This is an optimization exercise on Yosys and OpenROAD, whose aim is small area, a short achievable clock period and few clock cycles per item, not a production implementation. At most, simulation tests tie the RTL to the original design; equivalence was not proved. The series may have gaps, and a smaller design here may also do less where the tests do not look. Only the layout flow was run in runs 2 and 3; the RTL was not checked for function there.

==> flow/design.v <==
`timescale 1ns / 1ps
module seq_mult_16bit (
    input  wire         clk,
    input  wire         rst_n,
    input  wire         start,
    input  wire [15:0]  a_in,
    input  wire [15:0]  b_in,
    output wire [31:0]  p_out,
    output reg          done
);
    wire bo0;
    wire bt0;
    wire bn0;
    wire pp1;
    wire pp2;
    wire pp3;
    wire pp4;
    wire pp5;
    wire pp6;
    wire pp7;
    wire pp8;
    wire pp9;
    wire pp10;
    wire pp11;
    wire pp12;
    wire pp13;
    wire pp14;
    wire pp15;
    wire pp16;
    wire pp17;
    wire bo1;
    wire bt1;
    wire bn1;
    wire pp18;
    wire pp19;
    wire pp20;
    wire pp21;
    wire pp22;
    wire pp23;
    wire pp24;
    wire pp25;
    wire pp26;
    wire pp27;
    wire pp28;
    wire pp29;
    wire pp30;
    wire pp31;
    wire pp32;
    wire pp33;
    wire pp34;
    wire bo2;
    wire bt2;
    wire bn2;
    wire pp35;
    wire pp36;
    wire pp37;
    wire pp38;
    wire pp39;
    wire pp40;
    wire pp41;
    wire pp42;
    wire pp43;
    wire pp44;
    wire pp45;
    wire pp46;
    wire pp47;
    wire pp48;
    wire pp49;
    wire pp50;
    wire pp51;
    wire bo3;
    wire bt3;
    wire bn3;
    wire pp52;
    wire pp53;
    wire pp54;
    wire pp55;
    wire pp56;
    wire pp57;
    wire pp58;
    wire pp59;
    wire pp60;
    wire pp61;
    wire pp62;
    wire pp63;
    wire pp64;
    wire pp65;
    wire pp66;
    wire pp67;
    wire pp68;
    wire bo4;
    wire bt4;
    wire bn4;
    wire pp69;
    wire pp70;
    wire pp71;
    wire pp72;
    wire pp73;
    wire pp74;
    wire pp75;
    wire pp76;
    wire pp77;
    wire pp78;
    wire pp79;
    wire pp80;
    wire pp81;
    wire pp82;
    wire pp83;
    wire pp84;
    wire pp85;
    wire bo5;
    wire bt5;
    wire bn5;
    wire pp86;
    wire pp87;
    wire pp88;
    wire pp89;
    wire pp90;
    wire pp91;
    wire pp92;
    wire pp93;
    wire pp94;
    wire pp95;
    wire pp96;
    wire pp97;
    wire pp98;
    wire pp99;
    wire pp100;
    wire pp101;
    wire pp102;
    wire bo6;
    wire bt6;
    wire bn6;
    wire pp103;
    wire pp104;
    wire pp105;
    wire pp106;
    wire pp107;
    wire pp108;
    wire pp109;
    wire pp110;
    wire pp111;
    wire pp112;
    wire pp113;
    wire pp114;
    wire pp115;
    wire pp116;
    wire pp117;
    wire pp118;
    wire pp119;
    wire bo7;
    wire bt7;
    wire bn7;
    wire pp120;
    wire pp121;
    wire pp122;
    wire pp123;
    wire pp124;
    wire pp125;
    wire pp126;
    wire pp127;
    wire pp128;
    wire pp129;
    wire pp130;
    wire pp131;
    wire pp132;
    wire pp133;
    wire pp134;
    wire pp135;
    wire pp136;
    wire s137;
    wire c138;
    wire s139;
    wire c140;
    wire s141;
    wire c142;
    wire s143;
    wire c144;
    wire s145;
    wire c146;
    wire s147;
    wire c148;
    wire s149;
    wire c150;
    wire s151;
    wire c152;
    wire s153;
    wire c154;
    wire s155;
    wire c156;
    wire s157;
    wire c158;
    wire s159;
    wire c160;
    wire s161;
    wire c162;
    wire s163;
    wire c164;
    wire s165;
    wire c166;
    wire s167;
    wire c168;
    wire s169;
    wire c170;
    wire s171;
    wire c172;
    wire s173;
    wire c174;
    wire s175;
    wire c176;
    wire s177;
    wire c178;
    wire s179;
    wire c180;
    wire s181;
    wire c182;
    wire s183;
    wire c184;
    wire s185;
    wire c186;
    wire s187;
    wire c188;
    wire s189;
    wire c190;
    wire s191;
    wire c192;
    wire s193;
    wire c194;
    wire s195;
    wire c196;
    wire s197;
    wire c198;
    wire s199;
    wire c200;
    wire s201;
    wire c202;
    wire s203;
    wire c204;
    wire s205;
    wire c206;
    wire s207;
    wire c208;
    wire s209;
    wire c210;
    wire s211;
    wire c212;
    wire s213;
    wire c214;
    wire s215;
    wire c216;
    wire s217;
    wire c218;
    wire s219;
    wire c220;
    wire s221;
    wire c222;
    wire s223;
    wire c224;
    wire s225;
    wire c226;
    wire s227;
    wire c228;
    wire s229;
    wire c230;
    wire s231;
    wire c232;
    wire s233;
    wire c234;
    wire s235;
    wire c236;
    wire s237;
    wire c238;
    wire s239;
    wire c240;
    wire s241;
    wire c242;
    wire s243;
    wire c244;
    wire s245;
    wire c246;
    wire s247;
    wire c248;
    wire s249;
    wire c250;
    wire s251;
    wire c252;
    wire s253;
    wire c254;
    wire s255;
    wire c256;
    wire s257;
    wire c258;
    wire s259;
    wire c260;
    wire s261;
    wire c262;
    wire s263;
    wire c264;
    wire s265;
    wire c266;
    wire s267;
    wire c268;
    wire s269;
    wire c270;
    wire s271;
    wire c272;
    wire s273;
    wire c274;
    wire s275;
    wire c276;
    wire s277;
    wire c278;
    wire s279;
    wire c280;
    wire s281;
    wire c282;
    wire s283;
    wire c284;
    wire s285;
    wire c286;
    wire s287;
    wire c288;
    wire s289;
    wire c290;
    wire s291;
    wire c292;
    wire s293;
    wire c294;
    wire s295;
    wire c296;
    wire s297;
    wire c298;
    wire s299;
    wire c300;
    wire s301;
    wire c302;
    wire s303;
    wire c304;
    wire s305;
    wire c306;
    wire s307;
    wire c308;
    wire s309;
    wire c310;
    wire s311;
    wire c312;
    wire s313;
    wire c314;
    wire s315;
    wire c316;
    wire s317;
    wire c318;
    wire s319;
    wire c320;
    wire s321;
    wire c322;
    wire s323;
    wire c324;
    wire s325;
    wire c326;
    wire s327;
    wire c328;
    wire s329;
    wire c330;
    wire s331;
    wire c332;
    wire s333;
    wire c334;
    wire s335;
    wire c336;
    wire s337;
    wire c338;
    wire s339;
    wire c340;
    wire s341;
    wire c342;
    wire s343;
    wire c344;
    wire s345;
    wire c346;
    wire s347;
    wire c348;
    wire s349;
    wire c350;
    wire s351;
    wire c352;
    wire s353;
    wire c354;
    wire s355;
    wire c356;
    wire s357;
    wire c358;
    wire s359;
    wire c360;
    reg  [31:0] sx_r, sy_r;
    assign bo0 = b_in[0] ^ 1'b0;
    assign bt0 = (b_in[1] & ~b_in[0] & ~1'b0) | (~b_in[1] & b_in[0] & 1'b0);
    assign bn0 = b_in[1];
    assign pp1 = ((bo0 & a_in[0]) | (bt0 & 1'b0)) ^ bn0;
    assign pp2 = ((bo0 & a_in[1]) | (bt0 & a_in[0])) ^ bn0;
    assign pp3 = ((bo0 & a_in[2]) | (bt0 & a_in[1])) ^ bn0;
    assign pp4 = ((bo0 & a_in[3]) | (bt0 & a_in[2])) ^ bn0;
    assign pp5 = ((bo0 & a_in[4]) | (bt0 & a_in[3])) ^ bn0;
    assign pp6 = ((bo0 & a_in[5]) | (bt0 & a_in[4])) ^ bn0;
    assign pp7 = ((bo0 & a_in[6]) | (bt0 & a_in[5])) ^ bn0;
    assign pp8 = ((bo0 & a_in[7]) | (bt0 & a_in[6])) ^ bn0;
    assign pp9 = ((bo0 & a_in[8]) | (bt0 & a_in[7])) ^ bn0;
    assign pp10 = ((bo0 & a_in[9]) | (bt0 & a_in[8])) ^ bn0;
    assign pp11 = ((bo0 & a_in[10]) | (bt0 & a_in[9])) ^ bn0;
    assign pp12 = ((bo0 & a_in[11]) | (bt0 & a_in[10])) ^ bn0;
    assign pp13 = ((bo0 & a_in[12]) | (bt0 & a_in[11])) ^ bn0;
    assign pp14 = ((bo0 & a_in[13]) | (bt0 & a_in[12])) ^ bn0;
    assign pp15 = ((bo0 & a_in[14]) | (bt0 & a_in[13])) ^ bn0;
    assign pp16 = ((bo0 & a_in[15]) | (bt0 & a_in[14])) ^ bn0;
    assign pp17 = ~(((bo0 & a_in[15]) | (bt0 & a_in[15])) ^ bn0);
    assign bo1 = b_in[2] ^ b_in[1];
    assign bt1 = (b_in[3] & ~b_in[2] & ~b_in[1]) | (~b_in[3] & b_in[2] & b_in[1]);
    assign bn1 = b_in[3];
    assign pp18 = ((bo1 & a_in[0]) | (bt1 & 1'b0)) ^ bn1;
    assign pp19 = ((bo1 & a_in[1]) | (bt1 & a_in[0])) ^ bn1;
    assign pp20 = ((bo1 & a_in[2]) | (bt1 & a_in[1])) ^ bn1;
    assign pp21 = ((bo1 & a_in[3]) | (bt1 & a_in[2])) ^ bn1;
    assign pp22 = ((bo1 & a_in[4]) | (bt1 & a_in[3])) ^ bn1;
    assign pp23 = ((bo1 & a_in[5]) | (bt1 & a_in[4])) ^ bn1;
    assign pp24 = ((bo1 & a_in[6]) | (bt1 & a_in[5])) ^ bn1;
    assign pp25 = ((bo1 & a_in[7]) | (bt1 & a_in[6])) ^ bn1;
    assign pp26 = ((bo1 & a_in[8]) | (bt1 & a_in[7])) ^ bn1;
    assign pp27 = ((bo1 & a_in[9]) | (bt1 & a_in[8])) ^ bn1;
    assign pp28 = ((bo1 & a_in[10]) | (bt1 & a_in[9])) ^ bn1;
    assign pp29 = ((bo1 & a_in[11]) | (bt1 & a_in[10])) ^ bn1;
    assign pp30 = ((bo1 & a_in[12]) | (bt1 & a_in[11])) ^ bn1;
    assign pp31 = ((bo1 & a_in[13]) | (bt1 & a_in[12])) ^ bn1;
    assign pp32 = ((bo1 & a_in[14]) | (bt1 & a_in[13])) ^ bn1;
    assign pp33 = ((bo1 & a_in[15]) | (bt1 & a_in[14])) ^ bn1;
    assign pp34 = ~(((bo1 & a_in[15]) | (bt1 & a_in[15])) ^ bn1);
    assign bo2 = b_in[4] ^ b_in[3];
    assign bt2 = (b_in[5] & ~b_in[4] & ~b_in[3]) | (~b_in[5] & b_in[4] & b_in[3]);
    assign bn2 = b_in[5];
    assign pp35 = ((bo2 & a_in[0]) | (bt2 & 1'b0)) ^ bn2;
    assign pp36 = ((bo2 & a_in[1]) | (bt2 & a_in[0])) ^ bn2;
    assign pp37 = ((bo2 & a_in[2]) | (bt2 & a_in[1])) ^ bn2;
    assign pp38 = ((bo2 & a_in[3]) | (bt2 & a_in[2])) ^ bn2;
    assign pp39 = ((bo2 & a_in[4]) | (bt2 & a_in[3])) ^ bn2;
    assign pp40 = ((bo2 & a_in[5]) | (bt2 & a_in[4])) ^ bn2;
    assign pp41 = ((bo2 & a_in[6]) | (bt2 & a_in[5])) ^ bn2;
    assign pp42 = ((bo2 & a_in[7]) | (bt2 & a_in[6])) ^ bn2;
    assign pp43 = ((bo2 & a_in[8]) | (bt2 & a_in[7])) ^ bn2;
    assign pp44 = ((bo2 & a_in[9]) | (bt2 & a_in[8])) ^ bn2;
    assign pp45 = ((bo2 & a_in[10]) | (bt2 & a_in[9])) ^ bn2;
    assign pp46 = ((bo2 & a_in[11]) | (bt2 & a_in[10])) ^ bn2;
    assign pp47 = ((bo2 & a_in[12]) | (bt2 & a_in[11])) ^ bn2;
    assign pp48 = ((bo2 & a_in[13]) | (bt2 & a_in[12])) ^ bn2;
    assign pp49 = ((bo2 & a_in[14]) | (bt2 & a_in[13])) ^ bn2;
    assign pp50 = ((bo2 & a_in[15]) | (bt2 & a_in[14])) ^ bn2;
    assign pp51 = ~(((bo2 & a_in[15]) | (bt2 & a_in[15])) ^ bn2);
    assign bo3 = b_in[6] ^ b_in[5];
    assign bt3 = (b_in[7] & ~b_in[6] & ~b_in[5]) | (~b_in[7] & b_in[6] & b_in[5]);
    assign bn3 = b_in[7];
    assign pp52 = ((bo3 & a_in[0]) | (bt3 & 1'b0)) ^ bn3;
    assign pp53 = ((bo3 & a_in[1]) | (bt3 & a_in[0])) ^ bn3;
    assign pp54 = ((bo3 & a_in[2]) | (bt3 & a_in[1])) ^ bn3;
    assign pp55 = ((bo3 & a_in[3]) | (bt3 & a_in[2])) ^ bn3;
    assign pp56 = ((bo3 & a_in[4]) | (bt3 & a_in[3])) ^ bn3;
    assign pp57 = ((bo3 & a_in[5]) | (bt3 & a_in[4])) ^ bn3;
    assign pp58 = ((bo3 & a_in[6]) | (bt3 & a_in[5])) ^ bn3;
    assign pp59 = ((bo3 & a_in[7]) | (bt3 & a_in[6])) ^ bn3;
    assign pp60 = ((bo3 & a_in[8]) | (bt3 & a_in[7])) ^ bn3;
    assign pp61 = ((bo3 & a_in[9]) | (bt3 & a_in[8])) ^ bn3;
    assign pp62 = ((bo3 & a_in[10]) | (bt3 & a_in[9])) ^ bn3;
    assign pp63 = ((bo3 & a_in[11]) | (bt3 & a_in[10])) ^ bn3;
    assign pp64 = ((bo3 & a_in[12]) | (bt3 & a_in[11])) ^ bn3;
    assign pp65 = ((bo3 & a_in[13]) | (bt3 & a_in[12])) ^ bn3;
    assign pp66 = ((bo3 & a_in[14]) | (bt3 & a_in[13])) ^ bn3;
    assign pp67 = ((bo3 & a_in[15]) | (bt3 & a_in[14])) ^ bn3;
    assign pp68 = ~(((bo3 & a_in[15]) | (bt3 & a_in[15])) ^ bn3);
    assign bo4 = b_in[8] ^ b_in[7];
    assign bt4 = (b_in[9] & ~b_in[8] & ~b_in[7]) | (~b_in[9] & b_in[8] & b_in[7]);
    assign bn4 = b_in[9];
    assign pp69 = ((bo4 & a_in[0]) | (bt4 & 1'b0)) ^ bn4;
    assign pp70 = ((bo4 & a_in[1]) | (bt4 & a_in[0])) ^ bn4;
    assign pp71 = ((bo4 & a_in[2]) | (bt4 & a_in[1])) ^ bn4;
    assign pp72 = ((bo4 & a_in[3]) | (bt4 & a_in[2])) ^ bn4;
    assign pp73 = ((bo4 & a_in[4]) | (bt4 & a_in[3])) ^ bn4;
    assign pp74 = ((bo4 & a_in[5]) | (bt4 & a_in[4])) ^ bn4;
    assign pp75 = ((bo4 & a_in[6]) | (bt4 & a_in[5])) ^ bn4;
    assign pp76 = ((bo4 & a_in[7]) | (bt4 & a_in[6])) ^ bn4;
    assign pp77 = ((bo4 & a_in[8]) | (bt4 & a_in[7])) ^ bn4;
    assign pp78 = ((bo4 & a_in[9]) | (bt4 & a_in[8])) ^ bn4;
    assign pp79 = ((bo4 & a_in[10]) | (bt4 & a_in[9])) ^ bn4;
    assign pp80 = ((bo4 & a_in[11]) | (bt4 & a_in[10])) ^ bn4;
    assign pp81 = ((bo4 & a_in[12]) | (bt4 & a_in[11])) ^ bn4;
    assign pp82 = ((bo4 & a_in[13]) | (bt4 & a_in[12])) ^ bn4;
    assign pp83 = ((bo4 & a_in[14]) | (bt4 & a_in[13])) ^ bn4;
    assign pp84 = ((bo4 & a_in[15]) | (bt4 & a_in[14])) ^ bn4;
    assign pp85 = ~(((bo4 & a_in[15]) | (bt4 & a_in[15])) ^ bn4);
    assign bo5 = b_in[10] ^ b_in[9];
    assign bt5 = (b_in[11] & ~b_in[10] & ~b_in[9]) | (~b_in[11] & b_in[10] & b_in[9]);
    assign bn5 = b_in[11];
    assign pp86 = ((bo5 & a_in[0]) | (bt5 & 1'b0)) ^ bn5;
    assign pp87 = ((bo5 & a_in[1]) | (bt5 & a_in[0])) ^ bn5;
    assign pp88 = ((bo5 & a_in[2]) | (bt5 & a_in[1])) ^ bn5;
    assign pp89 = ((bo5 & a_in[3]) | (bt5 & a_in[2])) ^ bn5;
    assign pp90 = ((bo5 & a_in[4]) | (bt5 & a_in[3])) ^ bn5;
    assign pp91 = ((bo5 & a_in[5]) | (bt5 & a_in[4])) ^ bn5;
    assign pp92 = ((bo5 & a_in[6]) | (bt5 & a_in[5])) ^ bn5;
    assign pp93 = ((bo5 & a_in[7]) | (bt5 & a_in[6])) ^ bn5;
    assign pp94 = ((bo5 & a_in[8]) | (bt5 & a_in[7])) ^ bn5;
    assign pp95 = ((bo5 & a_in[9]) | (bt5 & a_in[8])) ^ bn5;
    assign pp96 = ((bo5 & a_in[10]) | (bt5 & a_in[9])) ^ bn5;
    assign pp97 = ((bo5 & a_in[11]) | (bt5 & a_in[10])) ^ bn5;
    assign pp98 = ((bo5 & a_in[12]) | (bt5 & a_in[11])) ^ bn5;
    assign pp99 = ((bo5 & a_in[13]) | (bt5 & a_in[12])) ^ bn5;
    assign pp100 = ((bo5 & a_in[14]) | (bt5 & a_in[13])) ^ bn5;
    assign pp101 = ((bo5 & a_in[15]) | (bt5 & a_in[14])) ^ bn5;
    assign pp102 = ~(((bo5 & a_in[15]) | (bt5 & a_in[15])) ^ bn5);
    assign bo6 = b_in[12] ^ b_in[11];
    assign bt6 = (b_in[13] & ~b_in[12] & ~b_in[11]) | (~b_in[13] & b_in[12] & b_in[11]);
    assign bn6 = b_in[13];
    assign pp103 = ((bo6 & a_in[0]) | (bt6 & 1'b0)) ^ bn6;
    assign pp104 = ((bo6 & a_in[1]) | (bt6 & a_in[0])) ^ bn6;
    assign pp105 = ((bo6 & a_in[2]) | (bt6 & a_in[1])) ^ bn6;
    assign pp106 = ((bo6 & a_in[3]) | (bt6 & a_in[2])) ^ bn6;
    assign pp107 = ((bo6 & a_in[4]) | (bt6 & a_in[3])) ^ bn6;
    assign pp108 = ((bo6 & a_in[5]) | (bt6 & a_in[4])) ^ bn6;
    assign pp109 = ((bo6 & a_in[6]) | (bt6 & a_in[5])) ^ bn6;
    assign pp110 = ((bo6 & a_in[7]) | (bt6 & a_in[6])) ^ bn6;
    assign pp111 = ((bo6 & a_in[8]) | (bt6 & a_in[7])) ^ bn6;
    assign pp112 = ((bo6 & a_in[9]) | (bt6 & a_in[8])) ^ bn6;
    assign pp113 = ((bo6 & a_in[10]) | (bt6 & a_in[9])) ^ bn6;
    assign pp114 = ((bo6 & a_in[11]) | (bt6 & a_in[10])) ^ bn6;
    assign pp115 = ((bo6 & a_in[12]) | (bt6 & a_in[11])) ^ bn6;
    assign pp116 = ((bo6 & a_in[13]) | (bt6 & a_in[12])) ^ bn6;
    assign pp117 = ((bo6 & a_in[14]) | (bt6 & a_in[13])) ^ bn6;
    assign pp118 = ((bo6 & a_in[15]) | (bt6 & a_in[14])) ^ bn6;
    assign pp119 = ~(((bo6 & a_in[15]) | (bt6 & a_in[15])) ^ bn6);
    assign bo7 = b_in[14] ^ b_in[13];
    assign bt7 = (b_in[15] & ~b_in[14] & ~b_in[13]) | (~b_in[15] & b_in[14] & b_in[13]);
    assign bn7 = b_in[15];
    assign pp120 = ((bo7 & a_in[0]) | (bt7 & 1'b0)) ^ bn7;
    assign pp121 = ((bo7 & a_in[1]) | (bt7 & a_in[0])) ^ bn7;
    assign pp122 = ((bo7 & a_in[2]) | (bt7 & a_in[1])) ^ bn7;
    assign pp123 = ((bo7 & a_in[3]) | (bt7 & a_in[2])) ^ bn7;
    assign pp124 = ((bo7 & a_in[4]) | (bt7 & a_in[3])) ^ bn7;
    assign pp125 = ((bo7 & a_in[5]) | (bt7 & a_in[4])) ^ bn7;
    assign pp126 = ((bo7 & a_in[6]) | (bt7 & a_in[5])) ^ bn7;
    assign pp127 = ((bo7 & a_in[7]) | (bt7 & a_in[6])) ^ bn7;
    assign pp128 = ((bo7 & a_in[8]) | (bt7 & a_in[7])) ^ bn7;
    assign pp129 = ((bo7 & a_in[9]) | (bt7 & a_in[8])) ^ bn7;
    assign pp130 = ((bo7 & a_in[10]) | (bt7 & a_in[9])) ^ bn7;
    assign pp131 = ((bo7 & a_in[11]) | (bt7 & a_in[10])) ^ bn7;
    assign pp132 = ((bo7 & a_in[12]) | (bt7 & a_in[11])) ^ bn7;
    assign pp133 = ((bo7 & a_in[13]) | (bt7 & a_in[12])) ^ bn7;
    assign pp134 = ((bo7 & a_in[14]) | (bt7 & a_in[13])) ^ bn7;
    assign pp135 = ((bo7 & a_in[15]) | (bt7 & a_in[14])) ^ bn7;
    assign pp136 = ~(((bo7 & a_in[15]) | (bt7 & a_in[15])) ^ bn7);
    assign s137 = bn1 ^ pp18;
    assign c138 = bn1 & pp18;
    assign s139 = pp19 ^ pp4;
    assign c140 = pp19 & pp4;
    assign s141 = bn2 ^ pp20 ^ pp35;
    assign c142 = (bn2 & pp20) | (pp35 & (bn2 ^ pp20));
    assign s143 = pp5 ^ c140;
    assign c144 = pp5 & c140;
    assign s145 = pp21 ^ pp36 ^ pp6;
    assign c146 = (pp21 & pp36) | (pp6 & (pp21 ^ pp36));
    assign s147 = c142 ^ c144;
    assign c148 = c142 & c144;
    assign s149 = bn3 ^ pp22 ^ pp37;
    assign c150 = (bn3 & pp22) | (pp37 & (bn3 ^ pp22));
    assign s151 = pp52 ^ pp7 ^ c146;
    assign c152 = (pp52 & pp7) | (c146 & (pp52 ^ pp7));
    assign s153 = s149 ^ c148;
    assign c154 = s149 & c148;
    assign s155 = pp23 ^ pp38 ^ pp53;
    assign c156 = (pp23 & pp38) | (pp53 & (pp23 ^ pp38));
    assign s157 = pp8 ^ c150 ^ s155;
    assign c158 = (pp8 & c150) | (s155 & (pp8 ^ c150));
    assign s159 = c152 ^ c154;
    assign c160 = c152 & c154;
    assign s161 = bn4 ^ pp24 ^ pp39;
    assign c162 = (bn4 & pp24) | (pp39 & (bn4 ^ pp24));
    assign s163 = pp54 ^ pp69 ^ pp9;
    assign c164 = (pp54 & pp69) | (pp9 & (pp54 ^ pp69));
    assign s165 = c156 ^ s161 ^ s163;
    assign c166 = (c156 & s161) | (s163 & (c156 ^ s161));
    assign s167 = c158 ^ s165;
    assign c168 = c158 & s165;
    assign s169 = pp10 ^ pp25 ^ pp40;
    assign c170 = (pp10 & pp25) | (pp40 & (pp10 ^ pp25));
    assign s171 = pp55 ^ pp70 ^ c162;
    assign c172 = (pp55 & pp70) | (c162 & (pp55 ^ pp70));
    assign s173 = c164 ^ s169 ^ c166;
    assign c174 = (c164 & s169) | (c166 & (c164 ^ s169));
    assign s175 = s171 ^ c168;
    assign c176 = s171 & c168;
    assign s177 = bn5 ^ pp11 ^ pp26;
    assign c178 = (bn5 & pp11) | (pp26 & (bn5 ^ pp11));
    assign s179 = pp41 ^ pp56 ^ pp71;
    assign c180 = (pp41 & pp56) | (pp71 & (pp41 ^ pp56));
    assign s181 = pp86 ^ c170 ^ s177;
    assign c182 = (pp86 & c170) | (s177 & (pp86 ^ c170));
    assign s183 = s179 ^ c172 ^ s181;
    assign c184 = (s179 & c172) | (s181 & (s179 ^ c172));
    assign s185 = c174 ^ c176;
    assign c186 = c174 & c176;
    assign s187 = pp12 ^ pp27 ^ pp42;
    assign c188 = (pp12 & pp27) | (pp42 & (pp12 ^ pp27));
    assign s189 = pp57 ^ pp72 ^ pp87;
    assign c190 = (pp57 & pp72) | (pp87 & (pp57 ^ pp72));
    assign s191 = c178 ^ c180 ^ s187;
    assign c192 = (c178 & c180) | (s187 & (c178 ^ c180));
    assign s193 = s189 ^ c182 ^ s191;
    assign c194 = (s189 & c182) | (s191 & (s189 ^ c182));
    assign s195 = c184 ^ s193;
    assign c196 = c184 & s193;
    assign s197 = bn6 ^ pp103 ^ pp13;
    assign c198 = (bn6 & pp103) | (pp13 & (bn6 ^ pp103));
    assign s199 = pp28 ^ pp43 ^ pp58;
    assign c200 = (pp28 & pp43) | (pp58 & (pp28 ^ pp43));
    assign s201 = pp73 ^ pp88 ^ c188;
    assign c202 = (pp73 & pp88) | (c188 & (pp73 ^ pp88));
    assign s203 = c190 ^ s197 ^ s199;
    assign c204 = (c190 & s197) | (s199 & (c190 ^ s197));
    assign s205 = c192 ^ s201 ^ s203;
    assign c206 = (c192 & s201) | (s203 & (c192 ^ s201));
    assign s207 = c194 ^ s205;
    assign c208 = c194 & s205;
    assign s209 = pp104 ^ pp14 ^ pp29;
    assign c210 = (pp104 & pp14) | (pp29 & (pp104 ^ pp14));
    assign s211 = pp44 ^ pp59 ^ pp74;
    assign c212 = (pp44 & pp59) | (pp74 & (pp44 ^ pp59));
    assign s213 = pp89 ^ c198 ^ c200;
    assign c214 = (pp89 & c198) | (c200 & (pp89 ^ c198));
    assign s215 = s209 ^ s211 ^ c202;
    assign c216 = (s209 & s211) | (c202 & (s209 ^ s211));
    assign s217 = c204 ^ s213 ^ s215;
    assign c218 = (c204 & s213) | (s215 & (c204 ^ s213));
    assign s219 = c206 ^ c208;
    assign c220 = c206 & c208;
    assign s221 = bn7 ^ pp105 ^ pp120;
    assign c222 = (bn7 & pp105) | (pp120 & (bn7 ^ pp105));
    assign s223 = pp15 ^ pp30 ^ pp45;
    assign c224 = (pp15 & pp30) | (pp45 & (pp15 ^ pp30));
    assign s225 = pp60 ^ pp75 ^ pp90;
    assign c226 = (pp60 & pp75) | (pp90 & (pp60 ^ pp75));
    assign s227 = c210 ^ c212 ^ s221;
    assign c228 = (c210 & c212) | (s221 & (c210 ^ c212));
    assign s229 = s223 ^ s225 ^ c214;
    assign c230 = (s223 & s225) | (c214 & (s223 ^ s225));
    assign s231 = s227 ^ c216 ^ s229;
    assign c232 = (s227 & c216) | (s229 & (s227 ^ c216));
    assign s233 = c218 ^ s231;
    assign c234 = c218 & s231;
    assign s235 = pp106 ^ pp121 ^ pp16;
    assign c236 = (pp106 & pp121) | (pp16 & (pp106 ^ pp121));
    assign s237 = pp31 ^ pp46 ^ pp61;
    assign c238 = (pp31 & pp46) | (pp61 & (pp31 ^ pp46));
    assign s239 = pp76 ^ pp91 ^ c222;
    assign c240 = (pp76 & pp91) | (c222 & (pp76 ^ pp91));
    assign s241 = c224 ^ c226 ^ s235;
    assign c242 = (c224 & c226) | (s235 & (c224 ^ c226));
    assign s243 = s237 ^ c228 ^ s239;
    assign c244 = (s237 & c228) | (s239 & (s237 ^ c228));
    assign s245 = s241 ^ c230 ^ s243;
    assign c246 = (s241 & c230) | (s243 & (s241 ^ c230));
    assign s247 = c232 ^ s245;
    assign c248 = c232 & s245;
    assign s249 = 1'b1 ^ pp107 ^ pp122;
    assign c250 = (1'b1 & pp107) | (pp122 & (1'b1 ^ pp107));
    assign s251 = pp17 ^ pp32 ^ pp47;
    assign c252 = (pp17 & pp32) | (pp47 & (pp17 ^ pp32));
    assign s253 = pp62 ^ pp77 ^ pp92;
    assign c254 = (pp62 & pp77) | (pp92 & (pp62 ^ pp77));
    assign s255 = c236 ^ c238 ^ s249;
    assign c256 = (c236 & c238) | (s249 & (c236 ^ c238));
    assign s257 = s251 ^ s253 ^ c240;
    assign c258 = (s251 & s253) | (c240 & (s251 ^ s253));
    assign s259 = c242 ^ s255 ^ c244;
    assign c260 = (c242 & s255) | (c244 & (c242 ^ s255));
    assign s261 = s257 ^ c246 ^ s259;
    assign c262 = (s257 & c246) | (s259 & (s257 ^ c246));
    assign s263 = 1'b1 ^ pp108 ^ pp123;
    assign c264 = (1'b1 & pp108) | (pp123 & (1'b1 ^ pp108));
    assign s265 = pp33 ^ pp48 ^ pp63;
    assign c266 = (pp33 & pp48) | (pp63 & (pp33 ^ pp48));
    assign s267 = pp78 ^ pp93 ^ c250;
    assign c268 = (pp78 & pp93) | (c250 & (pp78 ^ pp93));
    assign s269 = c252 ^ c254 ^ s263;
    assign c270 = (c252 & c254) | (s263 & (c252 ^ c254));
    assign s271 = s265 ^ c256 ^ s267;
    assign c272 = (s265 & c256) | (s267 & (s265 ^ c256));
    assign s273 = s269 ^ c258 ^ s271;
    assign c274 = (s269 & c258) | (s271 & (s269 ^ c258));
    assign s275 = c260 ^ s273;
    assign c276 = c260 & s273;
    assign s277 = pp109 ^ pp124 ^ pp34;
    assign c278 = (pp109 & pp124) | (pp34 & (pp109 ^ pp124));
    assign s279 = pp49 ^ pp64 ^ pp79;
    assign c280 = (pp49 & pp64) | (pp79 & (pp49 ^ pp64));
    assign s281 = pp94 ^ c264 ^ c266;
    assign c282 = (pp94 & c264) | (c266 & (pp94 ^ c264));
    assign s283 = s277 ^ s279 ^ c268;
    assign c284 = (s277 & s279) | (c268 & (s277 ^ s279));
    assign s285 = c270 ^ s281 ^ c272;
    assign c286 = (c270 & s281) | (c272 & (c270 ^ s281));
    assign s287 = s283 ^ c274 ^ s285;
    assign c288 = (s283 & c274) | (s285 & (s283 ^ c274));
    assign s289 = 1'b1 ^ pp110 ^ pp125;
    assign c290 = (1'b1 & pp110) | (pp125 & (1'b1 ^ pp110));
    assign s291 = pp50 ^ pp65 ^ pp80;
    assign c292 = (pp50 & pp65) | (pp80 & (pp50 ^ pp65));
    assign s293 = pp95 ^ c278 ^ c280;
    assign c294 = (pp95 & c278) | (c280 & (pp95 ^ c278));
    assign s295 = s289 ^ s291 ^ c282;
    assign c296 = (s289 & s291) | (c282 & (s289 ^ s291));
    assign s297 = s293 ^ c284 ^ s295;
    assign c298 = (s293 & c284) | (s295 & (s293 ^ c284));
    assign s299 = c286 ^ s297;
    assign c300 = c286 & s297;
    assign s301 = pp111 ^ pp126 ^ pp51;
    assign c302 = (pp111 & pp126) | (pp51 & (pp111 ^ pp126));
    assign s303 = pp66 ^ pp81 ^ pp96;
    assign c304 = (pp66 & pp81) | (pp96 & (pp66 ^ pp81));
    assign s305 = c290 ^ c292 ^ s301;
    assign c306 = (c290 & c292) | (s301 & (c290 ^ c292));
    assign s307 = s303 ^ c294 ^ s305;
    assign c308 = (s303 & c294) | (s305 & (s303 ^ c294));
    assign s309 = c296 ^ s307 ^ c298;
    assign c310 = (c296 & s307) | (c298 & (c296 ^ s307));
    assign s311 = 1'b1 ^ pp112 ^ pp127;
    assign c312 = (1'b1 & pp112) | (pp127 & (1'b1 ^ pp112));
    assign s313 = pp67 ^ pp82 ^ pp97;
    assign c314 = (pp67 & pp82) | (pp97 & (pp67 ^ pp82));
    assign s315 = c302 ^ c304 ^ s311;
    assign c316 = (c302 & c304) | (s311 & (c302 ^ c304));
    assign s317 = s313 ^ c306 ^ s315;
    assign c318 = (s313 & c306) | (s315 & (s313 ^ c306));
    assign s319 = c308 ^ s317;
    assign c320 = c308 & s317;
    assign s321 = pp113 ^ pp128 ^ pp68;
    assign c322 = (pp113 & pp128) | (pp68 & (pp113 ^ pp128));
    assign s323 = pp83 ^ pp98 ^ c312;
    assign c324 = (pp83 & pp98) | (c312 & (pp83 ^ pp98));
    assign s325 = c314 ^ s321 ^ c316;
    assign c326 = (c314 & s321) | (c316 & (c314 ^ s321));
    assign s327 = s323 ^ c318 ^ s325;
    assign c328 = (s323 & c318) | (s325 & (s323 ^ c318));
    assign s329 = 1'b1 ^ pp114 ^ pp129;
    assign c330 = (1'b1 & pp114) | (pp129 & (1'b1 ^ pp114));
    assign s331 = pp84 ^ pp99 ^ c322;
    assign c332 = (pp84 & pp99) | (c322 & (pp84 ^ pp99));
    assign s333 = s329 ^ c324 ^ s331;
    assign c334 = (s329 & c324) | (s331 & (s329 ^ c324));
    assign s335 = c326 ^ s333;
    assign c336 = c326 & s333;
    assign s337 = pp100 ^ pp115 ^ pp130;
    assign c338 = (pp100 & pp115) | (pp130 & (pp100 ^ pp115));
    assign s339 = pp85 ^ c330 ^ s337;
    assign c340 = (pp85 & c330) | (s337 & (pp85 ^ c330));
    assign s341 = c332 ^ s339 ^ c334;
    assign c342 = (c332 & s339) | (c334 & (c332 ^ s339));
    assign s343 = 1'b1 ^ pp101 ^ pp116;
    assign c344 = (1'b1 & pp101) | (pp116 & (1'b1 ^ pp101));
    assign s345 = pp131 ^ c338 ^ s343;
    assign c346 = (pp131 & c338) | (s343 & (pp131 ^ c338));
    assign s347 = c340 ^ s345;
    assign c348 = c340 & s345;
    assign s349 = pp102 ^ pp117 ^ pp132;
    assign c350 = (pp102 & pp117) | (pp132 & (pp102 ^ pp117));
    assign s351 = c344 ^ s349 ^ c346;
    assign c352 = (c344 & s349) | (c346 & (c344 ^ s349));
    assign s353 = 1'b1 ^ pp118 ^ pp133;
    assign c354 = (1'b1 & pp118) | (pp133 & (1'b1 ^ pp118));
    assign s355 = c350 ^ s353;
    assign c356 = c350 & s353;
    assign s357 = pp119 ^ pp134 ^ c354;
    assign c358 = (pp119 & pp134) | (c354 & (pp119 ^ pp134));
    assign s359 = 1'b1 ^ pp135;
    assign c360 = 1'b1 & pp135;
    wire [31:0] sx_d, sy_d;
    assign sx_d = {1'b1, pp136, s359, c356, s355, c348, s347, c336, s335, c320, s319, c300, s299, c276, c262, c248, c234, c220, s217, c196, c186, s183, s173, c160, s157, s151, s145, s141, c138, pp3, pp2, bn0};
    assign sy_d = {1'b0, c360, c358, s357, c352, s351, c342, s341, c328, s327, c310, s309, c288, s287, s275, s261, s247, s233, s219, s207, s195, s185, s175, s167, s159, s153, s147, s143, s139, s137, 1'b0, pp1};
    always @(posedge clk) begin
        sx_r <= sx_d;
        sy_r <= sy_d;
    end
    wire [31:0] g0, p0, sum;
    assign g0 = sx_r & sy_r;
    assign p0 = sx_r ^ sy_r;
    wire gg1;
    wire pp_1;
    wire gg2;
    wire pp_2;
    wire gg3;
    wire pp_3;
    wire gg4;
    wire pp_4;
    wire gg5;
    wire pp_5;
    wire gg6;
    wire pp_6;
    wire gg7;
    wire pp_7;
    wire gg8;
    wire pp_8;
    wire gg9;
    wire pp_9;
    wire gg10;
    wire pp_10;
    wire gg11;
    wire pp_11;
    wire gg12;
    wire pp_12;
    wire gg13;
    wire pp_13;
    wire gg14;
    wire pp_14;
    wire gg15;
    wire pp_15;
    wire gg16;
    wire pp_16;
    wire gg17;
    wire pp_17;
    wire gg18;
    wire pp_18;
    wire gg19;
    wire pp_19;
    wire gg20;
    wire pp_20;
    wire gg21;
    wire pp_21;
    wire gg22;
    wire pp_22;
    wire gg23;
    wire pp_23;
    wire gg24;
    wire pp_24;
    wire gg25;
    wire pp_25;
    wire gg26;
    wire pp_26;
    wire gg27;
    wire pp_27;
    wire gg28;
    wire pp_28;
    wire gg29;
    wire pp_29;
    wire gg30;
    wire pp_30;
    wire gg31;
    wire pp_31;
    wire gg32;
    wire pp_32;
    wire gg33;
    wire pp_33;
    wire gg34;
    wire pp_34;
    wire gg35;
    wire pp_35;
    wire gg36;
    wire pp_36;
    wire gg37;
    wire pp_37;
    wire gg38;
    wire pp_38;
    wire gg39;
    wire pp_39;
    wire gg40;
    wire pp_40;
    wire gg41;
    wire pp_41;
    wire gg42;
    wire pp_42;
    wire gg43;
    wire pp_43;
    wire gg44;
    wire pp_44;
    wire gg45;
    wire pp_45;
    wire gg46;
    wire pp_46;
    wire gg47;
    wire pp_47;
    wire gg48;
    wire pp_48;
    wire gg49;
    wire pp_49;
    wire gg50;
    wire pp_50;
    wire gg51;
    wire pp_51;
    wire gg52;
    wire pp_52;
    wire gg53;
    wire pp_53;
    wire gg54;
    wire pp_54;
    wire gg55;
    wire pp_55;
    wire gg56;
    wire pp_56;
    wire gg57;
    wire pp_57;
    assign gg1 = g0[1] | (p0[1] & g0[0]);
    assign pp_1 = p0[1] & p0[0];
    assign gg2 = g0[3] | (p0[3] & g0[2]);
    assign pp_2 = p0[3] & p0[2];
    assign gg3 = g0[5] | (p0[5] & g0[4]);
    assign pp_3 = p0[5] & p0[4];
    assign gg4 = g0[7] | (p0[7] & g0[6]);
    assign pp_4 = p0[7] & p0[6];
    assign gg5 = g0[9] | (p0[9] & g0[8]);
    assign pp_5 = p0[9] & p0[8];
    assign gg6 = g0[11] | (p0[11] & g0[10]);
    assign pp_6 = p0[11] & p0[10];
    assign gg7 = g0[13] | (p0[13] & g0[12]);
    assign pp_7 = p0[13] & p0[12];
    assign gg8 = g0[15] | (p0[15] & g0[14]);
    assign pp_8 = p0[15] & p0[14];
    assign gg9 = g0[17] | (p0[17] & g0[16]);
    assign pp_9 = p0[17] & p0[16];
    assign gg10 = g0[19] | (p0[19] & g0[18]);
    assign pp_10 = p0[19] & p0[18];
    assign gg11 = g0[21] | (p0[21] & g0[20]);
    assign pp_11 = p0[21] & p0[20];
    assign gg12 = g0[23] | (p0[23] & g0[22]);
    assign pp_12 = p0[23] & p0[22];
    assign gg13 = g0[25] | (p0[25] & g0[24]);
    assign pp_13 = p0[25] & p0[24];
    assign gg14 = g0[27] | (p0[27] & g0[26]);
    assign pp_14 = p0[27] & p0[26];
    assign gg15 = g0[29] | (p0[29] & g0[28]);
    assign pp_15 = p0[29] & p0[28];
    assign gg16 = g0[31] | (p0[31] & g0[30]);
    assign pp_16 = p0[31] & p0[30];
    assign gg17 = gg2 | (pp_2 & gg1);
    assign pp_17 = pp_2 & pp_1;
    assign gg18 = gg4 | (pp_4 & gg3);
    assign pp_18 = pp_4 & pp_3;
    assign gg19 = gg6 | (pp_6 & gg5);
    assign pp_19 = pp_6 & pp_5;
    assign gg20 = gg8 | (pp_8 & gg7);
    assign pp_20 = pp_8 & pp_7;
    assign gg21 = gg10 | (pp_10 & gg9);
    assign pp_21 = pp_10 & pp_9;
    assign gg22 = gg12 | (pp_12 & gg11);
    assign pp_22 = pp_12 & pp_11;
    assign gg23 = gg14 | (pp_14 & gg13);
    assign pp_23 = pp_14 & pp_13;
    assign gg24 = gg16 | (pp_16 & gg15);
    assign pp_24 = pp_16 & pp_15;
    assign gg25 = gg18 | (pp_18 & gg17);
    assign pp_25 = pp_18 & pp_17;
    assign gg26 = gg20 | (pp_20 & gg19);
    assign pp_26 = pp_20 & pp_19;
    assign gg27 = gg22 | (pp_22 & gg21);
    assign pp_27 = pp_22 & pp_21;
    assign gg28 = gg24 | (pp_24 & gg23);
    assign pp_28 = pp_24 & pp_23;
    assign gg29 = gg26 | (pp_26 & gg25);
    assign pp_29 = pp_26 & pp_25;
    assign gg30 = gg28 | (pp_28 & gg27);
    assign pp_30 = pp_28 & pp_27;
    assign gg31 = gg30 | (pp_30 & gg29);
    assign pp_31 = pp_30 & pp_29;
    assign gg32 = gg27 | (pp_27 & gg29);
    assign pp_32 = pp_27 & pp_29;
    assign gg33 = gg19 | (pp_19 & gg25);
    assign pp_33 = pp_19 & pp_25;
    assign gg34 = gg21 | (pp_21 & gg29);
    assign pp_34 = pp_21 & pp_29;
    assign gg35 = gg23 | (pp_23 & gg32);
    assign pp_35 = pp_23 & pp_32;
    assign gg36 = gg3 | (pp_3 & gg17);
    assign pp_36 = pp_3 & pp_17;
    assign gg37 = gg5 | (pp_5 & gg25);
    assign pp_37 = pp_5 & pp_25;
    assign gg38 = gg7 | (pp_7 & gg33);
    assign pp_38 = pp_7 & pp_33;
    assign gg39 = gg9 | (pp_9 & gg29);
    assign pp_39 = pp_9 & pp_29;
    assign gg40 = gg11 | (pp_11 & gg34);
    assign pp_40 = pp_11 & pp_34;
    assign gg41 = gg13 | (pp_13 & gg32);
    assign pp_41 = pp_13 & pp_32;
    assign gg42 = gg15 | (pp_15 & gg35);
    assign pp_42 = pp_15 & pp_35;
    assign gg43 = g0[2] | (p0[2] & gg1);
    assign pp_43 = p0[2] & pp_1;
    assign gg44 = g0[4] | (p0[4] & gg17);
    assign pp_44 = p0[4] & pp_17;
    assign gg45 = g0[6] | (p0[6] & gg36);
    assign pp_45 = p0[6] & pp_36;
    assign gg46 = g0[8] | (p0[8] & gg25);
    assign pp_46 = p0[8] & pp_25;
    assign gg47 = g0[10] | (p0[10] & gg37);
    assign pp_47 = p0[10] & pp_37;
    assign gg48 = g0[12] | (p0[12] & gg33);
    assign pp_48 = p0[12] & pp_33;
    assign gg49 = g0[14] | (p0[14] & gg38);
    assign pp_49 = p0[14] & pp_38;
    assign gg50 = g0[16] | (p0[16] & gg29);
    assign pp_50 = p0[16] & pp_29;
    assign gg51 = g0[18] | (p0[18] & gg39);
    assign pp_51 = p0[18] & pp_39;
    assign gg52 = g0[20] | (p0[20] & gg34);
    assign pp_52 = p0[20] & pp_34;
    assign gg53 = g0[22] | (p0[22] & gg40);
    assign pp_53 = p0[22] & pp_40;
    assign gg54 = g0[24] | (p0[24] & gg32);
    assign pp_54 = p0[24] & pp_32;
    assign gg55 = g0[26] | (p0[26] & gg41);
    assign pp_55 = p0[26] & pp_41;
    assign gg56 = g0[28] | (p0[28] & gg35);
    assign pp_56 = p0[28] & pp_35;
    assign gg57 = g0[30] | (p0[30] & gg42);
    assign pp_57 = p0[30] & pp_42;
    assign sum[0] = p0[0] ^ 1'b0;
    assign sum[1] = p0[1] ^ g0[0];
    assign sum[2] = p0[2] ^ gg1;
    assign sum[3] = p0[3] ^ gg43;
    assign sum[4] = p0[4] ^ gg17;
    assign sum[5] = p0[5] ^ gg44;
    assign sum[6] = p0[6] ^ gg36;
    assign sum[7] = p0[7] ^ gg45;
    assign sum[8] = p0[8] ^ gg25;
    assign sum[9] = p0[9] ^ gg46;
    assign sum[10] = p0[10] ^ gg37;
    assign sum[11] = p0[11] ^ gg47;
    assign sum[12] = p0[12] ^ gg33;
    assign sum[13] = p0[13] ^ gg48;
    assign sum[14] = p0[14] ^ gg38;
    assign sum[15] = p0[15] ^ gg49;
    assign sum[16] = p0[16] ^ gg29;
    assign sum[17] = p0[17] ^ gg50;
    assign sum[18] = p0[18] ^ gg39;
    assign sum[19] = p0[19] ^ gg51;
    assign sum[20] = p0[20] ^ gg34;
    assign sum[21] = p0[21] ^ gg52;
    assign sum[22] = p0[22] ^ gg40;
    assign sum[23] = p0[23] ^ gg53;
    assign sum[24] = p0[24] ^ gg32;
    assign sum[25] = p0[25] ^ gg54;
    assign sum[26] = p0[26] ^ gg41;
    assign sum[27] = p0[27] ^ gg55;
    assign sum[28] = p0[28] ^ gg35;
    assign sum[29] = p0[29] ^ gg56;
    assign sum[30] = p0[30] ^ gg42;
    assign sum[31] = p0[31] ^ gg57;
    assign p_out = sum;
    always @(posedge clk or negedge rst_n) begin
        if (!rst_n) done <= 1'b0;
        else        done <= start;
    end
endmodule
==> flow/run.sh <==
#!/bin/bash
# synth_recipe.tcl (not shown) runs the flow's synth.tcl, then flattens the netlist and writes it again
# the make line also repeats each setting of config.mk as NAME=value (left out here)
make -C /OpenROAD-flow-scripts/flow DESIGN_CONFIG=/design/flow/config.mk WORK_HOME=/design/flow/orfs CLKGATE_MAP_FILE= SYNTH_SCRIPT=/design/flow/synth_recipe.tcl finish
==> flow/config.mk <==
export PLATFORM = sky130hd
export DESIGN_NAME = seq_mult_16bit
export DESIGN_NICKNAME = seq_mult_16bit
export VERILOG_FILES = /design/flow/design.v
export SDC_FILE = /design/flow/constraint.sdc
export NUM_CORES = 4
export LEC_CHECK = 0
export CAP_MARGIN = 20
export CORE_MARGIN = 2
export CORE_UTILIZATION = 40
export SLEW_MARGIN = 20
==> flow/constraint.sdc <==
create_clock -name core_clock -period 4.5 [get_ports {clk}]
set_input_delay 0.9000 -clock core_clock [delete_from_list [all_inputs] [get_ports {clk}]]
set_output_delay 0.9000 -clock core_clock [all_outputs]
set_load 0.01 [all_outputs]
run_1/ir_drop.png
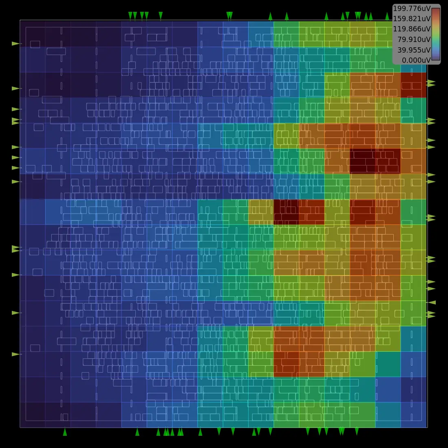

run_1/flops_by_reg.png
Bar = 50 um.
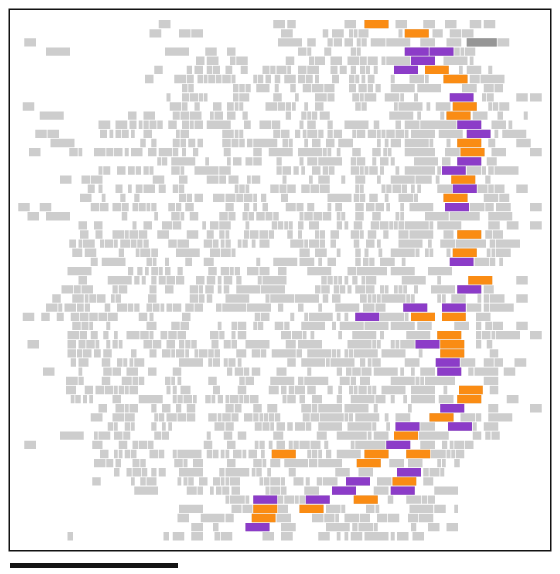
| color | name in the netlist | sequential cells |
|---|---|---|
| purple | `sy_r` | 30 |
| orange | `sx_r` | 31 |
not colored: 1
Layout Utilization: 48.4%
FF/Latch Area: 1250 um^2
sequential share of cell area: 10.6%

==> results.json, run 1 <==
{
  "status": "finished clean",
  "drtPass1Iterations": 6,
  "first_global_vias": 8712,
  "use_met1_pct": 35.2,
  "numCtsBuffers": 9,
  "multiInputGateArea_um2": 7480,
  "cp-endpoint": "sy_r[17]$_DFF_P_",
  "whs_ns": 0.716,
  "diodes": 0,
  "vias": 9641,
  "seq_area_frac_synth_pct": 12.7,
  "period_minus_slack_ns": 4.30,
  "placed_cell_area_um2": 11400,
  "tritoncts": "done",
  "grt_pass1_wl_um": 47800,
  "wl_per_cell_um": 17.6,
  "clock_path_buffers": 2,
  "place_hpwl_um": 23300,
  "vias_per_cell": 5.72,
  "syn_nets": 1485,
  "globalRouteMet2Util_pct": 34.8,
  "wl_met3_um": 1950,
  "arrival_ns": 4.51,
  "synth_top_flop_cell": "dfxtp_1",
  "multi_input_area_share_pct": 63.9,
  "final-setup-viol-count": 0,
  "synth_cells": 1297,
  "crit_path_max_fanout": 10,
  "antenna_found_initial": 0,
  "grt_max_degree": 89,
  "instances_no_fill": 1685,
  "rows": 57,
  "highest_layer": "met4",
  "top_usage_layer": "met1",
  "fmax_mhz": 233
}
Testbench counts for the RTL of run 1, summed over its fixed seeds: cycles 2,400, items 2,400.
run_1/io_fan.png
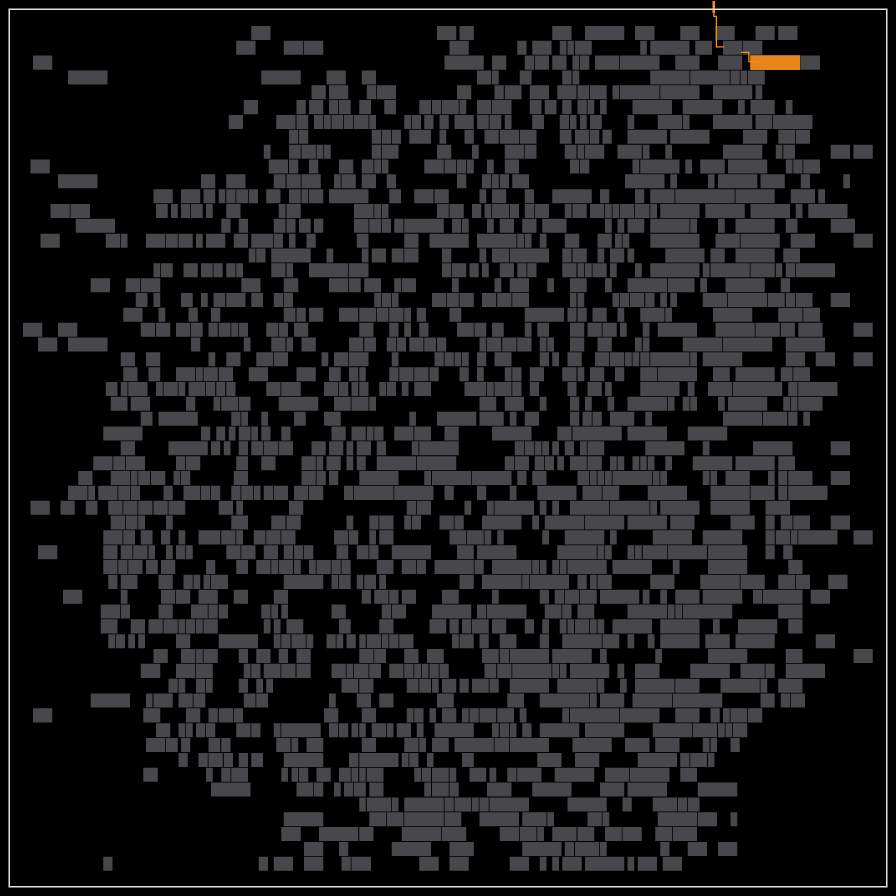
| color | port | bits | direction | edge | end cells | buffers | wire |
|---|---|---|---|---|---|---|---|
| orange | `start` | 1 | input | top | 1 | 1 | 13.1 um |
IO buf count: 67
IO Count: 68

## run 1: critical path, stage by stage
cell             delay (ns)
clkdlybuf4s50_1        0.67
xor2_1                 0.14
and2_1                 0.26
a22oi_1                0.18
o21ai_0                0.15
fa_1                   0.48
fa_1                   0.45
inv_1                  0.09
fa_1                   0.41
inv_1                  0.08
fa_1                   0.42
inv_1                  0.07
ha_1                   0.21
## run 1: cells by family (layout without fill, tap and decap cells)
kind of cell,after synthesis,in the layout,synth area share [%]
muxes,3,3,0.332
adders and majority gates,189,189,30.5
and+or+nand+nor,276,276,12.3
AOI/OAI and AO/OA,448,448,29.1
DFF,62,62,12.7
xor gates and xnor gates,44,44,3.93
buffers and inverters,275,339,11.1
## run 1: cell usage after synthesis (31+ instances only)
master      n  share of area [%]
maj3_1     36                3.7
o21ai_0    83                4.2
dfxtp_1    61                 12
o22ai_1    47                3.0
nor2_1     68                2.6
a22oi_1    58                4.4
clkbuf_1   86                3.3
nand2_1   134                5.1
fa_1       96                 20
xor2_1     31                2.8
buf_2      39                2.0
inv_1     122                4.7
ha_1       57                7.3
a21oi_1   139                7.1
==> run 2: a larger rewrite; changed files in full <==
==> flow/design.v <==
`timescale 1ns / 1ps
module seq_mult_16bit (
    input  wire         clk,
    input  wire         rst_n,
    input  wire         start,
    input  wire [15:0]  a_in,
    input  wire [15:0]  b_in,
    output reg  [31:0]  p_out,
    output reg          done
);
    always @(posedge clk) begin
        p_out <= $signed(a_in) * $signed(b_in);
    end
    always @(posedge clk or negedge rst_n) begin
        if (!rst_n) done <= 1'b0;
        else        done <= start;
    end
endmodule
run_2/ir_drop.png
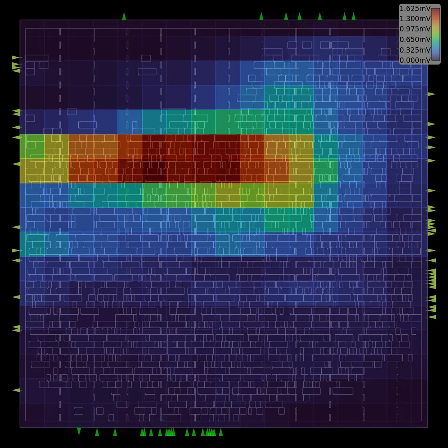

==> results.json, run 2 <==
{
  "status": "finished with violations",
  "so_faults": "negative setup slack",
  "path_depth": 23,
  "cp-endpoint": "p_out[29]$_DFF_P_",
  "synth_commonest_cells": "292 x inv_1, 262 x fa_1, 132 x nand2_1, 123 x and2_1, 82 x ha_1",
  "crit_path_max_fanout": 3,
  "cp_slowest_stage_delay_ns": 0.62,
  "grt_max_degree": 13,
  "place_hpwl_um": 22700,
  "seq_area_frac_synth_pct": 6.29,
  "clkbuf_count": 5,
  "syn_nets": 1507,
  "arrival_ns": 6.26,
  "period_minus_slack_ns": 6.09,
  "inv_count": 292,
  "tritoncts": "done",
  "fin_ws_ns": -1.59,
  "regArea_um2": 666,
  "clk_root_buffer_cell": "clkbuf_16",
  "highest_layer": "met4",
  "whs_ns": 0.754,
  "antenna_found_initial": 0,
  "port_buffers": 67,
  "rows": 59,
  "numCtsBuffers": 5,
  "synth_most_common_cell": "inv_1",
  "top_usage_layer": "met2",
  "drtPass1Iterations": 4,
  "diodes": 0,
  "multi_input_area_share_pct": 65.5,
  "worst_path_max_delay_cell": "fa_2",
  "cp_num_buf_inv": 8,
  "globalRouteMet2Util_pct": 40.1,
  "ios": 68,
  "wl_per_cell_um": 15.8,
  "synth_largest_area_cell": "fa_1",
  "synth_cells": 1128,
  "placed_cell_area_um2": 13000,
  "multiInputGateArea_um2": 9440,
  "final-setup-viol-count": 24,
  "cp_top_family": "adder cells",
  "first_global_vias": 9470,
  "cpMostUsedCell": "fa_1",
  "crit_chain": "buf_2 -> buf_6 -> nand2_4 -> inv_4 -> fa_2 -> buf_12 -> buf_12 -> fa_2 -> fa_1 -> fa_1 -> fa_1 -> inv_1 -> fa_1 -> inv_2 -> ha_4 -> inv_1 -> nor2_1 -> o21a_1 -> or4_4 -> o2111ai_2 -> nand2b_1 -> a21oi_2 -> xnor2_1",
  "wl_met3_um": 1040,
  "instances_no_fill": 1726,
  "synth_top_flop_cell": "dfxtp_1"
}
run_2/layer_met3.png
Cells faint in the background.
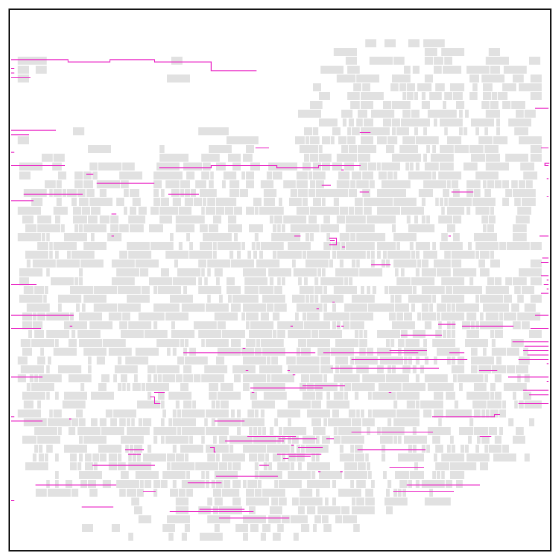
wire length on this layer: 1,040 um
main direction: horizontal
longest straight run: 40.5 um
share of all routed wire: 3.8%
met3 usage: 2.52%
routed wire length: 27,300 um
Vias: 8,268

-- run 2: cell count changes after synthesis, sizes merged, moves of 58 or more --
cell | previous run | this run
a22oi | 58 | 0
o21ai | 84 | 13
fa | 96 | 262
and2 | 12 | 124
inv | 122 | 292
buf | 62 | 4
a21oi | 141 | 26
-- run 2: timing repair --
item / 4_1_cts / 5_1_grt
pin swaps: 129 / 82
buffers inserted: 56 / 18
gates cloned: 3 / 0
gates resized for setup: 299 / 62
setup endpoints to repair: 26 / 25
-- run 2: logic make-up (layout without fill, tap and decap cells) --
| group | after synthesis | in the layout | synth area share [%] |
|---|---|---|---|
| xor+xnor | 35 | 35 | 2.90 |
| buf+inv | 328 | 591 | 11.8 |
| fa+ha+maj | 344 | 344 | 59.3 |
| flops | 33 | 33 | 6.29 |
| compound gates | 77 | 77 | 5.05 |
| simple gates | 311 | 311 | 14.7 |
-- run 2: per-stage QoR --
step	utilization [%]	setup TNS [ns]	setup WS, ns
floorplan	-	-23.60	-1.52
global placement	50.1	-49.00	-2.40
detailed placement	50.1	-50.10	-2.47
CTS	54.3	-29.46	-1.62
global route	55.4	-33.50	-1.78
finish	55.4	-29.31	-1.59
==> run 2 -> run 3 <==
--- a/flow/design.v
+++ b/flow/design.v
@@ -7,8 +7,11 @@
     input  wire [15:0]  b_in,
-    output reg  [31:0]  p_out,
+    output wire [31:0]  p_out,
     output reg          done
 );
+    reg [15:0] a_r, b_r;
     always @(posedge clk) begin
-        p_out <= $signed(a_in) * $signed(b_in);
+        a_r <= a_in;
+        b_r <= b_in;
     end
+    assign p_out = $signed(a_r) * $signed(b_r);
     always @(posedge clk or negedge rst_n) begin
run_3/placement_by_type.png
Bar = 50 um. Fill, decap, tap and diode cells in gray.
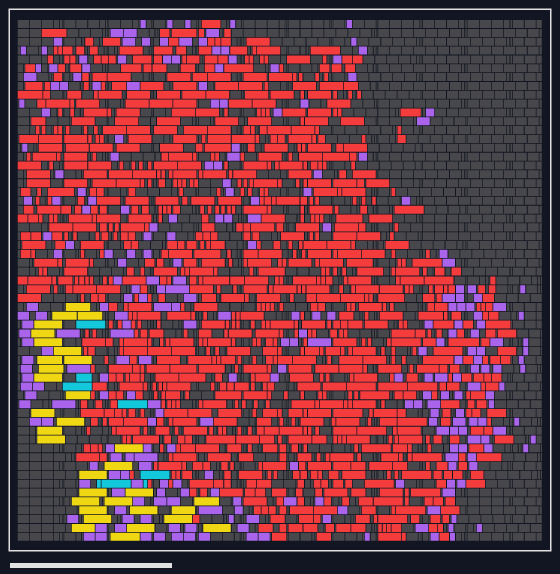
| color | class | cells |
|---|---|---|
| purple | remaining buffers and delay cells | 271 |
| yellow | sequential cells | 33 |
| red | combinational and other logic | 1,046 |
| cyan | clock drivers and dummy loads | 8 |
row count: 59
sequential share of cell area: 5.29%
core area: 25,900 um^2

==> results.json, run 3 <==
{
  "first_global_vias": 8859,
  "vias_per_cell": 4.74,
  "drt_wl_total_um": 27300,
  "synth_simple_gate_area_share_pct": 14.4,
  "status": "finished with violations",
  "synth_top_area_share_pct": 49.9,
  "antenna_found_initial": 0,
  "post_cts_buffers": 23,
  "so_faults": "negative setup slack",
  "fin_ws_ns": -2.41,
  "drtPass1Iterations": 5,
  "grt_pass1_wl_um": 45400,
  "cpMostUsedCell": "fa_1",
  "use_met3_pct": 1.62,
  "clk_root_buffer_cell": "clkbuf_16",
  "numCtsBuffers": 5,
  "fmax_mhz": 145,
  "syn_nets": 1492,
  "final-setup-viol-count": 27,
  "clkbuf_count": 8,
  "clock_path_buffers": 2,
  "synth_largest_area_cell": "fa_1",
  "cp_top_family": "adder cells",
  "tritoncts": "done",
  "instances_no_fill": 1693,
  "multi_input_area_share_pct": 66.6,
  "inv_count": 289,
  "port_buffers": 67,
  "ios": 68,
  "synth_most_common_cell": "inv_1",
  "synthXorXnorAreaFrac_pct": 2.75,
  "synthAdderAreaFrac_pct": 59.6,
  "synth_cells": 1113,
  "place_hpwl_um": 22900,
  "globalRouteMet2Util_pct": 34.1,
  "diodes": 0,
  "arrival_ns": 6.01,
  "use_met1_pct": 29.4,
  "seq_area_frac_synth_pct": 6.33
}
run_3/ir_drop.png
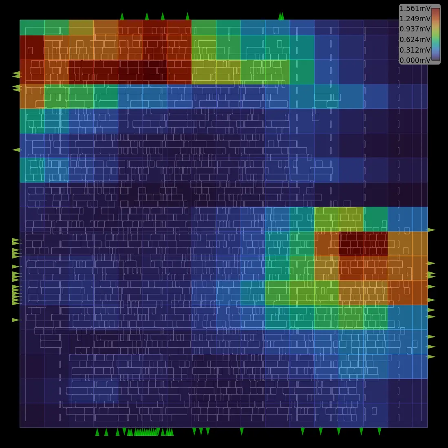

## run 3: per-stage QoR
step | util, % | hold slack (ns) | setup slack (ns) | TNS, ns | area (um^2)
6_report | 54.7 | 0.763 | -2.41 | -48.40 | 14200
5_1_grt | 54.7 | 0.754 | -2.58 | -52.98 | 14200
4_1_cts | 53.3 | 0.759 | -2.39 | -48.05 | 13800
3_5_place_dp | 50.5 | 1.05 | -2.69 | -54.83 | 13100
3_3_place_gp | 50.5 | 1.05 | -2.64 | -53.67 | 13100
2_1_floorplan | - | 0.604 | -1.79 | -30.67 | 11100
## run 3: path summary, 6_finish.rpt
path	slack, ns	cells past startpoint	end
min in group core_clock	1.06	1	a_r[2]$_DFF_P_
setup / recovery	-2.41	18	p_out[25]
max in group asynchronous	3.64	1	done$_DFF_PN0_
hold / removal	0.76	1	done$_DFF_PN0_
## run 3: cell families after synthesis
logic type / Yosys count
compound gates: 79
xor+xnor: 33
fa+ha+maj: 344
buf+inv: 323
flops: 33
simple gates: 301
## Run 4: files that changed since run 3, shown whole
removed: flow/run.sh
==> flow/design.v <==
`timescale 1ns / 1ps
module seq_mult_16bit (
    input  wire         clk,
    input  wire         rst_n,
    input  wire         start,
    input  wire [15:0]  a_in,
    input  wire [15:0]  b_in,
    output wire [31:0]  p_out,
    output reg          done
);
    wire bo0;
    wire bt0;
    wire bn0;
    wire pp1;
    wire pp2;
    wire pp3;
    wire pp4;
    wire pp5;
    wire pp6;
    wire pp7;
    wire pp8;
    wire pp9;
    wire pp10;
    wire pp11;
    wire pp12;
    wire pp13;
    wire pp14;
    wire pp15;
    wire pp16;
    wire sg17;
    wire sn18;
    wire bo1;
    wire bt1;
    wire bn1;
    wire pp19;
    wire pp20;
    wire pp21;
    wire pp22;
    wire pp23;
    wire pp24;
    wire pp25;
    wire pp26;
    wire pp27;
    wire pp28;
    wire pp29;
    wire pp30;
    wire pp31;
    wire pp32;
    wire pp33;
    wire pp34;
    wire sn35;
    wire bo2;
    wire bt2;
    wire bn2;
    wire pp36;
    wire pp37;
    wire pp38;
    wire pp39;
    wire pp40;
    wire pp41;
    wire pp42;
    wire pp43;
    wire pp44;
    wire pp45;
    wire pp46;
    wire pp47;
    wire pp48;
    wire pp49;
    wire pp50;
    wire pp51;
    wire sn52;
    wire bo3;
    wire bt3;
    wire bn3;
    wire pp53;
    wire pp54;
    wire pp55;
    wire pp56;
    wire pp57;
    wire pp58;
    wire pp59;
    wire pp60;
    wire pp61;
    wire pp62;
    wire pp63;
    wire pp64;
    wire pp65;
    wire pp66;
    wire pp67;
    wire pp68;
    wire sn69;
    wire bo4;
    wire bt4;
    wire bn4;
    wire pp70;
    wire pp71;
    wire pp72;
    wire pp73;
    wire pp74;
    wire pp75;
    wire pp76;
    wire pp77;
    wire pp78;
    wire pp79;
    wire pp80;
    wire pp81;
    wire pp82;
    wire pp83;
    wire pp84;
    wire pp85;
    wire sn86;
    wire bo5;
    wire bt5;
    wire bn5;
    wire pp87;
    wire pp88;
    wire pp89;
    wire pp90;
    wire pp91;
    wire pp92;
    wire pp93;
    wire pp94;
    wire pp95;
    wire pp96;
    wire pp97;
    wire pp98;
    wire pp99;
    wire pp100;
    wire pp101;
    wire pp102;
    wire sn103;
    wire bo6;
    wire bt6;
    wire bn6;
    wire pp104;
    wire pp105;
    wire pp106;
    wire pp107;
    wire pp108;
    wire pp109;
    wire pp110;
    wire pp111;
    wire pp112;
    wire pp113;
    wire pp114;
    wire pp115;
    wire pp116;
    wire pp117;
    wire pp118;
    wire pp119;
    wire sn120;
    wire bo7;
    wire bt7;
    wire bn7;
    wire pp121;
    wire pp122;
    wire pp123;
    wire pp124;
    wire pp125;
    wire pp126;
    wire pp127;
    wire pp128;
    wire pp129;
    wire pp130;
    wire pp131;
    wire pp132;
    wire pp133;
    wire pp134;
    wire pp135;
    wire pp136;
    wire sn137;
    wire s138;
    wire c139;
    wire s140;
    wire c141;
    wire s142;
    wire c143;
    wire s144;
    wire c145;
    wire s146;
    wire c147;
    wire s148;
    wire c149;
    wire s150;
    wire c151;
    wire s152;
    wire c153;
    wire s154;
    wire c155;
    wire s156;
    wire c157;
    wire s158;
    wire c159;
    wire s160;
    wire c161;
    wire s162;
    wire c163;
    wire s164;
    wire c165;
    wire s166;
    wire c167;
    wire s168;
    wire c169;
    wire s170;
    wire c171;
    wire s172;
    wire c173;
    wire s174;
    wire c175;
    wire s176;
    wire c177;
    wire s178;
    wire c179;
    wire s180;
    wire c181;
    wire s182;
    wire c183;
    wire s184;
    wire c185;
    wire s186;
    wire c187;
    wire s188;
    wire c189;
    wire s190;
    wire c191;
    wire s192;
    wire c193;
    wire s194;
    wire c195;
    wire s196;
    wire c197;
    wire s198;
    wire c199;
    wire s200;
    wire c201;
    wire s202;
    wire c203;
    wire s204;
    wire c205;
    wire s206;
    wire c207;
    wire s208;
    wire c209;
    wire s210;
    wire c211;
    wire s212;
    wire c213;
    wire s214;
    wire c215;
    wire s216;
    wire c217;
    wire s218;
    wire c219;
    wire s220;
    wire c221;
    wire s222;
    wire c223;
    wire s224;
    wire c225;
    wire s226;
    wire c227;
    wire s228;
    wire c229;
    wire s230;
    wire c231;
    wire s232;
    wire c233;
    wire s234;
    wire c235;
    wire s236;
    wire c237;
    wire s238;
    wire c239;
    wire s240;
    wire c241;
    wire s242;
    wire c243;
    wire s244;
    wire c245;
    wire s246;
    wire c247;
    wire s248;
    wire c249;
    wire s250;
    wire c251;
    wire s252;
    wire c253;
    wire s254;
    wire c255;
    wire s256;
    wire c257;
    wire s258;
    wire c259;
    wire s260;
    wire c261;
    wire s262;
    wire c263;
    wire s264;
    wire c265;
    wire s266;
    wire c267;
    wire s268;
    wire c269;
    wire s270;
    wire c271;
    wire s272;
    wire c273;
    wire s274;
    wire c275;
    wire s276;
    wire c277;
    wire s278;
    wire c279;
    wire s280;
    wire c281;
    wire s282;
    wire c283;
    wire s284;
    wire c285;
    wire s286;
    wire c287;
    wire s288;
    wire c289;
    wire s290;
    wire c291;
    wire s292;
    wire c293;
    wire s294;
    wire c295;
    wire s296;
    wire c297;
    wire s298;
    wire c299;
    wire s300;
    wire c301;
    wire s302;
    wire c303;
    wire s304;
    wire c305;
    wire s306;
    wire c307;
    wire s308;
    wire c309;
    wire s310;
    wire c311;
    wire s312;
    wire c313;
    wire s314;
    wire c315;
    wire s316;
    wire c317;
    wire s318;
    wire c319;
    wire s320;
    wire c321;
    wire s322;
    wire c323;
    wire s324;
    wire c325;
    wire s326;
    wire c327;
    wire s328;
    wire c329;
    wire s330;
    wire c331;
    wire s332;
    wire c333;
    wire s334;
    wire c335;
    wire s336;
    wire c337;
    wire s338;
    wire c339;
    wire s340;
    wire c341;
    wire s342;
    wire c343;
    wire s344;
    wire c345;
    wire s346;
    wire c347;
    wire s348;
    wire c349;
    wire s350;
    wire c351;
    wire s352;
    wire c353;
    wire s354;
    wire c355;
    wire s356;
    wire c357;
    wire s358;
    wire c359;
    wire s360;
    wire c361;
    wire s362;
    wire c363;
    assign bo0 = b_in[0] ^ 1'b0;
    assign bt0 = (b_in[1] & ~b_in[0] & ~1'b0) | (~b_in[1] & b_in[0] & 1'b0);
    assign bn0 = b_in[1];
    assign pp1 = ((bo0 & a_in[0]) | (bt0 & 1'b0)) ^ bn0;
    assign pp2 = ((bo0 & a_in[1]) | (bt0 & a_in[0])) ^ bn0;
    assign pp3 = ((bo0 & a_in[2]) | (bt0 & a_in[1])) ^ bn0;
    assign pp4 = ((bo0 & a_in[3]) | (bt0 & a_in[2])) ^ bn0;
    assign pp5 = ((bo0 & a_in[4]) | (bt0 & a_in[3])) ^ bn0;
    assign pp6 = ((bo0 & a_in[5]) | (bt0 & a_in[4])) ^ bn0;
    assign pp7 = ((bo0 & a_in[6]) | (bt0 & a_in[5])) ^ bn0;
    assign pp8 = ((bo0 & a_in[7]) | (bt0 & a_in[6])) ^ bn0;
    assign pp9 = ((bo0 & a_in[8]) | (bt0 & a_in[7])) ^ bn0;
    assign pp10 = ((bo0 & a_in[9]) | (bt0 & a_in[8])) ^ bn0;
    assign pp11 = ((bo0 & a_in[10]) | (bt0 & a_in[9])) ^ bn0;
    assign pp12 = ((bo0 & a_in[11]) | (bt0 & a_in[10])) ^ bn0;
    assign pp13 = ((bo0 & a_in[12]) | (bt0 & a_in[11])) ^ bn0;
    assign pp14 = ((bo0 & a_in[13]) | (bt0 & a_in[12])) ^ bn0;
    assign pp15 = ((bo0 & a_in[14]) | (bt0 & a_in[13])) ^ bn0;
    assign pp16 = ((bo0 & a_in[15]) | (bt0 & a_in[14])) ^ bn0;
    assign sg17 = ((bo0 & a_in[15]) | (bt0 & a_in[15])) ^ bn0;
    assign sn18 = ~sg17;
    assign bo1 = b_in[2] ^ b_in[1];
    assign bt1 = (b_in[3] & ~b_in[2] & ~b_in[1]) | (~b_in[3] & b_in[2] & b_in[1]);
    assign bn1 = b_in[3];
    assign pp19 = ((bo1 & a_in[0]) | (bt1 & 1'b0)) ^ bn1;
    assign pp20 = ((bo1 & a_in[1]) | (bt1 & a_in[0])) ^ bn1;
    assign pp21 = ((bo1 & a_in[2]) | (bt1 & a_in[1])) ^ bn1;
    assign pp22 = ((bo1 & a_in[3]) | (bt1 & a_in[2])) ^ bn1;
    assign pp23 = ((bo1 & a_in[4]) | (bt1 & a_in[3])) ^ bn1;
    assign pp24 = ((bo1 & a_in[5]) | (bt1 & a_in[4])) ^ bn1;
    assign pp25 = ((bo1 & a_in[6]) | (bt1 & a_in[5])) ^ bn1;
    assign pp26 = ((bo1 & a_in[7]) | (bt1 & a_in[6])) ^ bn1;
    assign pp27 = ((bo1 & a_in[8]) | (bt1 & a_in[7])) ^ bn1;
    assign pp28 = ((bo1 & a_in[9]) | (bt1 & a_in[8])) ^ bn1;
    assign pp29 = ((bo1 & a_in[10]) | (bt1 & a_in[9])) ^ bn1;
    assign pp30 = ((bo1 & a_in[11]) | (bt1 & a_in[10])) ^ bn1;
    assign pp31 = ((bo1 & a_in[12]) | (bt1 & a_in[11])) ^ bn1;
    assign pp32 = ((bo1 & a_in[13]) | (bt1 & a_in[12])) ^ bn1;
    assign pp33 = ((bo1 & a_in[14]) | (bt1 & a_in[13])) ^ bn1;
    assign pp34 = ((bo1 & a_in[15]) | (bt1 & a_in[14])) ^ bn1;
    assign sn35 = ~(((bo1 & a_in[15]) | (bt1 & a_in[15])) ^ bn1);
    assign bo2 = b_in[4] ^ b_in[3];
    assign bt2 = (b_in[5] & ~b_in[4] & ~b_in[3]) | (~b_in[5] & b_in[4] & b_in[3]);
    assign bn2 = b_in[5];
    assign pp36 = ((bo2 & a_in[0]) | (bt2 & 1'b0)) ^ bn2;
    assign pp37 = ((bo2 & a_in[1]) | (bt2 & a_in[0])) ^ bn2;
    assign pp38 = ((bo2 & a_in[2]) | (bt2 & a_in[1])) ^ bn2;
    assign pp39 = ((bo2 & a_in[3]) | (bt2 & a_in[2])) ^ bn2;
    assign pp40 = ((bo2 & a_in[4]) | (bt2 & a_in[3])) ^ bn2;
    assign pp41 = ((bo2 & a_in[5]) | (bt2 & a_in[4])) ^ bn2;
    assign pp42 = ((bo2 & a_in[6]) | (bt2 & a_in[5])) ^ bn2;
    assign pp43 = ((bo2 & a_in[7]) | (bt2 & a_in[6])) ^ bn2;
    assign pp44 = ((bo2 & a_in[8]) | (bt2 & a_in[7])) ^ bn2;
    assign pp45 = ((bo2 & a_in[9]) | (bt2 & a_in[8])) ^ bn2;
    assign pp46 = ((bo2 & a_in[10]) | (bt2 & a_in[9])) ^ bn2;
    assign pp47 = ((bo2 & a_in[11]) | (bt2 & a_in[10])) ^ bn2;
    assign pp48 = ((bo2 & a_in[12]) | (bt2 & a_in[11])) ^ bn2;
    assign pp49 = ((bo2 & a_in[13]) | (bt2 & a_in[12])) ^ bn2;
    assign pp50 = ((bo2 & a_in[14]) | (bt2 & a_in[13])) ^ bn2;
    assign pp51 = ((bo2 & a_in[15]) | (bt2 & a_in[14])) ^ bn2;
    assign sn52 = ~(((bo2 & a_in[15]) | (bt2 & a_in[15])) ^ bn2);
    assign bo3 = b_in[6] ^ b_in[5];
    assign bt3 = (b_in[7] & ~b_in[6] & ~b_in[5]) | (~b_in[7] & b_in[6] & b_in[5]);
    assign bn3 = b_in[7];
    assign pp53 = ((bo3 & a_in[0]) | (bt3 & 1'b0)) ^ bn3;
    assign pp54 = ((bo3 & a_in[1]) | (bt3 & a_in[0])) ^ bn3;
    assign pp55 = ((bo3 & a_in[2]) | (bt3 & a_in[1])) ^ bn3;
    assign pp56 = ((bo3 & a_in[3]) | (bt3 & a_in[2])) ^ bn3;
    assign pp57 = ((bo3 & a_in[4]) | (bt3 & a_in[3])) ^ bn3;
    assign pp58 = ((bo3 & a_in[5]) | (bt3 & a_in[4])) ^ bn3;
    assign pp59 = ((bo3 & a_in[6]) | (bt3 & a_in[5])) ^ bn3;
    assign pp60 = ((bo3 & a_in[7]) | (bt3 & a_in[6])) ^ bn3;
    assign pp61 = ((bo3 & a_in[8]) | (bt3 & a_in[7])) ^ bn3;
    assign pp62 = ((bo3 & a_in[9]) | (bt3 & a_in[8])) ^ bn3;
    assign pp63 = ((bo3 & a_in[10]) | (bt3 & a_in[9])) ^ bn3;
    assign pp64 = ((bo3 & a_in[11]) | (bt3 & a_in[10])) ^ bn3;
    assign pp65 = ((bo3 & a_in[12]) | (bt3 & a_in[11])) ^ bn3;
    assign pp66 = ((bo3 & a_in[13]) | (bt3 & a_in[12])) ^ bn3;
    assign pp67 = ((bo3 & a_in[14]) | (bt3 & a_in[13])) ^ bn3;
    assign pp68 = ((bo3 & a_in[15]) | (bt3 & a_in[14])) ^ bn3;
    assign sn69 = ~(((bo3 & a_in[15]) | (bt3 & a_in[15])) ^ bn3);
    assign bo4 = b_in[8] ^ b_in[7];
    assign bt4 = (b_in[9] & ~b_in[8] & ~b_in[7]) | (~b_in[9] & b_in[8] & b_in[7]);
    assign bn4 = b_in[9];
    assign pp70 = ((bo4 & a_in[0]) | (bt4 & 1'b0)) ^ bn4;
    assign pp71 = ((bo4 & a_in[1]) | (bt4 & a_in[0])) ^ bn4;
    assign pp72 = ((bo4 & a_in[2]) | (bt4 & a_in[1])) ^ bn4;
    assign pp73 = ((bo4 & a_in[3]) | (bt4 & a_in[2])) ^ bn4;
    assign pp74 = ((bo4 & a_in[4]) | (bt4 & a_in[3])) ^ bn4;
    assign pp75 = ((bo4 & a_in[5]) | (bt4 & a_in[4])) ^ bn4;
    assign pp76 = ((bo4 & a_in[6]) | (bt4 & a_in[5])) ^ bn4;
    assign pp77 = ((bo4 & a_in[7]) | (bt4 & a_in[6])) ^ bn4;
    assign pp78 = ((bo4 & a_in[8]) | (bt4 & a_in[7])) ^ bn4;
    assign pp79 = ((bo4 & a_in[9]) | (bt4 & a_in[8])) ^ bn4;
    assign pp80 = ((bo4 & a_in[10]) | (bt4 & a_in[9])) ^ bn4;
    assign pp81 = ((bo4 & a_in[11]) | (bt4 & a_in[10])) ^ bn4;
    assign pp82 = ((bo4 & a_in[12]) | (bt4 & a_in[11])) ^ bn4;
    assign pp83 = ((bo4 & a_in[13]) | (bt4 & a_in[12])) ^ bn4;
    assign pp84 = ((bo4 & a_in[14]) | (bt4 & a_in[13])) ^ bn4;
    assign pp85 = ((bo4 & a_in[15]) | (bt4 & a_in[14])) ^ bn4;
    assign sn86 = ~(((bo4 & a_in[15]) | (bt4 & a_in[15])) ^ bn4);
    assign bo5 = b_in[10] ^ b_in[9];
    assign bt5 = (b_in[11] & ~b_in[10] & ~b_in[9]) | (~b_in[11] & b_in[10] & b_in[9]);
    assign bn5 = b_in[11];
    assign pp87 = ((bo5 & a_in[0]) | (bt5 & 1'b0)) ^ bn5;
    assign pp88 = ((bo5 & a_in[1]) | (bt5 & a_in[0])) ^ bn5;
    assign pp89 = ((bo5 & a_in[2]) | (bt5 & a_in[1])) ^ bn5;
    assign pp90 = ((bo5 & a_in[3]) | (bt5 & a_in[2])) ^ bn5;
    assign pp91 = ((bo5 & a_in[4]) | (bt5 & a_in[3])) ^ bn5;
    assign pp92 = ((bo5 & a_in[5]) | (bt5 & a_in[4])) ^ bn5;
    assign pp93 = ((bo5 & a_in[6]) | (bt5 & a_in[5])) ^ bn5;
    assign pp94 = ((bo5 & a_in[7]) | (bt5 & a_in[6])) ^ bn5;
    assign pp95 = ((bo5 & a_in[8]) | (bt5 & a_in[7])) ^ bn5;
    assign pp96 = ((bo5 & a_in[9]) | (bt5 & a_in[8])) ^ bn5;
    assign pp97 = ((bo5 & a_in[10]) | (bt5 & a_in[9])) ^ bn5;
    assign pp98 = ((bo5 & a_in[11]) | (bt5 & a_in[10])) ^ bn5;
    assign pp99 = ((bo5 & a_in[12]) | (bt5 & a_in[11])) ^ bn5;
    assign pp100 = ((bo5 & a_in[13]) | (bt5 & a_in[12])) ^ bn5;
    assign pp101 = ((bo5 & a_in[14]) | (bt5 & a_in[13])) ^ bn5;
    assign pp102 = ((bo5 & a_in[15]) | (bt5 & a_in[14])) ^ bn5;
    assign sn103 = ~(((bo5 & a_in[15]) | (bt5 & a_in[15])) ^ bn5);
    assign bo6 = b_in[12] ^ b_in[11];
    assign bt6 = (b_in[13] & ~b_in[12] & ~b_in[11]) | (~b_in[13] & b_in[12] & b_in[11]);
    assign bn6 = b_in[13];
    assign pp104 = ((bo6 & a_in[0]) | (bt6 & 1'b0)) ^ bn6;
    assign pp105 = ((bo6 & a_in[1]) | (bt6 & a_in[0])) ^ bn6;
    assign pp106 = ((bo6 & a_in[2]) | (bt6 & a_in[1])) ^ bn6;
    assign pp107 = ((bo6 & a_in[3]) | (bt6 & a_in[2])) ^ bn6;
    assign pp108 = ((bo6 & a_in[4]) | (bt6 & a_in[3])) ^ bn6;
    assign pp109 = ((bo6 & a_in[5]) | (bt6 & a_in[4])) ^ bn6;
    assign pp110 = ((bo6 & a_in[6]) | (bt6 & a_in[5])) ^ bn6;
    assign pp111 = ((bo6 & a_in[7]) | (bt6 & a_in[6])) ^ bn6;
    assign pp112 = ((bo6 & a_in[8]) | (bt6 & a_in[7])) ^ bn6;
    assign pp113 = ((bo6 & a_in[9]) | (bt6 & a_in[8])) ^ bn6;
    assign pp114 = ((bo6 & a_in[10]) | (bt6 & a_in[9])) ^ bn6;
    assign pp115 = ((bo6 & a_in[11]) | (bt6 & a_in[10])) ^ bn6;
    assign pp116 = ((bo6 & a_in[12]) | (bt6 & a_in[11])) ^ bn6;
    assign pp117 = ((bo6 & a_in[13]) | (bt6 & a_in[12])) ^ bn6;
    assign pp118 = ((bo6 & a_in[14]) | (bt6 & a_in[13])) ^ bn6;
    assign pp119 = ((bo6 & a_in[15]) | (bt6 & a_in[14])) ^ bn6;
    assign sn120 = ~(((bo6 & a_in[15]) | (bt6 & a_in[15])) ^ bn6);
    assign bo7 = b_in[14] ^ b_in[13];
    assign bt7 = (b_in[15] & ~b_in[14] & ~b_in[13]) | (~b_in[15] & b_in[14] & b_in[13]);
    assign bn7 = b_in[15];
    assign pp121 = ((bo7 & a_in[0]) | (bt7 & 1'b0)) ^ bn7;
    assign pp122 = ((bo7 & a_in[1]) | (bt7 & a_in[0])) ^ bn7;
    assign pp123 = ((bo7 & a_in[2]) | (bt7 & a_in[1])) ^ bn7;
    assign pp124 = ((bo7 & a_in[3]) | (bt7 & a_in[2])) ^ bn7;
    assign pp125 = ((bo7 & a_in[4]) | (bt7 & a_in[3])) ^ bn7;
    assign pp126 = ((bo7 & a_in[5]) | (bt7 & a_in[4])) ^ bn7;
    assign pp127 = ((bo7 & a_in[6]) | (bt7 & a_in[5])) ^ bn7;
    assign pp128 = ((bo7 & a_in[7]) | (bt7 & a_in[6])) ^ bn7;
    assign pp129 = ((bo7 & a_in[8]) | (bt7 & a_in[7])) ^ bn7;
    assign pp130 = ((bo7 & a_in[9]) | (bt7 & a_in[8])) ^ bn7;
    assign pp131 = ((bo7 & a_in[10]) | (bt7 & a_in[9])) ^ bn7;
    assign pp132 = ((bo7 & a_in[11]) | (bt7 & a_in[10])) ^ bn7;
    assign pp133 = ((bo7 & a_in[12]) | (bt7 & a_in[11])) ^ bn7;
    assign pp134 = ((bo7 & a_in[13]) | (bt7 & a_in[12])) ^ bn7;
    assign pp135 = ((bo7 & a_in[14]) | (bt7 & a_in[13])) ^ bn7;
    assign pp136 = ((bo7 & a_in[15]) | (bt7 & a_in[14])) ^ bn7;
    assign sn137 = ~(((bo7 & a_in[15]) | (bt7 & a_in[15])) ^ bn7);
    assign s138 = bn5 ^ pp11;
    assign c139 = bn5 & pp11;
    assign s140 = pp12 ^ pp28;
    assign c141 = pp12 & pp28;
    assign s142 = bn6 ^ pp104 ^ pp13;
    assign c143 = (bn6 & pp104) | (pp13 & (bn6 ^ pp104));
    assign s144 = pp29 ^ pp44;
    assign c145 = pp29 & pp44;
    assign s146 = pp105 ^ pp14 ^ pp30;
    assign c147 = (pp105 & pp14) | (pp30 & (pp105 ^ pp14));
    assign s148 = pp45 ^ pp60;
    assign c149 = pp45 & pp60;
    assign s150 = bn7 ^ pp106 ^ pp121;
    assign c151 = (bn7 & pp106) | (pp121 & (bn7 ^ pp106));
    assign s152 = pp15 ^ pp31 ^ pp46;
    assign c153 = (pp15 & pp31) | (pp46 & (pp15 ^ pp31));
    assign s154 = pp61 ^ pp76;
    assign c155 = pp61 & pp76;
    assign s156 = pp107 ^ pp122 ^ pp16;
    assign c157 = (pp107 & pp122) | (pp16 & (pp107 ^ pp122));
    assign s158 = pp32 ^ pp47 ^ pp62;
    assign c159 = (pp32 & pp47) | (pp62 & (pp32 ^ pp47));
    assign s160 = pp77 ^ pp92;
    assign c161 = pp77 & pp92;
    assign s162 = pp108 ^ pp123 ^ pp33;
    assign c163 = (pp108 & pp123) | (pp33 & (pp108 ^ pp123));
    assign s164 = pp48 ^ pp63 ^ pp78;
    assign c165 = (pp48 & pp63) | (pp78 & (pp48 ^ pp63));
    assign s166 = pp93 ^ sg17;
    assign c167 = pp93 & sg17;
    assign s168 = pp109 ^ pp124 ^ pp34;
    assign c169 = (pp109 & pp124) | (pp34 & (pp109 ^ pp124));
    assign s170 = pp49 ^ pp64 ^ pp79;
    assign c171 = (pp49 & pp64) | (pp79 & (pp49 ^ pp64));
    assign s172 = pp94 ^ sg17;
    assign c173 = pp94 & sg17;
    assign s174 = pp110 ^ pp125 ^ pp50;
    assign c175 = (pp110 & pp125) | (pp50 & (pp110 ^ pp125));
    assign s176 = pp65 ^ pp80 ^ pp95;
    assign c177 = (pp65 & pp80) | (pp95 & (pp65 ^ pp80));
    assign s178 = sn35 ^ sn18;
    assign c179 = sn35 & sn18;
    assign s180 = 1'b1 ^ pp111 ^ pp126;
    assign c181 = (1'b1 & pp111) | (pp126 & (1'b1 ^ pp111));
    assign s182 = pp51 ^ pp66 ^ pp81;
    assign c183 = (pp51 & pp66) | (pp81 & (pp51 ^ pp66));
    assign s184 = pp112 ^ pp127 ^ pp67;
    assign c185 = (pp112 & pp127) | (pp67 & (pp112 ^ pp127));
    assign s186 = 1'b1 ^ pp113;
    assign c187 = 1'b1 & pp113;
    assign s188 = bn3 ^ pp23;
    assign c189 = bn3 & pp23;
    assign s190 = pp24 ^ pp39;
    assign c191 = pp24 & pp39;
    assign s192 = bn4 ^ pp25 ^ pp40;
    assign c193 = (bn4 & pp25) | (pp40 & (bn4 ^ pp25));
    assign s194 = pp55 ^ pp70;
    assign c195 = pp55 & pp70;
    assign s196 = pp10 ^ pp26 ^ pp41;
    assign c197 = (pp10 & pp26) | (pp41 & (pp10 ^ pp26));
    assign s198 = pp56 ^ pp71;
    assign c199 = pp56 & pp71;
    assign s200 = pp27 ^ pp42 ^ pp57;
    assign c201 = (pp27 & pp42) | (pp57 & (pp27 ^ pp42));
    assign s202 = pp72 ^ pp87 ^ s138;
    assign c203 = (pp72 & pp87) | (s138 & (pp72 ^ pp87));
    assign s204 = pp43 ^ pp58 ^ pp73;
    assign c205 = (pp43 & pp58) | (pp73 & (pp43 ^ pp58));
    assign s206 = pp88 ^ c139 ^ s140;
    assign c207 = (pp88 & c139) | (s140 & (pp88 ^ c139));
    assign s208 = pp59 ^ pp74 ^ pp89;
    assign c209 = (pp59 & pp74) | (pp89 & (pp59 ^ pp74));
    assign s210 = c141 ^ s144 ^ s142;
    assign c211 = (c141 & s144) | (s142 & (c141 ^ s144));
    assign s212 = pp75 ^ pp90 ^ c145;
    assign c213 = (pp75 & pp90) | (c145 & (pp75 ^ pp90));
    assign s214 = s148 ^ c143 ^ s146;
    assign c215 = (s148 & c143) | (s146 & (s148 ^ c143));
    assign s216 = pp91 ^ c149 ^ s154;
    assign c217 = (pp91 & c149) | (s154 & (pp91 ^ c149));
    assign s218 = c147 ^ s150 ^ s152;
    assign c219 = (c147 & s150) | (s152 & (c147 ^ s150));
    assign s220 = c155 ^ s160 ^ c151;
    assign c221 = (c155 & s160) | (c151 & (c155 ^ s160));
    assign s222 = c153 ^ s156 ^ s158;
    assign c223 = (c153 & s156) | (s158 & (c153 ^ s156));
    assign s224 = c161 ^ s166 ^ c157;
    assign c225 = (c161 & s166) | (c157 & (c161 ^ s166));
    assign s226 = c159 ^ s162 ^ s164;
    assign c227 = (c159 & s162) | (s164 & (c159 ^ s162));
    assign s228 = c167 ^ s172 ^ c163;
    assign c229 = (c167 & s172) | (c163 & (c167 ^ s172));
    assign s230 = c165 ^ s168 ^ s170;
    assign c231 = (c165 & s168) | (s170 & (c165 ^ s168));
    assign s232 = c173 ^ s178 ^ c169;
    assign c233 = (c173 & s178) | (c169 & (c173 ^ s178));
    assign s234 = c171 ^ s174 ^ s176;
    assign c235 = (c171 & s174) | (s176 & (c171 ^ s174));
    assign s236 = pp96 ^ c179 ^ c175;
    assign c237 = (pp96 & c179) | (c175 & (pp96 ^ c179));
    assign s238 = c177 ^ s180 ^ s182;
    assign c239 = (c177 & s180) | (s182 & (c177 ^ s180));
    assign s240 = pp82 ^ pp97 ^ sn52;
    assign c241 = (pp82 & pp97) | (sn52 & (pp82 ^ pp97));
    assign s242 = c181 ^ c183 ^ s184;
    assign c243 = (c181 & c183) | (s184 & (c181 ^ c183));
    assign s244 = pp128 ^ pp68 ^ pp83;
    assign c245 = (pp128 & pp68) | (pp83 & (pp128 ^ pp68));
    assign s246 = pp98 ^ s186 ^ c185;
    assign c247 = (pp98 & s186) | (c185 & (pp98 ^ s186));
    assign s248 = pp114 ^ pp129 ^ pp84;
    assign c249 = (pp114 & pp129) | (pp84 & (pp114 ^ pp129));
    assign s250 = pp99 ^ sn69 ^ c187;
    assign c251 = (pp99 & sn69) | (c187 & (pp99 ^ sn69));
    assign s252 = 1'b1 ^ pp100 ^ pp115;
    assign c253 = (1'b1 & pp100) | (pp115 & (1'b1 ^ pp100));
    assign s254 = pp130 ^ pp85;
    assign c255 = pp130 & pp85;
    assign s256 = pp101 ^ pp116 ^ pp131;
    assign c257 = (pp101 & pp116) | (pp131 & (pp101 ^ pp116));
    assign s258 = 1'b1 ^ pp102;
    assign c259 = 1'b1 & pp102;
    assign s260 = bn2 ^ pp21;
    assign c261 = bn2 & pp21;
    assign s262 = pp22 ^ pp37;
    assign c263 = pp22 & pp37;
    assign s264 = pp38 ^ pp53 ^ pp7;
    assign c265 = (pp38 & pp53) | (pp7 & (pp38 ^ pp53));
    assign s266 = pp54 ^ pp8 ^ c189;
    assign c267 = (pp54 & pp8) | (c189 & (pp54 ^ pp8));
    assign s268 = pp9 ^ c191 ^ s194;
    assign c269 = (pp9 & c191) | (s194 & (pp9 ^ c191));
    assign s270 = c195 ^ s198 ^ c193;
    assign c271 = (c195 & s198) | (c193 & (c195 ^ s198));
    assign s272 = c199 ^ c197 ^ s200;
    assign c273 = (c199 & c197) | (s200 & (c199 ^ c197));
    assign s274 = c201 ^ s204 ^ c203;
    assign c275 = (c201 & s204) | (c203 & (c201 ^ s204));
    assign s276 = c205 ^ s208 ^ c207;
    assign c277 = (c205 & s208) | (c207 & (c205 ^ s208));
    assign s278 = c209 ^ s212 ^ c211;
    assign c279 = (c209 & s212) | (c211 & (c209 ^ s212));
    assign s280 = c213 ^ s216 ^ c215;
    assign c281 = (c213 & s216) | (c215 & (c213 ^ s216));
    assign s282 = c217 ^ c219 ^ s220;
    assign c283 = (c217 & c219) | (s220 & (c217 ^ c219));
    assign s284 = c221 ^ c223 ^ s224;
    assign c285 = (c221 & c223) | (s224 & (c221 ^ c223));
    assign s286 = c225 ^ c227 ^ s228;
    assign c287 = (c225 & c227) | (s228 & (c225 ^ c227));
    assign s288 = c229 ^ c231 ^ s232;
    assign c289 = (c229 & c231) | (s232 & (c229 ^ c231));
    assign s290 = c233 ^ c235 ^ s236;
    assign c291 = (c233 & c235) | (s236 & (c233 ^ c235));
    assign s292 = s240 ^ c237 ^ c239;
    assign c293 = (s240 & c237) | (c239 & (s240 ^ c237));
    assign s294 = c241 ^ s244 ^ c243;
    assign c295 = (c241 & s244) | (c243 & (c241 ^ s244));
    assign s296 = c245 ^ s248 ^ s250;
    assign c297 = (c245 & s248) | (s250 & (c245 ^ s248));
    assign s298 = s254 ^ c249 ^ s252;
    assign c299 = (s254 & c249) | (s252 & (s254 ^ c249));
    assign s300 = sn86 ^ c255 ^ c253;
    assign c301 = (sn86 & c255) | (c253 & (sn86 ^ c255));
    assign s302 = pp117 ^ pp132 ^ s258;
    assign c303 = (pp117 & pp132) | (s258 & (pp117 ^ pp132));
    assign s304 = pp118 ^ pp133 ^ sn103;
    assign c305 = (pp118 & pp133) | (sn103 & (pp118 ^ pp133));
    assign s306 = 1'b1 ^ pp119;
    assign c307 = 1'b1 & pp119;
    assign s308 = bn1 ^ pp19;
    assign c309 = bn1 & pp19;
    assign s310 = pp20 ^ pp4;
    assign c311 = pp20 & pp4;
    assign s312 = pp36 ^ pp5 ^ s260;
    assign c313 = (pp36 & pp5) | (s260 & (pp36 ^ pp5));
    assign s314 = pp6 ^ c261 ^ s262;
    assign c315 = (pp6 & c261) | (s262 & (pp6 ^ c261));
    assign s316 = c263 ^ s188 ^ s264;
    assign c317 = (c263 & s188) | (s264 & (c263 ^ s188));
    assign s318 = s190 ^ c265 ^ s266;
    assign c319 = (s190 & c265) | (s266 & (s190 ^ c265));
    assign s320 = s192 ^ c267 ^ s268;
    assign c321 = (s192 & c267) | (s268 & (s192 ^ c267));
    assign s322 = s196 ^ c269 ^ s270;
    assign c323 = (s196 & c269) | (s270 & (s196 ^ c269));
    assign s324 = s202 ^ c271 ^ s272;
    assign c325 = (s202 & c271) | (s272 & (s202 ^ c271));
    assign s326 = s206 ^ c273 ^ s274;
    assign c327 = (s206 & c273) | (s274 & (s206 ^ c273));
    assign s328 = s210 ^ c275 ^ s276;
    assign c329 = (s210 & c275) | (s276 & (s210 ^ c275));
    assign s330 = s214 ^ c277 ^ s278;
    assign c331 = (s214 & c277) | (s278 & (s214 ^ c277));
    assign s332 = s218 ^ c279 ^ s280;
    assign c333 = (s218 & c279) | (s280 & (s218 ^ c279));
    assign s334 = s222 ^ c281 ^ s282;
    assign c335 = (s222 & c281) | (s282 & (s222 ^ c281));
    assign s336 = s226 ^ c283 ^ s284;
    assign c337 = (s226 & c283) | (s284 & (s226 ^ c283));
    assign s338 = s230 ^ c285 ^ s286;
    assign c339 = (s230 & c285) | (s286 & (s230 ^ c285));
    assign s340 = s234 ^ c287 ^ s288;
    assign c341 = (s234 & c287) | (s288 & (s234 ^ c287));
    assign s342 = s238 ^ c289 ^ s290;
    assign c343 = (s238 & c289) | (s290 & (s238 ^ c289));
    assign s344 = s242 ^ c291 ^ s292;
    assign c345 = (s242 & c291) | (s292 & (s242 ^ c291));
    assign s346 = s246 ^ c293 ^ s294;
    assign c347 = (s246 & c293) | (s294 & (s246 ^ c293));
    assign s348 = c247 ^ s296 ^ c295;
    assign c349 = (c247 & s296) | (c295 & (c247 ^ s296));
    assign s350 = c251 ^ s298 ^ c297;
    assign c351 = (c251 & s298) | (c297 & (c251 ^ s298));
    assign s352 = s256 ^ c299 ^ s300;
    assign c353 = (s256 & c299) | (s300 & (s256 ^ c299));
    assign s354 = c257 ^ s302 ^ c301;
    assign c355 = (c257 & s302) | (c301 & (c257 ^ s302));
    assign s356 = c259 ^ s304 ^ c303;
    assign c357 = (c259 & s304) | (c303 & (c259 ^ s304));
    assign s358 = pp134 ^ s306 ^ c305;
    assign c359 = (pp134 & s306) | (c305 & (pp134 ^ s306));
    assign s360 = pp135 ^ sn120 ^ c307;
    assign c361 = (pp135 & sn120) | (c307 & (pp135 ^ sn120));
    assign s362 = 1'b1 ^ pp136;
    assign c363 = 1'b1 & pp136;
    reg  [31:0] r0_q;    
    reg  [31:0] r1_q;    
    always @(posedge clk) begin
        r0_q[0] <= bn0;
        r0_q[1] <= pp2;
        r0_q[2] <= pp3;
        r0_q[3] <= c309;
        r0_q[4] <= c311;
        r0_q[5] <= c313;
        r0_q[6] <= c315;
        r0_q[7] <= c317;
        r0_q[8] <= c319;
        r0_q[9] <= c321;
        r0_q[10] <= c323;
        r0_q[11] <= c325;
        r0_q[12] <= c327;
        r0_q[13] <= c329;
        r0_q[14] <= c331;
        r0_q[15] <= c333;
        r0_q[16] <= c335;
        r0_q[17] <= c337;
        r0_q[18] <= c339;
        r0_q[19] <= c341;
        r0_q[20] <= c343;
        r0_q[21] <= c345;
        r0_q[22] <= c347;
        r0_q[23] <= s350;
        r0_q[24] <= s352;
        r0_q[25] <= c353;
        r0_q[26] <= s356;
        r0_q[27] <= s358;
        r0_q[28] <= s360;
        r0_q[29] <= s362;
        r0_q[30] <= sn137;
        r1_q[0] <= pp1;
        r1_q[2] <= s308;
        r1_q[3] <= s310;
        r1_q[4] <= s312;
        r1_q[5] <= s314;
        r1_q[6] <= s316;
        r1_q[7] <= s318;
        r1_q[8] <= s320;
        r1_q[9] <= s322;
        r1_q[10] <= s324;
        r1_q[11] <= s326;
        r1_q[12] <= s328;
        r1_q[13] <= s330;
        r1_q[14] <= s332;
        r1_q[15] <= s334;
        r1_q[16] <= s336;
        r1_q[17] <= s338;
        r1_q[18] <= s340;
        r1_q[19] <= s342;
        r1_q[20] <= s344;
        r1_q[21] <= s346;
        r1_q[22] <= s348;
        r1_q[23] <= c349;
        r1_q[24] <= c351;
        r1_q[25] <= s354;
        r1_q[26] <= c355;
        r1_q[27] <= c357;
        r1_q[28] <= c359;
        r1_q[29] <= c361;
        r1_q[30] <= c363;
    end
    wire [31:0] xs, ys, g0, p0;
    assign xs = {1'b1, r0_q[30], r0_q[29], r0_q[28], r0_q[27], r0_q[26], r0_q[25], r0_q[24], r0_q[23], r0_q[22], r0_q[21], r0_q[20], r0_q[19], r0_q[18], r0_q[17], r0_q[16], r0_q[15], r0_q[14], r0_q[13], r0_q[12], r0_q[11], r0_q[10], r0_q[9], r0_q[8], r0_q[7], r0_q[6], r0_q[5], r0_q[4], r0_q[3], r0_q[2], r0_q[1], r0_q[0]};
    assign ys = {1'b0, r1_q[30], r1_q[29], r1_q[28], r1_q[27], r1_q[26], r1_q[25], r1_q[24], r1_q[23], r1_q[22], r1_q[21], r1_q[20], r1_q[19], r1_q[18], r1_q[17], r1_q[16], r1_q[15], r1_q[14], r1_q[13], r1_q[12], r1_q[11], r1_q[10], r1_q[9], r1_q[8], r1_q[7], r1_q[6], r1_q[5], r1_q[4], r1_q[3], r1_q[2], 1'b0, r1_q[0]};
    assign g0 = xs & ys;
    assign p0 = xs ^ ys;
    wire gg1;
    wire gp1;
    wire gg2;
    wire gp2;
    wire gg3;
    wire gp3;
    wire gg4;
    wire gp4;
    wire gg5;
    wire gp5;
    wire gg6;
    wire gp6;
    wire gg7;
    wire gp7;
    wire gg8;
    wire gp8;
    wire gg9;
    wire gp9;
    wire gg10;
    wire gp10;
    wire gg11;
    wire gp11;
    wire gg12;
    wire gp12;
    wire gg13;
    wire gp13;
    wire gg14;
    wire gp14;
    wire gg15;
    wire gp15;
    wire gg16;
    wire gp16;
    wire gg17;
    wire gp17;
    wire gg18;
    wire gp18;
    wire gg19;
    wire gp19;
    wire gg20;
    wire gp20;
    wire gg21;
    wire gp21;
    wire gg22;
    wire gp22;
    wire gg23;
    wire gp23;
    wire gg24;
    wire gp24;
    wire gg25;
    wire gp25;
    wire gg26;
    wire gp26;
    wire gg27;
    wire gp27;
    wire gg28;
    wire gp28;
    wire gg29;
    wire gp29;
    wire gg30;
    wire gp30;
    wire gg31;
    wire gp31;
    wire gg32;
    wire gp32;
    wire gg33;
    wire gp33;
    wire gg34;
    wire gp34;
    wire gg35;
    wire gp35;
    wire gg36;
    wire gp36;
    wire gg37;
    wire gp37;
    wire gg38;
    wire gp38;
    wire gg39;
    wire gp39;
    wire gg40;
    wire gp40;
    wire gg41;
    wire gp41;
    wire gg42;
    wire gp42;
    wire gg43;
    wire gp43;
    wire gg44;
    wire gp44;
    wire gg45;
    wire gp45;
    wire gg46;
    wire gp46;
    wire gg47;
    wire gp47;
    wire gg48;
    wire gp48;
    wire gg49;
    wire gp49;
    wire gg50;
    wire gp50;
    wire gg51;
    wire gp51;
    wire gg52;
    wire gp52;
    wire gg53;
    wire gp53;
    wire gg54;
    wire gp54;
    wire gg55;
    wire gp55;
    wire gg56;
    wire gp56;
    wire gg57;
    wire gp57;
    assign gg1 = g0[1] | (p0[1] & g0[0]);
    assign gp1 = p0[1] & p0[0];
    assign gg2 = g0[3] | (p0[3] & g0[2]);
    assign gp2 = p0[3] & p0[2];
    assign gg3 = g0[5] | (p0[5] & g0[4]);
    assign gp3 = p0[5] & p0[4];
    assign gg4 = g0[7] | (p0[7] & g0[6]);
    assign gp4 = p0[7] & p0[6];
    assign gg5 = g0[9] | (p0[9] & g0[8]);
    assign gp5 = p0[9] & p0[8];
    assign gg6 = g0[11] | (p0[11] & g0[10]);
    assign gp6 = p0[11] & p0[10];
    assign gg7 = g0[13] | (p0[13] & g0[12]);
    assign gp7 = p0[13] & p0[12];
    assign gg8 = g0[15] | (p0[15] & g0[14]);
    assign gp8 = p0[15] & p0[14];
    assign gg9 = g0[17] | (p0[17] & g0[16]);
    assign gp9 = p0[17] & p0[16];
    assign gg10 = g0[19] | (p0[19] & g0[18]);
    assign gp10 = p0[19] & p0[18];
    assign gg11 = g0[21] | (p0[21] & g0[20]);
    assign gp11 = p0[21] & p0[20];
    assign gg12 = g0[23] | (p0[23] & g0[22]);
    assign gp12 = p0[23] & p0[22];
    assign gg13 = g0[25] | (p0[25] & g0[24]);
    assign gp13 = p0[25] & p0[24];
    assign gg14 = g0[27] | (p0[27] & g0[26]);
    assign gp14 = p0[27] & p0[26];
    assign gg15 = g0[29] | (p0[29] & g0[28]);
    assign gp15 = p0[29] & p0[28];
    assign gg16 = g0[31] | (p0[31] & g0[30]);
    assign gp16 = p0[31] & p0[30];
    assign gg17 = gg2 | (gp2 & gg1);
    assign gp17 = gp2 & gp1;
    assign gg18 = gg4 | (gp4 & gg3);
    assign gp18 = gp4 & gp3;
    assign gg19 = gg6 | (gp6 & gg5);
    assign gp19 = gp6 & gp5;
    assign gg20 = gg8 | (gp8 & gg7);
    assign gp20 = gp8 & gp7;
    assign gg21 = gg10 | (gp10 & gg9);
    assign gp21 = gp10 & gp9;
    assign gg22 = gg12 | (gp12 & gg11);
    assign gp22 = gp12 & gp11;
    assign gg23 = gg14 | (gp14 & gg13);
    assign gp23 = gp14 & gp13;
    assign gg24 = gg16 | (gp16 & gg15);
    assign gp24 = gp16 & gp15;
    assign gg25 = gg18 | (gp18 & gg17);
    assign gp25 = gp18 & gp17;
    assign gg26 = gg20 | (gp20 & gg19);
    assign gp26 = gp20 & gp19;
    assign gg27 = gg22 | (gp22 & gg21);
    assign gp27 = gp22 & gp21;
    assign gg28 = gg24 | (gp24 & gg23);
    assign gp28 = gp24 & gp23;
    assign gg29 = gg26 | (gp26 & gg25);
    assign gp29 = gp26 & gp25;
    assign gg30 = gg28 | (gp28 & gg27);
    assign gp30 = gp28 & gp27;
    assign gg31 = gg30 | (gp30 & gg29);
    assign gp31 = gp30 & gp29;
    assign gg32 = gg27 | (gp27 & gg29);
    assign gp32 = gp27 & gp29;
    assign gg33 = gg19 | (gp19 & gg25);
    assign gp33 = gp19 & gp25;
    assign gg34 = gg21 | (gp21 & gg29);
    assign gp34 = gp21 & gp29;
    assign gg35 = gg23 | (gp23 & gg32);
    assign gp35 = gp23 & gp32;
    assign gg36 = gg3 | (gp3 & gg17);
    assign gp36 = gp3 & gp17;
    assign gg37 = gg5 | (gp5 & gg25);
    assign gp37 = gp5 & gp25;
    assign gg38 = gg7 | (gp7 & gg33);
    assign gp38 = gp7 & gp33;
    assign gg39 = gg9 | (gp9 & gg29);
    assign gp39 = gp9 & gp29;
    assign gg40 = gg11 | (gp11 & gg34);
    assign gp40 = gp11 & gp34;
    assign gg41 = gg13 | (gp13 & gg32);
    assign gp41 = gp13 & gp32;
    assign gg42 = gg15 | (gp15 & gg35);
    assign gp42 = gp15 & gp35;
    assign gg43 = g0[2] | (p0[2] & gg1);
    assign gp43 = p0[2] & gp1;
    assign gg44 = g0[4] | (p0[4] & gg17);
    assign gp44 = p0[4] & gp17;
    assign gg45 = g0[6] | (p0[6] & gg36);
    assign gp45 = p0[6] & gp36;
    assign gg46 = g0[8] | (p0[8] & gg25);
    assign gp46 = p0[8] & gp25;
    assign gg47 = g0[10] | (p0[10] & gg37);
    assign gp47 = p0[10] & gp37;
    assign gg48 = g0[12] | (p0[12] & gg33);
    assign gp48 = p0[12] & gp33;
    assign gg49 = g0[14] | (p0[14] & gg38);
    assign gp49 = p0[14] & gp38;
    assign gg50 = g0[16] | (p0[16] & gg29);
    assign gp50 = p0[16] & gp29;
    assign gg51 = g0[18] | (p0[18] & gg39);
    assign gp51 = p0[18] & gp39;
    assign gg52 = g0[20] | (p0[20] & gg34);
    assign gp52 = p0[20] & gp34;
    assign gg53 = g0[22] | (p0[22] & gg40);
    assign gp53 = p0[22] & gp40;
    assign gg54 = g0[24] | (p0[24] & gg32);
    assign gp54 = p0[24] & gp32;
    assign gg55 = g0[26] | (p0[26] & gg41);
    assign gp55 = p0[26] & gp41;
    assign gg56 = g0[28] | (p0[28] & gg35);
    assign gp56 = p0[28] & gp35;
    assign gg57 = g0[30] | (p0[30] & gg42);
    assign gp57 = p0[30] & gp42;
    assign p_out[0] = p0[0];
    assign p_out[1] = p0[1] ^ g0[0];
    assign p_out[2] = p0[2] ^ gg1;
    assign p_out[3] = p0[3] ^ gg43;
    assign p_out[4] = p0[4] ^ gg17;
    assign p_out[5] = p0[5] ^ gg44;
    assign p_out[6] = p0[6] ^ gg36;
    assign p_out[7] = p0[7] ^ gg45;
    assign p_out[8] = p0[8] ^ gg25;
    assign p_out[9] = p0[9] ^ gg46;
    assign p_out[10] = p0[10] ^ gg37;
    assign p_out[11] = p0[11] ^ gg47;
    assign p_out[12] = p0[12] ^ gg33;
    assign p_out[13] = p0[13] ^ gg48;
    assign p_out[14] = p0[14] ^ gg38;
    assign p_out[15] = p0[15] ^ gg49;
    assign p_out[16] = p0[16] ^ gg29;
    assign p_out[17] = p0[17] ^ gg50;
    assign p_out[18] = p0[18] ^ gg39;
    assign p_out[19] = p0[19] ^ gg51;
    assign p_out[20] = p0[20] ^ gg34;
    assign p_out[21] = p0[21] ^ gg52;
    assign p_out[22] = p0[22] ^ gg40;
    assign p_out[23] = p0[23] ^ gg53;
    assign p_out[24] = p0[24] ^ gg32;
    assign p_out[25] = p0[25] ^ gg54;
    assign p_out[26] = p0[26] ^ gg41;
    assign p_out[27] = p0[27] ^ gg55;
    assign p_out[28] = p0[28] ^ gg35;
    assign p_out[29] = p0[29] ^ gg56;
    assign p_out[30] = p0[30] ^ gg42;
    assign p_out[31] = p0[31] ^ gg57;
    always @(posedge clk or negedge rst_n) begin
        if (!rst_n) done <= 1'b0;
        else        done <= start;
    end
endmodule
==> flow/flow/run.sh <==
#!/bin/bash
set -euo pipefail
cd "$(dirname "$0")/.."
bash standard.sh \
  "BUFFER_PORTS_ARGS=-buffer_cell sky130_fd_sc_hd__buf_4" \
  "SYNTH_ARGS=-noabc" \
  finish > flow_make.log 2>&1
==> flow/standard.sh <==
#!/bin/bash
# synth_recipe.tcl (not shown) runs the flow's synth.tcl, then flattens the netlist and writes it again
# the make line also repeats each setting of config.mk as NAME=value (left out here)
make -C /OpenROAD-flow-scripts/flow DESIGN_CONFIG=/design/flow/config.mk WORK_HOME=/design/flow/orfs CLKGATE_MAP_FILE= SYNTH_SCRIPT=/design/flow/synth_recipe.tcl "${@:-finish}"
==> flow/config.mk <==
export PLATFORM = sky130hd
export DESIGN_NAME = seq_mult_16bit
export DESIGN_NICKNAME = seq_mult_16bit
export VERILOG_FILES = /design/flow/design.v
export SDC_FILE = /design/flow/constraint.sdc
export NUM_CORES = 4
export LEC_CHECK = 0
export ABC_AREA = 1
export CAP_MARGIN = 20
export CORE_MARGIN = 2
export CORE_UTILIZATION = 40
export SETUP_SLACK_MARGIN = 1.0
export SLEW_MARGIN = 20
run_4/io_fan.png
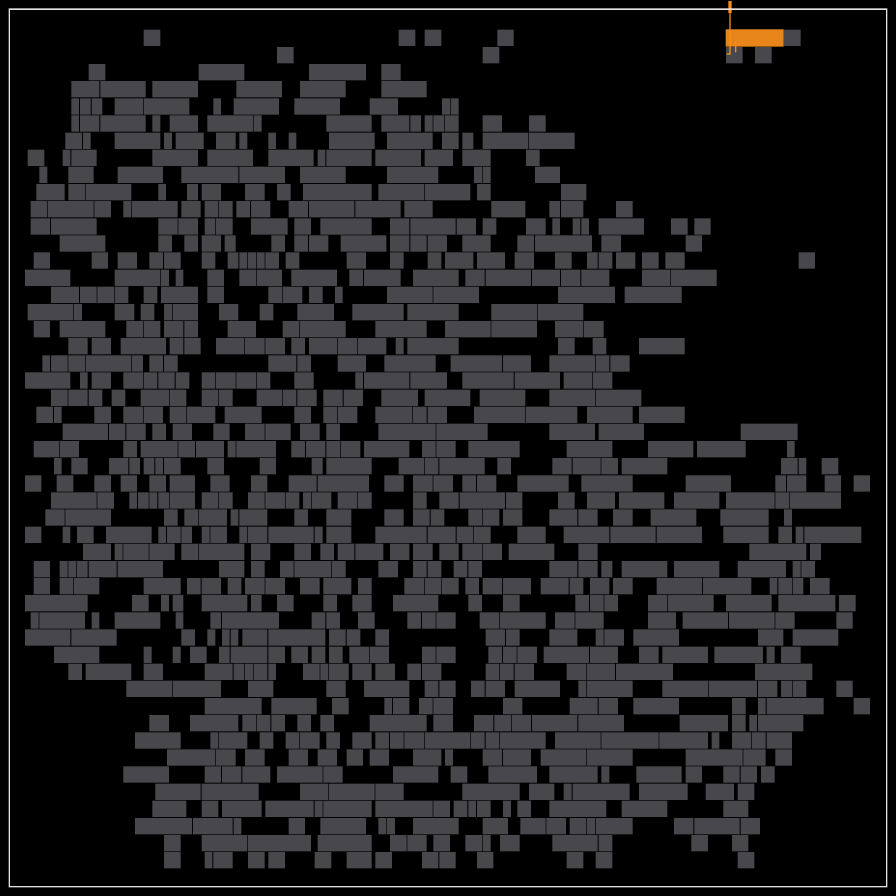
| color | port | bits | direction | edge | end cells | buffers | wire |
|---|---|---|---|---|---|---|---|
| orange | `start` | 1 | input | top | 1 | 1 | 8.90 um |

==> results.json, run 4 <==
{
  "wl_met3_um": 1150,
  "first_global_vias": 5669,
  "fmax_mhz": 284,
  "placed_cell_area_um2": 8110,
  "place_hpwl_um": 14300,
  "cp_slowest_stage_delay_ns": 0.58,
  "grt_pass1_wl_um": 30100,
  "crit_chain": "buf_4 -> inv_1 -> o21ai_0 -> inv_1 -> ha_1 -> fa_2 -> fa_1 -> fa_1",
  "highest_layer": "met4",
  "status": "finished clean",
  "use_met1_pct": 27.1,
  "vias": 5637,
  "period_minus_slack_ns": 3.52,
  "drt_wl_total_um": 19300,
  "rows": 49,
  "synth_top_family_by_area": "adder cells",
  "clk_root_buffer_cell": "clkbuf_16",
  "synth_simple_gate_area_share_pct": 5.73,
  "synth_largest_area_cell": "fa_1",
  "wl_per_cell_um": 18.2,
  "numCtsBuffers": 9,
  "port_buffers": 67,
  "synth_most_common_cell": "xor2_1",
  "final-setup-viol-count": 0,
  "cp_top_family": "adder cells",
  "ios": 68,
  "crit_path_max_fanout": 6,
  "antenna_found_initial": 0,
  "synth_top_area_share_pct": 28.5
}
Testbench counts for the RTL of run 4, summed over its fixed seeds: cycles 2,400, items 2,400.
run_4/flops_by_reg.png
Bar = 50 um.
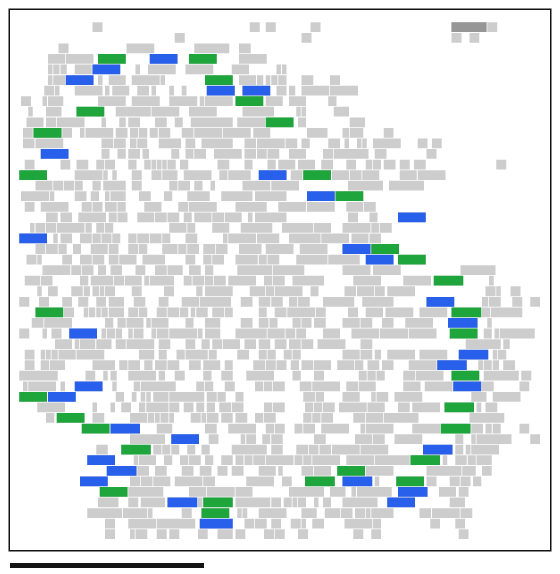
| color | name in the netlist | sequential cells | where |
|---|---|---|---|
| green | `r1_q` | 30 | all over the die |
| blue | `r0_q` | 31 | all over the die |
not colored: 1

run 4: stage by stage:
step           worst slack, ns  util [%]  hold slack [ns]  cells
6_report                 0.980      53.0            0.317   1063
3_3_place_gp             0.349      45.3            0.675   1002
5_1_grt                  0.917      53.0            0.303   1063
4_1_cts                  0.998      49.1            0.306   1035
3_5_place_dp             0.282      45.3            0.675   1002
2_1_floorplan            0.810         -            0.604    727
run 4: layout make-up:
cell class | instances | area (um^2)
Fill cell | 1607 | 8420
Multi-Input combinational cell | 549 | 6130
Sequential cell | 62 | 1270
Timing Repair Buffer | 140 | 1200
Inverter | 67 | 297
Tap cell | 229 | 287
Clock buffer | 10 | 229
Clock inverter | 6 | 61.3
run 4: path summary, 6_finish.rpt:
path,end,slack [ns]
max,r1_q[17]$_DFF_P_,0.98
min,done$_DFF_PN0_,0.32
max in group asynchronous,done$_DFF_PN0_,4.10
min in group core_clock,done$_DFF_PN0_,0.66
run 4: what timing repair did:
item,in CTS,in global routing
gates resized for setup,53,99
pin swaps,15,50
endpoints found under the setup margin,35,29
hold buffers,0,0
gates cloned,0,1
setup buffers,17,27
==> run 4 -> run 5 <==
==> flow/flow/run.sh (replaced) <==
#!/bin/bash
set -euo pipefail
cd "$(dirname "$0")/.."
bash standard.sh \
  "BUFFER_PORTS_ARGS=-buffer_cell sky130_fd_sc_hd__buf_2" \
  "SYNTH_ARGS=-noabc" \
  finish > flow_make.log 2>&1
--- a/flow/config.mk
+++ b/flow/config.mk
@@ -10,3 +10,3 @@
 export CORE_MARGIN = 2
-export CORE_UTILIZATION = 40
+export CORE_UTILIZATION = 65
 export SETUP_SLACK_MARGIN = 1.0
run_5/layer_met3.png
Cells faint in the background.
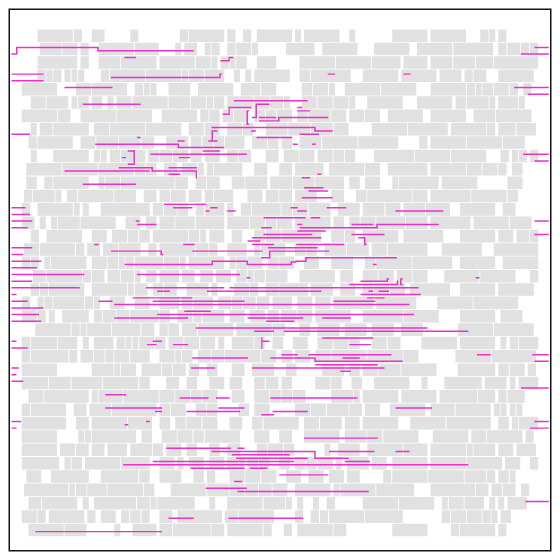
nets with wire on the layer: 138
wire length on this layer: 1,640 um
met3 usage: 7.17%
routed wire length: 20,200 um

==> results.json, run 5 <==
{
  "status": "finished clean",
  "grt_pass1_wl_um": 30200,
  "clock_path_buffers": 2,
  "finalSetupTns_ns": 0,
  "highest_layer": "met4",
  "seq_area_frac_synth_pct": 17.1,
  "ios": 68,
  "whs_ns": 0.292,
  "clk_root_buffer_cell": "clkbuf_8",
  "fin_ws_ns": 0.943,
  "top_usage_layer": "met2",
  "synth_cells": 727,
  "ctsResizeCount": 58,
  "place_ws_ns": 0.292,
  "first_global_vias": 5902,
  "fmax_mhz": 281,
  "place_hpwl_um": 14400,
  "grt_max_degree": 18,
  "instances_no_fill": 972,
  "drtPass1Iterations": 7,
  "arrival_ns": 2.66,
  "vias": 5947,
  "core_um2": 10900,
  "globalRouteMet2Util_pct": 52.7,
  "placed_cell_area_um2": 7840,
  "syn_nets": 918,
  "synth_largest_area_cell": "fa_1"
}
run_5/flops_by_reg.png
Bar = 20 um.
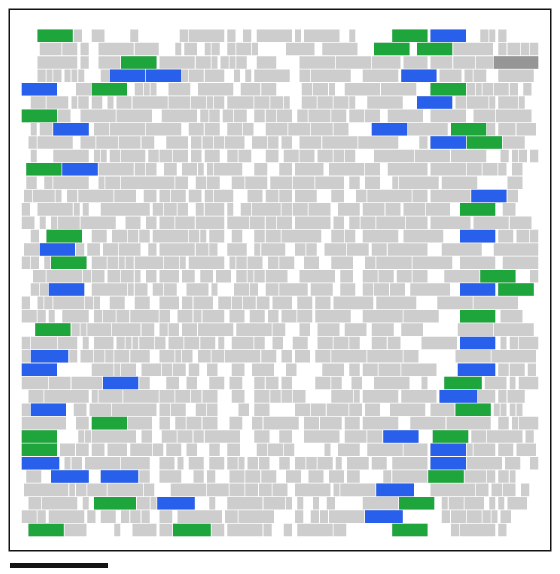
| color | name in the netlist | sequential cells | where |
|---|---|---|---|
| green | `r1_q` | 30 | all over the die |
| blue | `r0_q` | 31 | all over the die |
not colored: 1
Layout Utilization: 83.2%
FF/Latch Area: 1260 um^2
sequential share of cell area: 14.0%

## run 5: cell counts after synthesis
No cell type changed its count.
## run 5: critical path, stage by stage (launching register included)
cell and delay, ns:
dfxtp_2 0.34, ha_4 0.24, nand2_4 0.07, inv_2 0.05
a21oi_4 0.26, nand2_4 0.09, nand2_4 0.07, nand2_4 0.07
nand2_4 0.07, nand2_4 0.08, nand2_2 0.08, nand2_2 0.07
nand2_2 0.09, nand2_2 0.06, fa_1 0.51, buf_2 0.13
## run 5: kinds of logic after synthesis
group / after synthesis / synth area share [%]
multiplexers: 1 / 0.206
AND/OR/NAND/NOR: 97 / 5.73
adder cells (fa/ha/maj): 156 / 37.4
flip-flops: 62 / 17.1
buffers and inverters: 116 / 7.29
XOR/XNOR: 143 / 17.3
AO/OA/AOI/OAI: 152 / 15.0
## run 5: layout make-up
| class | count | share of cell area [%] |
|---|---|---|
| Clock inverter | 4 | 0.498 |
| Timing Repair Buffer | 137 | 10.8 |
| Tap cell | 140 | 1.93 |
| Multi-Input combinational cell | 549 | 67.9 |
| Clock buffer | 12 | 1.71 |
| Inverter | 67 | 3.21 |
| Timing Repair inverter | 1 | 0.0553 |
| Sequential cell | 62 | 14.0 |
## Run 6: files that changed since run 5, shown whole
==> flow/design.v <==
`timescale 1ns / 1ps
module seq_mult_16bit (
    input  wire         clk,
    input  wire         rst_n,
    input  wire         start,
    input  wire [15:0]  a_in,
    input  wire [15:0]  b_in,
    output wire [31:0]  p_out,
    output reg          done
);
    wire bo0;
    wire bt0;
    wire bn0;
    wire ax0_0;
    wire ax0_1;
    wire ax0_2;
    wire ax0_3;
    wire ax0_4;
    wire ax0_5;
    wire ax0_6;
    wire ax0_7;
    wire ax0_8;
    wire ax0_9;
    wire ax0_10;
    wire ax0_11;
    wire ax0_12;
    wire ax0_13;
    wire ax0_14;
    wire ax0_15;
    wire pp1;
    wire pp2;
    wire pp3;
    wire pp4;
    wire pp5;
    wire pp6;
    wire pp7;
    wire pp8;
    wire pp9;
    wire pp10;
    wire pp11;
    wire pp12;
    wire pp13;
    wire pp14;
    wire pp15;
    wire pp16;
    wire sg17;
    wire sn18;
    wire bo1;
    wire bt1;
    wire bn1;
    wire ax1_0;
    wire ax1_1;
    wire ax1_2;
    wire ax1_3;
    wire ax1_4;
    wire ax1_5;
    wire ax1_6;
    wire ax1_7;
    wire ax1_8;
    wire ax1_9;
    wire ax1_10;
    wire ax1_11;
    wire ax1_12;
    wire ax1_13;
    wire ax1_14;
    wire ax1_15;
    wire pp19;
    wire pp20;
    wire pp21;
    wire pp22;
    wire pp23;
    wire pp24;
    wire pp25;
    wire pp26;
    wire pp27;
    wire pp28;
    wire pp29;
    wire pp30;
    wire pp31;
    wire pp32;
    wire pp33;
    wire pp34;
    wire sn35;
    wire bo2;
    wire bt2;
    wire bn2;
    wire ax2_0;
    wire ax2_1;
    wire ax2_2;
    wire ax2_3;
    wire ax2_4;
    wire ax2_5;
    wire ax2_6;
    wire ax2_7;
    wire ax2_8;
    wire ax2_9;
    wire ax2_10;
    wire ax2_11;
    wire ax2_12;
    wire ax2_13;
    wire ax2_14;
    wire ax2_15;
    wire pp36;
    wire pp37;
    wire pp38;
    wire pp39;
    wire pp40;
    wire pp41;
    wire pp42;
    wire pp43;
    wire pp44;
    wire pp45;
    wire pp46;
    wire pp47;
    wire pp48;
    wire pp49;
    wire pp50;
    wire pp51;
    wire sn52;
    wire bo3;
    wire bt3;
    wire bn3;
    wire ax3_0;
    wire ax3_1;
    wire ax3_2;
    wire ax3_3;
    wire ax3_4;
    wire ax3_5;
    wire ax3_6;
    wire ax3_7;
    wire ax3_8;
    wire ax3_9;
    wire ax3_10;
    wire ax3_11;
    wire ax3_12;
    wire ax3_13;
    wire ax3_14;
    wire ax3_15;
    wire pp53;
    wire pp54;
    wire pp55;
    wire pp56;
    wire pp57;
    wire pp58;
    wire pp59;
    wire pp60;
    wire pp61;
    wire pp62;
    wire pp63;
    wire pp64;
    wire pp65;
    wire pp66;
    wire pp67;
    wire pp68;
    wire sn69;
    wire bo4;
    wire bt4;
    wire bn4;
    wire ax4_0;
    wire ax4_1;
    wire ax4_2;
    wire ax4_3;
    wire ax4_4;
    wire ax4_5;
    wire ax4_6;
    wire ax4_7;
    wire ax4_8;
    wire ax4_9;
    wire ax4_10;
    wire ax4_11;
    wire ax4_12;
    wire ax4_13;
    wire ax4_14;
    wire ax4_15;
    wire pp70;
    wire pp71;
    wire pp72;
    wire pp73;
    wire pp74;
    wire pp75;
    wire pp76;
    wire pp77;
    wire pp78;
    wire pp79;
    wire pp80;
    wire pp81;
    wire pp82;
    wire pp83;
    wire pp84;
    wire pp85;
    wire sn86;
    wire bo5;
    wire bt5;
    wire bn5;
    wire ax5_0;
    wire ax5_1;
    wire ax5_2;
    wire ax5_3;
    wire ax5_4;
    wire ax5_5;
    wire ax5_6;
    wire ax5_7;
    wire ax5_8;
    wire ax5_9;
    wire ax5_10;
    wire ax5_11;
    wire ax5_12;
    wire ax5_13;
    wire ax5_14;
    wire ax5_15;
    wire pp87;
    wire pp88;
    wire pp89;
    wire pp90;
    wire pp91;
    wire pp92;
    wire pp93;
    wire pp94;
    wire pp95;
    wire pp96;
    wire pp97;
    wire pp98;
    wire pp99;
    wire pp100;
    wire pp101;
    wire pp102;
    wire sn103;
    wire bo6;
    wire bt6;
    wire bn6;
    wire ax6_0;
    wire ax6_1;
    wire ax6_2;
    wire ax6_3;
    wire ax6_4;
    wire ax6_5;
    wire ax6_6;
    wire ax6_7;
    wire ax6_8;
    wire ax6_9;
    wire ax6_10;
    wire ax6_11;
    wire ax6_12;
    wire ax6_13;
    wire ax6_14;
    wire ax6_15;
    wire pp104;
    wire pp105;
    wire pp106;
    wire pp107;
    wire pp108;
    wire pp109;
    wire pp110;
    wire pp111;
    wire pp112;
    wire pp113;
    wire pp114;
    wire pp115;
    wire pp116;
    wire pp117;
    wire pp118;
    wire pp119;
    wire sn120;
    wire bo7;
    wire bt7;
    wire bn7;
    wire ax7_0;
    wire ax7_1;
    wire ax7_2;
    wire ax7_3;
    wire ax7_4;
    wire ax7_5;
    wire ax7_6;
    wire ax7_7;
    wire ax7_8;
    wire ax7_9;
    wire ax7_10;
    wire ax7_11;
    wire ax7_12;
    wire ax7_13;
    wire ax7_14;
    wire ax7_15;
    wire pp121;
    wire pp122;
    wire pp123;
    wire pp124;
    wire pp125;
    wire pp126;
    wire pp127;
    wire pp128;
    wire pp129;
    wire pp130;
    wire pp131;
    wire pp132;
    wire pp133;
    wire pp134;
    wire pp135;
    wire pp136;
    wire sn137;
    wire s138;
    wire c139;
    wire s140;
    wire c141;
    wire s142;
    wire c143;
    wire s144;
    wire c145;
    wire s146;
    wire c147;
    wire s148;
    wire c149;
    wire s150;
    wire c151;
    wire s152;
    wire c153;
    wire s154;
    wire c155;
    wire s156;
    wire c157;
    wire s158;
    wire c159;
    wire s160;
    wire c161;
    wire s162;
    wire c163;
    wire s164;
    wire c165;
    wire s166;
    wire c167;
    wire s168;
    wire c169;
    wire s170;
    wire c171;
    wire s172;
    wire c173;
    wire s174;
    wire c175;
    wire s176;
    wire c177;
    wire s178;
    wire c179;
    wire s180;
    wire c181;
    wire s182;
    wire c183;
    wire s184;
    wire c185;
    wire s186;
    wire c187;
    wire s188;
    wire c189;
    wire s190;
    wire c191;
    wire s192;
    wire c193;
    wire s194;
    wire c195;
    wire s196;
    wire c197;
    wire s198;
    wire c199;
    wire s200;
    wire c201;
    wire s202;
    wire c203;
    wire s204;
    wire c205;
    wire s206;
    wire c207;
    wire s208;
    wire c209;
    wire s210;
    wire c211;
    wire s212;
    wire c213;
    wire s214;
    wire c215;
    wire s216;
    wire c217;
    wire s218;
    wire c219;
    wire s220;
    wire c221;
    wire s222;
    wire c223;
    wire s224;
    wire c225;
    wire s226;
    wire c227;
    wire s228;
    wire c229;
    wire s230;
    wire c231;
    wire s232;
    wire c233;
    wire s234;
    wire c235;
    wire s236;
    wire c237;
    wire s238;
    wire c239;
    wire s240;
    wire c241;
    wire s242;
    wire c243;
    wire s244;
    wire c245;
    wire s246;
    wire c247;
    wire s248;
    wire c249;
    wire s250;
    wire c251;
    wire s252;
    wire c253;
    wire s254;
    wire c255;
    wire s256;
    wire c257;
    wire s258;
    wire c259;
    wire s260;
    wire c261;
    wire s262;
    wire c263;
    wire s264;
    wire c265;
    wire s266;
    wire c267;
    wire s268;
    wire c269;
    wire s270;
    wire c271;
    wire s272;
    wire c273;
    wire s274;
    wire c275;
    wire s276;
    wire c277;
    wire s278;
    wire c279;
    wire s280;
    wire c281;
    wire s282;
    wire c283;
    wire s284;
    wire c285;
    wire s286;
    wire c287;
    wire s288;
    wire c289;
    wire s290;
    wire c291;
    wire s292;
    wire c293;
    wire s294;
    wire c295;
    wire s296;
    wire c297;
    wire s298;
    wire c299;
    wire s300;
    wire c301;
    wire s302;
    wire c303;
    wire s304;
    wire c305;
    wire s306;
    wire c307;
    wire s308;
    wire c309;
    wire s310;
    wire c311;
    wire s312;
    wire c313;
    wire s314;
    wire c315;
    wire s316;
    wire c317;
    wire s318;
    wire c319;
    wire s320;
    wire c321;
    wire s322;
    wire c323;
    wire s324;
    wire c325;
    wire s326;
    wire c327;
    wire s328;
    wire c329;
    wire s330;
    wire c331;
    wire s332;
    wire c333;
    wire s334;
    wire c335;
    wire s336;
    wire c337;
    wire s338;
    wire c339;
    wire s340;
    wire c341;
    wire s342;
    wire c343;
    wire s344;
    wire c345;
    wire s346;
    wire c347;
    wire s348;
    wire c349;
    wire s350;
    wire c351;
    wire s352;
    wire c353;
    wire s354;
    wire c355;
    wire s356;
    wire c357;
    wire s358;
    wire c359;
    wire s360;
    wire c361;
    wire s362;
    wire c363;
    assign bo0 = b_in[0] ^ 1'b0;
    assign bt0 = (b_in[1] & ~b_in[0] & ~1'b0) | (~b_in[1] & b_in[0] & 1'b0);
    assign bn0 = b_in[1] & ~(b_in[0] & 1'b0);
    assign ax0_0 = a_in[0] ^ b_in[1];
    assign ax0_1 = a_in[1] ^ b_in[1];
    assign ax0_2 = a_in[2] ^ b_in[1];
    assign ax0_3 = a_in[3] ^ b_in[1];
    assign ax0_4 = a_in[4] ^ b_in[1];
    assign ax0_5 = a_in[5] ^ b_in[1];
    assign ax0_6 = a_in[6] ^ b_in[1];
    assign ax0_7 = a_in[7] ^ b_in[1];
    assign ax0_8 = a_in[8] ^ b_in[1];
    assign ax0_9 = a_in[9] ^ b_in[1];
    assign ax0_10 = a_in[10] ^ b_in[1];
    assign ax0_11 = a_in[11] ^ b_in[1];
    assign ax0_12 = a_in[12] ^ b_in[1];
    assign ax0_13 = a_in[13] ^ b_in[1];
    assign ax0_14 = a_in[14] ^ b_in[1];
    assign ax0_15 = a_in[15] ^ b_in[1];
    assign pp1 = ((bo0 & ax0_0) | (bt0 & b_in[1]));
    assign pp2 = ((bo0 & ax0_1) | (bt0 & ax0_0));
    assign pp3 = ((bo0 & ax0_2) | (bt0 & ax0_1));
    assign pp4 = ((bo0 & ax0_3) | (bt0 & ax0_2));
    assign pp5 = ((bo0 & ax0_4) | (bt0 & ax0_3));
    assign pp6 = ((bo0 & ax0_5) | (bt0 & ax0_4));
    assign pp7 = ((bo0 & ax0_6) | (bt0 & ax0_5));
    assign pp8 = ((bo0 & ax0_7) | (bt0 & ax0_6));
    assign pp9 = ((bo0 & ax0_8) | (bt0 & ax0_7));
    assign pp10 = ((bo0 & ax0_9) | (bt0 & ax0_8));
    assign pp11 = ((bo0 & ax0_10) | (bt0 & ax0_9));
    assign pp12 = ((bo0 & ax0_11) | (bt0 & ax0_10));
    assign pp13 = ((bo0 & ax0_12) | (bt0 & ax0_11));
    assign pp14 = ((bo0 & ax0_13) | (bt0 & ax0_12));
    assign pp15 = ((bo0 & ax0_14) | (bt0 & ax0_13));
    assign pp16 = ((bo0 & ax0_15) | (bt0 & ax0_14));
    assign sg17 = ((bo0 & ax0_15) | (bt0 & ax0_15));
    assign sn18 = ~sg17;
    assign bo1 = b_in[2] ^ b_in[1];
    assign bt1 = (b_in[3] & ~b_in[2] & ~b_in[1]) | (~b_in[3] & b_in[2] & b_in[1]);
    assign bn1 = b_in[3] & ~(b_in[2] & b_in[1]);
    assign ax1_0 = a_in[0] ^ b_in[3];
    assign ax1_1 = a_in[1] ^ b_in[3];
    assign ax1_2 = a_in[2] ^ b_in[3];
    assign ax1_3 = a_in[3] ^ b_in[3];
    assign ax1_4 = a_in[4] ^ b_in[3];
    assign ax1_5 = a_in[5] ^ b_in[3];
    assign ax1_6 = a_in[6] ^ b_in[3];
    assign ax1_7 = a_in[7] ^ b_in[3];
    assign ax1_8 = a_in[8] ^ b_in[3];
    assign ax1_9 = a_in[9] ^ b_in[3];
    assign ax1_10 = a_in[10] ^ b_in[3];
    assign ax1_11 = a_in[11] ^ b_in[3];
    assign ax1_12 = a_in[12] ^ b_in[3];
    assign ax1_13 = a_in[13] ^ b_in[3];
    assign ax1_14 = a_in[14] ^ b_in[3];
    assign ax1_15 = a_in[15] ^ b_in[3];
    assign pp19 = ((bo1 & ax1_0) | (bt1 & b_in[3]));
    assign pp20 = ((bo1 & ax1_1) | (bt1 & ax1_0));
    assign pp21 = ((bo1 & ax1_2) | (bt1 & ax1_1));
    assign pp22 = ((bo1 & ax1_3) | (bt1 & ax1_2));
    assign pp23 = ((bo1 & ax1_4) | (bt1 & ax1_3));
    assign pp24 = ((bo1 & ax1_5) | (bt1 & ax1_4));
    assign pp25 = ((bo1 & ax1_6) | (bt1 & ax1_5));
    assign pp26 = ((bo1 & ax1_7) | (bt1 & ax1_6));
    assign pp27 = ((bo1 & ax1_8) | (bt1 & ax1_7));
    assign pp28 = ((bo1 & ax1_9) | (bt1 & ax1_8));
    assign pp29 = ((bo1 & ax1_10) | (bt1 & ax1_9));
    assign pp30 = ((bo1 & ax1_11) | (bt1 & ax1_10));
    assign pp31 = ((bo1 & ax1_12) | (bt1 & ax1_11));
    assign pp32 = ((bo1 & ax1_13) | (bt1 & ax1_12));
    assign pp33 = ((bo1 & ax1_14) | (bt1 & ax1_13));
    assign pp34 = ((bo1 & ax1_15) | (bt1 & ax1_14));
    assign sn35 = ~(((bo1 & ax1_15) | (bt1 & ax1_15)));
    assign bo2 = b_in[4] ^ b_in[3];
    assign bt2 = (b_in[5] & ~b_in[4] & ~b_in[3]) | (~b_in[5] & b_in[4] & b_in[3]);
    assign bn2 = b_in[5] & ~(b_in[4] & b_in[3]);
    assign ax2_0 = a_in[0] ^ b_in[5];
    assign ax2_1 = a_in[1] ^ b_in[5];
    assign ax2_2 = a_in[2] ^ b_in[5];
    assign ax2_3 = a_in[3] ^ b_in[5];
    assign ax2_4 = a_in[4] ^ b_in[5];
    assign ax2_5 = a_in[5] ^ b_in[5];
    assign ax2_6 = a_in[6] ^ b_in[5];
    assign ax2_7 = a_in[7] ^ b_in[5];
    assign ax2_8 = a_in[8] ^ b_in[5];
    assign ax2_9 = a_in[9] ^ b_in[5];
    assign ax2_10 = a_in[10] ^ b_in[5];
    assign ax2_11 = a_in[11] ^ b_in[5];
    assign ax2_12 = a_in[12] ^ b_in[5];
    assign ax2_13 = a_in[13] ^ b_in[5];
    assign ax2_14 = a_in[14] ^ b_in[5];
    assign ax2_15 = a_in[15] ^ b_in[5];
    assign pp36 = ((bo2 & ax2_0) | (bt2 & b_in[5]));
    assign pp37 = ((bo2 & ax2_1) | (bt2 & ax2_0));
    assign pp38 = ((bo2 & ax2_2) | (bt2 & ax2_1));
    assign pp39 = ((bo2 & ax2_3) | (bt2 & ax2_2));
    assign pp40 = ((bo2 & ax2_4) | (bt2 & ax2_3));
    assign pp41 = ((bo2 & ax2_5) | (bt2 & ax2_4));
    assign pp42 = ((bo2 & ax2_6) | (bt2 & ax2_5));
    assign pp43 = ((bo2 & ax2_7) | (bt2 & ax2_6));
    assign pp44 = ((bo2 & ax2_8) | (bt2 & ax2_7));
    assign pp45 = ((bo2 & ax2_9) | (bt2 & ax2_8));
    assign pp46 = ((bo2 & ax2_10) | (bt2 & ax2_9));
    assign pp47 = ((bo2 & ax2_11) | (bt2 & ax2_10));
    assign pp48 = ((bo2 & ax2_12) | (bt2 & ax2_11));
    assign pp49 = ((bo2 & ax2_13) | (bt2 & ax2_12));
    assign pp50 = ((bo2 & ax2_14) | (bt2 & ax2_13));
    assign pp51 = ((bo2 & ax2_15) | (bt2 & ax2_14));
    assign sn52 = ~(((bo2 & ax2_15) | (bt2 & ax2_15)));
    assign bo3 = b_in[6] ^ b_in[5];
    assign bt3 = (b_in[7] & ~b_in[6] & ~b_in[5]) | (~b_in[7] & b_in[6] & b_in[5]);
    assign bn3 = b_in[7] & ~(b_in[6] & b_in[5]);
    assign ax3_0 = a_in[0] ^ b_in[7];
    assign ax3_1 = a_in[1] ^ b_in[7];
    assign ax3_2 = a_in[2] ^ b_in[7];
    assign ax3_3 = a_in[3] ^ b_in[7];
    assign ax3_4 = a_in[4] ^ b_in[7];
    assign ax3_5 = a_in[5] ^ b_in[7];
    assign ax3_6 = a_in[6] ^ b_in[7];
    assign ax3_7 = a_in[7] ^ b_in[7];
    assign ax3_8 = a_in[8] ^ b_in[7];
    assign ax3_9 = a_in[9] ^ b_in[7];
    assign ax3_10 = a_in[10] ^ b_in[7];
    assign ax3_11 = a_in[11] ^ b_in[7];
    assign ax3_12 = a_in[12] ^ b_in[7];
    assign ax3_13 = a_in[13] ^ b_in[7];
    assign ax3_14 = a_in[14] ^ b_in[7];
    assign ax3_15 = a_in[15] ^ b_in[7];
    assign pp53 = ((bo3 & ax3_0) | (bt3 & b_in[7]));
    assign pp54 = ((bo3 & ax3_1) | (bt3 & ax3_0));
    assign pp55 = ((bo3 & ax3_2) | (bt3 & ax3_1));
    assign pp56 = ((bo3 & ax3_3) | (bt3 & ax3_2));
    assign pp57 = ((bo3 & ax3_4) | (bt3 & ax3_3));
    assign pp58 = ((bo3 & ax3_5) | (bt3 & ax3_4));
    assign pp59 = ((bo3 & ax3_6) | (bt3 & ax3_5));
    assign pp60 = ((bo3 & ax3_7) | (bt3 & ax3_6));
    assign pp61 = ((bo3 & ax3_8) | (bt3 & ax3_7));
    assign pp62 = ((bo3 & ax3_9) | (bt3 & ax3_8));
    assign pp63 = ((bo3 & ax3_10) | (bt3 & ax3_9));
    assign pp64 = ((bo3 & ax3_11) | (bt3 & ax3_10));
    assign pp65 = ((bo3 & ax3_12) | (bt3 & ax3_11));
    assign pp66 = ((bo3 & ax3_13) | (bt3 & ax3_12));
    assign pp67 = ((bo3 & ax3_14) | (bt3 & ax3_13));
    assign pp68 = ((bo3 & ax3_15) | (bt3 & ax3_14));
    assign sn69 = ~(((bo3 & ax3_15) | (bt3 & ax3_15)));
    assign bo4 = b_in[8] ^ b_in[7];
    assign bt4 = (b_in[9] & ~b_in[8] & ~b_in[7]) | (~b_in[9] & b_in[8] & b_in[7]);
    assign bn4 = b_in[9] & ~(b_in[8] & b_in[7]);
    assign ax4_0 = a_in[0] ^ b_in[9];
    assign ax4_1 = a_in[1] ^ b_in[9];
    assign ax4_2 = a_in[2] ^ b_in[9];
    assign ax4_3 = a_in[3] ^ b_in[9];
    assign ax4_4 = a_in[4] ^ b_in[9];
    assign ax4_5 = a_in[5] ^ b_in[9];
    assign ax4_6 = a_in[6] ^ b_in[9];
    assign ax4_7 = a_in[7] ^ b_in[9];
    assign ax4_8 = a_in[8] ^ b_in[9];
    assign ax4_9 = a_in[9] ^ b_in[9];
    assign ax4_10 = a_in[10] ^ b_in[9];
    assign ax4_11 = a_in[11] ^ b_in[9];
    assign ax4_12 = a_in[12] ^ b_in[9];
    assign ax4_13 = a_in[13] ^ b_in[9];
    assign ax4_14 = a_in[14] ^ b_in[9];
    assign ax4_15 = a_in[15] ^ b_in[9];
    assign pp70 = ((bo4 & ax4_0) | (bt4 & b_in[9]));
    assign pp71 = ((bo4 & ax4_1) | (bt4 & ax4_0));
    assign pp72 = ((bo4 & ax4_2) | (bt4 & ax4_1));
    assign pp73 = ((bo4 & ax4_3) | (bt4 & ax4_2));
    assign pp74 = ((bo4 & ax4_4) | (bt4 & ax4_3));
    assign pp75 = ((bo4 & ax4_5) | (bt4 & ax4_4));
    assign pp76 = ((bo4 & ax4_6) | (bt4 & ax4_5));
    assign pp77 = ((bo4 & ax4_7) | (bt4 & ax4_6));
    assign pp78 = ((bo4 & ax4_8) | (bt4 & ax4_7));
    assign pp79 = ((bo4 & ax4_9) | (bt4 & ax4_8));
    assign pp80 = ((bo4 & ax4_10) | (bt4 & ax4_9));
    assign pp81 = ((bo4 & ax4_11) | (bt4 & ax4_10));
    assign pp82 = ((bo4 & ax4_12) | (bt4 & ax4_11));
    assign pp83 = ((bo4 & ax4_13) | (bt4 & ax4_12));
    assign pp84 = ((bo4 & ax4_14) | (bt4 & ax4_13));
    assign pp85 = ((bo4 & ax4_15) | (bt4 & ax4_14));
    assign sn86 = ~(((bo4 & ax4_15) | (bt4 & ax4_15)));
    assign bo5 = b_in[10] ^ b_in[9];
    assign bt5 = (b_in[11] & ~b_in[10] & ~b_in[9]) | (~b_in[11] & b_in[10] & b_in[9]);
    assign bn5 = b_in[11] & ~(b_in[10] & b_in[9]);
    assign ax5_0 = a_in[0] ^ b_in[11];
    assign ax5_1 = a_in[1] ^ b_in[11];
    assign ax5_2 = a_in[2] ^ b_in[11];
    assign ax5_3 = a_in[3] ^ b_in[11];
    assign ax5_4 = a_in[4] ^ b_in[11];
    assign ax5_5 = a_in[5] ^ b_in[11];
    assign ax5_6 = a_in[6] ^ b_in[11];
    assign ax5_7 = a_in[7] ^ b_in[11];
    assign ax5_8 = a_in[8] ^ b_in[11];
    assign ax5_9 = a_in[9] ^ b_in[11];
    assign ax5_10 = a_in[10] ^ b_in[11];
    assign ax5_11 = a_in[11] ^ b_in[11];
    assign ax5_12 = a_in[12] ^ b_in[11];
    assign ax5_13 = a_in[13] ^ b_in[11];
    assign ax5_14 = a_in[14] ^ b_in[11];
    assign ax5_15 = a_in[15] ^ b_in[11];
    assign pp87 = ((bo5 & ax5_0) | (bt5 & b_in[11]));
    assign pp88 = ((bo5 & ax5_1) | (bt5 & ax5_0));
    assign pp89 = ((bo5 & ax5_2) | (bt5 & ax5_1));
    assign pp90 = ((bo5 & ax5_3) | (bt5 & ax5_2));
    assign pp91 = ((bo5 & ax5_4) | (bt5 & ax5_3));
    assign pp92 = ((bo5 & ax5_5) | (bt5 & ax5_4));
    assign pp93 = ((bo5 & ax5_6) | (bt5 & ax5_5));
    assign pp94 = ((bo5 & ax5_7) | (bt5 & ax5_6));
    assign pp95 = ((bo5 & ax5_8) | (bt5 & ax5_7));
    assign pp96 = ((bo5 & ax5_9) | (bt5 & ax5_8));
    assign pp97 = ((bo5 & ax5_10) | (bt5 & ax5_9));
    assign pp98 = ((bo5 & ax5_11) | (bt5 & ax5_10));
    assign pp99 = ((bo5 & ax5_12) | (bt5 & ax5_11));
    assign pp100 = ((bo5 & ax5_13) | (bt5 & ax5_12));
    assign pp101 = ((bo5 & ax5_14) | (bt5 & ax5_13));
    assign pp102 = ((bo5 & ax5_15) | (bt5 & ax5_14));
    assign sn103 = ~(((bo5 & ax5_15) | (bt5 & ax5_15)));
    assign bo6 = b_in[12] ^ b_in[11];
    assign bt6 = (b_in[13] & ~b_in[12] & ~b_in[11]) | (~b_in[13] & b_in[12] & b_in[11]);
    assign bn6 = b_in[13] & ~(b_in[12] & b_in[11]);
    assign ax6_0 = a_in[0] ^ b_in[13];
    assign ax6_1 = a_in[1] ^ b_in[13];
    assign ax6_2 = a_in[2] ^ b_in[13];
    assign ax6_3 = a_in[3] ^ b_in[13];
    assign ax6_4 = a_in[4] ^ b_in[13];
    assign ax6_5 = a_in[5] ^ b_in[13];
    assign ax6_6 = a_in[6] ^ b_in[13];
    assign ax6_7 = a_in[7] ^ b_in[13];
    assign ax6_8 = a_in[8] ^ b_in[13];
    assign ax6_9 = a_in[9] ^ b_in[13];
    assign ax6_10 = a_in[10] ^ b_in[13];
    assign ax6_11 = a_in[11] ^ b_in[13];
    assign ax6_12 = a_in[12] ^ b_in[13];
    assign ax6_13 = a_in[13] ^ b_in[13];
    assign ax6_14 = a_in[14] ^ b_in[13];
    assign ax6_15 = a_in[15] ^ b_in[13];
    assign pp104 = ((bo6 & ax6_0) | (bt6 & b_in[13]));
    assign pp105 = ((bo6 & ax6_1) | (bt6 & ax6_0));
    assign pp106 = ((bo6 & ax6_2) | (bt6 & ax6_1));
    assign pp107 = ((bo6 & ax6_3) | (bt6 & ax6_2));
    assign pp108 = ((bo6 & ax6_4) | (bt6 & ax6_3));
    assign pp109 = ((bo6 & ax6_5) | (bt6 & ax6_4));
    assign pp110 = ((bo6 & ax6_6) | (bt6 & ax6_5));
    assign pp111 = ((bo6 & ax6_7) | (bt6 & ax6_6));
    assign pp112 = ((bo6 & ax6_8) | (bt6 & ax6_7));
    assign pp113 = ((bo6 & ax6_9) | (bt6 & ax6_8));
    assign pp114 = ((bo6 & ax6_10) | (bt6 & ax6_9));
    assign pp115 = ((bo6 & ax6_11) | (bt6 & ax6_10));
    assign pp116 = ((bo6 & ax6_12) | (bt6 & ax6_11));
    assign pp117 = ((bo6 & ax6_13) | (bt6 & ax6_12));
    assign pp118 = ((bo6 & ax6_14) | (bt6 & ax6_13));
    assign pp119 = ((bo6 & ax6_15) | (bt6 & ax6_14));
    assign sn120 = ~(((bo6 & ax6_15) | (bt6 & ax6_15)));
    assign bo7 = b_in[14] ^ b_in[13];
    assign bt7 = (b_in[15] & ~b_in[14] & ~b_in[13]) | (~b_in[15] & b_in[14] & b_in[13]);
    assign bn7 = b_in[15] & ~(b_in[14] & b_in[13]);
    assign ax7_0 = a_in[0] ^ b_in[15];
    assign ax7_1 = a_in[1] ^ b_in[15];
    assign ax7_2 = a_in[2] ^ b_in[15];
    assign ax7_3 = a_in[3] ^ b_in[15];
    assign ax7_4 = a_in[4] ^ b_in[15];
    assign ax7_5 = a_in[5] ^ b_in[15];
    assign ax7_6 = a_in[6] ^ b_in[15];
    assign ax7_7 = a_in[7] ^ b_in[15];
    assign ax7_8 = a_in[8] ^ b_in[15];
    assign ax7_9 = a_in[9] ^ b_in[15];
    assign ax7_10 = a_in[10] ^ b_in[15];
    assign ax7_11 = a_in[11] ^ b_in[15];
    assign ax7_12 = a_in[12] ^ b_in[15];
    assign ax7_13 = a_in[13] ^ b_in[15];
    assign ax7_14 = a_in[14] ^ b_in[15];
    assign ax7_15 = a_in[15] ^ b_in[15];
    assign pp121 = ((bo7 & ax7_0) | (bt7 & b_in[15]));
    assign pp122 = ((bo7 & ax7_1) | (bt7 & ax7_0));
    assign pp123 = ((bo7 & ax7_2) | (bt7 & ax7_1));
    assign pp124 = ((bo7 & ax7_3) | (bt7 & ax7_2));
    assign pp125 = ((bo7 & ax7_4) | (bt7 & ax7_3));
    assign pp126 = ((bo7 & ax7_5) | (bt7 & ax7_4));
    assign pp127 = ((bo7 & ax7_6) | (bt7 & ax7_5));
    assign pp128 = ((bo7 & ax7_7) | (bt7 & ax7_6));
    assign pp129 = ((bo7 & ax7_8) | (bt7 & ax7_7));
    assign pp130 = ((bo7 & ax7_9) | (bt7 & ax7_8));
    assign pp131 = ((bo7 & ax7_10) | (bt7 & ax7_9));
    assign pp132 = ((bo7 & ax7_11) | (bt7 & ax7_10));
    assign pp133 = ((bo7 & ax7_12) | (bt7 & ax7_11));
    assign pp134 = ((bo7 & ax7_13) | (bt7 & ax7_12));
    assign pp135 = ((bo7 & ax7_14) | (bt7 & ax7_13));
    assign pp136 = ((bo7 & ax7_15) | (bt7 & ax7_14));
    assign sn137 = ~(((bo7 & ax7_15) | (bt7 & ax7_15)));
    assign s138 = bn5 ^ pp11;
    assign c139 = bn5 & pp11;
    assign s140 = pp12 ^ pp28;
    assign c141 = pp12 & pp28;
    assign s142 = bn6 ^ pp104 ^ pp13;
    assign c143 = (bn6 & pp104) | (pp13 & (bn6 ^ pp104));
    assign s144 = pp29 ^ pp44;
    assign c145 = pp29 & pp44;
    assign s146 = pp105 ^ pp14 ^ pp30;
    assign c147 = (pp105 & pp14) | (pp30 & (pp105 ^ pp14));
    assign s148 = pp45 ^ pp60;
    assign c149 = pp45 & pp60;
    assign s150 = bn7 ^ pp106 ^ pp121;
    assign c151 = (bn7 & pp106) | (pp121 & (bn7 ^ pp106));
    assign s152 = pp15 ^ pp31 ^ pp46;
    assign c153 = (pp15 & pp31) | (pp46 & (pp15 ^ pp31));
    assign s154 = pp61 ^ pp76;
    assign c155 = pp61 & pp76;
    assign s156 = pp107 ^ pp122 ^ pp16;
    assign c157 = (pp107 & pp122) | (pp16 & (pp107 ^ pp122));
    assign s158 = pp32 ^ pp47 ^ pp62;
    assign c159 = (pp32 & pp47) | (pp62 & (pp32 ^ pp47));
    assign s160 = pp77 ^ pp92;
    assign c161 = pp77 & pp92;
    assign s162 = pp108 ^ pp123 ^ pp33;
    assign c163 = (pp108 & pp123) | (pp33 & (pp108 ^ pp123));
    assign s164 = pp48 ^ pp63 ^ pp78;
    assign c165 = (pp48 & pp63) | (pp78 & (pp48 ^ pp63));
    assign s166 = pp93 ^ sg17;
    assign c167 = pp93 & sg17;
    assign s168 = pp109 ^ pp124 ^ pp34;
    assign c169 = (pp109 & pp124) | (pp34 & (pp109 ^ pp124));
    assign s170 = pp49 ^ pp64 ^ pp79;
    assign c171 = (pp49 & pp64) | (pp79 & (pp49 ^ pp64));
    assign s172 = pp94 ^ sg17;
    assign c173 = pp94 & sg17;
    assign s174 = pp110 ^ pp125 ^ pp50;
    assign c175 = (pp110 & pp125) | (pp50 & (pp110 ^ pp125));
    assign s176 = pp65 ^ pp80 ^ pp95;
    assign c177 = (pp65 & pp80) | (pp95 & (pp65 ^ pp80));
    assign s178 = sn35 ^ sn18;
    assign c179 = sn35 & sn18;
    assign s180 = 1'b1 ^ pp111 ^ pp126;
    assign c181 = (1'b1 & pp111) | (pp126 & (1'b1 ^ pp111));
    assign s182 = pp51 ^ pp66 ^ pp81;
    assign c183 = (pp51 & pp66) | (pp81 & (pp51 ^ pp66));
    assign s184 = pp112 ^ pp127 ^ pp67;
    assign c185 = (pp112 & pp127) | (pp67 & (pp112 ^ pp127));
    assign s186 = 1'b1 ^ pp113;
    assign c187 = 1'b1 & pp113;
    assign s188 = bn3 ^ pp23;
    assign c189 = bn3 & pp23;
    assign s190 = pp24 ^ pp39;
    assign c191 = pp24 & pp39;
    assign s192 = bn4 ^ pp25 ^ pp40;
    assign c193 = (bn4 & pp25) | (pp40 & (bn4 ^ pp25));
    assign s194 = pp55 ^ pp70;
    assign c195 = pp55 & pp70;
    assign s196 = pp10 ^ pp26 ^ pp41;
    assign c197 = (pp10 & pp26) | (pp41 & (pp10 ^ pp26));
    assign s198 = pp56 ^ pp71;
    assign c199 = pp56 & pp71;
    assign s200 = pp27 ^ pp42 ^ pp57;
    assign c201 = (pp27 & pp42) | (pp57 & (pp27 ^ pp42));
    assign s202 = pp72 ^ pp87 ^ s138;
    assign c203 = (pp72 & pp87) | (s138 & (pp72 ^ pp87));
    assign s204 = pp43 ^ pp58 ^ pp73;
    assign c205 = (pp43 & pp58) | (pp73 & (pp43 ^ pp58));
    assign s206 = pp88 ^ c139 ^ s140;
    assign c207 = (pp88 & c139) | (s140 & (pp88 ^ c139));
    assign s208 = pp59 ^ pp74 ^ pp89;
    assign c209 = (pp59 & pp74) | (pp89 & (pp59 ^ pp74));
    assign s210 = c141 ^ s144 ^ s142;
    assign c211 = (c141 & s144) | (s142 & (c141 ^ s144));
    assign s212 = pp75 ^ pp90 ^ c145;
    assign c213 = (pp75 & pp90) | (c145 & (pp75 ^ pp90));
    assign s214 = s148 ^ c143 ^ s146;
    assign c215 = (s148 & c143) | (s146 & (s148 ^ c143));
    assign s216 = pp91 ^ c149 ^ s154;
    assign c217 = (pp91 & c149) | (s154 & (pp91 ^ c149));
    assign s218 = c147 ^ s150 ^ s152;
    assign c219 = (c147 & s150) | (s152 & (c147 ^ s150));
    assign s220 = c155 ^ s160 ^ c151;
    assign c221 = (c155 & s160) | (c151 & (c155 ^ s160));
    assign s222 = c153 ^ s156 ^ s158;
    assign c223 = (c153 & s156) | (s158 & (c153 ^ s156));
    assign s224 = c161 ^ s166 ^ c157;
    assign c225 = (c161 & s166) | (c157 & (c161 ^ s166));
    assign s226 = c159 ^ s162 ^ s164;
    assign c227 = (c159 & s162) | (s164 & (c159 ^ s162));
    assign s228 = c167 ^ s172 ^ c163;
    assign c229 = (c167 & s172) | (c163 & (c167 ^ s172));
    assign s230 = c165 ^ s168 ^ s170;
    assign c231 = (c165 & s168) | (s170 & (c165 ^ s168));
    assign s232 = c173 ^ s178 ^ c169;
    assign c233 = (c173 & s178) | (c169 & (c173 ^ s178));
    assign s234 = c171 ^ s174 ^ s176;
    assign c235 = (c171 & s174) | (s176 & (c171 ^ s174));
    assign s236 = pp96 ^ c179 ^ c175;
    assign c237 = (pp96 & c179) | (c175 & (pp96 ^ c179));
    assign s238 = c177 ^ s180 ^ s182;
    assign c239 = (c177 & s180) | (s182 & (c177 ^ s180));
    assign s240 = pp82 ^ pp97 ^ sn52;
    assign c241 = (pp82 & pp97) | (sn52 & (pp82 ^ pp97));
    assign s242 = c181 ^ c183 ^ s184;
    assign c243 = (c181 & c183) | (s184 & (c181 ^ c183));
    assign s244 = pp128 ^ pp68 ^ pp83;
    assign c245 = (pp128 & pp68) | (pp83 & (pp128 ^ pp68));
    assign s246 = pp98 ^ s186 ^ c185;
    assign c247 = (pp98 & s186) | (c185 & (pp98 ^ s186));
    assign s248 = pp114 ^ pp129 ^ pp84;
    assign c249 = (pp114 & pp129) | (pp84 & (pp114 ^ pp129));
    assign s250 = pp99 ^ sn69 ^ c187;
    assign c251 = (pp99 & sn69) | (c187 & (pp99 ^ sn69));
    assign s252 = 1'b1 ^ pp100 ^ pp115;
    assign c253 = (1'b1 & pp100) | (pp115 & (1'b1 ^ pp100));
    assign s254 = pp130 ^ pp85;
    assign c255 = pp130 & pp85;
    assign s256 = pp101 ^ pp116 ^ pp131;
    assign c257 = (pp101 & pp116) | (pp131 & (pp101 ^ pp116));
    assign s258 = 1'b1 ^ pp102;
    assign c259 = 1'b1 & pp102;
    assign s260 = bn2 ^ pp21;
    assign c261 = bn2 & pp21;
    assign s262 = pp22 ^ pp37;
    assign c263 = pp22 & pp37;
    assign s264 = pp38 ^ pp53 ^ pp7;
    assign c265 = (pp38 & pp53) | (pp7 & (pp38 ^ pp53));
    assign s266 = pp54 ^ pp8 ^ c189;
    assign c267 = (pp54 & pp8) | (c189 & (pp54 ^ pp8));
    assign s268 = pp9 ^ c191 ^ s194;
    assign c269 = (pp9 & c191) | (s194 & (pp9 ^ c191));
    assign s270 = c195 ^ s198 ^ c193;
    assign c271 = (c195 & s198) | (c193 & (c195 ^ s198));
    assign s272 = c199 ^ c197 ^ s200;
    assign c273 = (c199 & c197) | (s200 & (c199 ^ c197));
    assign s274 = c201 ^ s204 ^ c203;
    assign c275 = (c201 & s204) | (c203 & (c201 ^ s204));
    assign s276 = c205 ^ s208 ^ c207;
    assign c277 = (c205 & s208) | (c207 & (c205 ^ s208));
    assign s278 = c209 ^ s212 ^ c211;
    assign c279 = (c209 & s212) | (c211 & (c209 ^ s212));
    assign s280 = c213 ^ s216 ^ c215;
    assign c281 = (c213 & s216) | (c215 & (c213 ^ s216));
    assign s282 = c217 ^ c219 ^ s220;
    assign c283 = (c217 & c219) | (s220 & (c217 ^ c219));
    assign s284 = c221 ^ c223 ^ s224;
    assign c285 = (c221 & c223) | (s224 & (c221 ^ c223));
    assign s286 = c225 ^ c227 ^ s228;
    assign c287 = (c225 & c227) | (s228 & (c225 ^ c227));
    assign s288 = c229 ^ c231 ^ s232;
    assign c289 = (c229 & c231) | (s232 & (c229 ^ c231));
    assign s290 = c233 ^ c235 ^ s236;
    assign c291 = (c233 & c235) | (s236 & (c233 ^ c235));
    assign s292 = s240 ^ c237 ^ c239;
    assign c293 = (s240 & c237) | (c239 & (s240 ^ c237));
    assign s294 = c241 ^ s244 ^ c243;
    assign c295 = (c241 & s244) | (c243 & (c241 ^ s244));
    assign s296 = c245 ^ s248 ^ s250;
    assign c297 = (c245 & s248) | (s250 & (c245 ^ s248));
    assign s298 = s254 ^ c249 ^ s252;
    assign c299 = (s254 & c249) | (s252 & (s254 ^ c249));
    assign s300 = sn86 ^ c255 ^ c253;
    assign c301 = (sn86 & c255) | (c253 & (sn86 ^ c255));
    assign s302 = pp117 ^ pp132 ^ s258;
    assign c303 = (pp117 & pp132) | (s258 & (pp117 ^ pp132));
    assign s304 = pp118 ^ pp133 ^ sn103;
    assign c305 = (pp118 & pp133) | (sn103 & (pp118 ^ pp133));
    assign s306 = 1'b1 ^ pp119;
    assign c307 = 1'b1 & pp119;
    assign s308 = bn1 ^ pp19;
    assign c309 = bn1 & pp19;
    assign s310 = pp20 ^ pp4;
    assign c311 = pp20 & pp4;
    assign s312 = pp36 ^ pp5 ^ s260;
    assign c313 = (pp36 & pp5) | (s260 & (pp36 ^ pp5));
    assign s314 = pp6 ^ c261 ^ s262;
    assign c315 = (pp6 & c261) | (s262 & (pp6 ^ c261));
    assign s316 = c263 ^ s188 ^ s264;
    assign c317 = (c263 & s188) | (s264 & (c263 ^ s188));
    assign s318 = s190 ^ c265 ^ s266;
    assign c319 = (s190 & c265) | (s266 & (s190 ^ c265));
    assign s320 = s192 ^ c267 ^ s268;
    assign c321 = (s192 & c267) | (s268 & (s192 ^ c267));
    assign s322 = s196 ^ c269 ^ s270;
    assign c323 = (s196 & c269) | (s270 & (s196 ^ c269));
    assign s324 = s202 ^ c271 ^ s272;
    assign c325 = (s202 & c271) | (s272 & (s202 ^ c271));
    assign s326 = s206 ^ c273 ^ s274;
    assign c327 = (s206 & c273) | (s274 & (s206 ^ c273));
    assign s328 = s210 ^ c275 ^ s276;
    assign c329 = (s210 & c275) | (s276 & (s210 ^ c275));
    assign s330 = s214 ^ c277 ^ s278;
    assign c331 = (s214 & c277) | (s278 & (s214 ^ c277));
    assign s332 = s218 ^ c279 ^ s280;
    assign c333 = (s218 & c279) | (s280 & (s218 ^ c279));
    assign s334 = s222 ^ c281 ^ s282;
    assign c335 = (s222 & c281) | (s282 & (s222 ^ c281));
    assign s336 = s226 ^ c283 ^ s284;
    assign c337 = (s226 & c283) | (s284 & (s226 ^ c283));
    assign s338 = s230 ^ c285 ^ s286;
    assign c339 = (s230 & c285) | (s286 & (s230 ^ c285));
    assign s340 = s234 ^ c287 ^ s288;
    assign c341 = (s234 & c287) | (s288 & (s234 ^ c287));
    assign s342 = s238 ^ c289 ^ s290;
    assign c343 = (s238 & c289) | (s290 & (s238 ^ c289));
    assign s344 = s242 ^ c291 ^ s292;
    assign c345 = (s242 & c291) | (s292 & (s242 ^ c291));
    assign s346 = s246 ^ c293 ^ s294;
    assign c347 = (s246 & c293) | (s294 & (s246 ^ c293));
    assign s348 = c247 ^ s296 ^ c295;
    assign c349 = (c247 & s296) | (c295 & (c247 ^ s296));
    assign s350 = c251 ^ s298 ^ c297;
    assign c351 = (c251 & s298) | (c297 & (c251 ^ s298));
    assign s352 = s256 ^ c299 ^ s300;
    assign c353 = (s256 & c299) | (s300 & (s256 ^ c299));
    assign s354 = c257 ^ s302 ^ c301;
    assign c355 = (c257 & s302) | (c301 & (c257 ^ s302));
    assign s356 = c259 ^ s304 ^ c303;
    assign c357 = (c259 & s304) | (c303 & (c259 ^ s304));
    assign s358 = pp134 ^ s306 ^ c305;
    assign c359 = (pp134 & s306) | (c305 & (pp134 ^ s306));
    assign s360 = pp135 ^ sn120 ^ c307;
    assign c361 = (pp135 & sn120) | (c307 & (pp135 ^ sn120));
    assign s362 = 1'b1 ^ pp136;
    assign c363 = 1'b1 & pp136;
    reg [31:0] r0_q, r1_q;
    always @(posedge clk) begin
        r0_q[0] <= bn0;
        r1_q[0] <= pp1;
        r0_q[1] <= pp2;
        r0_q[2] <= pp3;
        r1_q[2] <= s308;
        r0_q[3] <= c309;
        r1_q[3] <= s310;
        r0_q[4] <= c311;
        r1_q[4] <= s312;
        r0_q[5] <= c313;
        r1_q[5] <= s314;
        r0_q[6] <= c315;
        r1_q[6] <= s316;
        r0_q[7] <= c317;
        r1_q[7] <= s318;
        r0_q[8] <= c319;
        r1_q[8] <= s320;
        r0_q[9] <= c321;
        r1_q[9] <= s322;
        r0_q[10] <= c323;
        r1_q[10] <= s324;
        r0_q[11] <= c325;
        r1_q[11] <= s326;
        r0_q[12] <= c327;
        r1_q[12] <= s328;
        r0_q[13] <= c329;
        r1_q[13] <= s330;
        r0_q[14] <= c331;
        r1_q[14] <= s332;
        r0_q[15] <= c333;
        r1_q[15] <= s334;
        r0_q[16] <= c335;
        r1_q[16] <= s336;
        r0_q[17] <= c337;
        r1_q[17] <= s338;
        r0_q[18] <= c339;
        r1_q[18] <= s340;
        r0_q[19] <= c341;
        r1_q[19] <= s342;
        r0_q[20] <= c343;
        r1_q[20] <= s344;
        r0_q[21] <= c345;
        r1_q[21] <= s346;
        r0_q[22] <= c347;
        r1_q[22] <= s348;
        r0_q[23] <= s350;
        r1_q[23] <= c349;
        r0_q[24] <= s352;
        r1_q[24] <= c351;
        r0_q[25] <= c353;
        r1_q[25] <= s354;
        r0_q[26] <= s356;
        r1_q[26] <= c355;
        r0_q[27] <= s358;
        r1_q[27] <= c357;
        r0_q[28] <= s360;
        r1_q[28] <= c359;
        r0_q[29] <= s362;
        r1_q[29] <= c361;
        r0_q[30] <= sn137;
        r1_q[30] <= c363;
    end
    wire hg0;
    wire hg1;
    wire hg2;
    wire hg3;
    wire hg4;
    wire hg5;
    wire hg6;
    wire hg7;
    wire hg8;
    wire hg9;
    wire hg10;
    wire hg11;
    wire hg12;
    wire hg13;
    wire hg14;
    wire hg15;
    wire hg16;
    wire hg17;
    wire hg18;
    wire hg19;
    wire hg20;
    wire hg21;
    wire hg22;
    wire hg23;
    wire hg24;
    wire hg25;
    wire hg26;
    wire hg27;
    wire hg28;
    wire hg29;
    wire hg30;
    wire hg31;
    wire hp0;
    wire hp1;
    wire hp2;
    wire hp3;
    wire hp4;
    wire hp5;
    wire hp6;
    wire hp7;
    wire hp8;
    wire hp9;
    wire hp10;
    wire hp11;
    wire hp12;
    wire hp13;
    wire hp14;
    wire hp15;
    wire hp16;
    wire hp17;
    wire hp18;
    wire hp19;
    wire hp20;
    wire hp21;
    wire hp22;
    wire hp23;
    wire hp24;
    wire hp25;
    wire hp26;
    wire hp27;
    wire hp28;
    wire hp29;
    wire hp30;
    wire hp31;
    wire hG1;
    wire hP1;
    wire hG2;
    wire hP2;
    wire hG3;
    wire hP3;
    wire hG4;
    wire hP4;
    wire hG5;
    wire hP5;
    wire hG6;
    wire hP6;
    wire hG7;
    wire hP7;
    wire hG8;
    wire hP8;
    wire hG9;
    wire hP9;
    wire hG10;
    wire hP10;
    wire hG11;
    wire hP11;
    wire hG12;
    wire hP12;
    wire hG13;
    wire hP13;
    wire hG14;
    wire hP14;
    wire hG15;
    wire hP15;
    wire hG16;
    wire hP16;
    wire hG17;
    wire hP17;
    wire hG18;
    wire hP18;
    wire hG19;
    wire hP19;
    wire hG20;
    wire hP20;
    wire hG21;
    wire hP21;
    wire hG22;
    wire hP22;
    wire hG23;
    wire hP23;
    wire hG24;
    wire hP24;
    wire hG25;
    wire hP25;
    wire hG26;
    wire hP26;
    wire hG27;
    wire hP27;
    wire hG28;
    wire hP28;
    wire hG29;
    wire hP29;
    wire hG30;
    wire hP30;
    wire hG31;
    wire hP31;
    wire hG32;
    wire hP32;
    wire hG33;
    wire hP33;
    wire hG34;
    wire hP34;
    wire hG35;
    wire hP35;
    wire hG36;
    wire hP36;
    wire hG37;
    wire hP37;
    wire hG38;
    wire hP38;
    wire hG39;
    wire hP39;
    wire hG40;
    wire hP40;
    wire hG41;
    wire hP41;
    wire hG42;
    wire hP42;
    wire hG43;
    wire hP43;
    wire hG44;
    wire hP44;
    wire hG45;
    wire hP45;
    wire hG46;
    wire hP46;
    wire hG47;
    wire hP47;
    wire hG48;
    wire hP48;
    wire hG49;
    wire hP49;
    wire hG50;
    wire hP50;
    wire hG51;
    wire hP51;
    wire hG52;
    wire hP52;
    wire hG53;
    wire hP53;
    wire hG54;
    wire hP54;
    wire hG55;
    wire hP55;
    wire hG56;
    wire hP56;
    wire hG57;
    wire hP57;
    wire hs0;
    wire hs1;
    wire hs2;
    wire hs3;
    wire hs4;
    wire hs5;
    wire hs6;
    wire hs7;
    wire hs8;
    wire hs9;
    wire hs10;
    wire hs11;
    wire hs12;
    wire hs13;
    wire hs14;
    wire hs15;
    wire hs16;
    wire hs17;
    wire hs18;
    wire hs19;
    wire hs20;
    wire hs21;
    wire hs22;
    wire hs23;
    wire hs24;
    wire hs25;
    wire hs26;
    wire hs27;
    wire hs28;
    wire hs29;
    wire hs30;
    wire hs31;
    assign hg0 = r0_q[0] & r1_q[0];
    assign hp0 = r0_q[0] ^ r1_q[0];
    assign hg1 = r0_q[1] & 1'b0;
    assign hp1 = r0_q[1] ^ 1'b0;
    assign hg2 = r0_q[2] & r1_q[2];
    assign hp2 = r0_q[2] ^ r1_q[2];
    assign hg3 = r0_q[3] & r1_q[3];
    assign hp3 = r0_q[3] ^ r1_q[3];
    assign hg4 = r0_q[4] & r1_q[4];
    assign hp4 = r0_q[4] ^ r1_q[4];
    assign hg5 = r0_q[5] & r1_q[5];
    assign hp5 = r0_q[5] ^ r1_q[5];
    assign hg6 = r0_q[6] & r1_q[6];
    assign hp6 = r0_q[6] ^ r1_q[6];
    assign hg7 = r0_q[7] & r1_q[7];
    assign hp7 = r0_q[7] ^ r1_q[7];
    assign hg8 = r0_q[8] & r1_q[8];
    assign hp8 = r0_q[8] ^ r1_q[8];
    assign hg9 = r0_q[9] & r1_q[9];
    assign hp9 = r0_q[9] ^ r1_q[9];
    assign hg10 = r0_q[10] & r1_q[10];
    assign hp10 = r0_q[10] ^ r1_q[10];
    assign hg11 = r0_q[11] & r1_q[11];
    assign hp11 = r0_q[11] ^ r1_q[11];
    assign hg12 = r0_q[12] & r1_q[12];
    assign hp12 = r0_q[12] ^ r1_q[12];
    assign hg13 = r0_q[13] & r1_q[13];
    assign hp13 = r0_q[13] ^ r1_q[13];
    assign hg14 = r0_q[14] & r1_q[14];
    assign hp14 = r0_q[14] ^ r1_q[14];
    assign hg15 = r0_q[15] & r1_q[15];
    assign hp15 = r0_q[15] ^ r1_q[15];
    assign hg16 = r0_q[16] & r1_q[16];
    assign hp16 = r0_q[16] ^ r1_q[16];
    assign hg17 = r0_q[17] & r1_q[17];
    assign hp17 = r0_q[17] ^ r1_q[17];
    assign hg18 = r0_q[18] & r1_q[18];
    assign hp18 = r0_q[18] ^ r1_q[18];
    assign hg19 = r0_q[19] & r1_q[19];
    assign hp19 = r0_q[19] ^ r1_q[19];
    assign hg20 = r0_q[20] & r1_q[20];
    assign hp20 = r0_q[20] ^ r1_q[20];
    assign hg21 = r0_q[21] & r1_q[21];
    assign hp21 = r0_q[21] ^ r1_q[21];
    assign hg22 = r0_q[22] & r1_q[22];
    assign hp22 = r0_q[22] ^ r1_q[22];
    assign hg23 = r0_q[23] & r1_q[23];
    assign hp23 = r0_q[23] ^ r1_q[23];
    assign hg24 = r0_q[24] & r1_q[24];
    assign hp24 = r0_q[24] ^ r1_q[24];
    assign hg25 = r0_q[25] & r1_q[25];
    assign hp25 = r0_q[25] ^ r1_q[25];
    assign hg26 = r0_q[26] & r1_q[26];
    assign hp26 = r0_q[26] ^ r1_q[26];
    assign hg27 = r0_q[27] & r1_q[27];
    assign hp27 = r0_q[27] ^ r1_q[27];
    assign hg28 = r0_q[28] & r1_q[28];
    assign hp28 = r0_q[28] ^ r1_q[28];
    assign hg29 = r0_q[29] & r1_q[29];
    assign hp29 = r0_q[29] ^ r1_q[29];
    assign hg30 = r0_q[30] & r1_q[30];
    assign hp30 = r0_q[30] ^ r1_q[30];
    assign hg31 = 1'b1 & 1'b0;
    assign hp31 = 1'b1 ^ 1'b0;
    assign hG1 = hg1 | (hp1 & hg0);
    assign hP1 = hp1 & hp0;
    assign hG2 = hg3 | (hp3 & hg2);
    assign hP2 = hp3 & hp2;
    assign hG3 = hg5 | (hp5 & hg4);
    assign hP3 = hp5 & hp4;
    assign hG4 = hg7 | (hp7 & hg6);
    assign hP4 = hp7 & hp6;
    assign hG5 = hg9 | (hp9 & hg8);
    assign hP5 = hp9 & hp8;
    assign hG6 = hg11 | (hp11 & hg10);
    assign hP6 = hp11 & hp10;
    assign hG7 = hg13 | (hp13 & hg12);
    assign hP7 = hp13 & hp12;
    assign hG8 = hg15 | (hp15 & hg14);
    assign hP8 = hp15 & hp14;
    assign hG9 = hg17 | (hp17 & hg16);
    assign hP9 = hp17 & hp16;
    assign hG10 = hg19 | (hp19 & hg18);
    assign hP10 = hp19 & hp18;
    assign hG11 = hg21 | (hp21 & hg20);
    assign hP11 = hp21 & hp20;
    assign hG12 = hg23 | (hp23 & hg22);
    assign hP12 = hp23 & hp22;
    assign hG13 = hg25 | (hp25 & hg24);
    assign hP13 = hp25 & hp24;
    assign hG14 = hg27 | (hp27 & hg26);
    assign hP14 = hp27 & hp26;
    assign hG15 = hg29 | (hp29 & hg28);
    assign hP15 = hp29 & hp28;
    assign hG16 = hg31 | (hp31 & hg30);
    assign hP16 = hp31 & hp30;
    assign hG17 = hG2 | (hP2 & hG1);
    assign hP17 = hP2 & hP1;
    assign hG18 = hG4 | (hP4 & hG3);
    assign hP18 = hP4 & hP3;
    assign hG19 = hG6 | (hP6 & hG5);
    assign hP19 = hP6 & hP5;
    assign hG20 = hG8 | (hP8 & hG7);
    assign hP20 = hP8 & hP7;
    assign hG21 = hG10 | (hP10 & hG9);
    assign hP21 = hP10 & hP9;
    assign hG22 = hG12 | (hP12 & hG11);
    assign hP22 = hP12 & hP11;
    assign hG23 = hG14 | (hP14 & hG13);
    assign hP23 = hP14 & hP13;
    assign hG24 = hG16 | (hP16 & hG15);
    assign hP24 = hP16 & hP15;
    assign hG25 = hG18 | (hP18 & hG17);
    assign hP25 = hP18 & hP17;
    assign hG26 = hG20 | (hP20 & hG19);
    assign hP26 = hP20 & hP19;
    assign hG27 = hG22 | (hP22 & hG21);
    assign hP27 = hP22 & hP21;
    assign hG28 = hG24 | (hP24 & hG23);
    assign hP28 = hP24 & hP23;
    assign hG29 = hG26 | (hP26 & hG25);
    assign hP29 = hP26 & hP25;
    assign hG30 = hG28 | (hP28 & hG27);
    assign hP30 = hP28 & hP27;
    assign hG31 = hG30 | (hP30 & hG29);
    assign hP31 = hP30 & hP29;
    assign hG32 = hG27 | (hP27 & hG29);
    assign hP32 = hP27 & hP29;
    assign hG33 = hG19 | (hP19 & hG25);
    assign hP33 = hP19 & hP25;
    assign hG34 = hG21 | (hP21 & hG29);
    assign hP34 = hP21 & hP29;
    assign hG35 = hG23 | (hP23 & hG32);
    assign hP35 = hP23 & hP32;
    assign hG36 = hG3 | (hP3 & hG17);
    assign hP36 = hP3 & hP17;
    assign hG37 = hG5 | (hP5 & hG25);
    assign hP37 = hP5 & hP25;
    assign hG38 = hG7 | (hP7 & hG33);
    assign hP38 = hP7 & hP33;
    assign hG39 = hG9 | (hP9 & hG29);
    assign hP39 = hP9 & hP29;
    assign hG40 = hG11 | (hP11 & hG34);
    assign hP40 = hP11 & hP34;
    assign hG41 = hG13 | (hP13 & hG32);
    assign hP41 = hP13 & hP32;
    assign hG42 = hG15 | (hP15 & hG35);
    assign hP42 = hP15 & hP35;
    assign hG43 = hg2 | (hp2 & hG1);
    assign hP43 = hp2 & hP1;
    assign hG44 = hg4 | (hp4 & hG17);
    assign hP44 = hp4 & hP17;
    assign hG45 = hg6 | (hp6 & hG36);
    assign hP45 = hp6 & hP36;
    assign hG46 = hg8 | (hp8 & hG25);
    assign hP46 = hp8 & hP25;
    assign hG47 = hg10 | (hp10 & hG37);
    assign hP47 = hp10 & hP37;
    assign hG48 = hg12 | (hp12 & hG33);
    assign hP48 = hp12 & hP33;
    assign hG49 = hg14 | (hp14 & hG38);
    assign hP49 = hp14 & hP38;
    assign hG50 = hg16 | (hp16 & hG29);
    assign hP50 = hp16 & hP29;
    assign hG51 = hg18 | (hp18 & hG39);
    assign hP51 = hp18 & hP39;
    assign hG52 = hg20 | (hp20 & hG34);
    assign hP52 = hp20 & hP34;
    assign hG53 = hg22 | (hp22 & hG40);
    assign hP53 = hp22 & hP40;
    assign hG54 = hg24 | (hp24 & hG32);
    assign hP54 = hp24 & hP32;
    assign hG55 = hg26 | (hp26 & hG41);
    assign hP55 = hp26 & hP41;
    assign hG56 = hg28 | (hp28 & hG35);
    assign hP56 = hp28 & hP35;
    assign hG57 = hg30 | (hp30 & hG42);
    assign hP57 = hp30 & hP42;
    assign hs0 = hp0;
    assign hs1 = hp1 ^ hg0;
    assign hs2 = hp2 ^ hG1;
    assign hs3 = hp3 ^ hG43;
    assign hs4 = hp4 ^ hG17;
    assign hs5 = hp5 ^ hG44;
    assign hs6 = hp6 ^ hG36;
    assign hs7 = hp7 ^ hG45;
    assign hs8 = hp8 ^ hG25;
    assign hs9 = hp9 ^ hG46;
    assign hs10 = hp10 ^ hG37;
    assign hs11 = hp11 ^ hG47;
    assign hs12 = hp12 ^ hG33;
    assign hs13 = hp13 ^ hG48;
    assign hs14 = hp14 ^ hG38;
    assign hs15 = hp15 ^ hG49;
    assign hs16 = hp16 ^ hG29;
    assign hs17 = hp17 ^ hG50;
    assign hs18 = hp18 ^ hG39;
    assign hs19 = hp19 ^ hG51;
    assign hs20 = hp20 ^ hG34;
    assign hs21 = hp21 ^ hG52;
    assign hs22 = hp22 ^ hG40;
    assign hs23 = hp23 ^ hG53;
    assign hs24 = hp24 ^ hG32;
    assign hs25 = hp25 ^ hG54;
    assign hs26 = hp26 ^ hG41;
    assign hs27 = hp27 ^ hG55;
    assign hs28 = hp28 ^ hG35;
    assign hs29 = hp29 ^ hG56;
    assign hs30 = hp30 ^ hG42;
    assign hs31 = hp31 ^ hG57;
    assign p_out = {hs31, hs30, hs29, hs28, hs27, hs26, hs25, hs24, hs23, hs22, hs21, hs20, hs19, hs18, hs17, hs16, hs15, hs14, hs13, hs12, hs11, hs10, hs9, hs8, hs7, hs6, hs5, hs4, hs3, hs2, hs1, hs0};
    always @(posedge clk or negedge rst_n) begin
        if (!rst_n) done <= 1'b0;
        else        done <= start;
    end
endmodule
run_6/wires.png
Bar = 20 um.
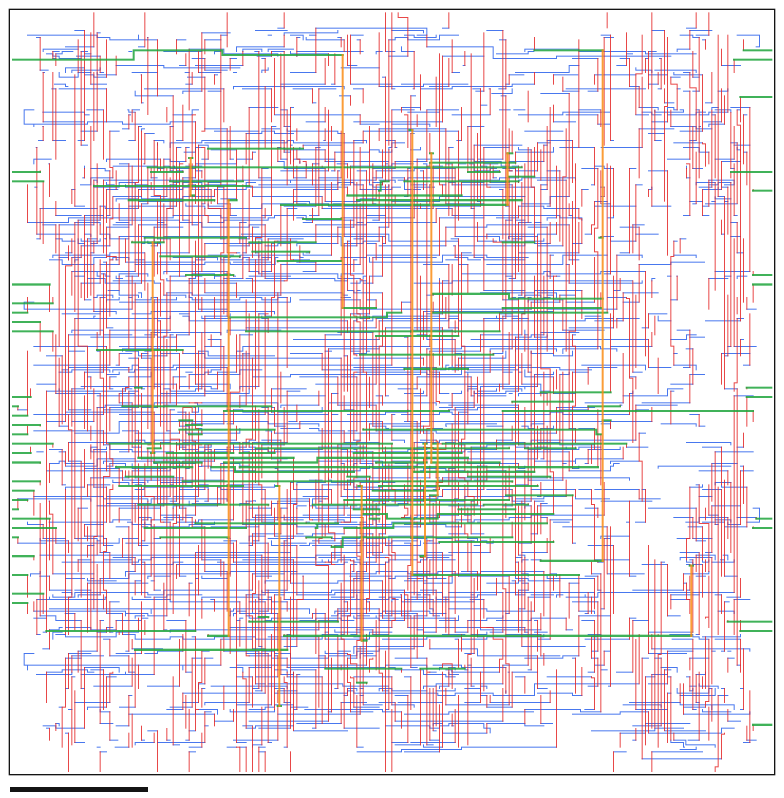
| color | layer | wire length |
|---|---|---|
| red | metal 2 | 8,890 um |
| blue | metal 1 | 8,250 um |
| orange | metal 4 | 416 um |
| green | metal 3 | 1,740 um |
GRT Resource Usage Total: 31.9%
routed wire length: 19,300 um
Vias: 5,720
wire per inst: 20.4 um

==> results.json, run 6 <==
{
  "use_met3_pct": 7.00,
  "synth_commonest_cells": "104 x fa_1, 103 x xnor2_1, 99 x o22ai_1, 61 x dfxtp_1, 57 x ha_1",
  "core_um2": 11300,
  "fin_util_pct": 78.4,
  "fmax_mhz": 288,
  "status": "finished clean",
  "highest_layer": "met4",
  "wl_met3_um": 1740,
  "worst_path_max_delay_cell": "fa_1",
  "port_buffers": 67,
  "seq_share_pct": 14.3,
  "numCtsBuffers": 9,
  "nFillCells": 717,
  "synth_cells": 765,
  "period_minus_slack_ns": 3.48,
  "nNonClkBuffers": 99,
  "placed_cell_area_um2": 7760,
  "instances_no_fill": 945,
  "ios": 68,
  "place_hpwl_um": 14600,
  "clkbuf_count": 13,
  "final-nonclk-buf-share_pct": 7.44,
  "synth_top_flop_cell": "dfxtp_1",
  "rows": 39,
  "clock_path_buffers": 2,
  "cp_num_buf_inv": 3,
  "synthTopCellsByArea": "fa_1 28%, dfxtp_1 16%, xnor2_1 12%",
  "largest_class": "multi-input gates",
  "cp_top_family": "adder cells"
}
Testbench counts for the RTL of run 6, summed over its fixed seeds: cycles 2,400, items 2,400.
run_6/io_fan.png
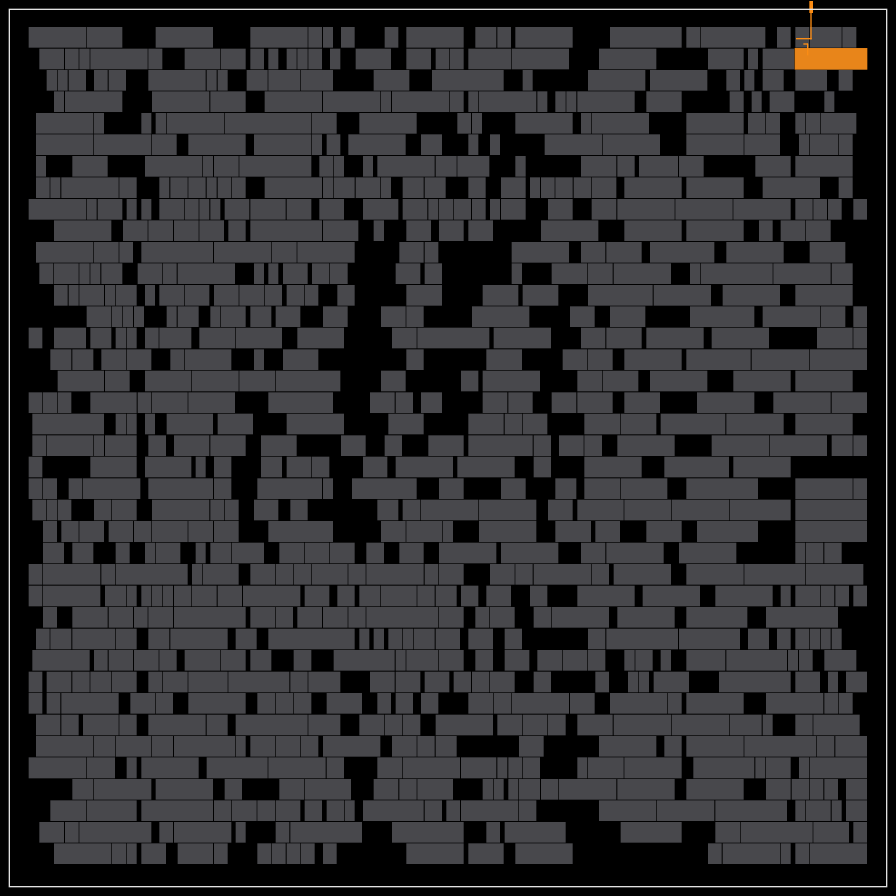
| color | port | bits | direction | edge | end cells | buffers | wire |
|---|---|---|---|---|---|---|---|
| orange | `start` | 1 | input | top | 1 | 1 | 6.90 um |

[run 6: cell types whose count changed after synthesis, moves of 7 or more]
cell,previous run,this run
a22oi_1,0,8
buf_2,11,25
buf_4,12,45
inv_1,63,56
o21ai_0,4,20
o22ai_2,21,0
xnor2_1,0,103
xor2_1,142,39
[run 6: path summary, 6_finish.rpt]
path | start | cells after the start | to | slack [ns]
setup / recovery | b_in[5] | 10 | r1_q[15]$_DFF_P_ | 1.02
hold / removal | rst_n | 1 | done$_DFF_PN0_ | 0.32
max in group asynchronous | rst_n | 1 | done$_DFF_PN0_ | 4.09
min in group core_clock | start | 1 | done$_DFF_PN0_ | 0.66
[run 6: logic make-up after synthesis]
| kind of cell | count (synthesis) | synth area share (%) |
|---|---|---|
| AND/OR/NAND/NOR | 106 | 6.52 |
| XOR/XNOR | 142 | 16.7 |
| buffers and inverters | 143 | 9.92 |
| AO/OA/AOI/OAI | 151 | 12.4 |
| flip-flops | 62 | 16.8 |
| adder cells (fa/ha/maj) | 161 | 37.6 |
[run 6: timing repair]
action                     4_1_cts  5_1_grt
setup endpoints to repair       29       25
hold buffers                     0        0
gates resized for setup         34       86
pin swaps                        6       23
buffers inserted                 6       14
gates cloned                     0        1
==> run 6 -> run 7 <==
--- a/flow/config.mk
+++ b/flow/config.mk
@@ -11,3 +11,3 @@
 export CORE_UTILIZATION = 65
-export SETUP_SLACK_MARGIN = 1.0
+export SETUP_SLACK_MARGIN = 0.8
 export SLEW_MARGIN = 20
run_7/io_fan.png
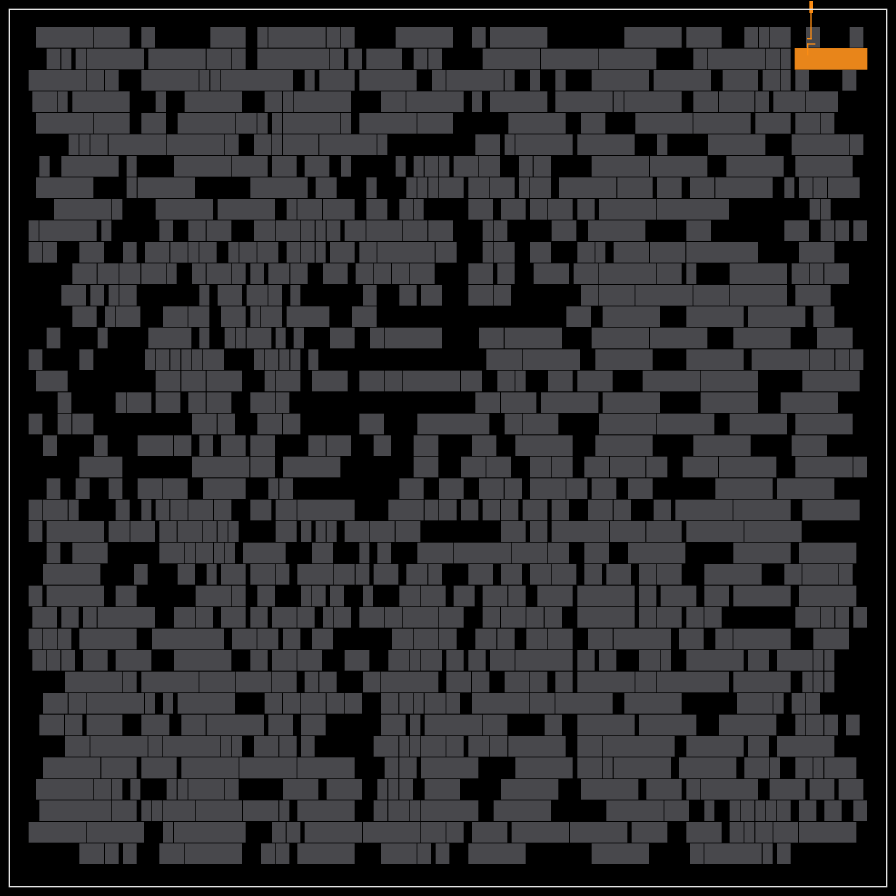
| color | port | bits | direction | edge | end cells | buffers | wire |
|---|---|---|---|---|---|---|---|
| orange | `start` | 1 | input | top | 1 | 1 | 6.00 um |

==> results.json, run 7 <==
{
  "status": "finished clean",
  "grt_max_degree": 20,
  "cp_top_family": "adder cells",
  "synthAdderAreaFrac_pct": 37.6,
  "cp_num_buf_inv": 2,
  "synth_most_common_cell": "fa_1",
  "grt_use_total_pct": 31.4,
  "vias_per_cell": 5.99,
  "antenna_found_initial": 0,
  "cp_slowest_stage_delay_ns": 0.53,
  "synth_largest_area_cell": "fa_1",
  "path_depth": 8,
  "regArea_um2": 1250,
  "dp_cells": 914,
  "highest_layer": "met4",
  "grt_pass1_wl_um": 29900,
  "cpMostUsedCell": "fa_1",
  "seq_area_frac_synth_pct": 16.8,
  "wl_per_cell_um": 20.2,
  "core_um2": 11300,
  "clk_root_buffer_cell": "clkbuf_16",
  "synth_compound_area_share_pct": 12.4,
  "wl_met3_um": 1730,
  "worst_path_max_delay_cell": "fa_1",
  "synth_top_flop_cell": "dfxtp_1",
  "drtPass1Iterations": 5,
  "final-setup-viol-count": 0,
  "multiInputGateArea_um2": 5590,
  "synthTopCellsByArea": "fa_1 28%, dfxtp_1 16%, xnor2_1 12%",
  "synth_cells": 765,
  "crit_path_max_fanout": 19,
  "use_met3_pct": 7.22,
  "synthXorXnorAreaFrac_pct": 16.7,
  "drt_wl_total_um": 19300,
  "instances_no_fill": 955,
  "fmax_mhz": 273,
  "tritoncts": "done",
  "period_minus_slack_ns": 3.66,
  "port_buffers": 67,
  "top_usage_layer": "met2",
  "whs_ns": 0.323,
  "place_hpwl_um": 14700
}
run_7/flops_by_reg.png
Bar = 20 um.
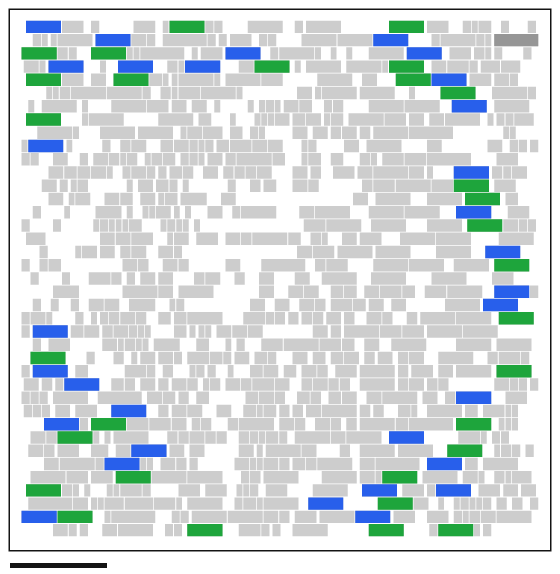
| color | name in the netlist | sequential cells | where |
|---|---|---|---|
| blue | `r0_q` | 31 | all over the die |
| green | `r1_q` | 30 | all over the die |

[run 7: cell counts after synthesis]
Identical to the previous run, type by type.
[run 7: final timing paths]
kind                          start                to  slack [ns]
worst max-delay path       b_in[13]  r1_q[17]$_DFF_P_        0.84
worst min-delay path          rst_n    done$_DFF_PN0_        0.32
max in group asynchronous     rst_n    done$_DFF_PN0_        4.09
min in group core_clock       start    done$_DFF_PN0_        0.66
[run 7: stage by stage]
step / setup WS, ns / utilization (%)
2_1_floorplan: 0.809 / -
6_report: 0.839 / 73.0
4_1_cts: 0.814 / 69.8
5_1_grt: 0.746 / 73.0
3_3_place_gp: 0.333 / 67.3
3_5_place_dp: 0.259 / 67.3
[run 7: what timing repair did]
item | in CTS | in global routing
setup buffers | 0 | 22
resized for setup | 9 | 39
setup endpoints to repair | 18 | 27
gates cloned | 0 | 3
pin swaps | 0 | 3
hold buffers | 0 | 0
[run 7: cell type report]
cell class,count,share of cell area [%]
timing repair inverter,3,0.213
inverter,64,3.32
multi-input combinational,560,68.0
tap,143,2.18
timing repair buffer,107,8.06
sequential,62,15.2
clock buffer,14,2.97
clock inverter,2,0.122
==> run 7 -> run 8 <==
--- a/flow/config.mk
+++ b/flow/config.mk
@@ -11,3 +11,3 @@
 export CORE_UTILIZATION = 65
-export SETUP_SLACK_MARGIN = 0.8
+export SETUP_SLACK_MARGIN = 0.6
 export SLEW_MARGIN = 20
run_8/layer_met3.png
Cells faint in the background.
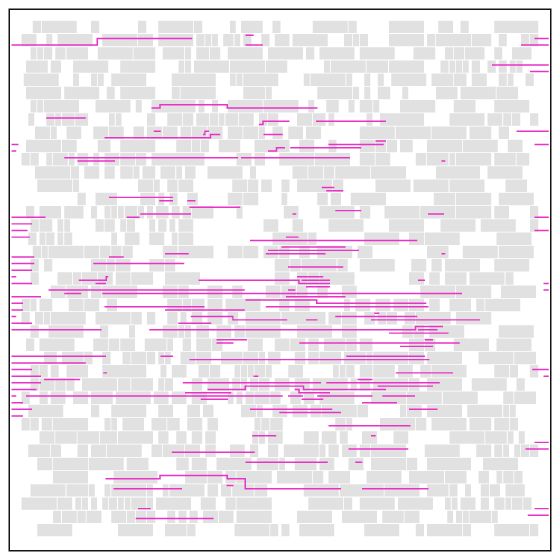
nets with wire on the layer: 121
share of all routed wire: 8.7%

==> results.json, run 8 <==
{
  "arrival_ns": 4.02,
  "synth_commonest_cells": "104 x fa_1, 103 x xnor2_1, 99 x o22ai_1, 61 x dfxtp_1, 57 x ha_1",
  "ios": 68,
  "synthXorXnorAreaFrac_pct": 16.7,
  "clk_root_buffer_cell": "clkbuf_16",
  "synthTopCellsByArea": "fa_1 28%, dfxtp_1 16%, xnor2_1 12%",
  "numCtsBuffers": 9,
  "cp_num_buf_inv": 2,
  "status": "finished clean",
  "synth_most_common_cell": "fa_1",
  "synth_top_family_by_area": "adder cells",
  "vias_per_cell": 5.93,
  "clock_path_buffers": 2,
  "synth_largest_area_cell": "fa_1",
  "placed_cell_area_um2": 7590,
  "worst_path_max_delay_cell": "fa_1",
  "cp_top_family": "adder cells",
  "crit_chain": "buf_2 -> ha_1 -> clkinvlp_4 -> o22ai_1 -> fa_1 -> fa_1 -> fa_1 -> fa_1",
  "tritoncts": "done",
  "vias": 5524,
  "synth_compound_area_share_pct": 12.4,
  "fin_util_pct": 70.1,
  "path_depth": 8,
  "finalSetupTns_ns": 0,
  "nFillCells": 898,
  "crit_path_max_fanout": 9,
  "grt_max_degree": 20,
  "final-setup-viol-count": 0,
  "drtPass1Iterations": 5,
  "fmax_mhz": 263,
  "period_minus_slack_ns": 3.80,
  "core_um2": 11300,
  "yosys-mux-area-fraction_pct": 0,
  "first_global_vias": 5640,
  "dp_cells": 915,
  "synth_cells": 765,
  "rows": 39,
  "synthAdderAreaFrac_pct": 37.6,
  "fin_ws_ns": 0.696,
  "whs_ns": 0.322,
  "place_ws_ns": 0.357,
  "cp_slowest_stage_delay_ns": 0.57,
  "wl_per_cell_um": 19.4,
  "place_hpwl_um": 14500
}
run_8/wires.png
Bar = 20 um.
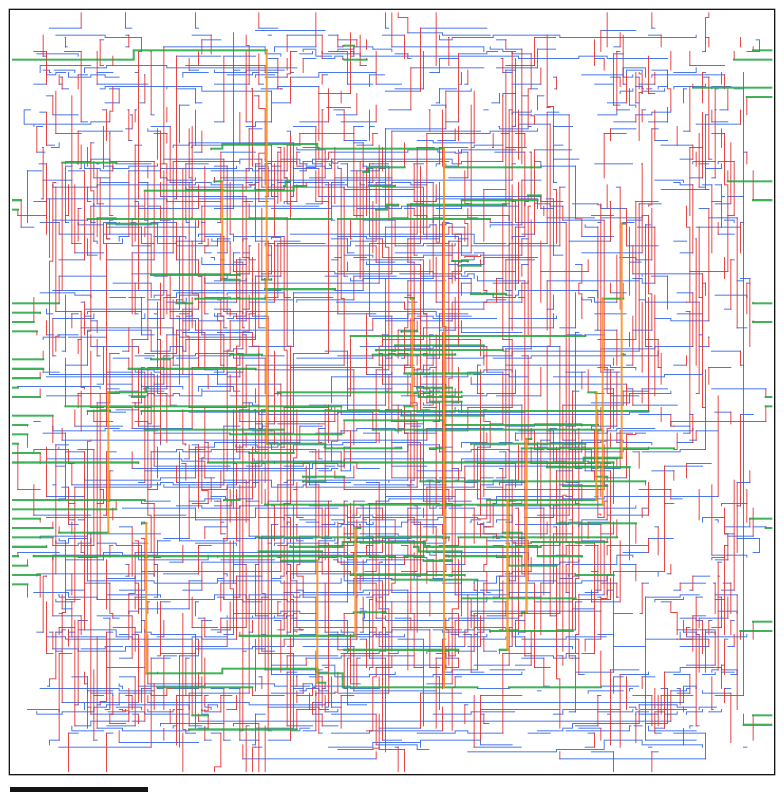
| color | layer | wire length |
|---|---|---|
| orange | metal 4 | 367 um |
| green | metal 3 | 1,570 um |
| red | metal 2 | 8,290 um |
| blue | metal 1 | 7,900 um |

run 8: cell counts after synthesis:
Identical to the previous run, type by type.
run 8: worst paths after layout:
kind | startpoint | endpoint | slack, ns
max | b_in[13] | r1_q[18]$_DFF_P_ | 0.70
min | rst_n | done$_DFF_PN0_ | 0.32
max in group asynchronous | rst_n | done$_DFF_PN0_ | 4.10
min in group core_clock | start | done$_DFF_PN0_ | 0.66
run 8: layout make-up:
class                      count  area, um^2  area share [%]
clock buffer                  11         233            2.94
clock inverter                 5        50.0           0.633
inverter                      64         248            3.13
timing repair buffer          87         489            6.19
sequential                    62        1250            15.8
tap                          143         179            2.26
multi-input combinational    560        5460            69.1
run 8: what timing repair did:
action / in CTS / in global routing
endpoints found under the setup margin: 0 / 14
setup buffers: 0 / 1
gates resized for setup: 0 / 6
hold buffers: 0 / 0
run 8: logic make-up after synthesis:
| group | count (synthesis) |
|---|---|
| xor+xnor | 142 |
| simple gates | 106 |
| buf+inv | 143 |
| flops | 62 |
| fa+ha+maj | 161 |
| compound gates | 151 |
run 8: per-layer routing:
layer | routed length (um) | track usage [%]
met5 | 0 | 0
met4 | 367 | 9.25
met3 | 1570 | 7.33
met2 | 8290 | 48.7
met1 | 7900 | 43.6
==> run 8 -> run 9 <==
--- a/flow/flow/run.sh
+++ b/flow/flow/run.sh
@@ -3,2 +3,3 @@
 cd "$(dirname "$0")/.."
+GRT_SETUP_MARGIN=0.6
 bash standard.sh \
@@ -6,2 +7,7 @@
   "SYNTH_ARGS=-noabc" \
+  cts > flow_make_cts.log 2>&1
+bash standard.sh \
+  "BUFFER_PORTS_ARGS=-buffer_cell sky130_fd_sc_hd__buf_2" \
+  "SYNTH_ARGS=-noabc" \
+  "SETUP_SLACK_MARGIN=$GRT_SETUP_MARGIN" \
   finish > flow_make.log 2>&1
--- a/flow/config.mk
+++ b/flow/config.mk
@@ -11,3 +11,3 @@
 export CORE_UTILIZATION = 65
-export SETUP_SLACK_MARGIN = 0.6
+export SETUP_SLACK_MARGIN = 1.0
 export SLEW_MARGIN = 20
run_9/io_fan.png
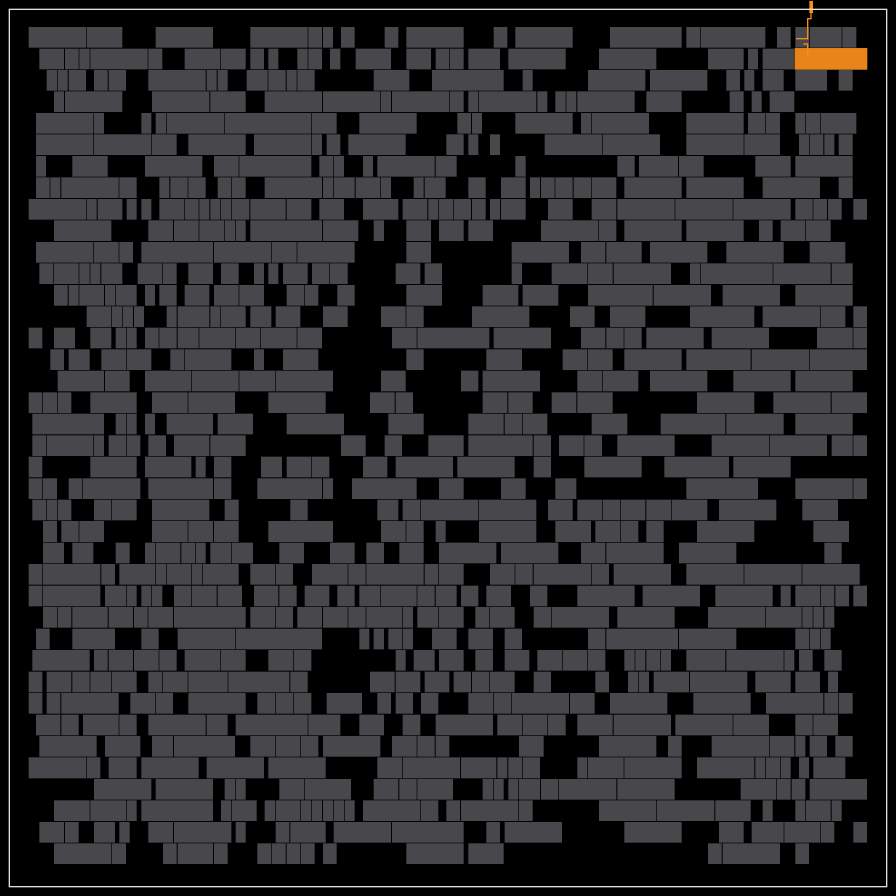
| color | port | bits | direction | edge | end cells | buffers | wire |
|---|---|---|---|---|---|---|---|
| orange | `start` | 1 | input | top | 1 | 1 | 6.90 um |

==> results.json, run 9 <==
{
  "status": "finished clean",
  "regArea_um2": 1250,
  "placed_cell_area_um2": 7760,
  "use_met3_pct": 7.00,
  "fmax_mhz": 281,
  "synth_cells": 765,
  "seq_area_frac_synth_pct": 16.8,
  "numCtsBuffers": 9,
  "syn_nets": 961,
  "synth_largest_area_cell": "fa_1",
  "vias": 5605,
  "period_minus_slack_ns": 3.55,
  "met2_length_um": 8370,
  "use_met1_pct": 45.7,
  "place_ws_ns": 0.459,
  "port_buffers": 67,
  "grt_use_total_pct": 31.9,
  "seq_share_pct": 15.0,
  "clock_path_buffers": 2,
  "inv_count": 64,
  "vias_per_cell": 6.03,
  "synth_compound_area_share_pct": 12.4,
  "clk_root_buffer_cell": "clkbuf_16",
  "seq_cells": 62
}
run_9/ir_drop.png
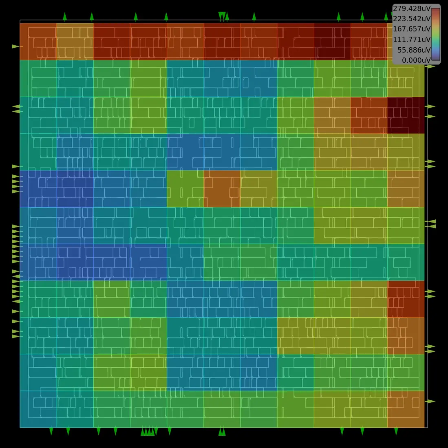

-- run 9: cell counts after synthesis --
Identical to the previous run, type by type.
-- run 9: worst max-delay path, cell delays in order --
cell and delay, ns:
buf_2 0.15, inv_1 0.13, nand3_1 0.09, nand2_1 0.12
clkinvlp_4 0.28, o22ai_1 0.31, fa_2 0.49, fa_2 0.36
fa_1 0.53, fa_1 0.40
-- run 9: repair_timing --
item,in CTS,in global routing
setup endpoints to repair,29,0
buffers inserted,6,0
gates resized for setup,34,0
hold buffers,0,0
-- run 9: path summary, 6_finish.rpt --
check / endpoint / slack, ns / cells after the start
worst min-delay path: done$_DFF_PN0_ / 0.32 / 1
min in group core_clock: done$_DFF_PN0_ / 0.66 / 1
max in group asynchronous: done$_DFF_PN0_ / 4.10 / 1
worst max-delay path: r1_q[19]$_DFF_P_ / 0.95 / 10
-- run 9: stage by stage --
stage | instances | hold slack [ns] | utilization, %
finish | 930 | 0.319 | 73.6
CTS | 930 | 0.312 | 73.6
detailed placement | 908 | 0.675 | 68.9
global placement | 908 | 0.675 | 68.9
global route | 930 | 0.319 | 73.6
floorplan | 765 | 0.604 | -
==> run 9 -> run 10 <==
--- a/flow/config.mk
+++ b/flow/config.mk
@@ -13 +13,2 @@
 export SLEW_MARGIN = 20
+export TNS_END_PERCENT = 0
run_10/layer_met3.png
Cells faint in the background.
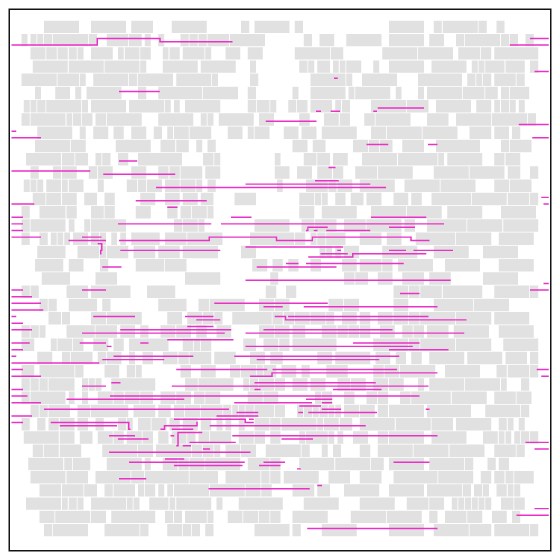
longest straight run: 63.3 um
wire length on this layer: 1,810 um
share of all routed wire: 9.6%
nets with wire on the layer: 127

==> results.json, run 10 <==
{
  "diodes": 0,
  "vias": 5597,
  "place_hpwl_um": 14900,
  "first_global_vias": 6029,
  "cp-endpoint": "r1_q[20]$_DFF_P_",
  "wl_per_cell_um": 20.0,
  "synth_largest_area_cell": "fa_1",
  "synthTopCellsByArea": "fa_1 28%, dfxtp_1 16%, xnor2_1 12%",
  "fin_util_pct": 72.9,
  "multi_input_area_share_pct": 69.4,
  "path_depth": 11,
  "dp_cells": 912,
  "ios": 68,
  "seq_area_frac_synth_pct": 16.8,
  "synth_top_area_share_pct": 28.0,
  "synth_top_flop_cell": "dfxtp_1",
  "post_cts_buffers": 10,
  "yosys-mux-area-fraction_pct": 0,
  "seq_cells": 62,
  "multiInputGateArea_um2": 5700,
  "place_ws_ns": 0.406,
  "status": "finished clean",
  "drt_wl_total_um": 18800,
  "instances_no_fill": 938,
  "core_um2": 11300,
  "syn_nets": 961,
  "synthXorXnorAreaFrac_pct": 16.7,
  "grt_max_degree": 19,
  "clock_area_share_pct": 3.09,
  "synth_top_family_by_area": "adder cells",
  "clock_path_buffers": 2,
  "tritoncts": "done",
  "cpMostUsedCell": "fa_1"
}
run_10/io_fan.png
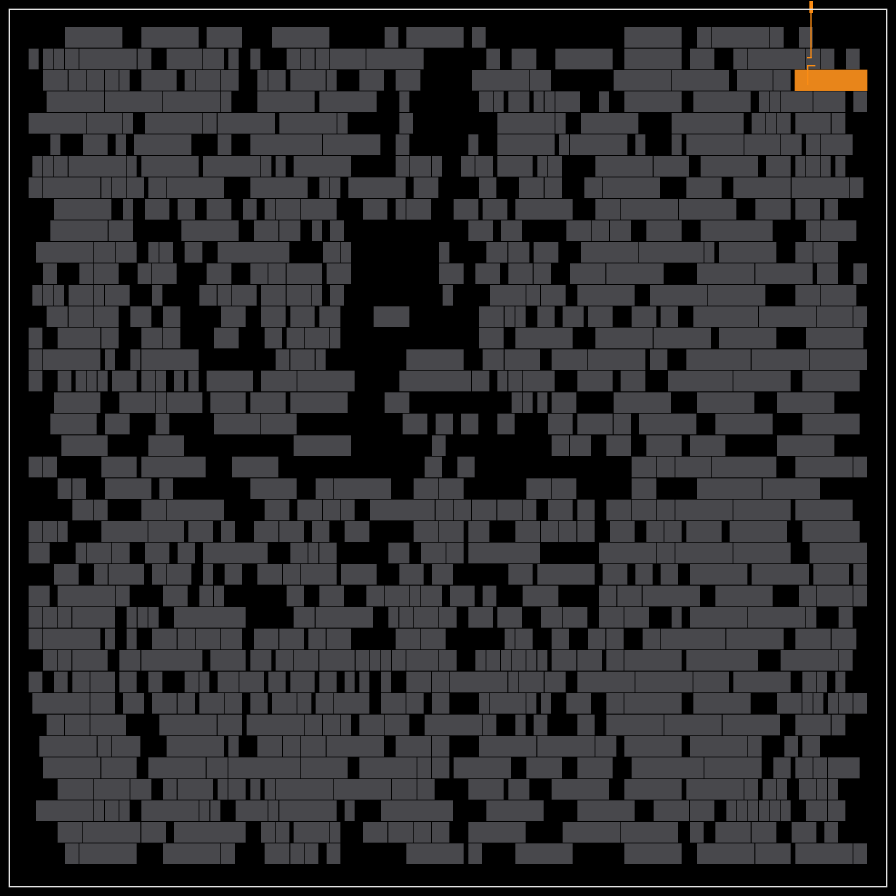
| color | port | bits | direction | edge | end cells | buffers | wire |
|---|---|---|---|---|---|---|---|
| orange | `start` | 1 | input | top | 1 | 1 | 9.40 um |

==> run 10: cell types whose count changed in the layout (fill, tap and decap cells not counted), moves of 2 or more <==
cell       before  now
bufinv_16       2    0
a21oi_2         2    0
a21oi_1        11   13
clkbuf_8        3    0
o21ai_2         4    1
o21ai_1         6    9
buf_4          17   26
o22ai_1        81   85
ha_4            5    3
o22ai_2        18   14
clkbuf_1        1    5
==> run 10: cells by family (layout without fill, tap and decap cells) <==
family,count (synthesis),in the layout
fa+ha+maj,161,161
simple gates,106,106
compound gates,151,151
xor+xnor,142,142
buf+inv,143,173
flops,62,62
==> run 10: layer usage <==
metal	share of wire, %	routed length [um]	GRT usage (%)
met2	46	8560	50.8
met5	0	0	0
met4	2.6	480	12.3
met1	42	7920	44.8
met3	9.6	1810	7.49
==> run 10 -> run 11 <==
--- a/flow/flow/run.sh
+++ b/flow/flow/run.sh
@@ -3,3 +3,3 @@
 cd "$(dirname "$0")/.."
-GRT_SETUP_MARGIN=0.6
+GRT_SETUP_MARGIN=0.8
 bash standard.sh \
--- a/flow/config.mk
+++ b/flow/config.mk
@@ -10,5 +10,4 @@
 export CORE_MARGIN = 2
-export CORE_UTILIZATION = 65
+export CORE_UTILIZATION = 55
 export SETUP_SLACK_MARGIN = 1.0
 export SLEW_MARGIN = 20
-export TNS_END_PERCENT = 0
run_11/layer_met3.png
Cells faint in the background.
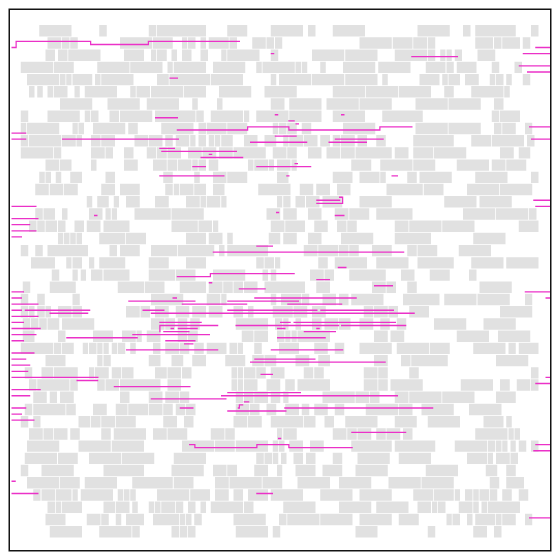
longest straight run: 58.4 um
wire length on this layer: 1,160 um
nets with wire on the layer: 97
share of all routed wire: 6.3%
met3 usage: 6.13%
Vias: 5,425
routed wire length: 18,400 um

==> results.json, run 11 <==
{
  "path_depth": 9,
  "layout-drive-gt1-share_pct": 22.9,
  "tritoncts": "done",
  "start_kind": "input pin",
  "holdBufCountCts": 0,
  "whs_ns": 0.322,
  "placed_cell_area_um2": 7820,
  "crit_chain": "buf_2 -> nand2_1 -> nand2_1 -> clkinvlp_4 -> o22ai_1 -> fa_1 -> fa_2 -> fa_1 -> fa_1",
  "synth_top_area_share_pct": 28.0,
  "dp_cells": 943,
  "final-setup-viol-count": 0,
  "grt_pass1_wl_um": 29500,
  "cp_top_family": "adder cells",
  "cp_slowest_stage_delay_ns": 0.53,
  "top_regs": "r0_q (31), r1_q (30), done (1)",
  "numCtsBuffers": 9,
  "antenna_found_initial": 0,
  "seq_area_frac_synth_pct": 16.8,
  "worst_path_max_delay_cell": "fa_1",
  "final_cell_area_um2": 8260,
  "crit_path_max_fanout": 15,
  "synth_cells": 765,
  "syn_nets": 961,
  "synthTopCellsByArea": "fa_1 28%, dfxtp_1 16%, xnor2_1 12%",
  "synth_commonest_cells": "104 x fa_1, 103 x xnor2_1, 99 x o22ai_1, 61 x dfxtp_1, 57 x ha_1",
  "first_global_vias": 5650,
  "grt_max_degree": 18,
  "drtPass1Iterations": 5,
  "place_hpwl_um": 14800,
  "ctsResizeCount": 20,
  "synth_top_flop_cell": "dfxtp_1",
  "port_buffers": 67,
  "diodes": 0,
  "status": "finished clean",
  "synth_most_common_cell": "fa_1",
  "fin_ws_ns": 0.991,
  "fmax_mhz": 285,
  "clock_path_buffers": 2,
  "ant_nets": 0,
  "cp-endpoint": "r1_q[19]$_DFF_P_",
  "instances_no_fill": 963,
  "fin_util_pct": 62.6,
  "post_cts_buffers": 4,
  "ios": 68,
  "core_um2": 13200,
  "crit_start": "b_in[5]",
  "finalSetupTns_ns": 0,
  "vias_per_cell": 5.63,
  "cp_num_buf_inv": 2
}
run_11/wires.png
Bar = 20 um.
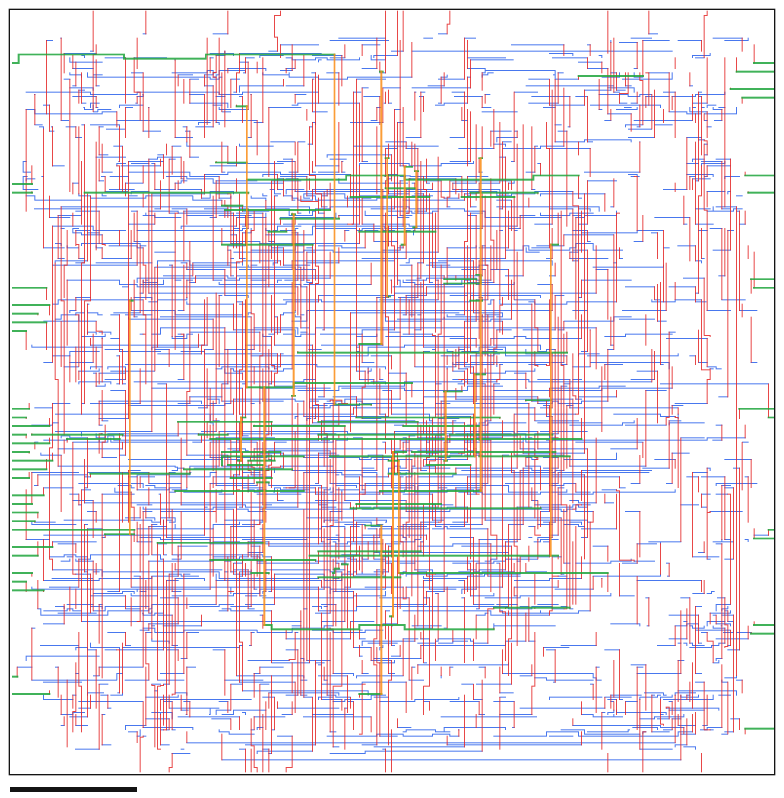
| color | layer | wire length |
|---|---|---|
| red | metal 2 | 8,220 um |
| blue | metal 1 | 8,500 um |
| orange | metal 4 | 490 um |
| green | metal 3 | 1,160 um |
GRT Resource Usage Total: 27.2%
wire per inst: 19.1 um

## run 11: changes by cell type in the layout (fill, tap and decap cells not counted), moves of 3 or more
cell	delta
buf_4	-6
clkbuf_1	-4
clkbuf_8	+4
o21ai_1	-3
o21ai_2	+3
## run 11: layer usage
| layer | wire (um) | vias up | share of wire, % | global-route usage [%] |
|---|---|---|---|---|
| met5 | 0 | - | 0 | 0 |
| met4 | 489 | 0 | 2.7 | 9.08 |
| met3 | 1160 | 38 | 6.3 | 6.13 |
| met2 | 8220 | 186 | 45 | 41.9 |
| met1 | 8500 | 2646 | 46 | 38.3 |
| li1 | - | 2555 | - | - |
## run 11: logic make-up (layout without fill, tap and decap cells)
kind of cell	Yosys count	in the layout	synth area share (%)
fa+ha+maj	161	161	37.6
compound gates	151	151	12.4
buf+inv	143	165	9.92
xor+xnor	142	142	16.7
simple gates	106	106	6.52
flops	62	62	16.8
## run 11: area by class of cell
class                           count  area [um^2]
Inverter                           64          262
Sequential cell                    62         1250
Multi-Input combinational cell    560         5730
Clock buffer                       14          284
Tap cell                          176          220
Fill cell                        1112         4930
Timing Repair Buffer               85          475
Clock inverter                      2         37.5
==> run 11 -> run 12 <==
--- a/flow/flow/run.sh
+++ b/flow/flow/run.sh
@@ -3,3 +3,3 @@
 cd "$(dirname "$0")/.."
-GRT_SETUP_MARGIN=0.8
+GRT_SETUP_MARGIN=0.6
 bash standard.sh \
run_12/io_fan.png
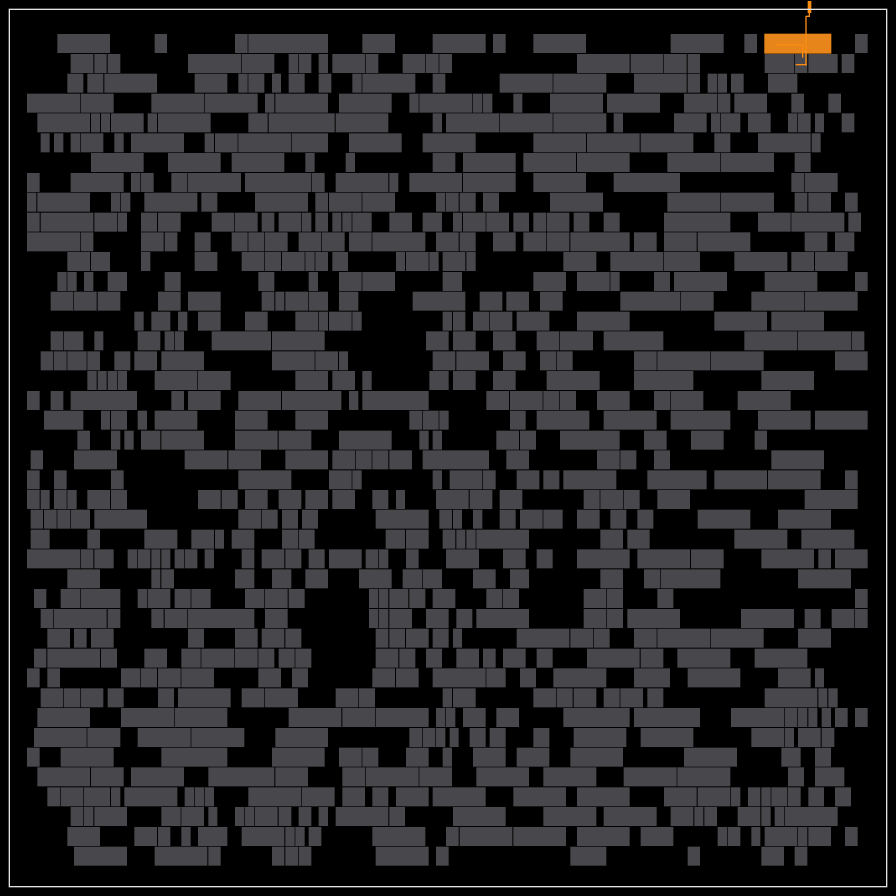
| color | port | bits | direction | edge | end cells | buffers | wire |
|---|---|---|---|---|---|---|---|
| orange | `start` | 1 | input | top | 1 | 1 | 14.5 um |

==> results.json, run 12 <==
{
  "grt_max_degree": 18,
  "rows": 42,
  "top_regs": "r0_q (31), r1_q (30), done (1)",
  "seq_area_frac_synth_pct": 16.8,
  "use_met3_pct": 6.13,
  "synth_cells": 765,
  "layout-drive-gt1-share_pct": 22.9,
  "cp_top_family": "adder cells",
  "placed_cell_area_um2": 7820,
  "instances_no_fill": 963,
  "synth_most_common_cell": "fa_1",
  "ant_nets": 0,
  "final-setup-viol-count": 0,
  "status": "finished clean",
  "core_um2": 13200,
  "fin_ws_ns": 0.991,
  "start_kind": "input pin",
  "tritoncts": "done",
  "wl_met1_um": 8500,
  "path_depth": 9,
  "vias": 5425,
  "crit_path_max_fanout": 15,
  "synthTopCellsByArea": "fa_1 28%, dfxtp_1 16%, xnor2_1 12%",
  "met2_length_um": 8220,
  "vias_per_cell": 5.63,
  "antenna_found_initial": 0,
  "syn_nets": 961,
  "wl_per_cell_um": 19.1,
  "synth_commonest_cells": "104 x fa_1, 103 x xnor2_1, 99 x o22ai_1, 61 x dfxtp_1, 57 x ha_1",
  "synth_top_area_share_pct": 28.0,
  "ios": 68,
  "synth_largest_area_cell": "fa_1",
  "clock_path_buffers": 2,
  "cp_num_buf_inv": 2,
  "highest_layer": "met4",
  "drt_wl_total_um": 18400,
  "grt_use_total_pct": 27.2
}
run_12/ir_drop.png
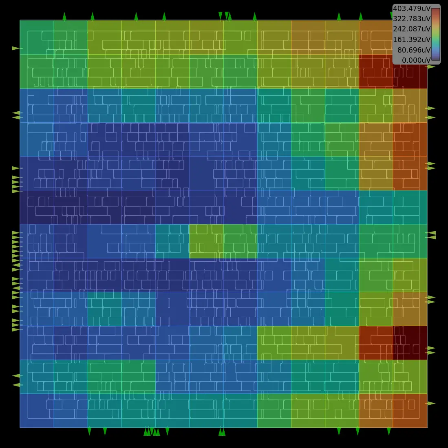

## run 12: cell counts in the layout (fill, tap and decap cells not counted)
No cell type changed its count.
## run 12: final cells by class
cell class | instances | area (um^2)
Multi-Input combinational cell | 560 | 5730
Clock buffer | 14 | 284
Fill cell | 1112 | 4930
Clock inverter | 2 | 37.5
Inverter | 64 | 262
Tap cell | 176 | 220
Sequential cell | 62 | 1250
Timing Repair Buffer | 85 | 475
## run 12: cell families after synthesis
logic type	count (synthesis)	share of synthesized area, %
xor+xnor	142	16.7
simple gates	106	6.52
fa+ha+maj	161	37.6
compound gates	151	12.4
flops	62	16.8
buf+inv	143	9.92
## run 12: worst min path at each step
stage,from,to,cells after the start
6_report,rst_n,done$_DFF_PN0_,1
4_1_cts,rst_n,done$_DFF_PN0_,1
3_3_place_gp,rst_n,done$_DFF_PN0_,1
3_5_place_dp,rst_n,done$_DFF_PN0_,1
5_1_grt,rst_n,done$_DFF_PN0_,1
2_1_floorplan,rst_n,done$_DFF_PN0_,0
## run 12: timing repair
action,4_1_cts,5_1_grt
hold buffers,0,0
setup buffers,4,0
resized for setup,20,0
hold endpoints to repair,0,0
setup endpoints to repair,27,0
==> run 12 -> run 13 <==
--- a/flow/config.mk
+++ b/flow/config.mk
@@ -11,2 +11,5 @@
 export CORE_UTILIZATION = 55
+export CTS_BUF_LIST = sky130_fd_sc_hd__clkbuf_4
+export CTS_CLUSTER_DIAMETER = 200
+export CTS_CLUSTER_SIZE = 64
 export SETUP_SLACK_MARGIN = 1.0
run_13/ir_drop.png
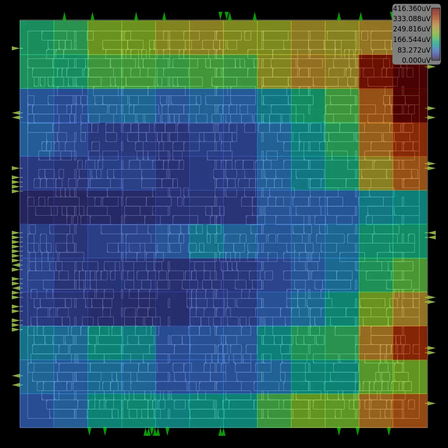

==> results.json, run 13 <==
{
  "vias": 5515,
  "fin_util_pct": 62.6,
  "status": "finished clean",
  "tritoncts": "done",
  "grt_max_degree": 18,
  "layout-drive-gt1-share_pct": 26.0,
  "start_kind": "input pin",
  "placed_cell_area_um2": 7820,
  "synth_top_flop_cell": "dfxtp_1",
  "instances_no_fill": 970,
  "synthXorXnorAreaFrac_pct": 16.7,
  "final_cell_area_um2": 8250,
  "dp_cells": 943,
  "worst_path_max_delay_cell": "a21oi_1",
  "seq_area_frac_synth_pct": 16.8,
  "final-setup-viol-count": 0,
  "globalRouteMet2Util_pct": 43.5,
  "synth_top_area_share_pct": 28.0,
  "antenna_found_initial": 1,
  "first_global_vias": 5668,
  "period_minus_slack_ns": 3.57,
  "synthAdderAreaFrac_pct": 37.6,
  "ant_nets": 0,
  "drt_wl_total_um": 18600,
  "synth_top_family_by_area": "adder cells"
}
run_13/flops_by_reg.png
Bar = 20 um.
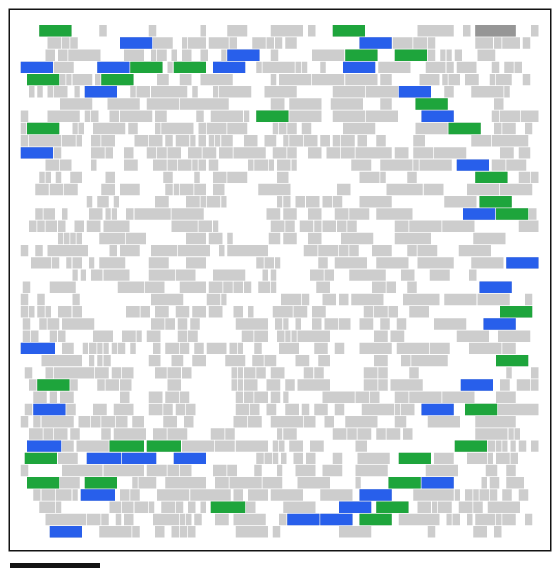
| color | name in the netlist | sequential cells | where |
|---|---|---|---|
| green | `r1_q` | 30 | all over the die |
| blue | `r0_q` | 31 | all over the die |
not colored: 1

-- run 13: cells by family after synthesis --
group / after synthesis
fa+ha+maj: 161
simple gates: 106
flops: 62
buf+inv: 143
compound gates: 151
xor+xnor: 142
-- run 13: metal layers --
metal | wire (um) | up-vias
li1 | - | 2569
met1 | 8430 | 2710
met2 | 8480 | 203
met3 | 1250 | 33
met4 | 393 | 0
met5 | 0 | -
-- run 13: worst paths after layout --
check / from / endpoint / cells after the start
worst max-delay path: b_in[1] / r1_q[18]$_DFF_P_ / 8
worst min-delay path: rst_n / done$_DFF_PN0_ / 1
max in group asynchronous: rst_n / done$_DFF_PN0_ / 1
min in group core_clock: start / done$_DFF_PN0_ / 1
-- run 13: what timing repair did --
item                                    CTS  global route
gates resized for setup                  44             0
buffers inserted                         10             0
endpoints found under the setup margin   26             0
-- run 13: area by class of cell --
class                           instances  area (um^2)
Multi-Input combinational cell        560         5860
Fill cell                            1104         4940
Timing Repair Buffer                   91          528
Sequential cell                        62         1260
Clock buffer                           10         75.1
Inverter                               64          258
Tap cell                              176          220
Antenna cell                            1         2.50
Clock inverter                          6         52.6
==> run 13 -> run 14 <==
--- a/flow/config.mk
+++ b/flow/config.mk
@@ -11,6 +11,7 @@
 export CORE_UTILIZATION = 55
-export CTS_BUF_LIST = sky130_fd_sc_hd__clkbuf_4
-export CTS_CLUSTER_DIAMETER = 200
-export CTS_CLUSTER_SIZE = 64
+export CTS_BUF_LIST = sky130_fd_sc_hd__clkbuf_4 sky130_fd_sc_hd__clkbuf_8
+export CTS_CLUSTER_DIAMETER = 100
+export CTS_CLUSTER_SIZE = 32
 export SETUP_SLACK_MARGIN = 1.0
 export SLEW_MARGIN = 20
+export TNS_END_PERCENT = 0
run_14/layer_met3.png
Cells faint in the background.
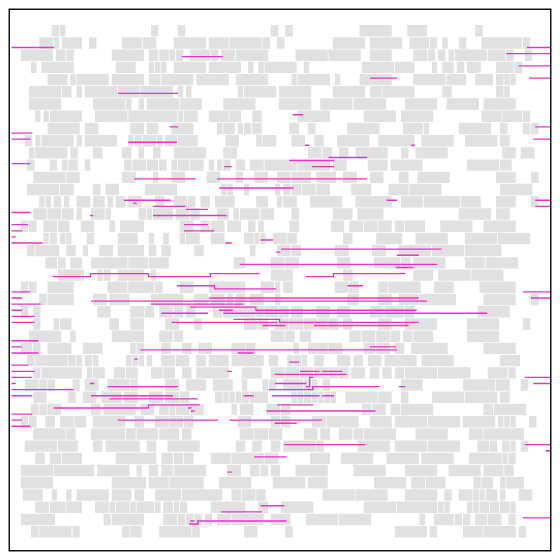
main direction: horizontal
share of all routed wire: 6.8%
longest straight run: 74.5 um
wire length on this layer: 1,280 um

==> results.json, run 14 <==
{
  "cpMostUsedCell": "fa_1",
  "fmax_mhz": 280,
  "ant_nets": 0,
  "dp_cells": 944,
  "crit_path_max_fanout": 12,
  "port_buffers": 67,
  "drt_wl_total_um": 18900,
  "synth_compound_area_share_pct": 12.4,
  "numCtsBuffers": 9,
  "grt_use_total_pct": 28.0,
  "multiInputGateArea_um2": 5750,
  "synthAdderAreaFrac_pct": 37.6,
  "placed_cell_area_um2": 7770,
  "syn_nets": 961,
  "final_cell_area_um2": 8220,
  "use_met1_pct": 39.1,
  "yosys-mux-area-fraction_pct": 0,
  "use_met3_pct": 5.19,
  "synth_most_common_cell": "fa_1",
  "core_um2": 13200,
  "synth_largest_area_cell": "fa_1",
  "antenna_found_initial": 0,
  "first_global_vias": 5838,
  "drtPass1Iterations": 5,
  "synth_cells": 765,
  "post_cts_buffers": 10,
  "place_ws_ns": 0.438,
  "highest_layer": "met4",
  "final-setup-viol-count": 0,
  "finalSetupTns_ns": 0,
  "cp_top_family": "adder cells",
  "synthTopCellsByArea": "fa_1 28%, dfxtp_1 16%, xnor2_1 12%",
  "synth_top_family_by_area": "adder cells",
  "seq_area_frac_synth_pct": 16.8,
  "status": "finished clean"
}
run_14/ir_drop.png
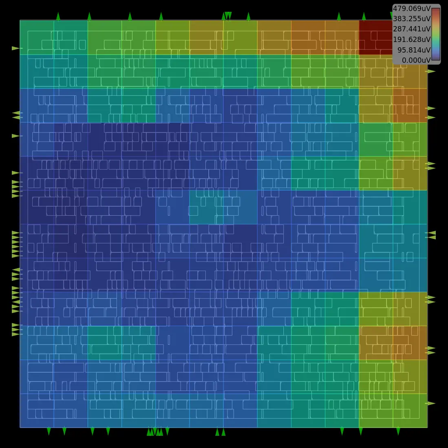

==> run 14: cell count changes in the layout (fill, tap and decap cells not counted), moves of 4 or more <==
cell,delta
clkinv_1,-4
ha_4,-7
clkbuf_4,-9
clkbuf_8,+10
ha_1,+5
==> run 14: how the worst max path moves through the flow <==
| stage | depth (start not counted) | endpoint | slack [ns] | startpoint |
|---|---|---|---|---|
| after floorplan | 8 | r1_q[15]$_DFF_P_ | 0.98 | b_in[13] |
| after global placement | 11 | r1_q[14]$_DFF_P_ | 0.46 | b_in[11] |
| after detailed placement | 11 | r1_q[15]$_DFF_P_ | 0.44 | b_in[11] |
| after CTS | 15 | p_out[30] | 0.97 | r1_q[5]$_DFF_P_ |
| after global routing | 12 | r1_q[19]$_DFF_P_ | 0.76 | b_in[11] |
| final | 12 | r1_q[15]$_DFF_P_ | 0.92 | b_in[5] |
==> run 14: final cells by class <==
class,instances,share of cell area [%]
repair buffers,92,6.53
inverters,64,3.18
multi-input cells,560,70.0
flip-flops and latches,62,15.3
well taps,176,2.68
clock buffers,11,1.77
clock inverters,4,0.579
==> run 14 -> run 15 <==
--- a/flow/config.mk
+++ b/flow/config.mk
@@ -16,2 +16 @@
 export SLEW_MARGIN = 20
-export TNS_END_PERCENT = 0
run_15/flops_by_reg.png
Bar = 20 um.
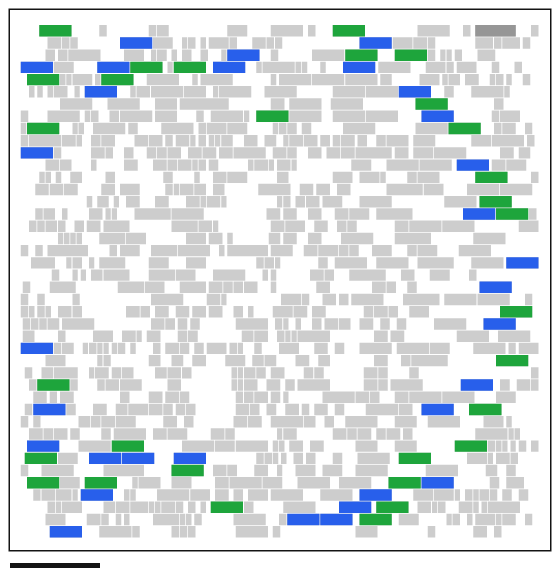
| color | name in the netlist | sequential cells | where |
|---|---|---|---|
| blue | `r0_q` | 31 | all over the die |
| green | `r1_q` | 30 | all over the die |
FF/Latch Area: 1250 um^2
Layout Utilization: 61.8%

==> results.json, run 15 <==
{
  "tritoncts": "done",
  "synthTopCellsByArea": "fa_1 28%, dfxtp_1 16%, xnor2_1 12%",
  "vias_per_cell": 5.60,
  "status": "finished clean",
  "crit_path_max_fanout": 12,
  "place_hpwl_um": 14800,
  "fmax_mhz": 285,
  "cp_num_buf_inv": 2,
  "use_met1_pct": 38.7,
  "syn_nets": 961,
  "arrival_ns": 3.75,
  "port_buffers": 67,
  "grt_max_degree": 18,
  "top_usage_layer": "met2",
  "taps": 176,
  "seq_cells": 62,
  "yosys-mux-area-fraction_pct": 0,
  "diodes": 0,
  "synth_simple_gate_area_share_pct": 6.52,
  "inv_count": 64,
  "grt_pass1_wl_um": 29500,
  "first_global_vias": 5634,
  "synth_commonest_cells": "104 x fa_1, 103 x xnor2_1, 99 x o22ai_1, 61 x dfxtp_1, 57 x ha_1",
  "period_minus_slack_ns": 3.51,
  "synth_largest_area_cell": "fa_1",
  "seq_share_pct": 15.3,
  "clk_root_buffer_cell": "clkbuf_8"
}
run_15/wires.png
Bar = 20 um.
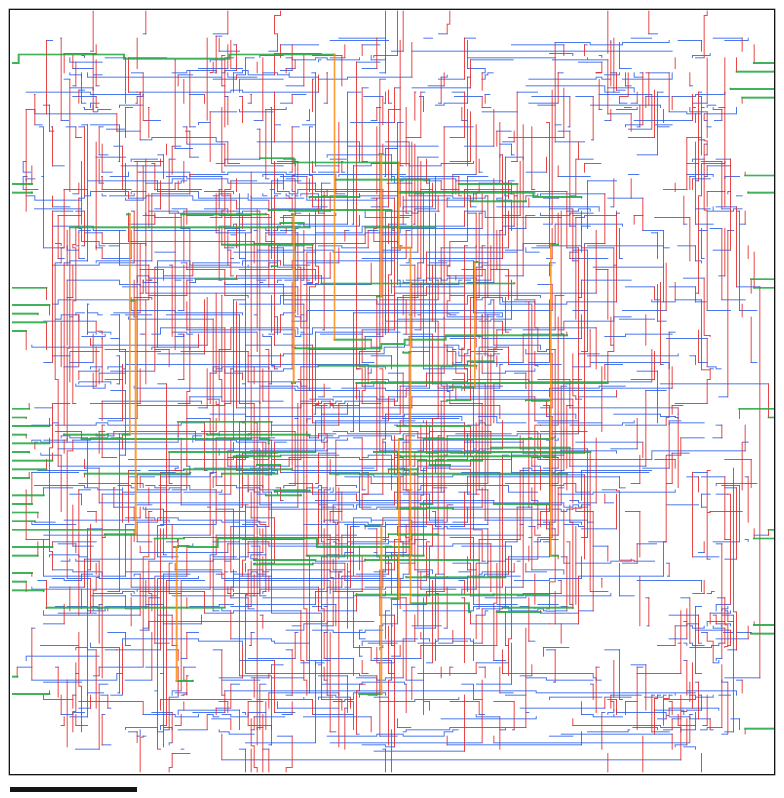
| color | layer | wire length |
|---|---|---|
| red | metal 2 | 8,280 um |
| orange | metal 4 | 378 um |
| green | metal 3 | 1,160 um |
| blue | metal 1 | 8,410 um |
wire per inst: 18.9 um
GRT Resource Usage Total: 27.0%
Vias: 5,395

[run 15: cell types whose count changed in the layout (fill, tap and decap cells not counted), sizes merged]
| cell | before | now |
|---|---|---|
| clkinv | 6 | 4 |
| buf | 92 | 85 |
| clkbuf | 11 | 14 |
[run 15: routing by layer]
layer  routed length (um)  part of all wire (%)
met5                    0                     0
met3                 1160                   6.3
met1                 8410                    46
met4                  377                   2.1
met2                 8280                    45
[run 15: what timing repair did]
| item | in CTS | in global routing |
|---|---|---|
| hold buffers | 0 | 0 |
| gates resized for setup | 19 | 0 |
| setup buffers | 4 | 0 |
| setup endpoints to repair | 29 | 0 |
[run 15: final timing paths]
path                       cells past startpoint    start               end
worst max-delay path                           8  b_in[1]  r1_q[18]$_DFF_P_
min in group core_clock                        1    start    done$_DFF_PN0_
worst min-delay path                           1    rst_n    done$_DFF_PN0_
max in group asynchronous                      1    rst_n    done$_DFF_PN0_
[run 15: per-stage QoR]
stage / area, um^2 / worst slack (ns) / hold slack (ns)
detailed placement: 7820 / 0.389 / 0.678
floorplan: 7700 / 0.983 / 0.604
CTS: 8160 / 0.974 / 0.283
global route: 8160 / 0.777 / 0.277
finish: 8160 / 0.986 / 0.297
global placement: 7820 / 0.493 / 0.675
==> run 15 -> run 16 <==
--- a/flow/config.mk
+++ b/flow/config.mk
@@ -14,3 +14,3 @@
 export CTS_CLUSTER_SIZE = 32
-export SETUP_SLACK_MARGIN = 1.0
+export SETUP_SLACK_MARGIN = 1.1
 export SLEW_MARGIN = 20
run_16/io_fan.png
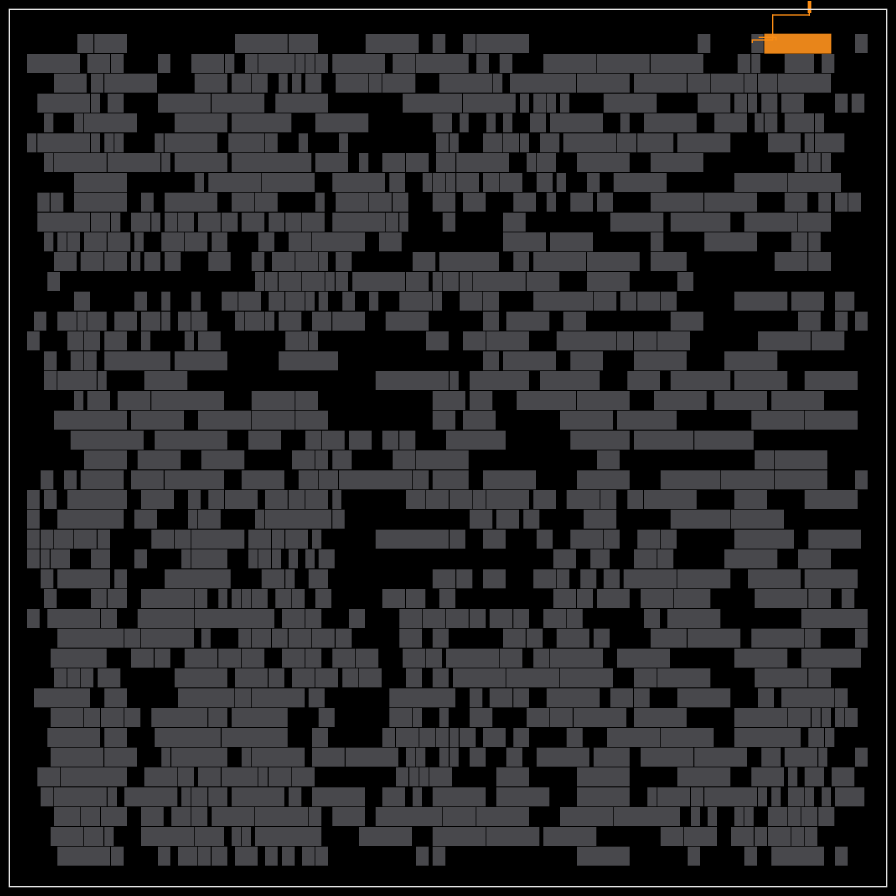
| color | port | bits | direction | edge | end cells | buffers | wire |
|---|---|---|---|---|---|---|---|
| orange | `start` | 1 | input | top | 1 | 1 | 14.7 um |

==> results.json, run 16 <==
{
  "clock_path_buffers": 2,
  "drtPass1Iterations": 6,
  "holdBufCountCts": 0,
  "finalSetupTns_ns": 0,
  "synth_top_area_share_pct": 28.0,
  "syn_nets": 961,
  "period_minus_slack_ns": 3.54,
  "instances_no_fill": 968,
  "vias_per_cell": 5.68,
  "antenna_found_initial": 0,
  "dp_cells": 939,
  "status": "finished clean",
  "synth_cells": 765,
  "drt_wl_total_um": 19300,
  "first_global_vias": 5752,
  "grt_pass1_wl_um": 30700,
  "worst_path_max_delay_cell": "fa_1",
  "wl_per_cell_um": 20.0,
  "arrival_ns": 2.64,
  "whs_ns": 0.283,
  "synth_commonest_cells": "104 x fa_1, 103 x xnor2_1, 99 x o22ai_1, 61 x dfxtp_1, 57 x ha_1",
  "synthAdderAreaFrac_pct": 37.6,
  "synth_compound_area_share_pct": 12.4,
  "synthTopCellsByArea": "fa_1 28%, dfxtp_1 16%, xnor2_1 12%",
  "synth_most_common_cell": "fa_1",
  "fmax_mhz": 283
}
run_16/flops_by_reg.png
Bar = 20 um.
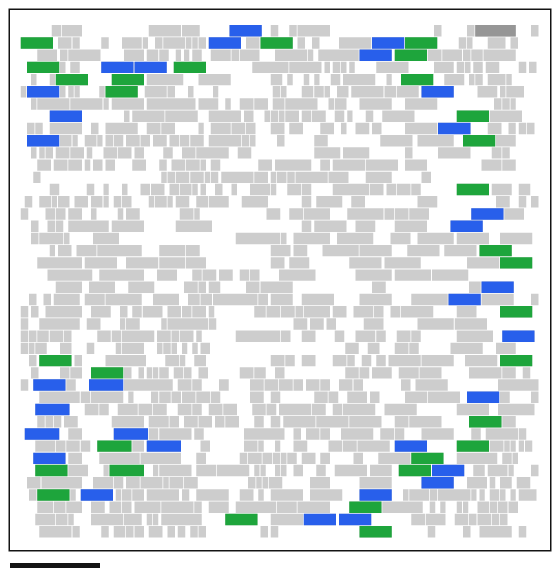
| color | name in the netlist | sequential cells | where |
|---|---|---|---|
| blue | `r0_q` | 31 | all over the die |
| green | `r1_q` | 30 | all over the die |

[run 16: how the worst max path moves through the flow]
stage                     from               end  cells past startpoint
2_1_floorplan         b_in[15]  r1_q[18]$_DFF_P_                     11
3_3_place_gp           b_in[1]  r1_q[16]$_DFF_P_                      8
3_5_place_dp           b_in[3]  r1_q[18]$_DFF_P_                     10
4_1_cts        r1_q[5]$_DFF_P_         p_out[30]                     15
5_1_grt        r1_q[7]$_DFF_P_         p_out[30]                     15
6_report       r0_q[7]$_DFF_P_         p_out[30]                     15
[run 16: routing by layer]
layer	part of all wire, %	up-vias	global-route usage [%]
met4	2.3	0	9.16
li1	-	2577	-
met5	0	-	0
met3	7.9	35	7.83
met2	46	191	45.1
met1	44	2700	38.2
[run 16: final cells by class]
class | instances | area (um^2)
Fill cell | 1034 | 4510
Clock buffer | 12 | 153
Multi-Input combinational cell | 560 | 6160
Clock inverter | 4 | 70.1
Sequential cell | 62 | 1250
Timing Repair Buffer | 90 | 532
Tap cell | 176 | 220
Inverter | 64 | 288
[run 16: repair_timing]
item / CTS / global route
resized for setup: 50 / 0
setup buffers: 13 / 0
setup endpoints to repair: 34 / 0
==> run 16 -> run 17 <==
--- a/flow/config.mk
+++ b/flow/config.mk
@@ -14,3 +14,3 @@
 export CTS_CLUSTER_SIZE = 32
-export SETUP_SLACK_MARGIN = 1.1
+export SETUP_SLACK_MARGIN = 0.9
 export SLEW_MARGIN = 20
run_17/wires.png
Bar = 20 um.
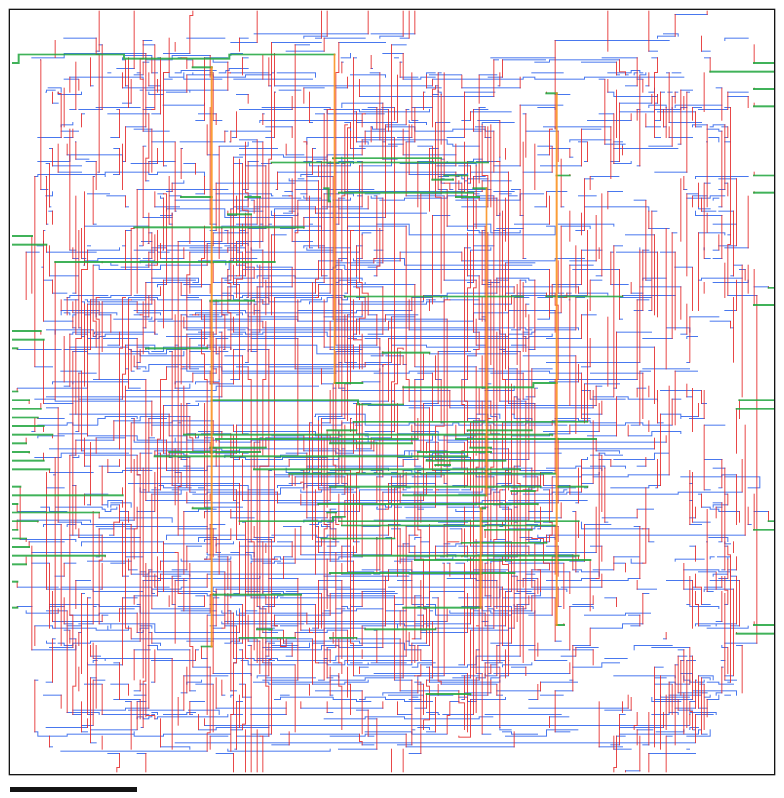
| color | layer | wire length |
|---|---|---|
| orange | metal 4 | 290 um |
| blue | metal 1 | 8,640 um |
| green | metal 3 | 1,240 um |
| red | metal 2 | 8,850 um |

==> results.json, run 17 <==
{
  "synth_top_family_by_area": "adder cells",
  "synth_largest_area_cell": "fa_1",
  "synth_top_area_share_pct": 28.0,
  "first_global_vias": 5848,
  "synth_compound_area_share_pct": 12.4,
  "crit_start": "b_in[12]",
  "arrival_ns": 3.91,
  "worst_path_max_delay_cell": "fa_1",
  "use_met1_pct": 39.1,
  "crit_path_max_fanout": 8,
  "syn_nets": 961,
  "synth_cells": 765,
  "synth_commonest_cells": "104 x fa_1, 103 x xnor2_1, 99 x o22ai_1, 61 x dfxtp_1, 57 x ha_1",
  "instances_no_fill": 968,
  "use_met3_pct": 4.76,
  "antenna_found_initial": 0,
  "period_minus_slack_ns": 3.66,
  "port_buffers": 67,
  "wl_per_cell_um": 19.6,
  "place_hpwl_um": 15600,
  "cp-endpoint": "r1_q[21]$_DFF_P_",
  "cp_slowest_stage_delay_ns": 0.53,
  "layout-drive-gt1-share_pct": 18.4,
  "status": "finished clean",
  "vias": 5457,
  "crit_chain": "buf_2 -> ha_1 -> clkinvlp_4 -> o21ai_0 -> fa_1 -> fa_1 -> fa_1 -> fa_1"
}
run_17/io_fan.png
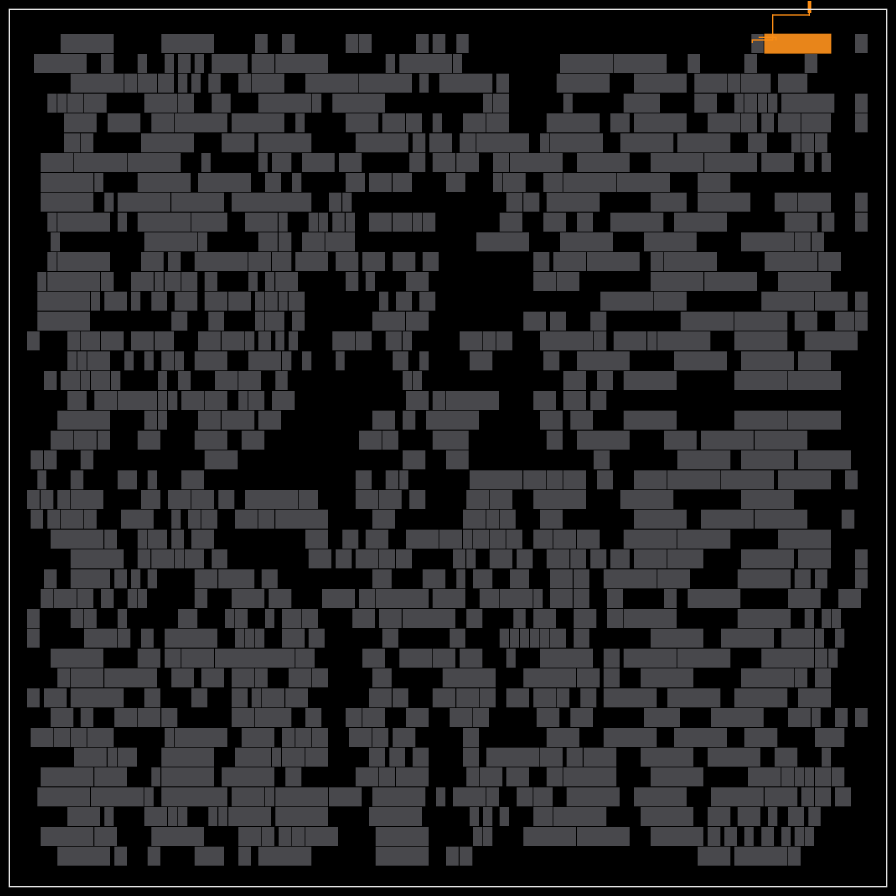
| color | port | bits | direction | edge | end cells | buffers | wire |
|---|---|---|---|---|---|---|---|
| orange | `start` | 1 | input | top | 1 | 1 | 14.7 um |

## run 17: critical path, delay by kind of cell
kind | cells | cell delay [ns]
AO/OA/AOI/OAI | 1 | 0.37
adder cells (fa/ha/maj) | 5 | 2.27
buffers and inverters | 2 | 0.37
## run 17: timing repair
action,in CTS,in global routing
buffers inserted,2,0
endpoints found under the setup margin,28,0
gates resized for setup,16,0
## run 17: layout make-up
cell class,instances,area share [%]
sequential,62,15.6
clock inverter,4,0.878
tap,176,2.76
multi-input combinational,560,69.3
timing repair buffer,90,6.45
inverter,64,3.07
clock buffer,12,1.91
## run 17: routing by layer
| metal | vias up | part of all wire (%) |
|---|---|---|
| met5 | - | 0 |
| met3 | 16 | 6.5 |
| met1 | 2707 | 45 |
| met4 | 0 | 1.5 |
| li1 | 2571 | - |
| met2 | 163 | 47 |
## run 17: cells by family after synthesis
| logic type | Yosys count |
|---|---|
| buffers and inverters | 143 |
| adders and majority gates | 161 |
| AOI/OAI and AO/OA | 151 |
| DFF | 62 |
| xor gates and xnor gates | 142 |
| and+or+nand+nor | 106 |
==> run 17 -> run 18 <==
--- a/flow/config.mk
+++ b/flow/config.mk
@@ -10,3 +10,3 @@
 export CORE_MARGIN = 2
-export CORE_UTILIZATION = 55
+export CORE_UTILIZATION = 65
 export CTS_BUF_LIST = sky130_fd_sc_hd__clkbuf_4 sky130_fd_sc_hd__clkbuf_8
@@ -14,3 +14,3 @@
 export CTS_CLUSTER_SIZE = 32
-export SETUP_SLACK_MARGIN = 0.9
+export SETUP_SLACK_MARGIN = 1.0
 export SLEW_MARGIN = 20
run_18/layer_met3.png
Cells faint in the background.
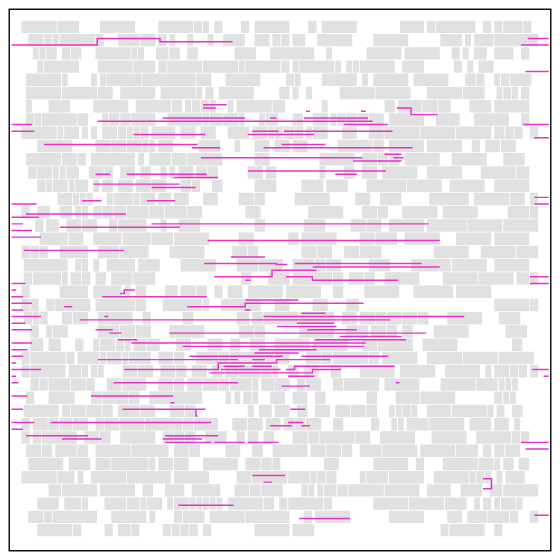
wire length on this layer: 1,660 um
longest straight run: 63.5 um
share of all routed wire: 9.1%
main direction: horizontal
met3 usage: 7.11%
Vias: 5,564
routed wire length: 18,200 um

==> results.json, run 18 <==
{
  "synth_top_area_share_pct": 28.0,
  "largest_class": "multi-input gates",
  "cpMostUsedCell": "fa_1",
  "multi_input_area_share_pct": 70.5,
  "clkbuf_count": 13,
  "cp_top_family": "adder cells",
  "nFillCells": 833,
  "numCtsBuffers": 9,
  "top_usage_layer": "met2",
  "highest_layer": "met4",
  "arrival_ns": 3.77,
  "instances_no_fill": 930,
  "port_buffers": 67,
  "core_um2": 11300,
  "layout-drive-gt1-share_pct": 23.8,
  "status": "finished clean",
  "clock_area_share_pct": 2.90,
  "regArea_um2": 1250,
  "grt_use_total_pct": 31.4,
  "rows": 39,
  "finalSetupTns_ns": 0,
  "cp_num_buf_inv": 5,
  "seq_cells": 62,
  "drtPass1Iterations": 5,
  "first_global_vias": 5760,
  "fin_util_pct": 72.6,
  "worst_path_max_delay_cell": "fa_1",
  "top_regs": "r0_q (31), r1_q (30), done (1)",
  "num-multi-input-gates": 560,
  "nNonClkBuffers": 85,
  "placed_cell_area_um2": 7760,
  "crit_start": "b_in[3]",
  "crit_path_max_fanout": 18,
  "post_cts_buffers": 6,
  "seq_area_frac_synth_pct": 16.8,
  "grt_pass1_wl_um": 30000
}
run_18/ir_drop.png
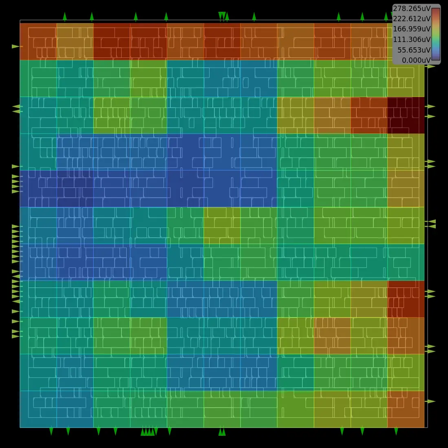

[run 18: cell types whose count changed in the layout (fill, tap and decap cells not counted), moves of 4 or more]
cell,delta
o21ai_0,-4
ha_4,+5
buf_4,-5
xnor2_2,+10
ha_1,-4
fa_2,+10
xnor2_1,-10
o21ai_2,+4
fa_1,-10
o22ai_2,+8
o22ai_1,-8
[run 18: cell families (layout without fill, tap and decap cells)]
logic type	count (synthesis)	in the layout	share of synthesized area, %
compound gates	151	151	12.4
xor+xnor	142	142	16.7
fa+ha+maj	161	161	37.6
buf+inv	143	165	9.92
flops	62	62	16.8
simple gates	106	106	6.52
[run 18: final timing paths]
path                               endpoint  slack [ns]  cells past startpoint
min in group core_clock      done$_DFF_PN0_        0.64                      1
max                        r1_q[14]$_DFF_P_        0.95                     12
max in group asynchronous    done$_DFF_PN0_        4.12                      1
min                          done$_DFF_PN0_        0.30                      1
==> run 18 -> run 19 <==
--- a/flow/config.mk
+++ b/flow/config.mk
@@ -10,3 +10,3 @@
 export CORE_MARGIN = 2
-export CORE_UTILIZATION = 65
+export CORE_UTILIZATION = 45
 export CTS_BUF_LIST = sky130_fd_sc_hd__clkbuf_4 sky130_fd_sc_hd__clkbuf_8
run_19/flops_by_reg.png
Bar = 50 um.
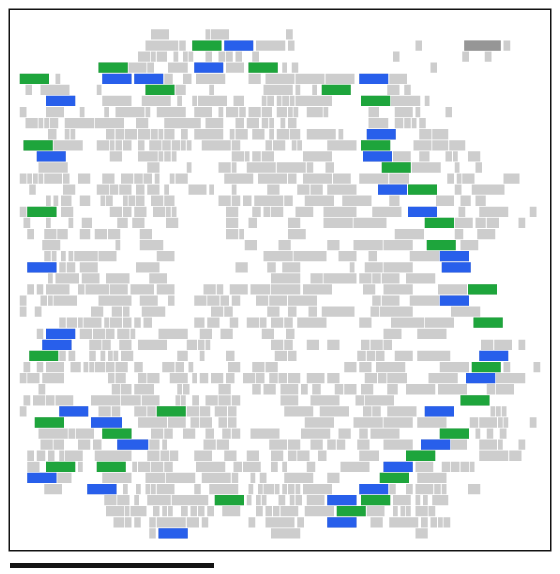
| color | name in the netlist | sequential cells | where |
|---|---|---|---|
| blue | `r0_q` | 31 | all over the die |
| green | `r1_q` | 30 | all over the die |

==> results.json, run 19 <==
{
  "status": "finished clean",
  "period_minus_slack_ns": 3.56,
  "ios": 68,
  "synth_cells": 765,
  "final-setup-viol-count": 0,
  "start_kind": "input pin",
  "numCtsBuffers": 9,
  "wl_met1_um": 8500,
  "seq_area_frac_synth_pct": 16.8,
  "synth_top_flop_cell": "dfxtp_1",
  "ant_nets": 0,
  "highest_layer": "met4",
  "grt_pass1_wl_um": 30000,
  "use_met3_pct": 2.95,
  "worst_path_max_delay_cell": "fa_1",
  "vias_per_cell": 5.39,
  "whs_ns": 0.293,
  "first_global_vias": 5667,
  "synth_top_family_by_area": "adder cells",
  "drt_wl_total_um": 18400,
  "port_buffers": 67,
  "synth_largest_area_cell": "fa_1",
  "top_regs": "r0_q (31), r1_q (30), done (1)",
  "core_um2": 16000,
  "synthXorXnorAreaFrac_pct": 16.7,
  "dp_cells": 980,
  "synthTopCellsByArea": "fa_1 28%, dfxtp_1 16%, xnor2_1 12%",
  "tritoncts": "done",
  "final_cell_area_um2": 8160,
  "diodes": 0,
  "cp_slowest_stage_delay_ns": 0.54,
  "clock_path_buffers": 2,
  "finalSetupTns_ns": 0,
  "antenna_found_initial": 0,
  "synthAdderAreaFrac_pct": 37.6,
  "clk_root_buffer_cell": "clkbuf_8",
  "place_hpwl_um": 15100,
  "grt_max_degree": 18,
  "cp_top_family": "adder cells",
  "fin_util_pct": 51.0,
  "yosys-mux-area-fraction_pct": 0,
  "met2_length_um": 8520,
  "place_ws_ns": 0.460,
  "synth_commonest_cells": "104 x fa_1, 103 x xnor2_1, 99 x o22ai_1, 61 x dfxtp_1, 57 x ha_1",
  "instances_no_fill": 1002,
  "cpMostUsedCell": "fa_1",
  "grt_use_total_pct": 22.2,
  "wl_met3_um": 1040,
  "syn_nets": 961,
  "crit_path_max_fanout": 15,
  "layout-drive-gt1-share_pct": 22.9,
  "holdBufCountCts": 0
}
run_19/layer_met3.png
Cells faint in the background.
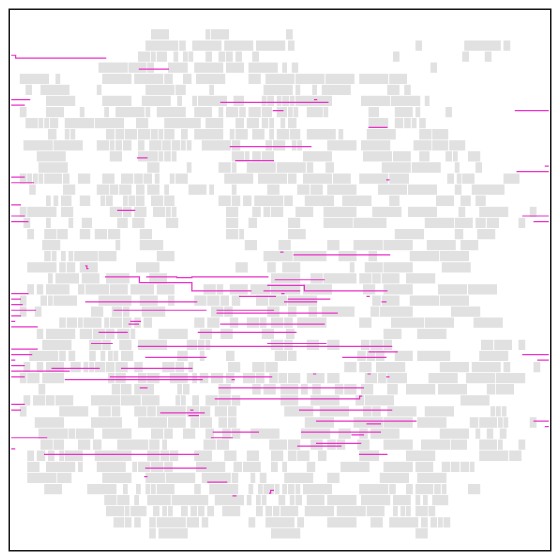
share of all routed wire: 5.6%
nets with wire on the layer: 82
main direction: horizontal
longest straight run: 62.1 um

[run 19: final timing paths]
| path | from | endpoint | slack [ns] | cells after the start |
|---|---|---|---|---|
| setup / recovery | b_in[5] | r1_q[20]$_DFF_P_ | 0.94 | 10 |
| hold / removal | rst_n | done$_DFF_PN0_ | 0.29 | 1 |
| max in group asynchronous | rst_n | done$_DFF_PN0_ | 4.12 | 1 |
| min in group core_clock | start | done$_DFF_PN0_ | 0.64 | 1 |
[run 19: repair_timing]
action | CTS | global route
setup endpoints to repair | 26 | 0
resized for setup | 20 | 0
buffers inserted | 6 | 0
[run 19: layout make-up]
cell class	count	area [um^2]	area share, %
Multi-Input combinational cell	560	5730	70.2
Sequential cell	62	1250	15.3
Timing Repair Buffer	84	473	5.79
Tap cell	216	270	3.31
Inverter	64	262	3.20
Clock buffer	15	175	2.15
Clock inverter	1	5.00	0.0613

==> layout pictures side by side <==
Static IR drop.
image #1
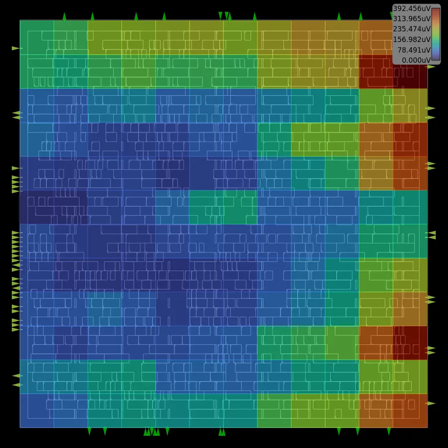
image #2
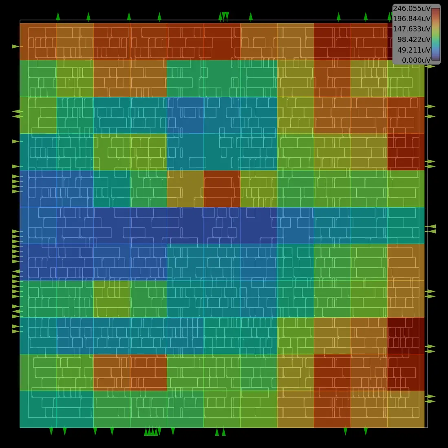
image #3
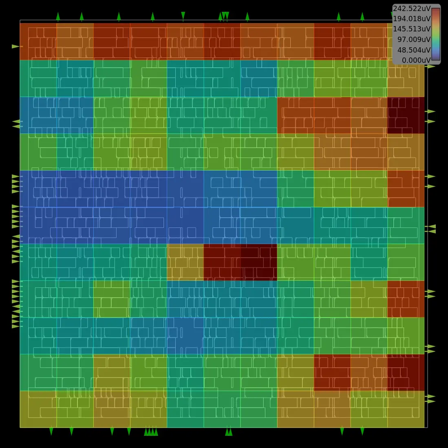
image #4
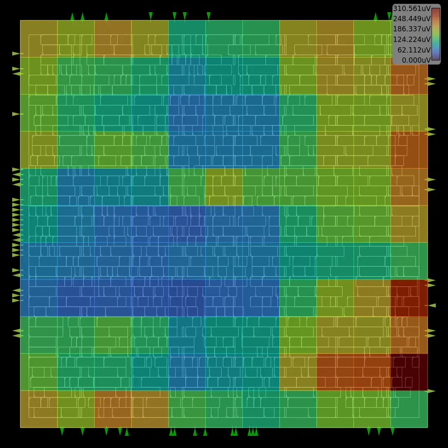
image #5
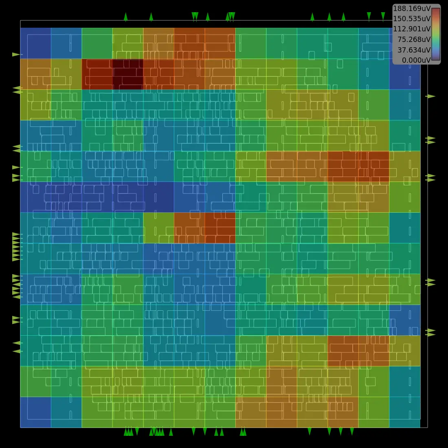
image #6
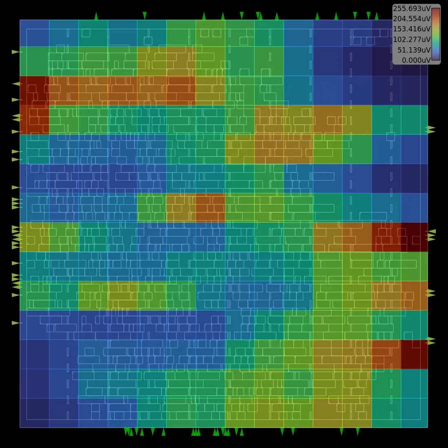
run 4 -> image #6
run 15 -> image #1
run 5 -> image #4
run 10 -> image #2
run 19 -> image #5
run 8 -> image #3


## Gallery

Metal 3.
Cells faint in the background.
(a)
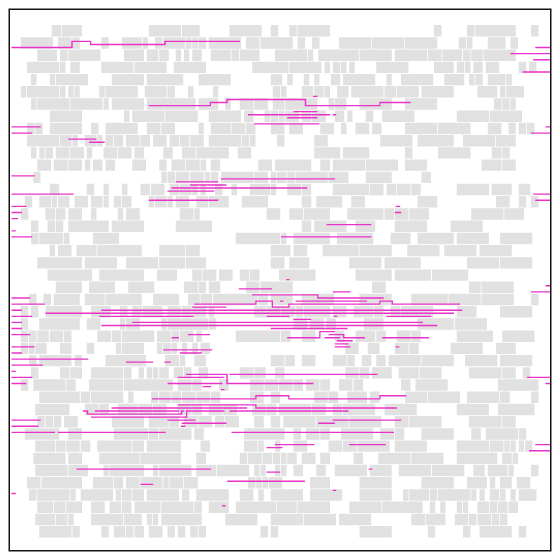
(b)
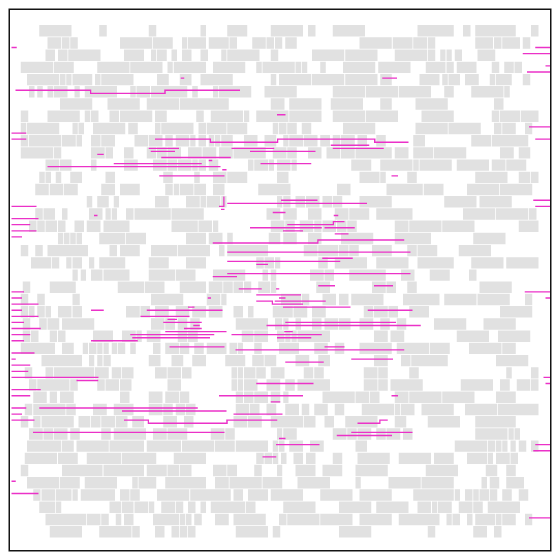
(c)
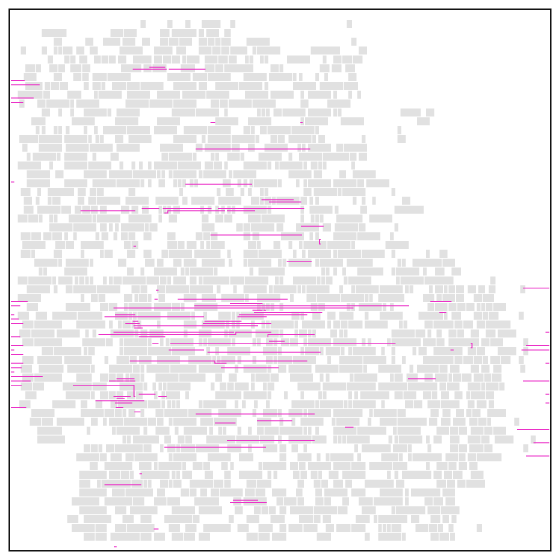
(d)
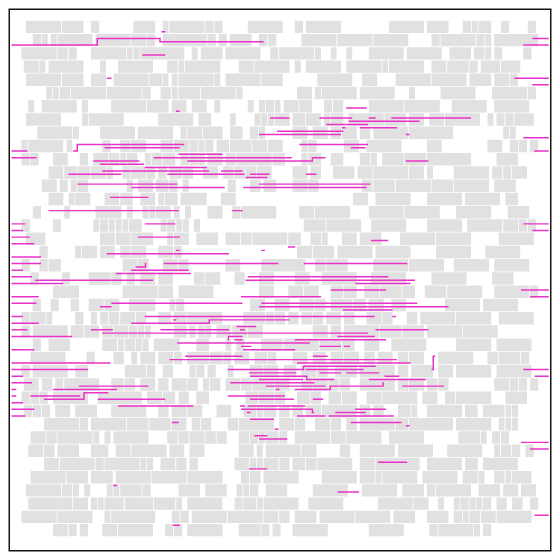
(e)
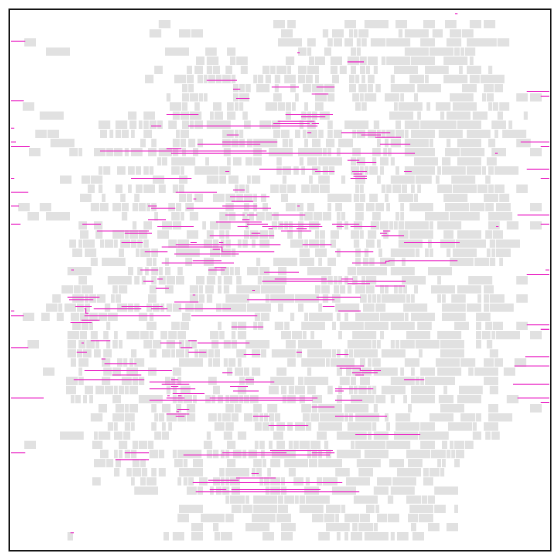
(f)
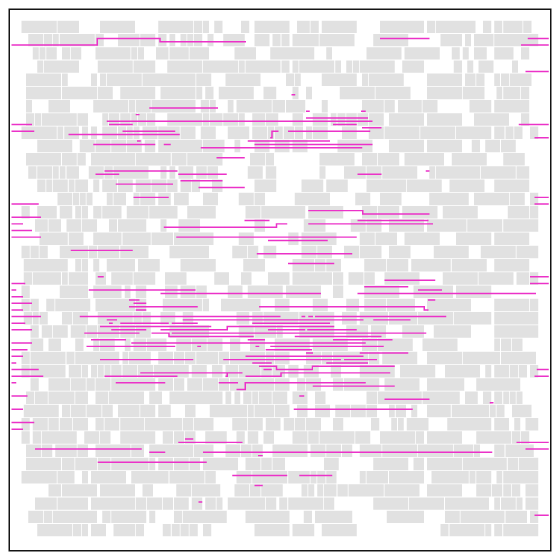
- run 6 = (f)
- run 3 = (c)
- run 13 = (b)
- run 16 = (a)
- run 1 = (e)
- run 7 = (d)

## separate check: timing with driven ports
In the flow no input, the clock included, has a driving cell. The finished layouts below were timed again as built, in two steps. Step 1: set_driving_cell puts a clkbuf_16 on clk and a buf_2 on each other input, an assumption about the parent block. Step 2 also shifts input and output timing later by t, the mid clock arrival at the registers, as if the neighbouring blocks saw the same clock. Three values: no drivers, after step 1, after step 2; two values: the first two.
run | t, ns | slack for setup (ns) | worst setup path at the end | worst data-port slew with drivers (ns) | pins driven straight from the clock port
run 1 | 0.361 | 0.199 / 0.192 / -0.144 | input to register | 0.04 | 1
run 2 | 0.319 | -1.594 / -1.602 / -1.921 | input to register | 0.06 | 1
run 3 | 0.301 | -2.405 / -2.436 / -2.135 | register to output | 0.06 | 1
run 4 | 0.381 | 0.980 / 0.986 / 0.605 | input to register | 0.14 | 1
run 5 | 0.396 | 0.943 / 0.908 / 0.600 | input to register | 0.05 | 1
run 6 | 0.379 | 1.024 / 0.998 / 0.656 | input to register | 0.04 | 1
run 7 | 0.378 | 0.839 / 0.848 / 0.470 | input to register | 0.05 | 1
run 8 | 0.384 | 0.696 / 0.721 / 0.337 | input to register | 0.04 | 1
run 9 | 0.382 | 0.946 / 0.957 / 0.576 | input to register | 0.04 | 1
run 10 | 0.374 | 0.943 / 0.954 / 0.580 | input to register | 0.04 | 1
run 11 | 0.380 | 0.991 / 0.973 / 0.631 | input to register | 0.04 | 1
run 12 | 0.380 | 0.991 / 0.973 / 0.631 | input to register | 0.04 | 1
run 13 | 0.476 | 0.928 / 0.911 / 0.466 | input to register | 0.04 | 1
run 14 | 0.404 | 0.925 / 0.934 / 0.530 | input to register | 0.03 | 1
run 15 | 0.395 | 0.986 / 0.969 / 0.605 | input to register | 0.04 | 1
run 16 | 0.408 | 0.961 / 0.923 / 0.640 | input to register | 0.04 | 1
run 17 | 0.406 | 0.835 / 0.855 / 0.449 | input to register | 0.04 | 1
run 18 | 0.390 | 0.947 / 0.947 / 0.568 | input to register | 0.04 | 1
run 19 | 0.405 | 0.942 / 0.942 / 0.550 | input to register | 0.04 | 1
With both steps, setup timing fails in run 1, where it was met with ideal ports. The setup slack of run 13, which loses most, moves by -0.017 ns with the drivers and by -0.462 ns with both steps.
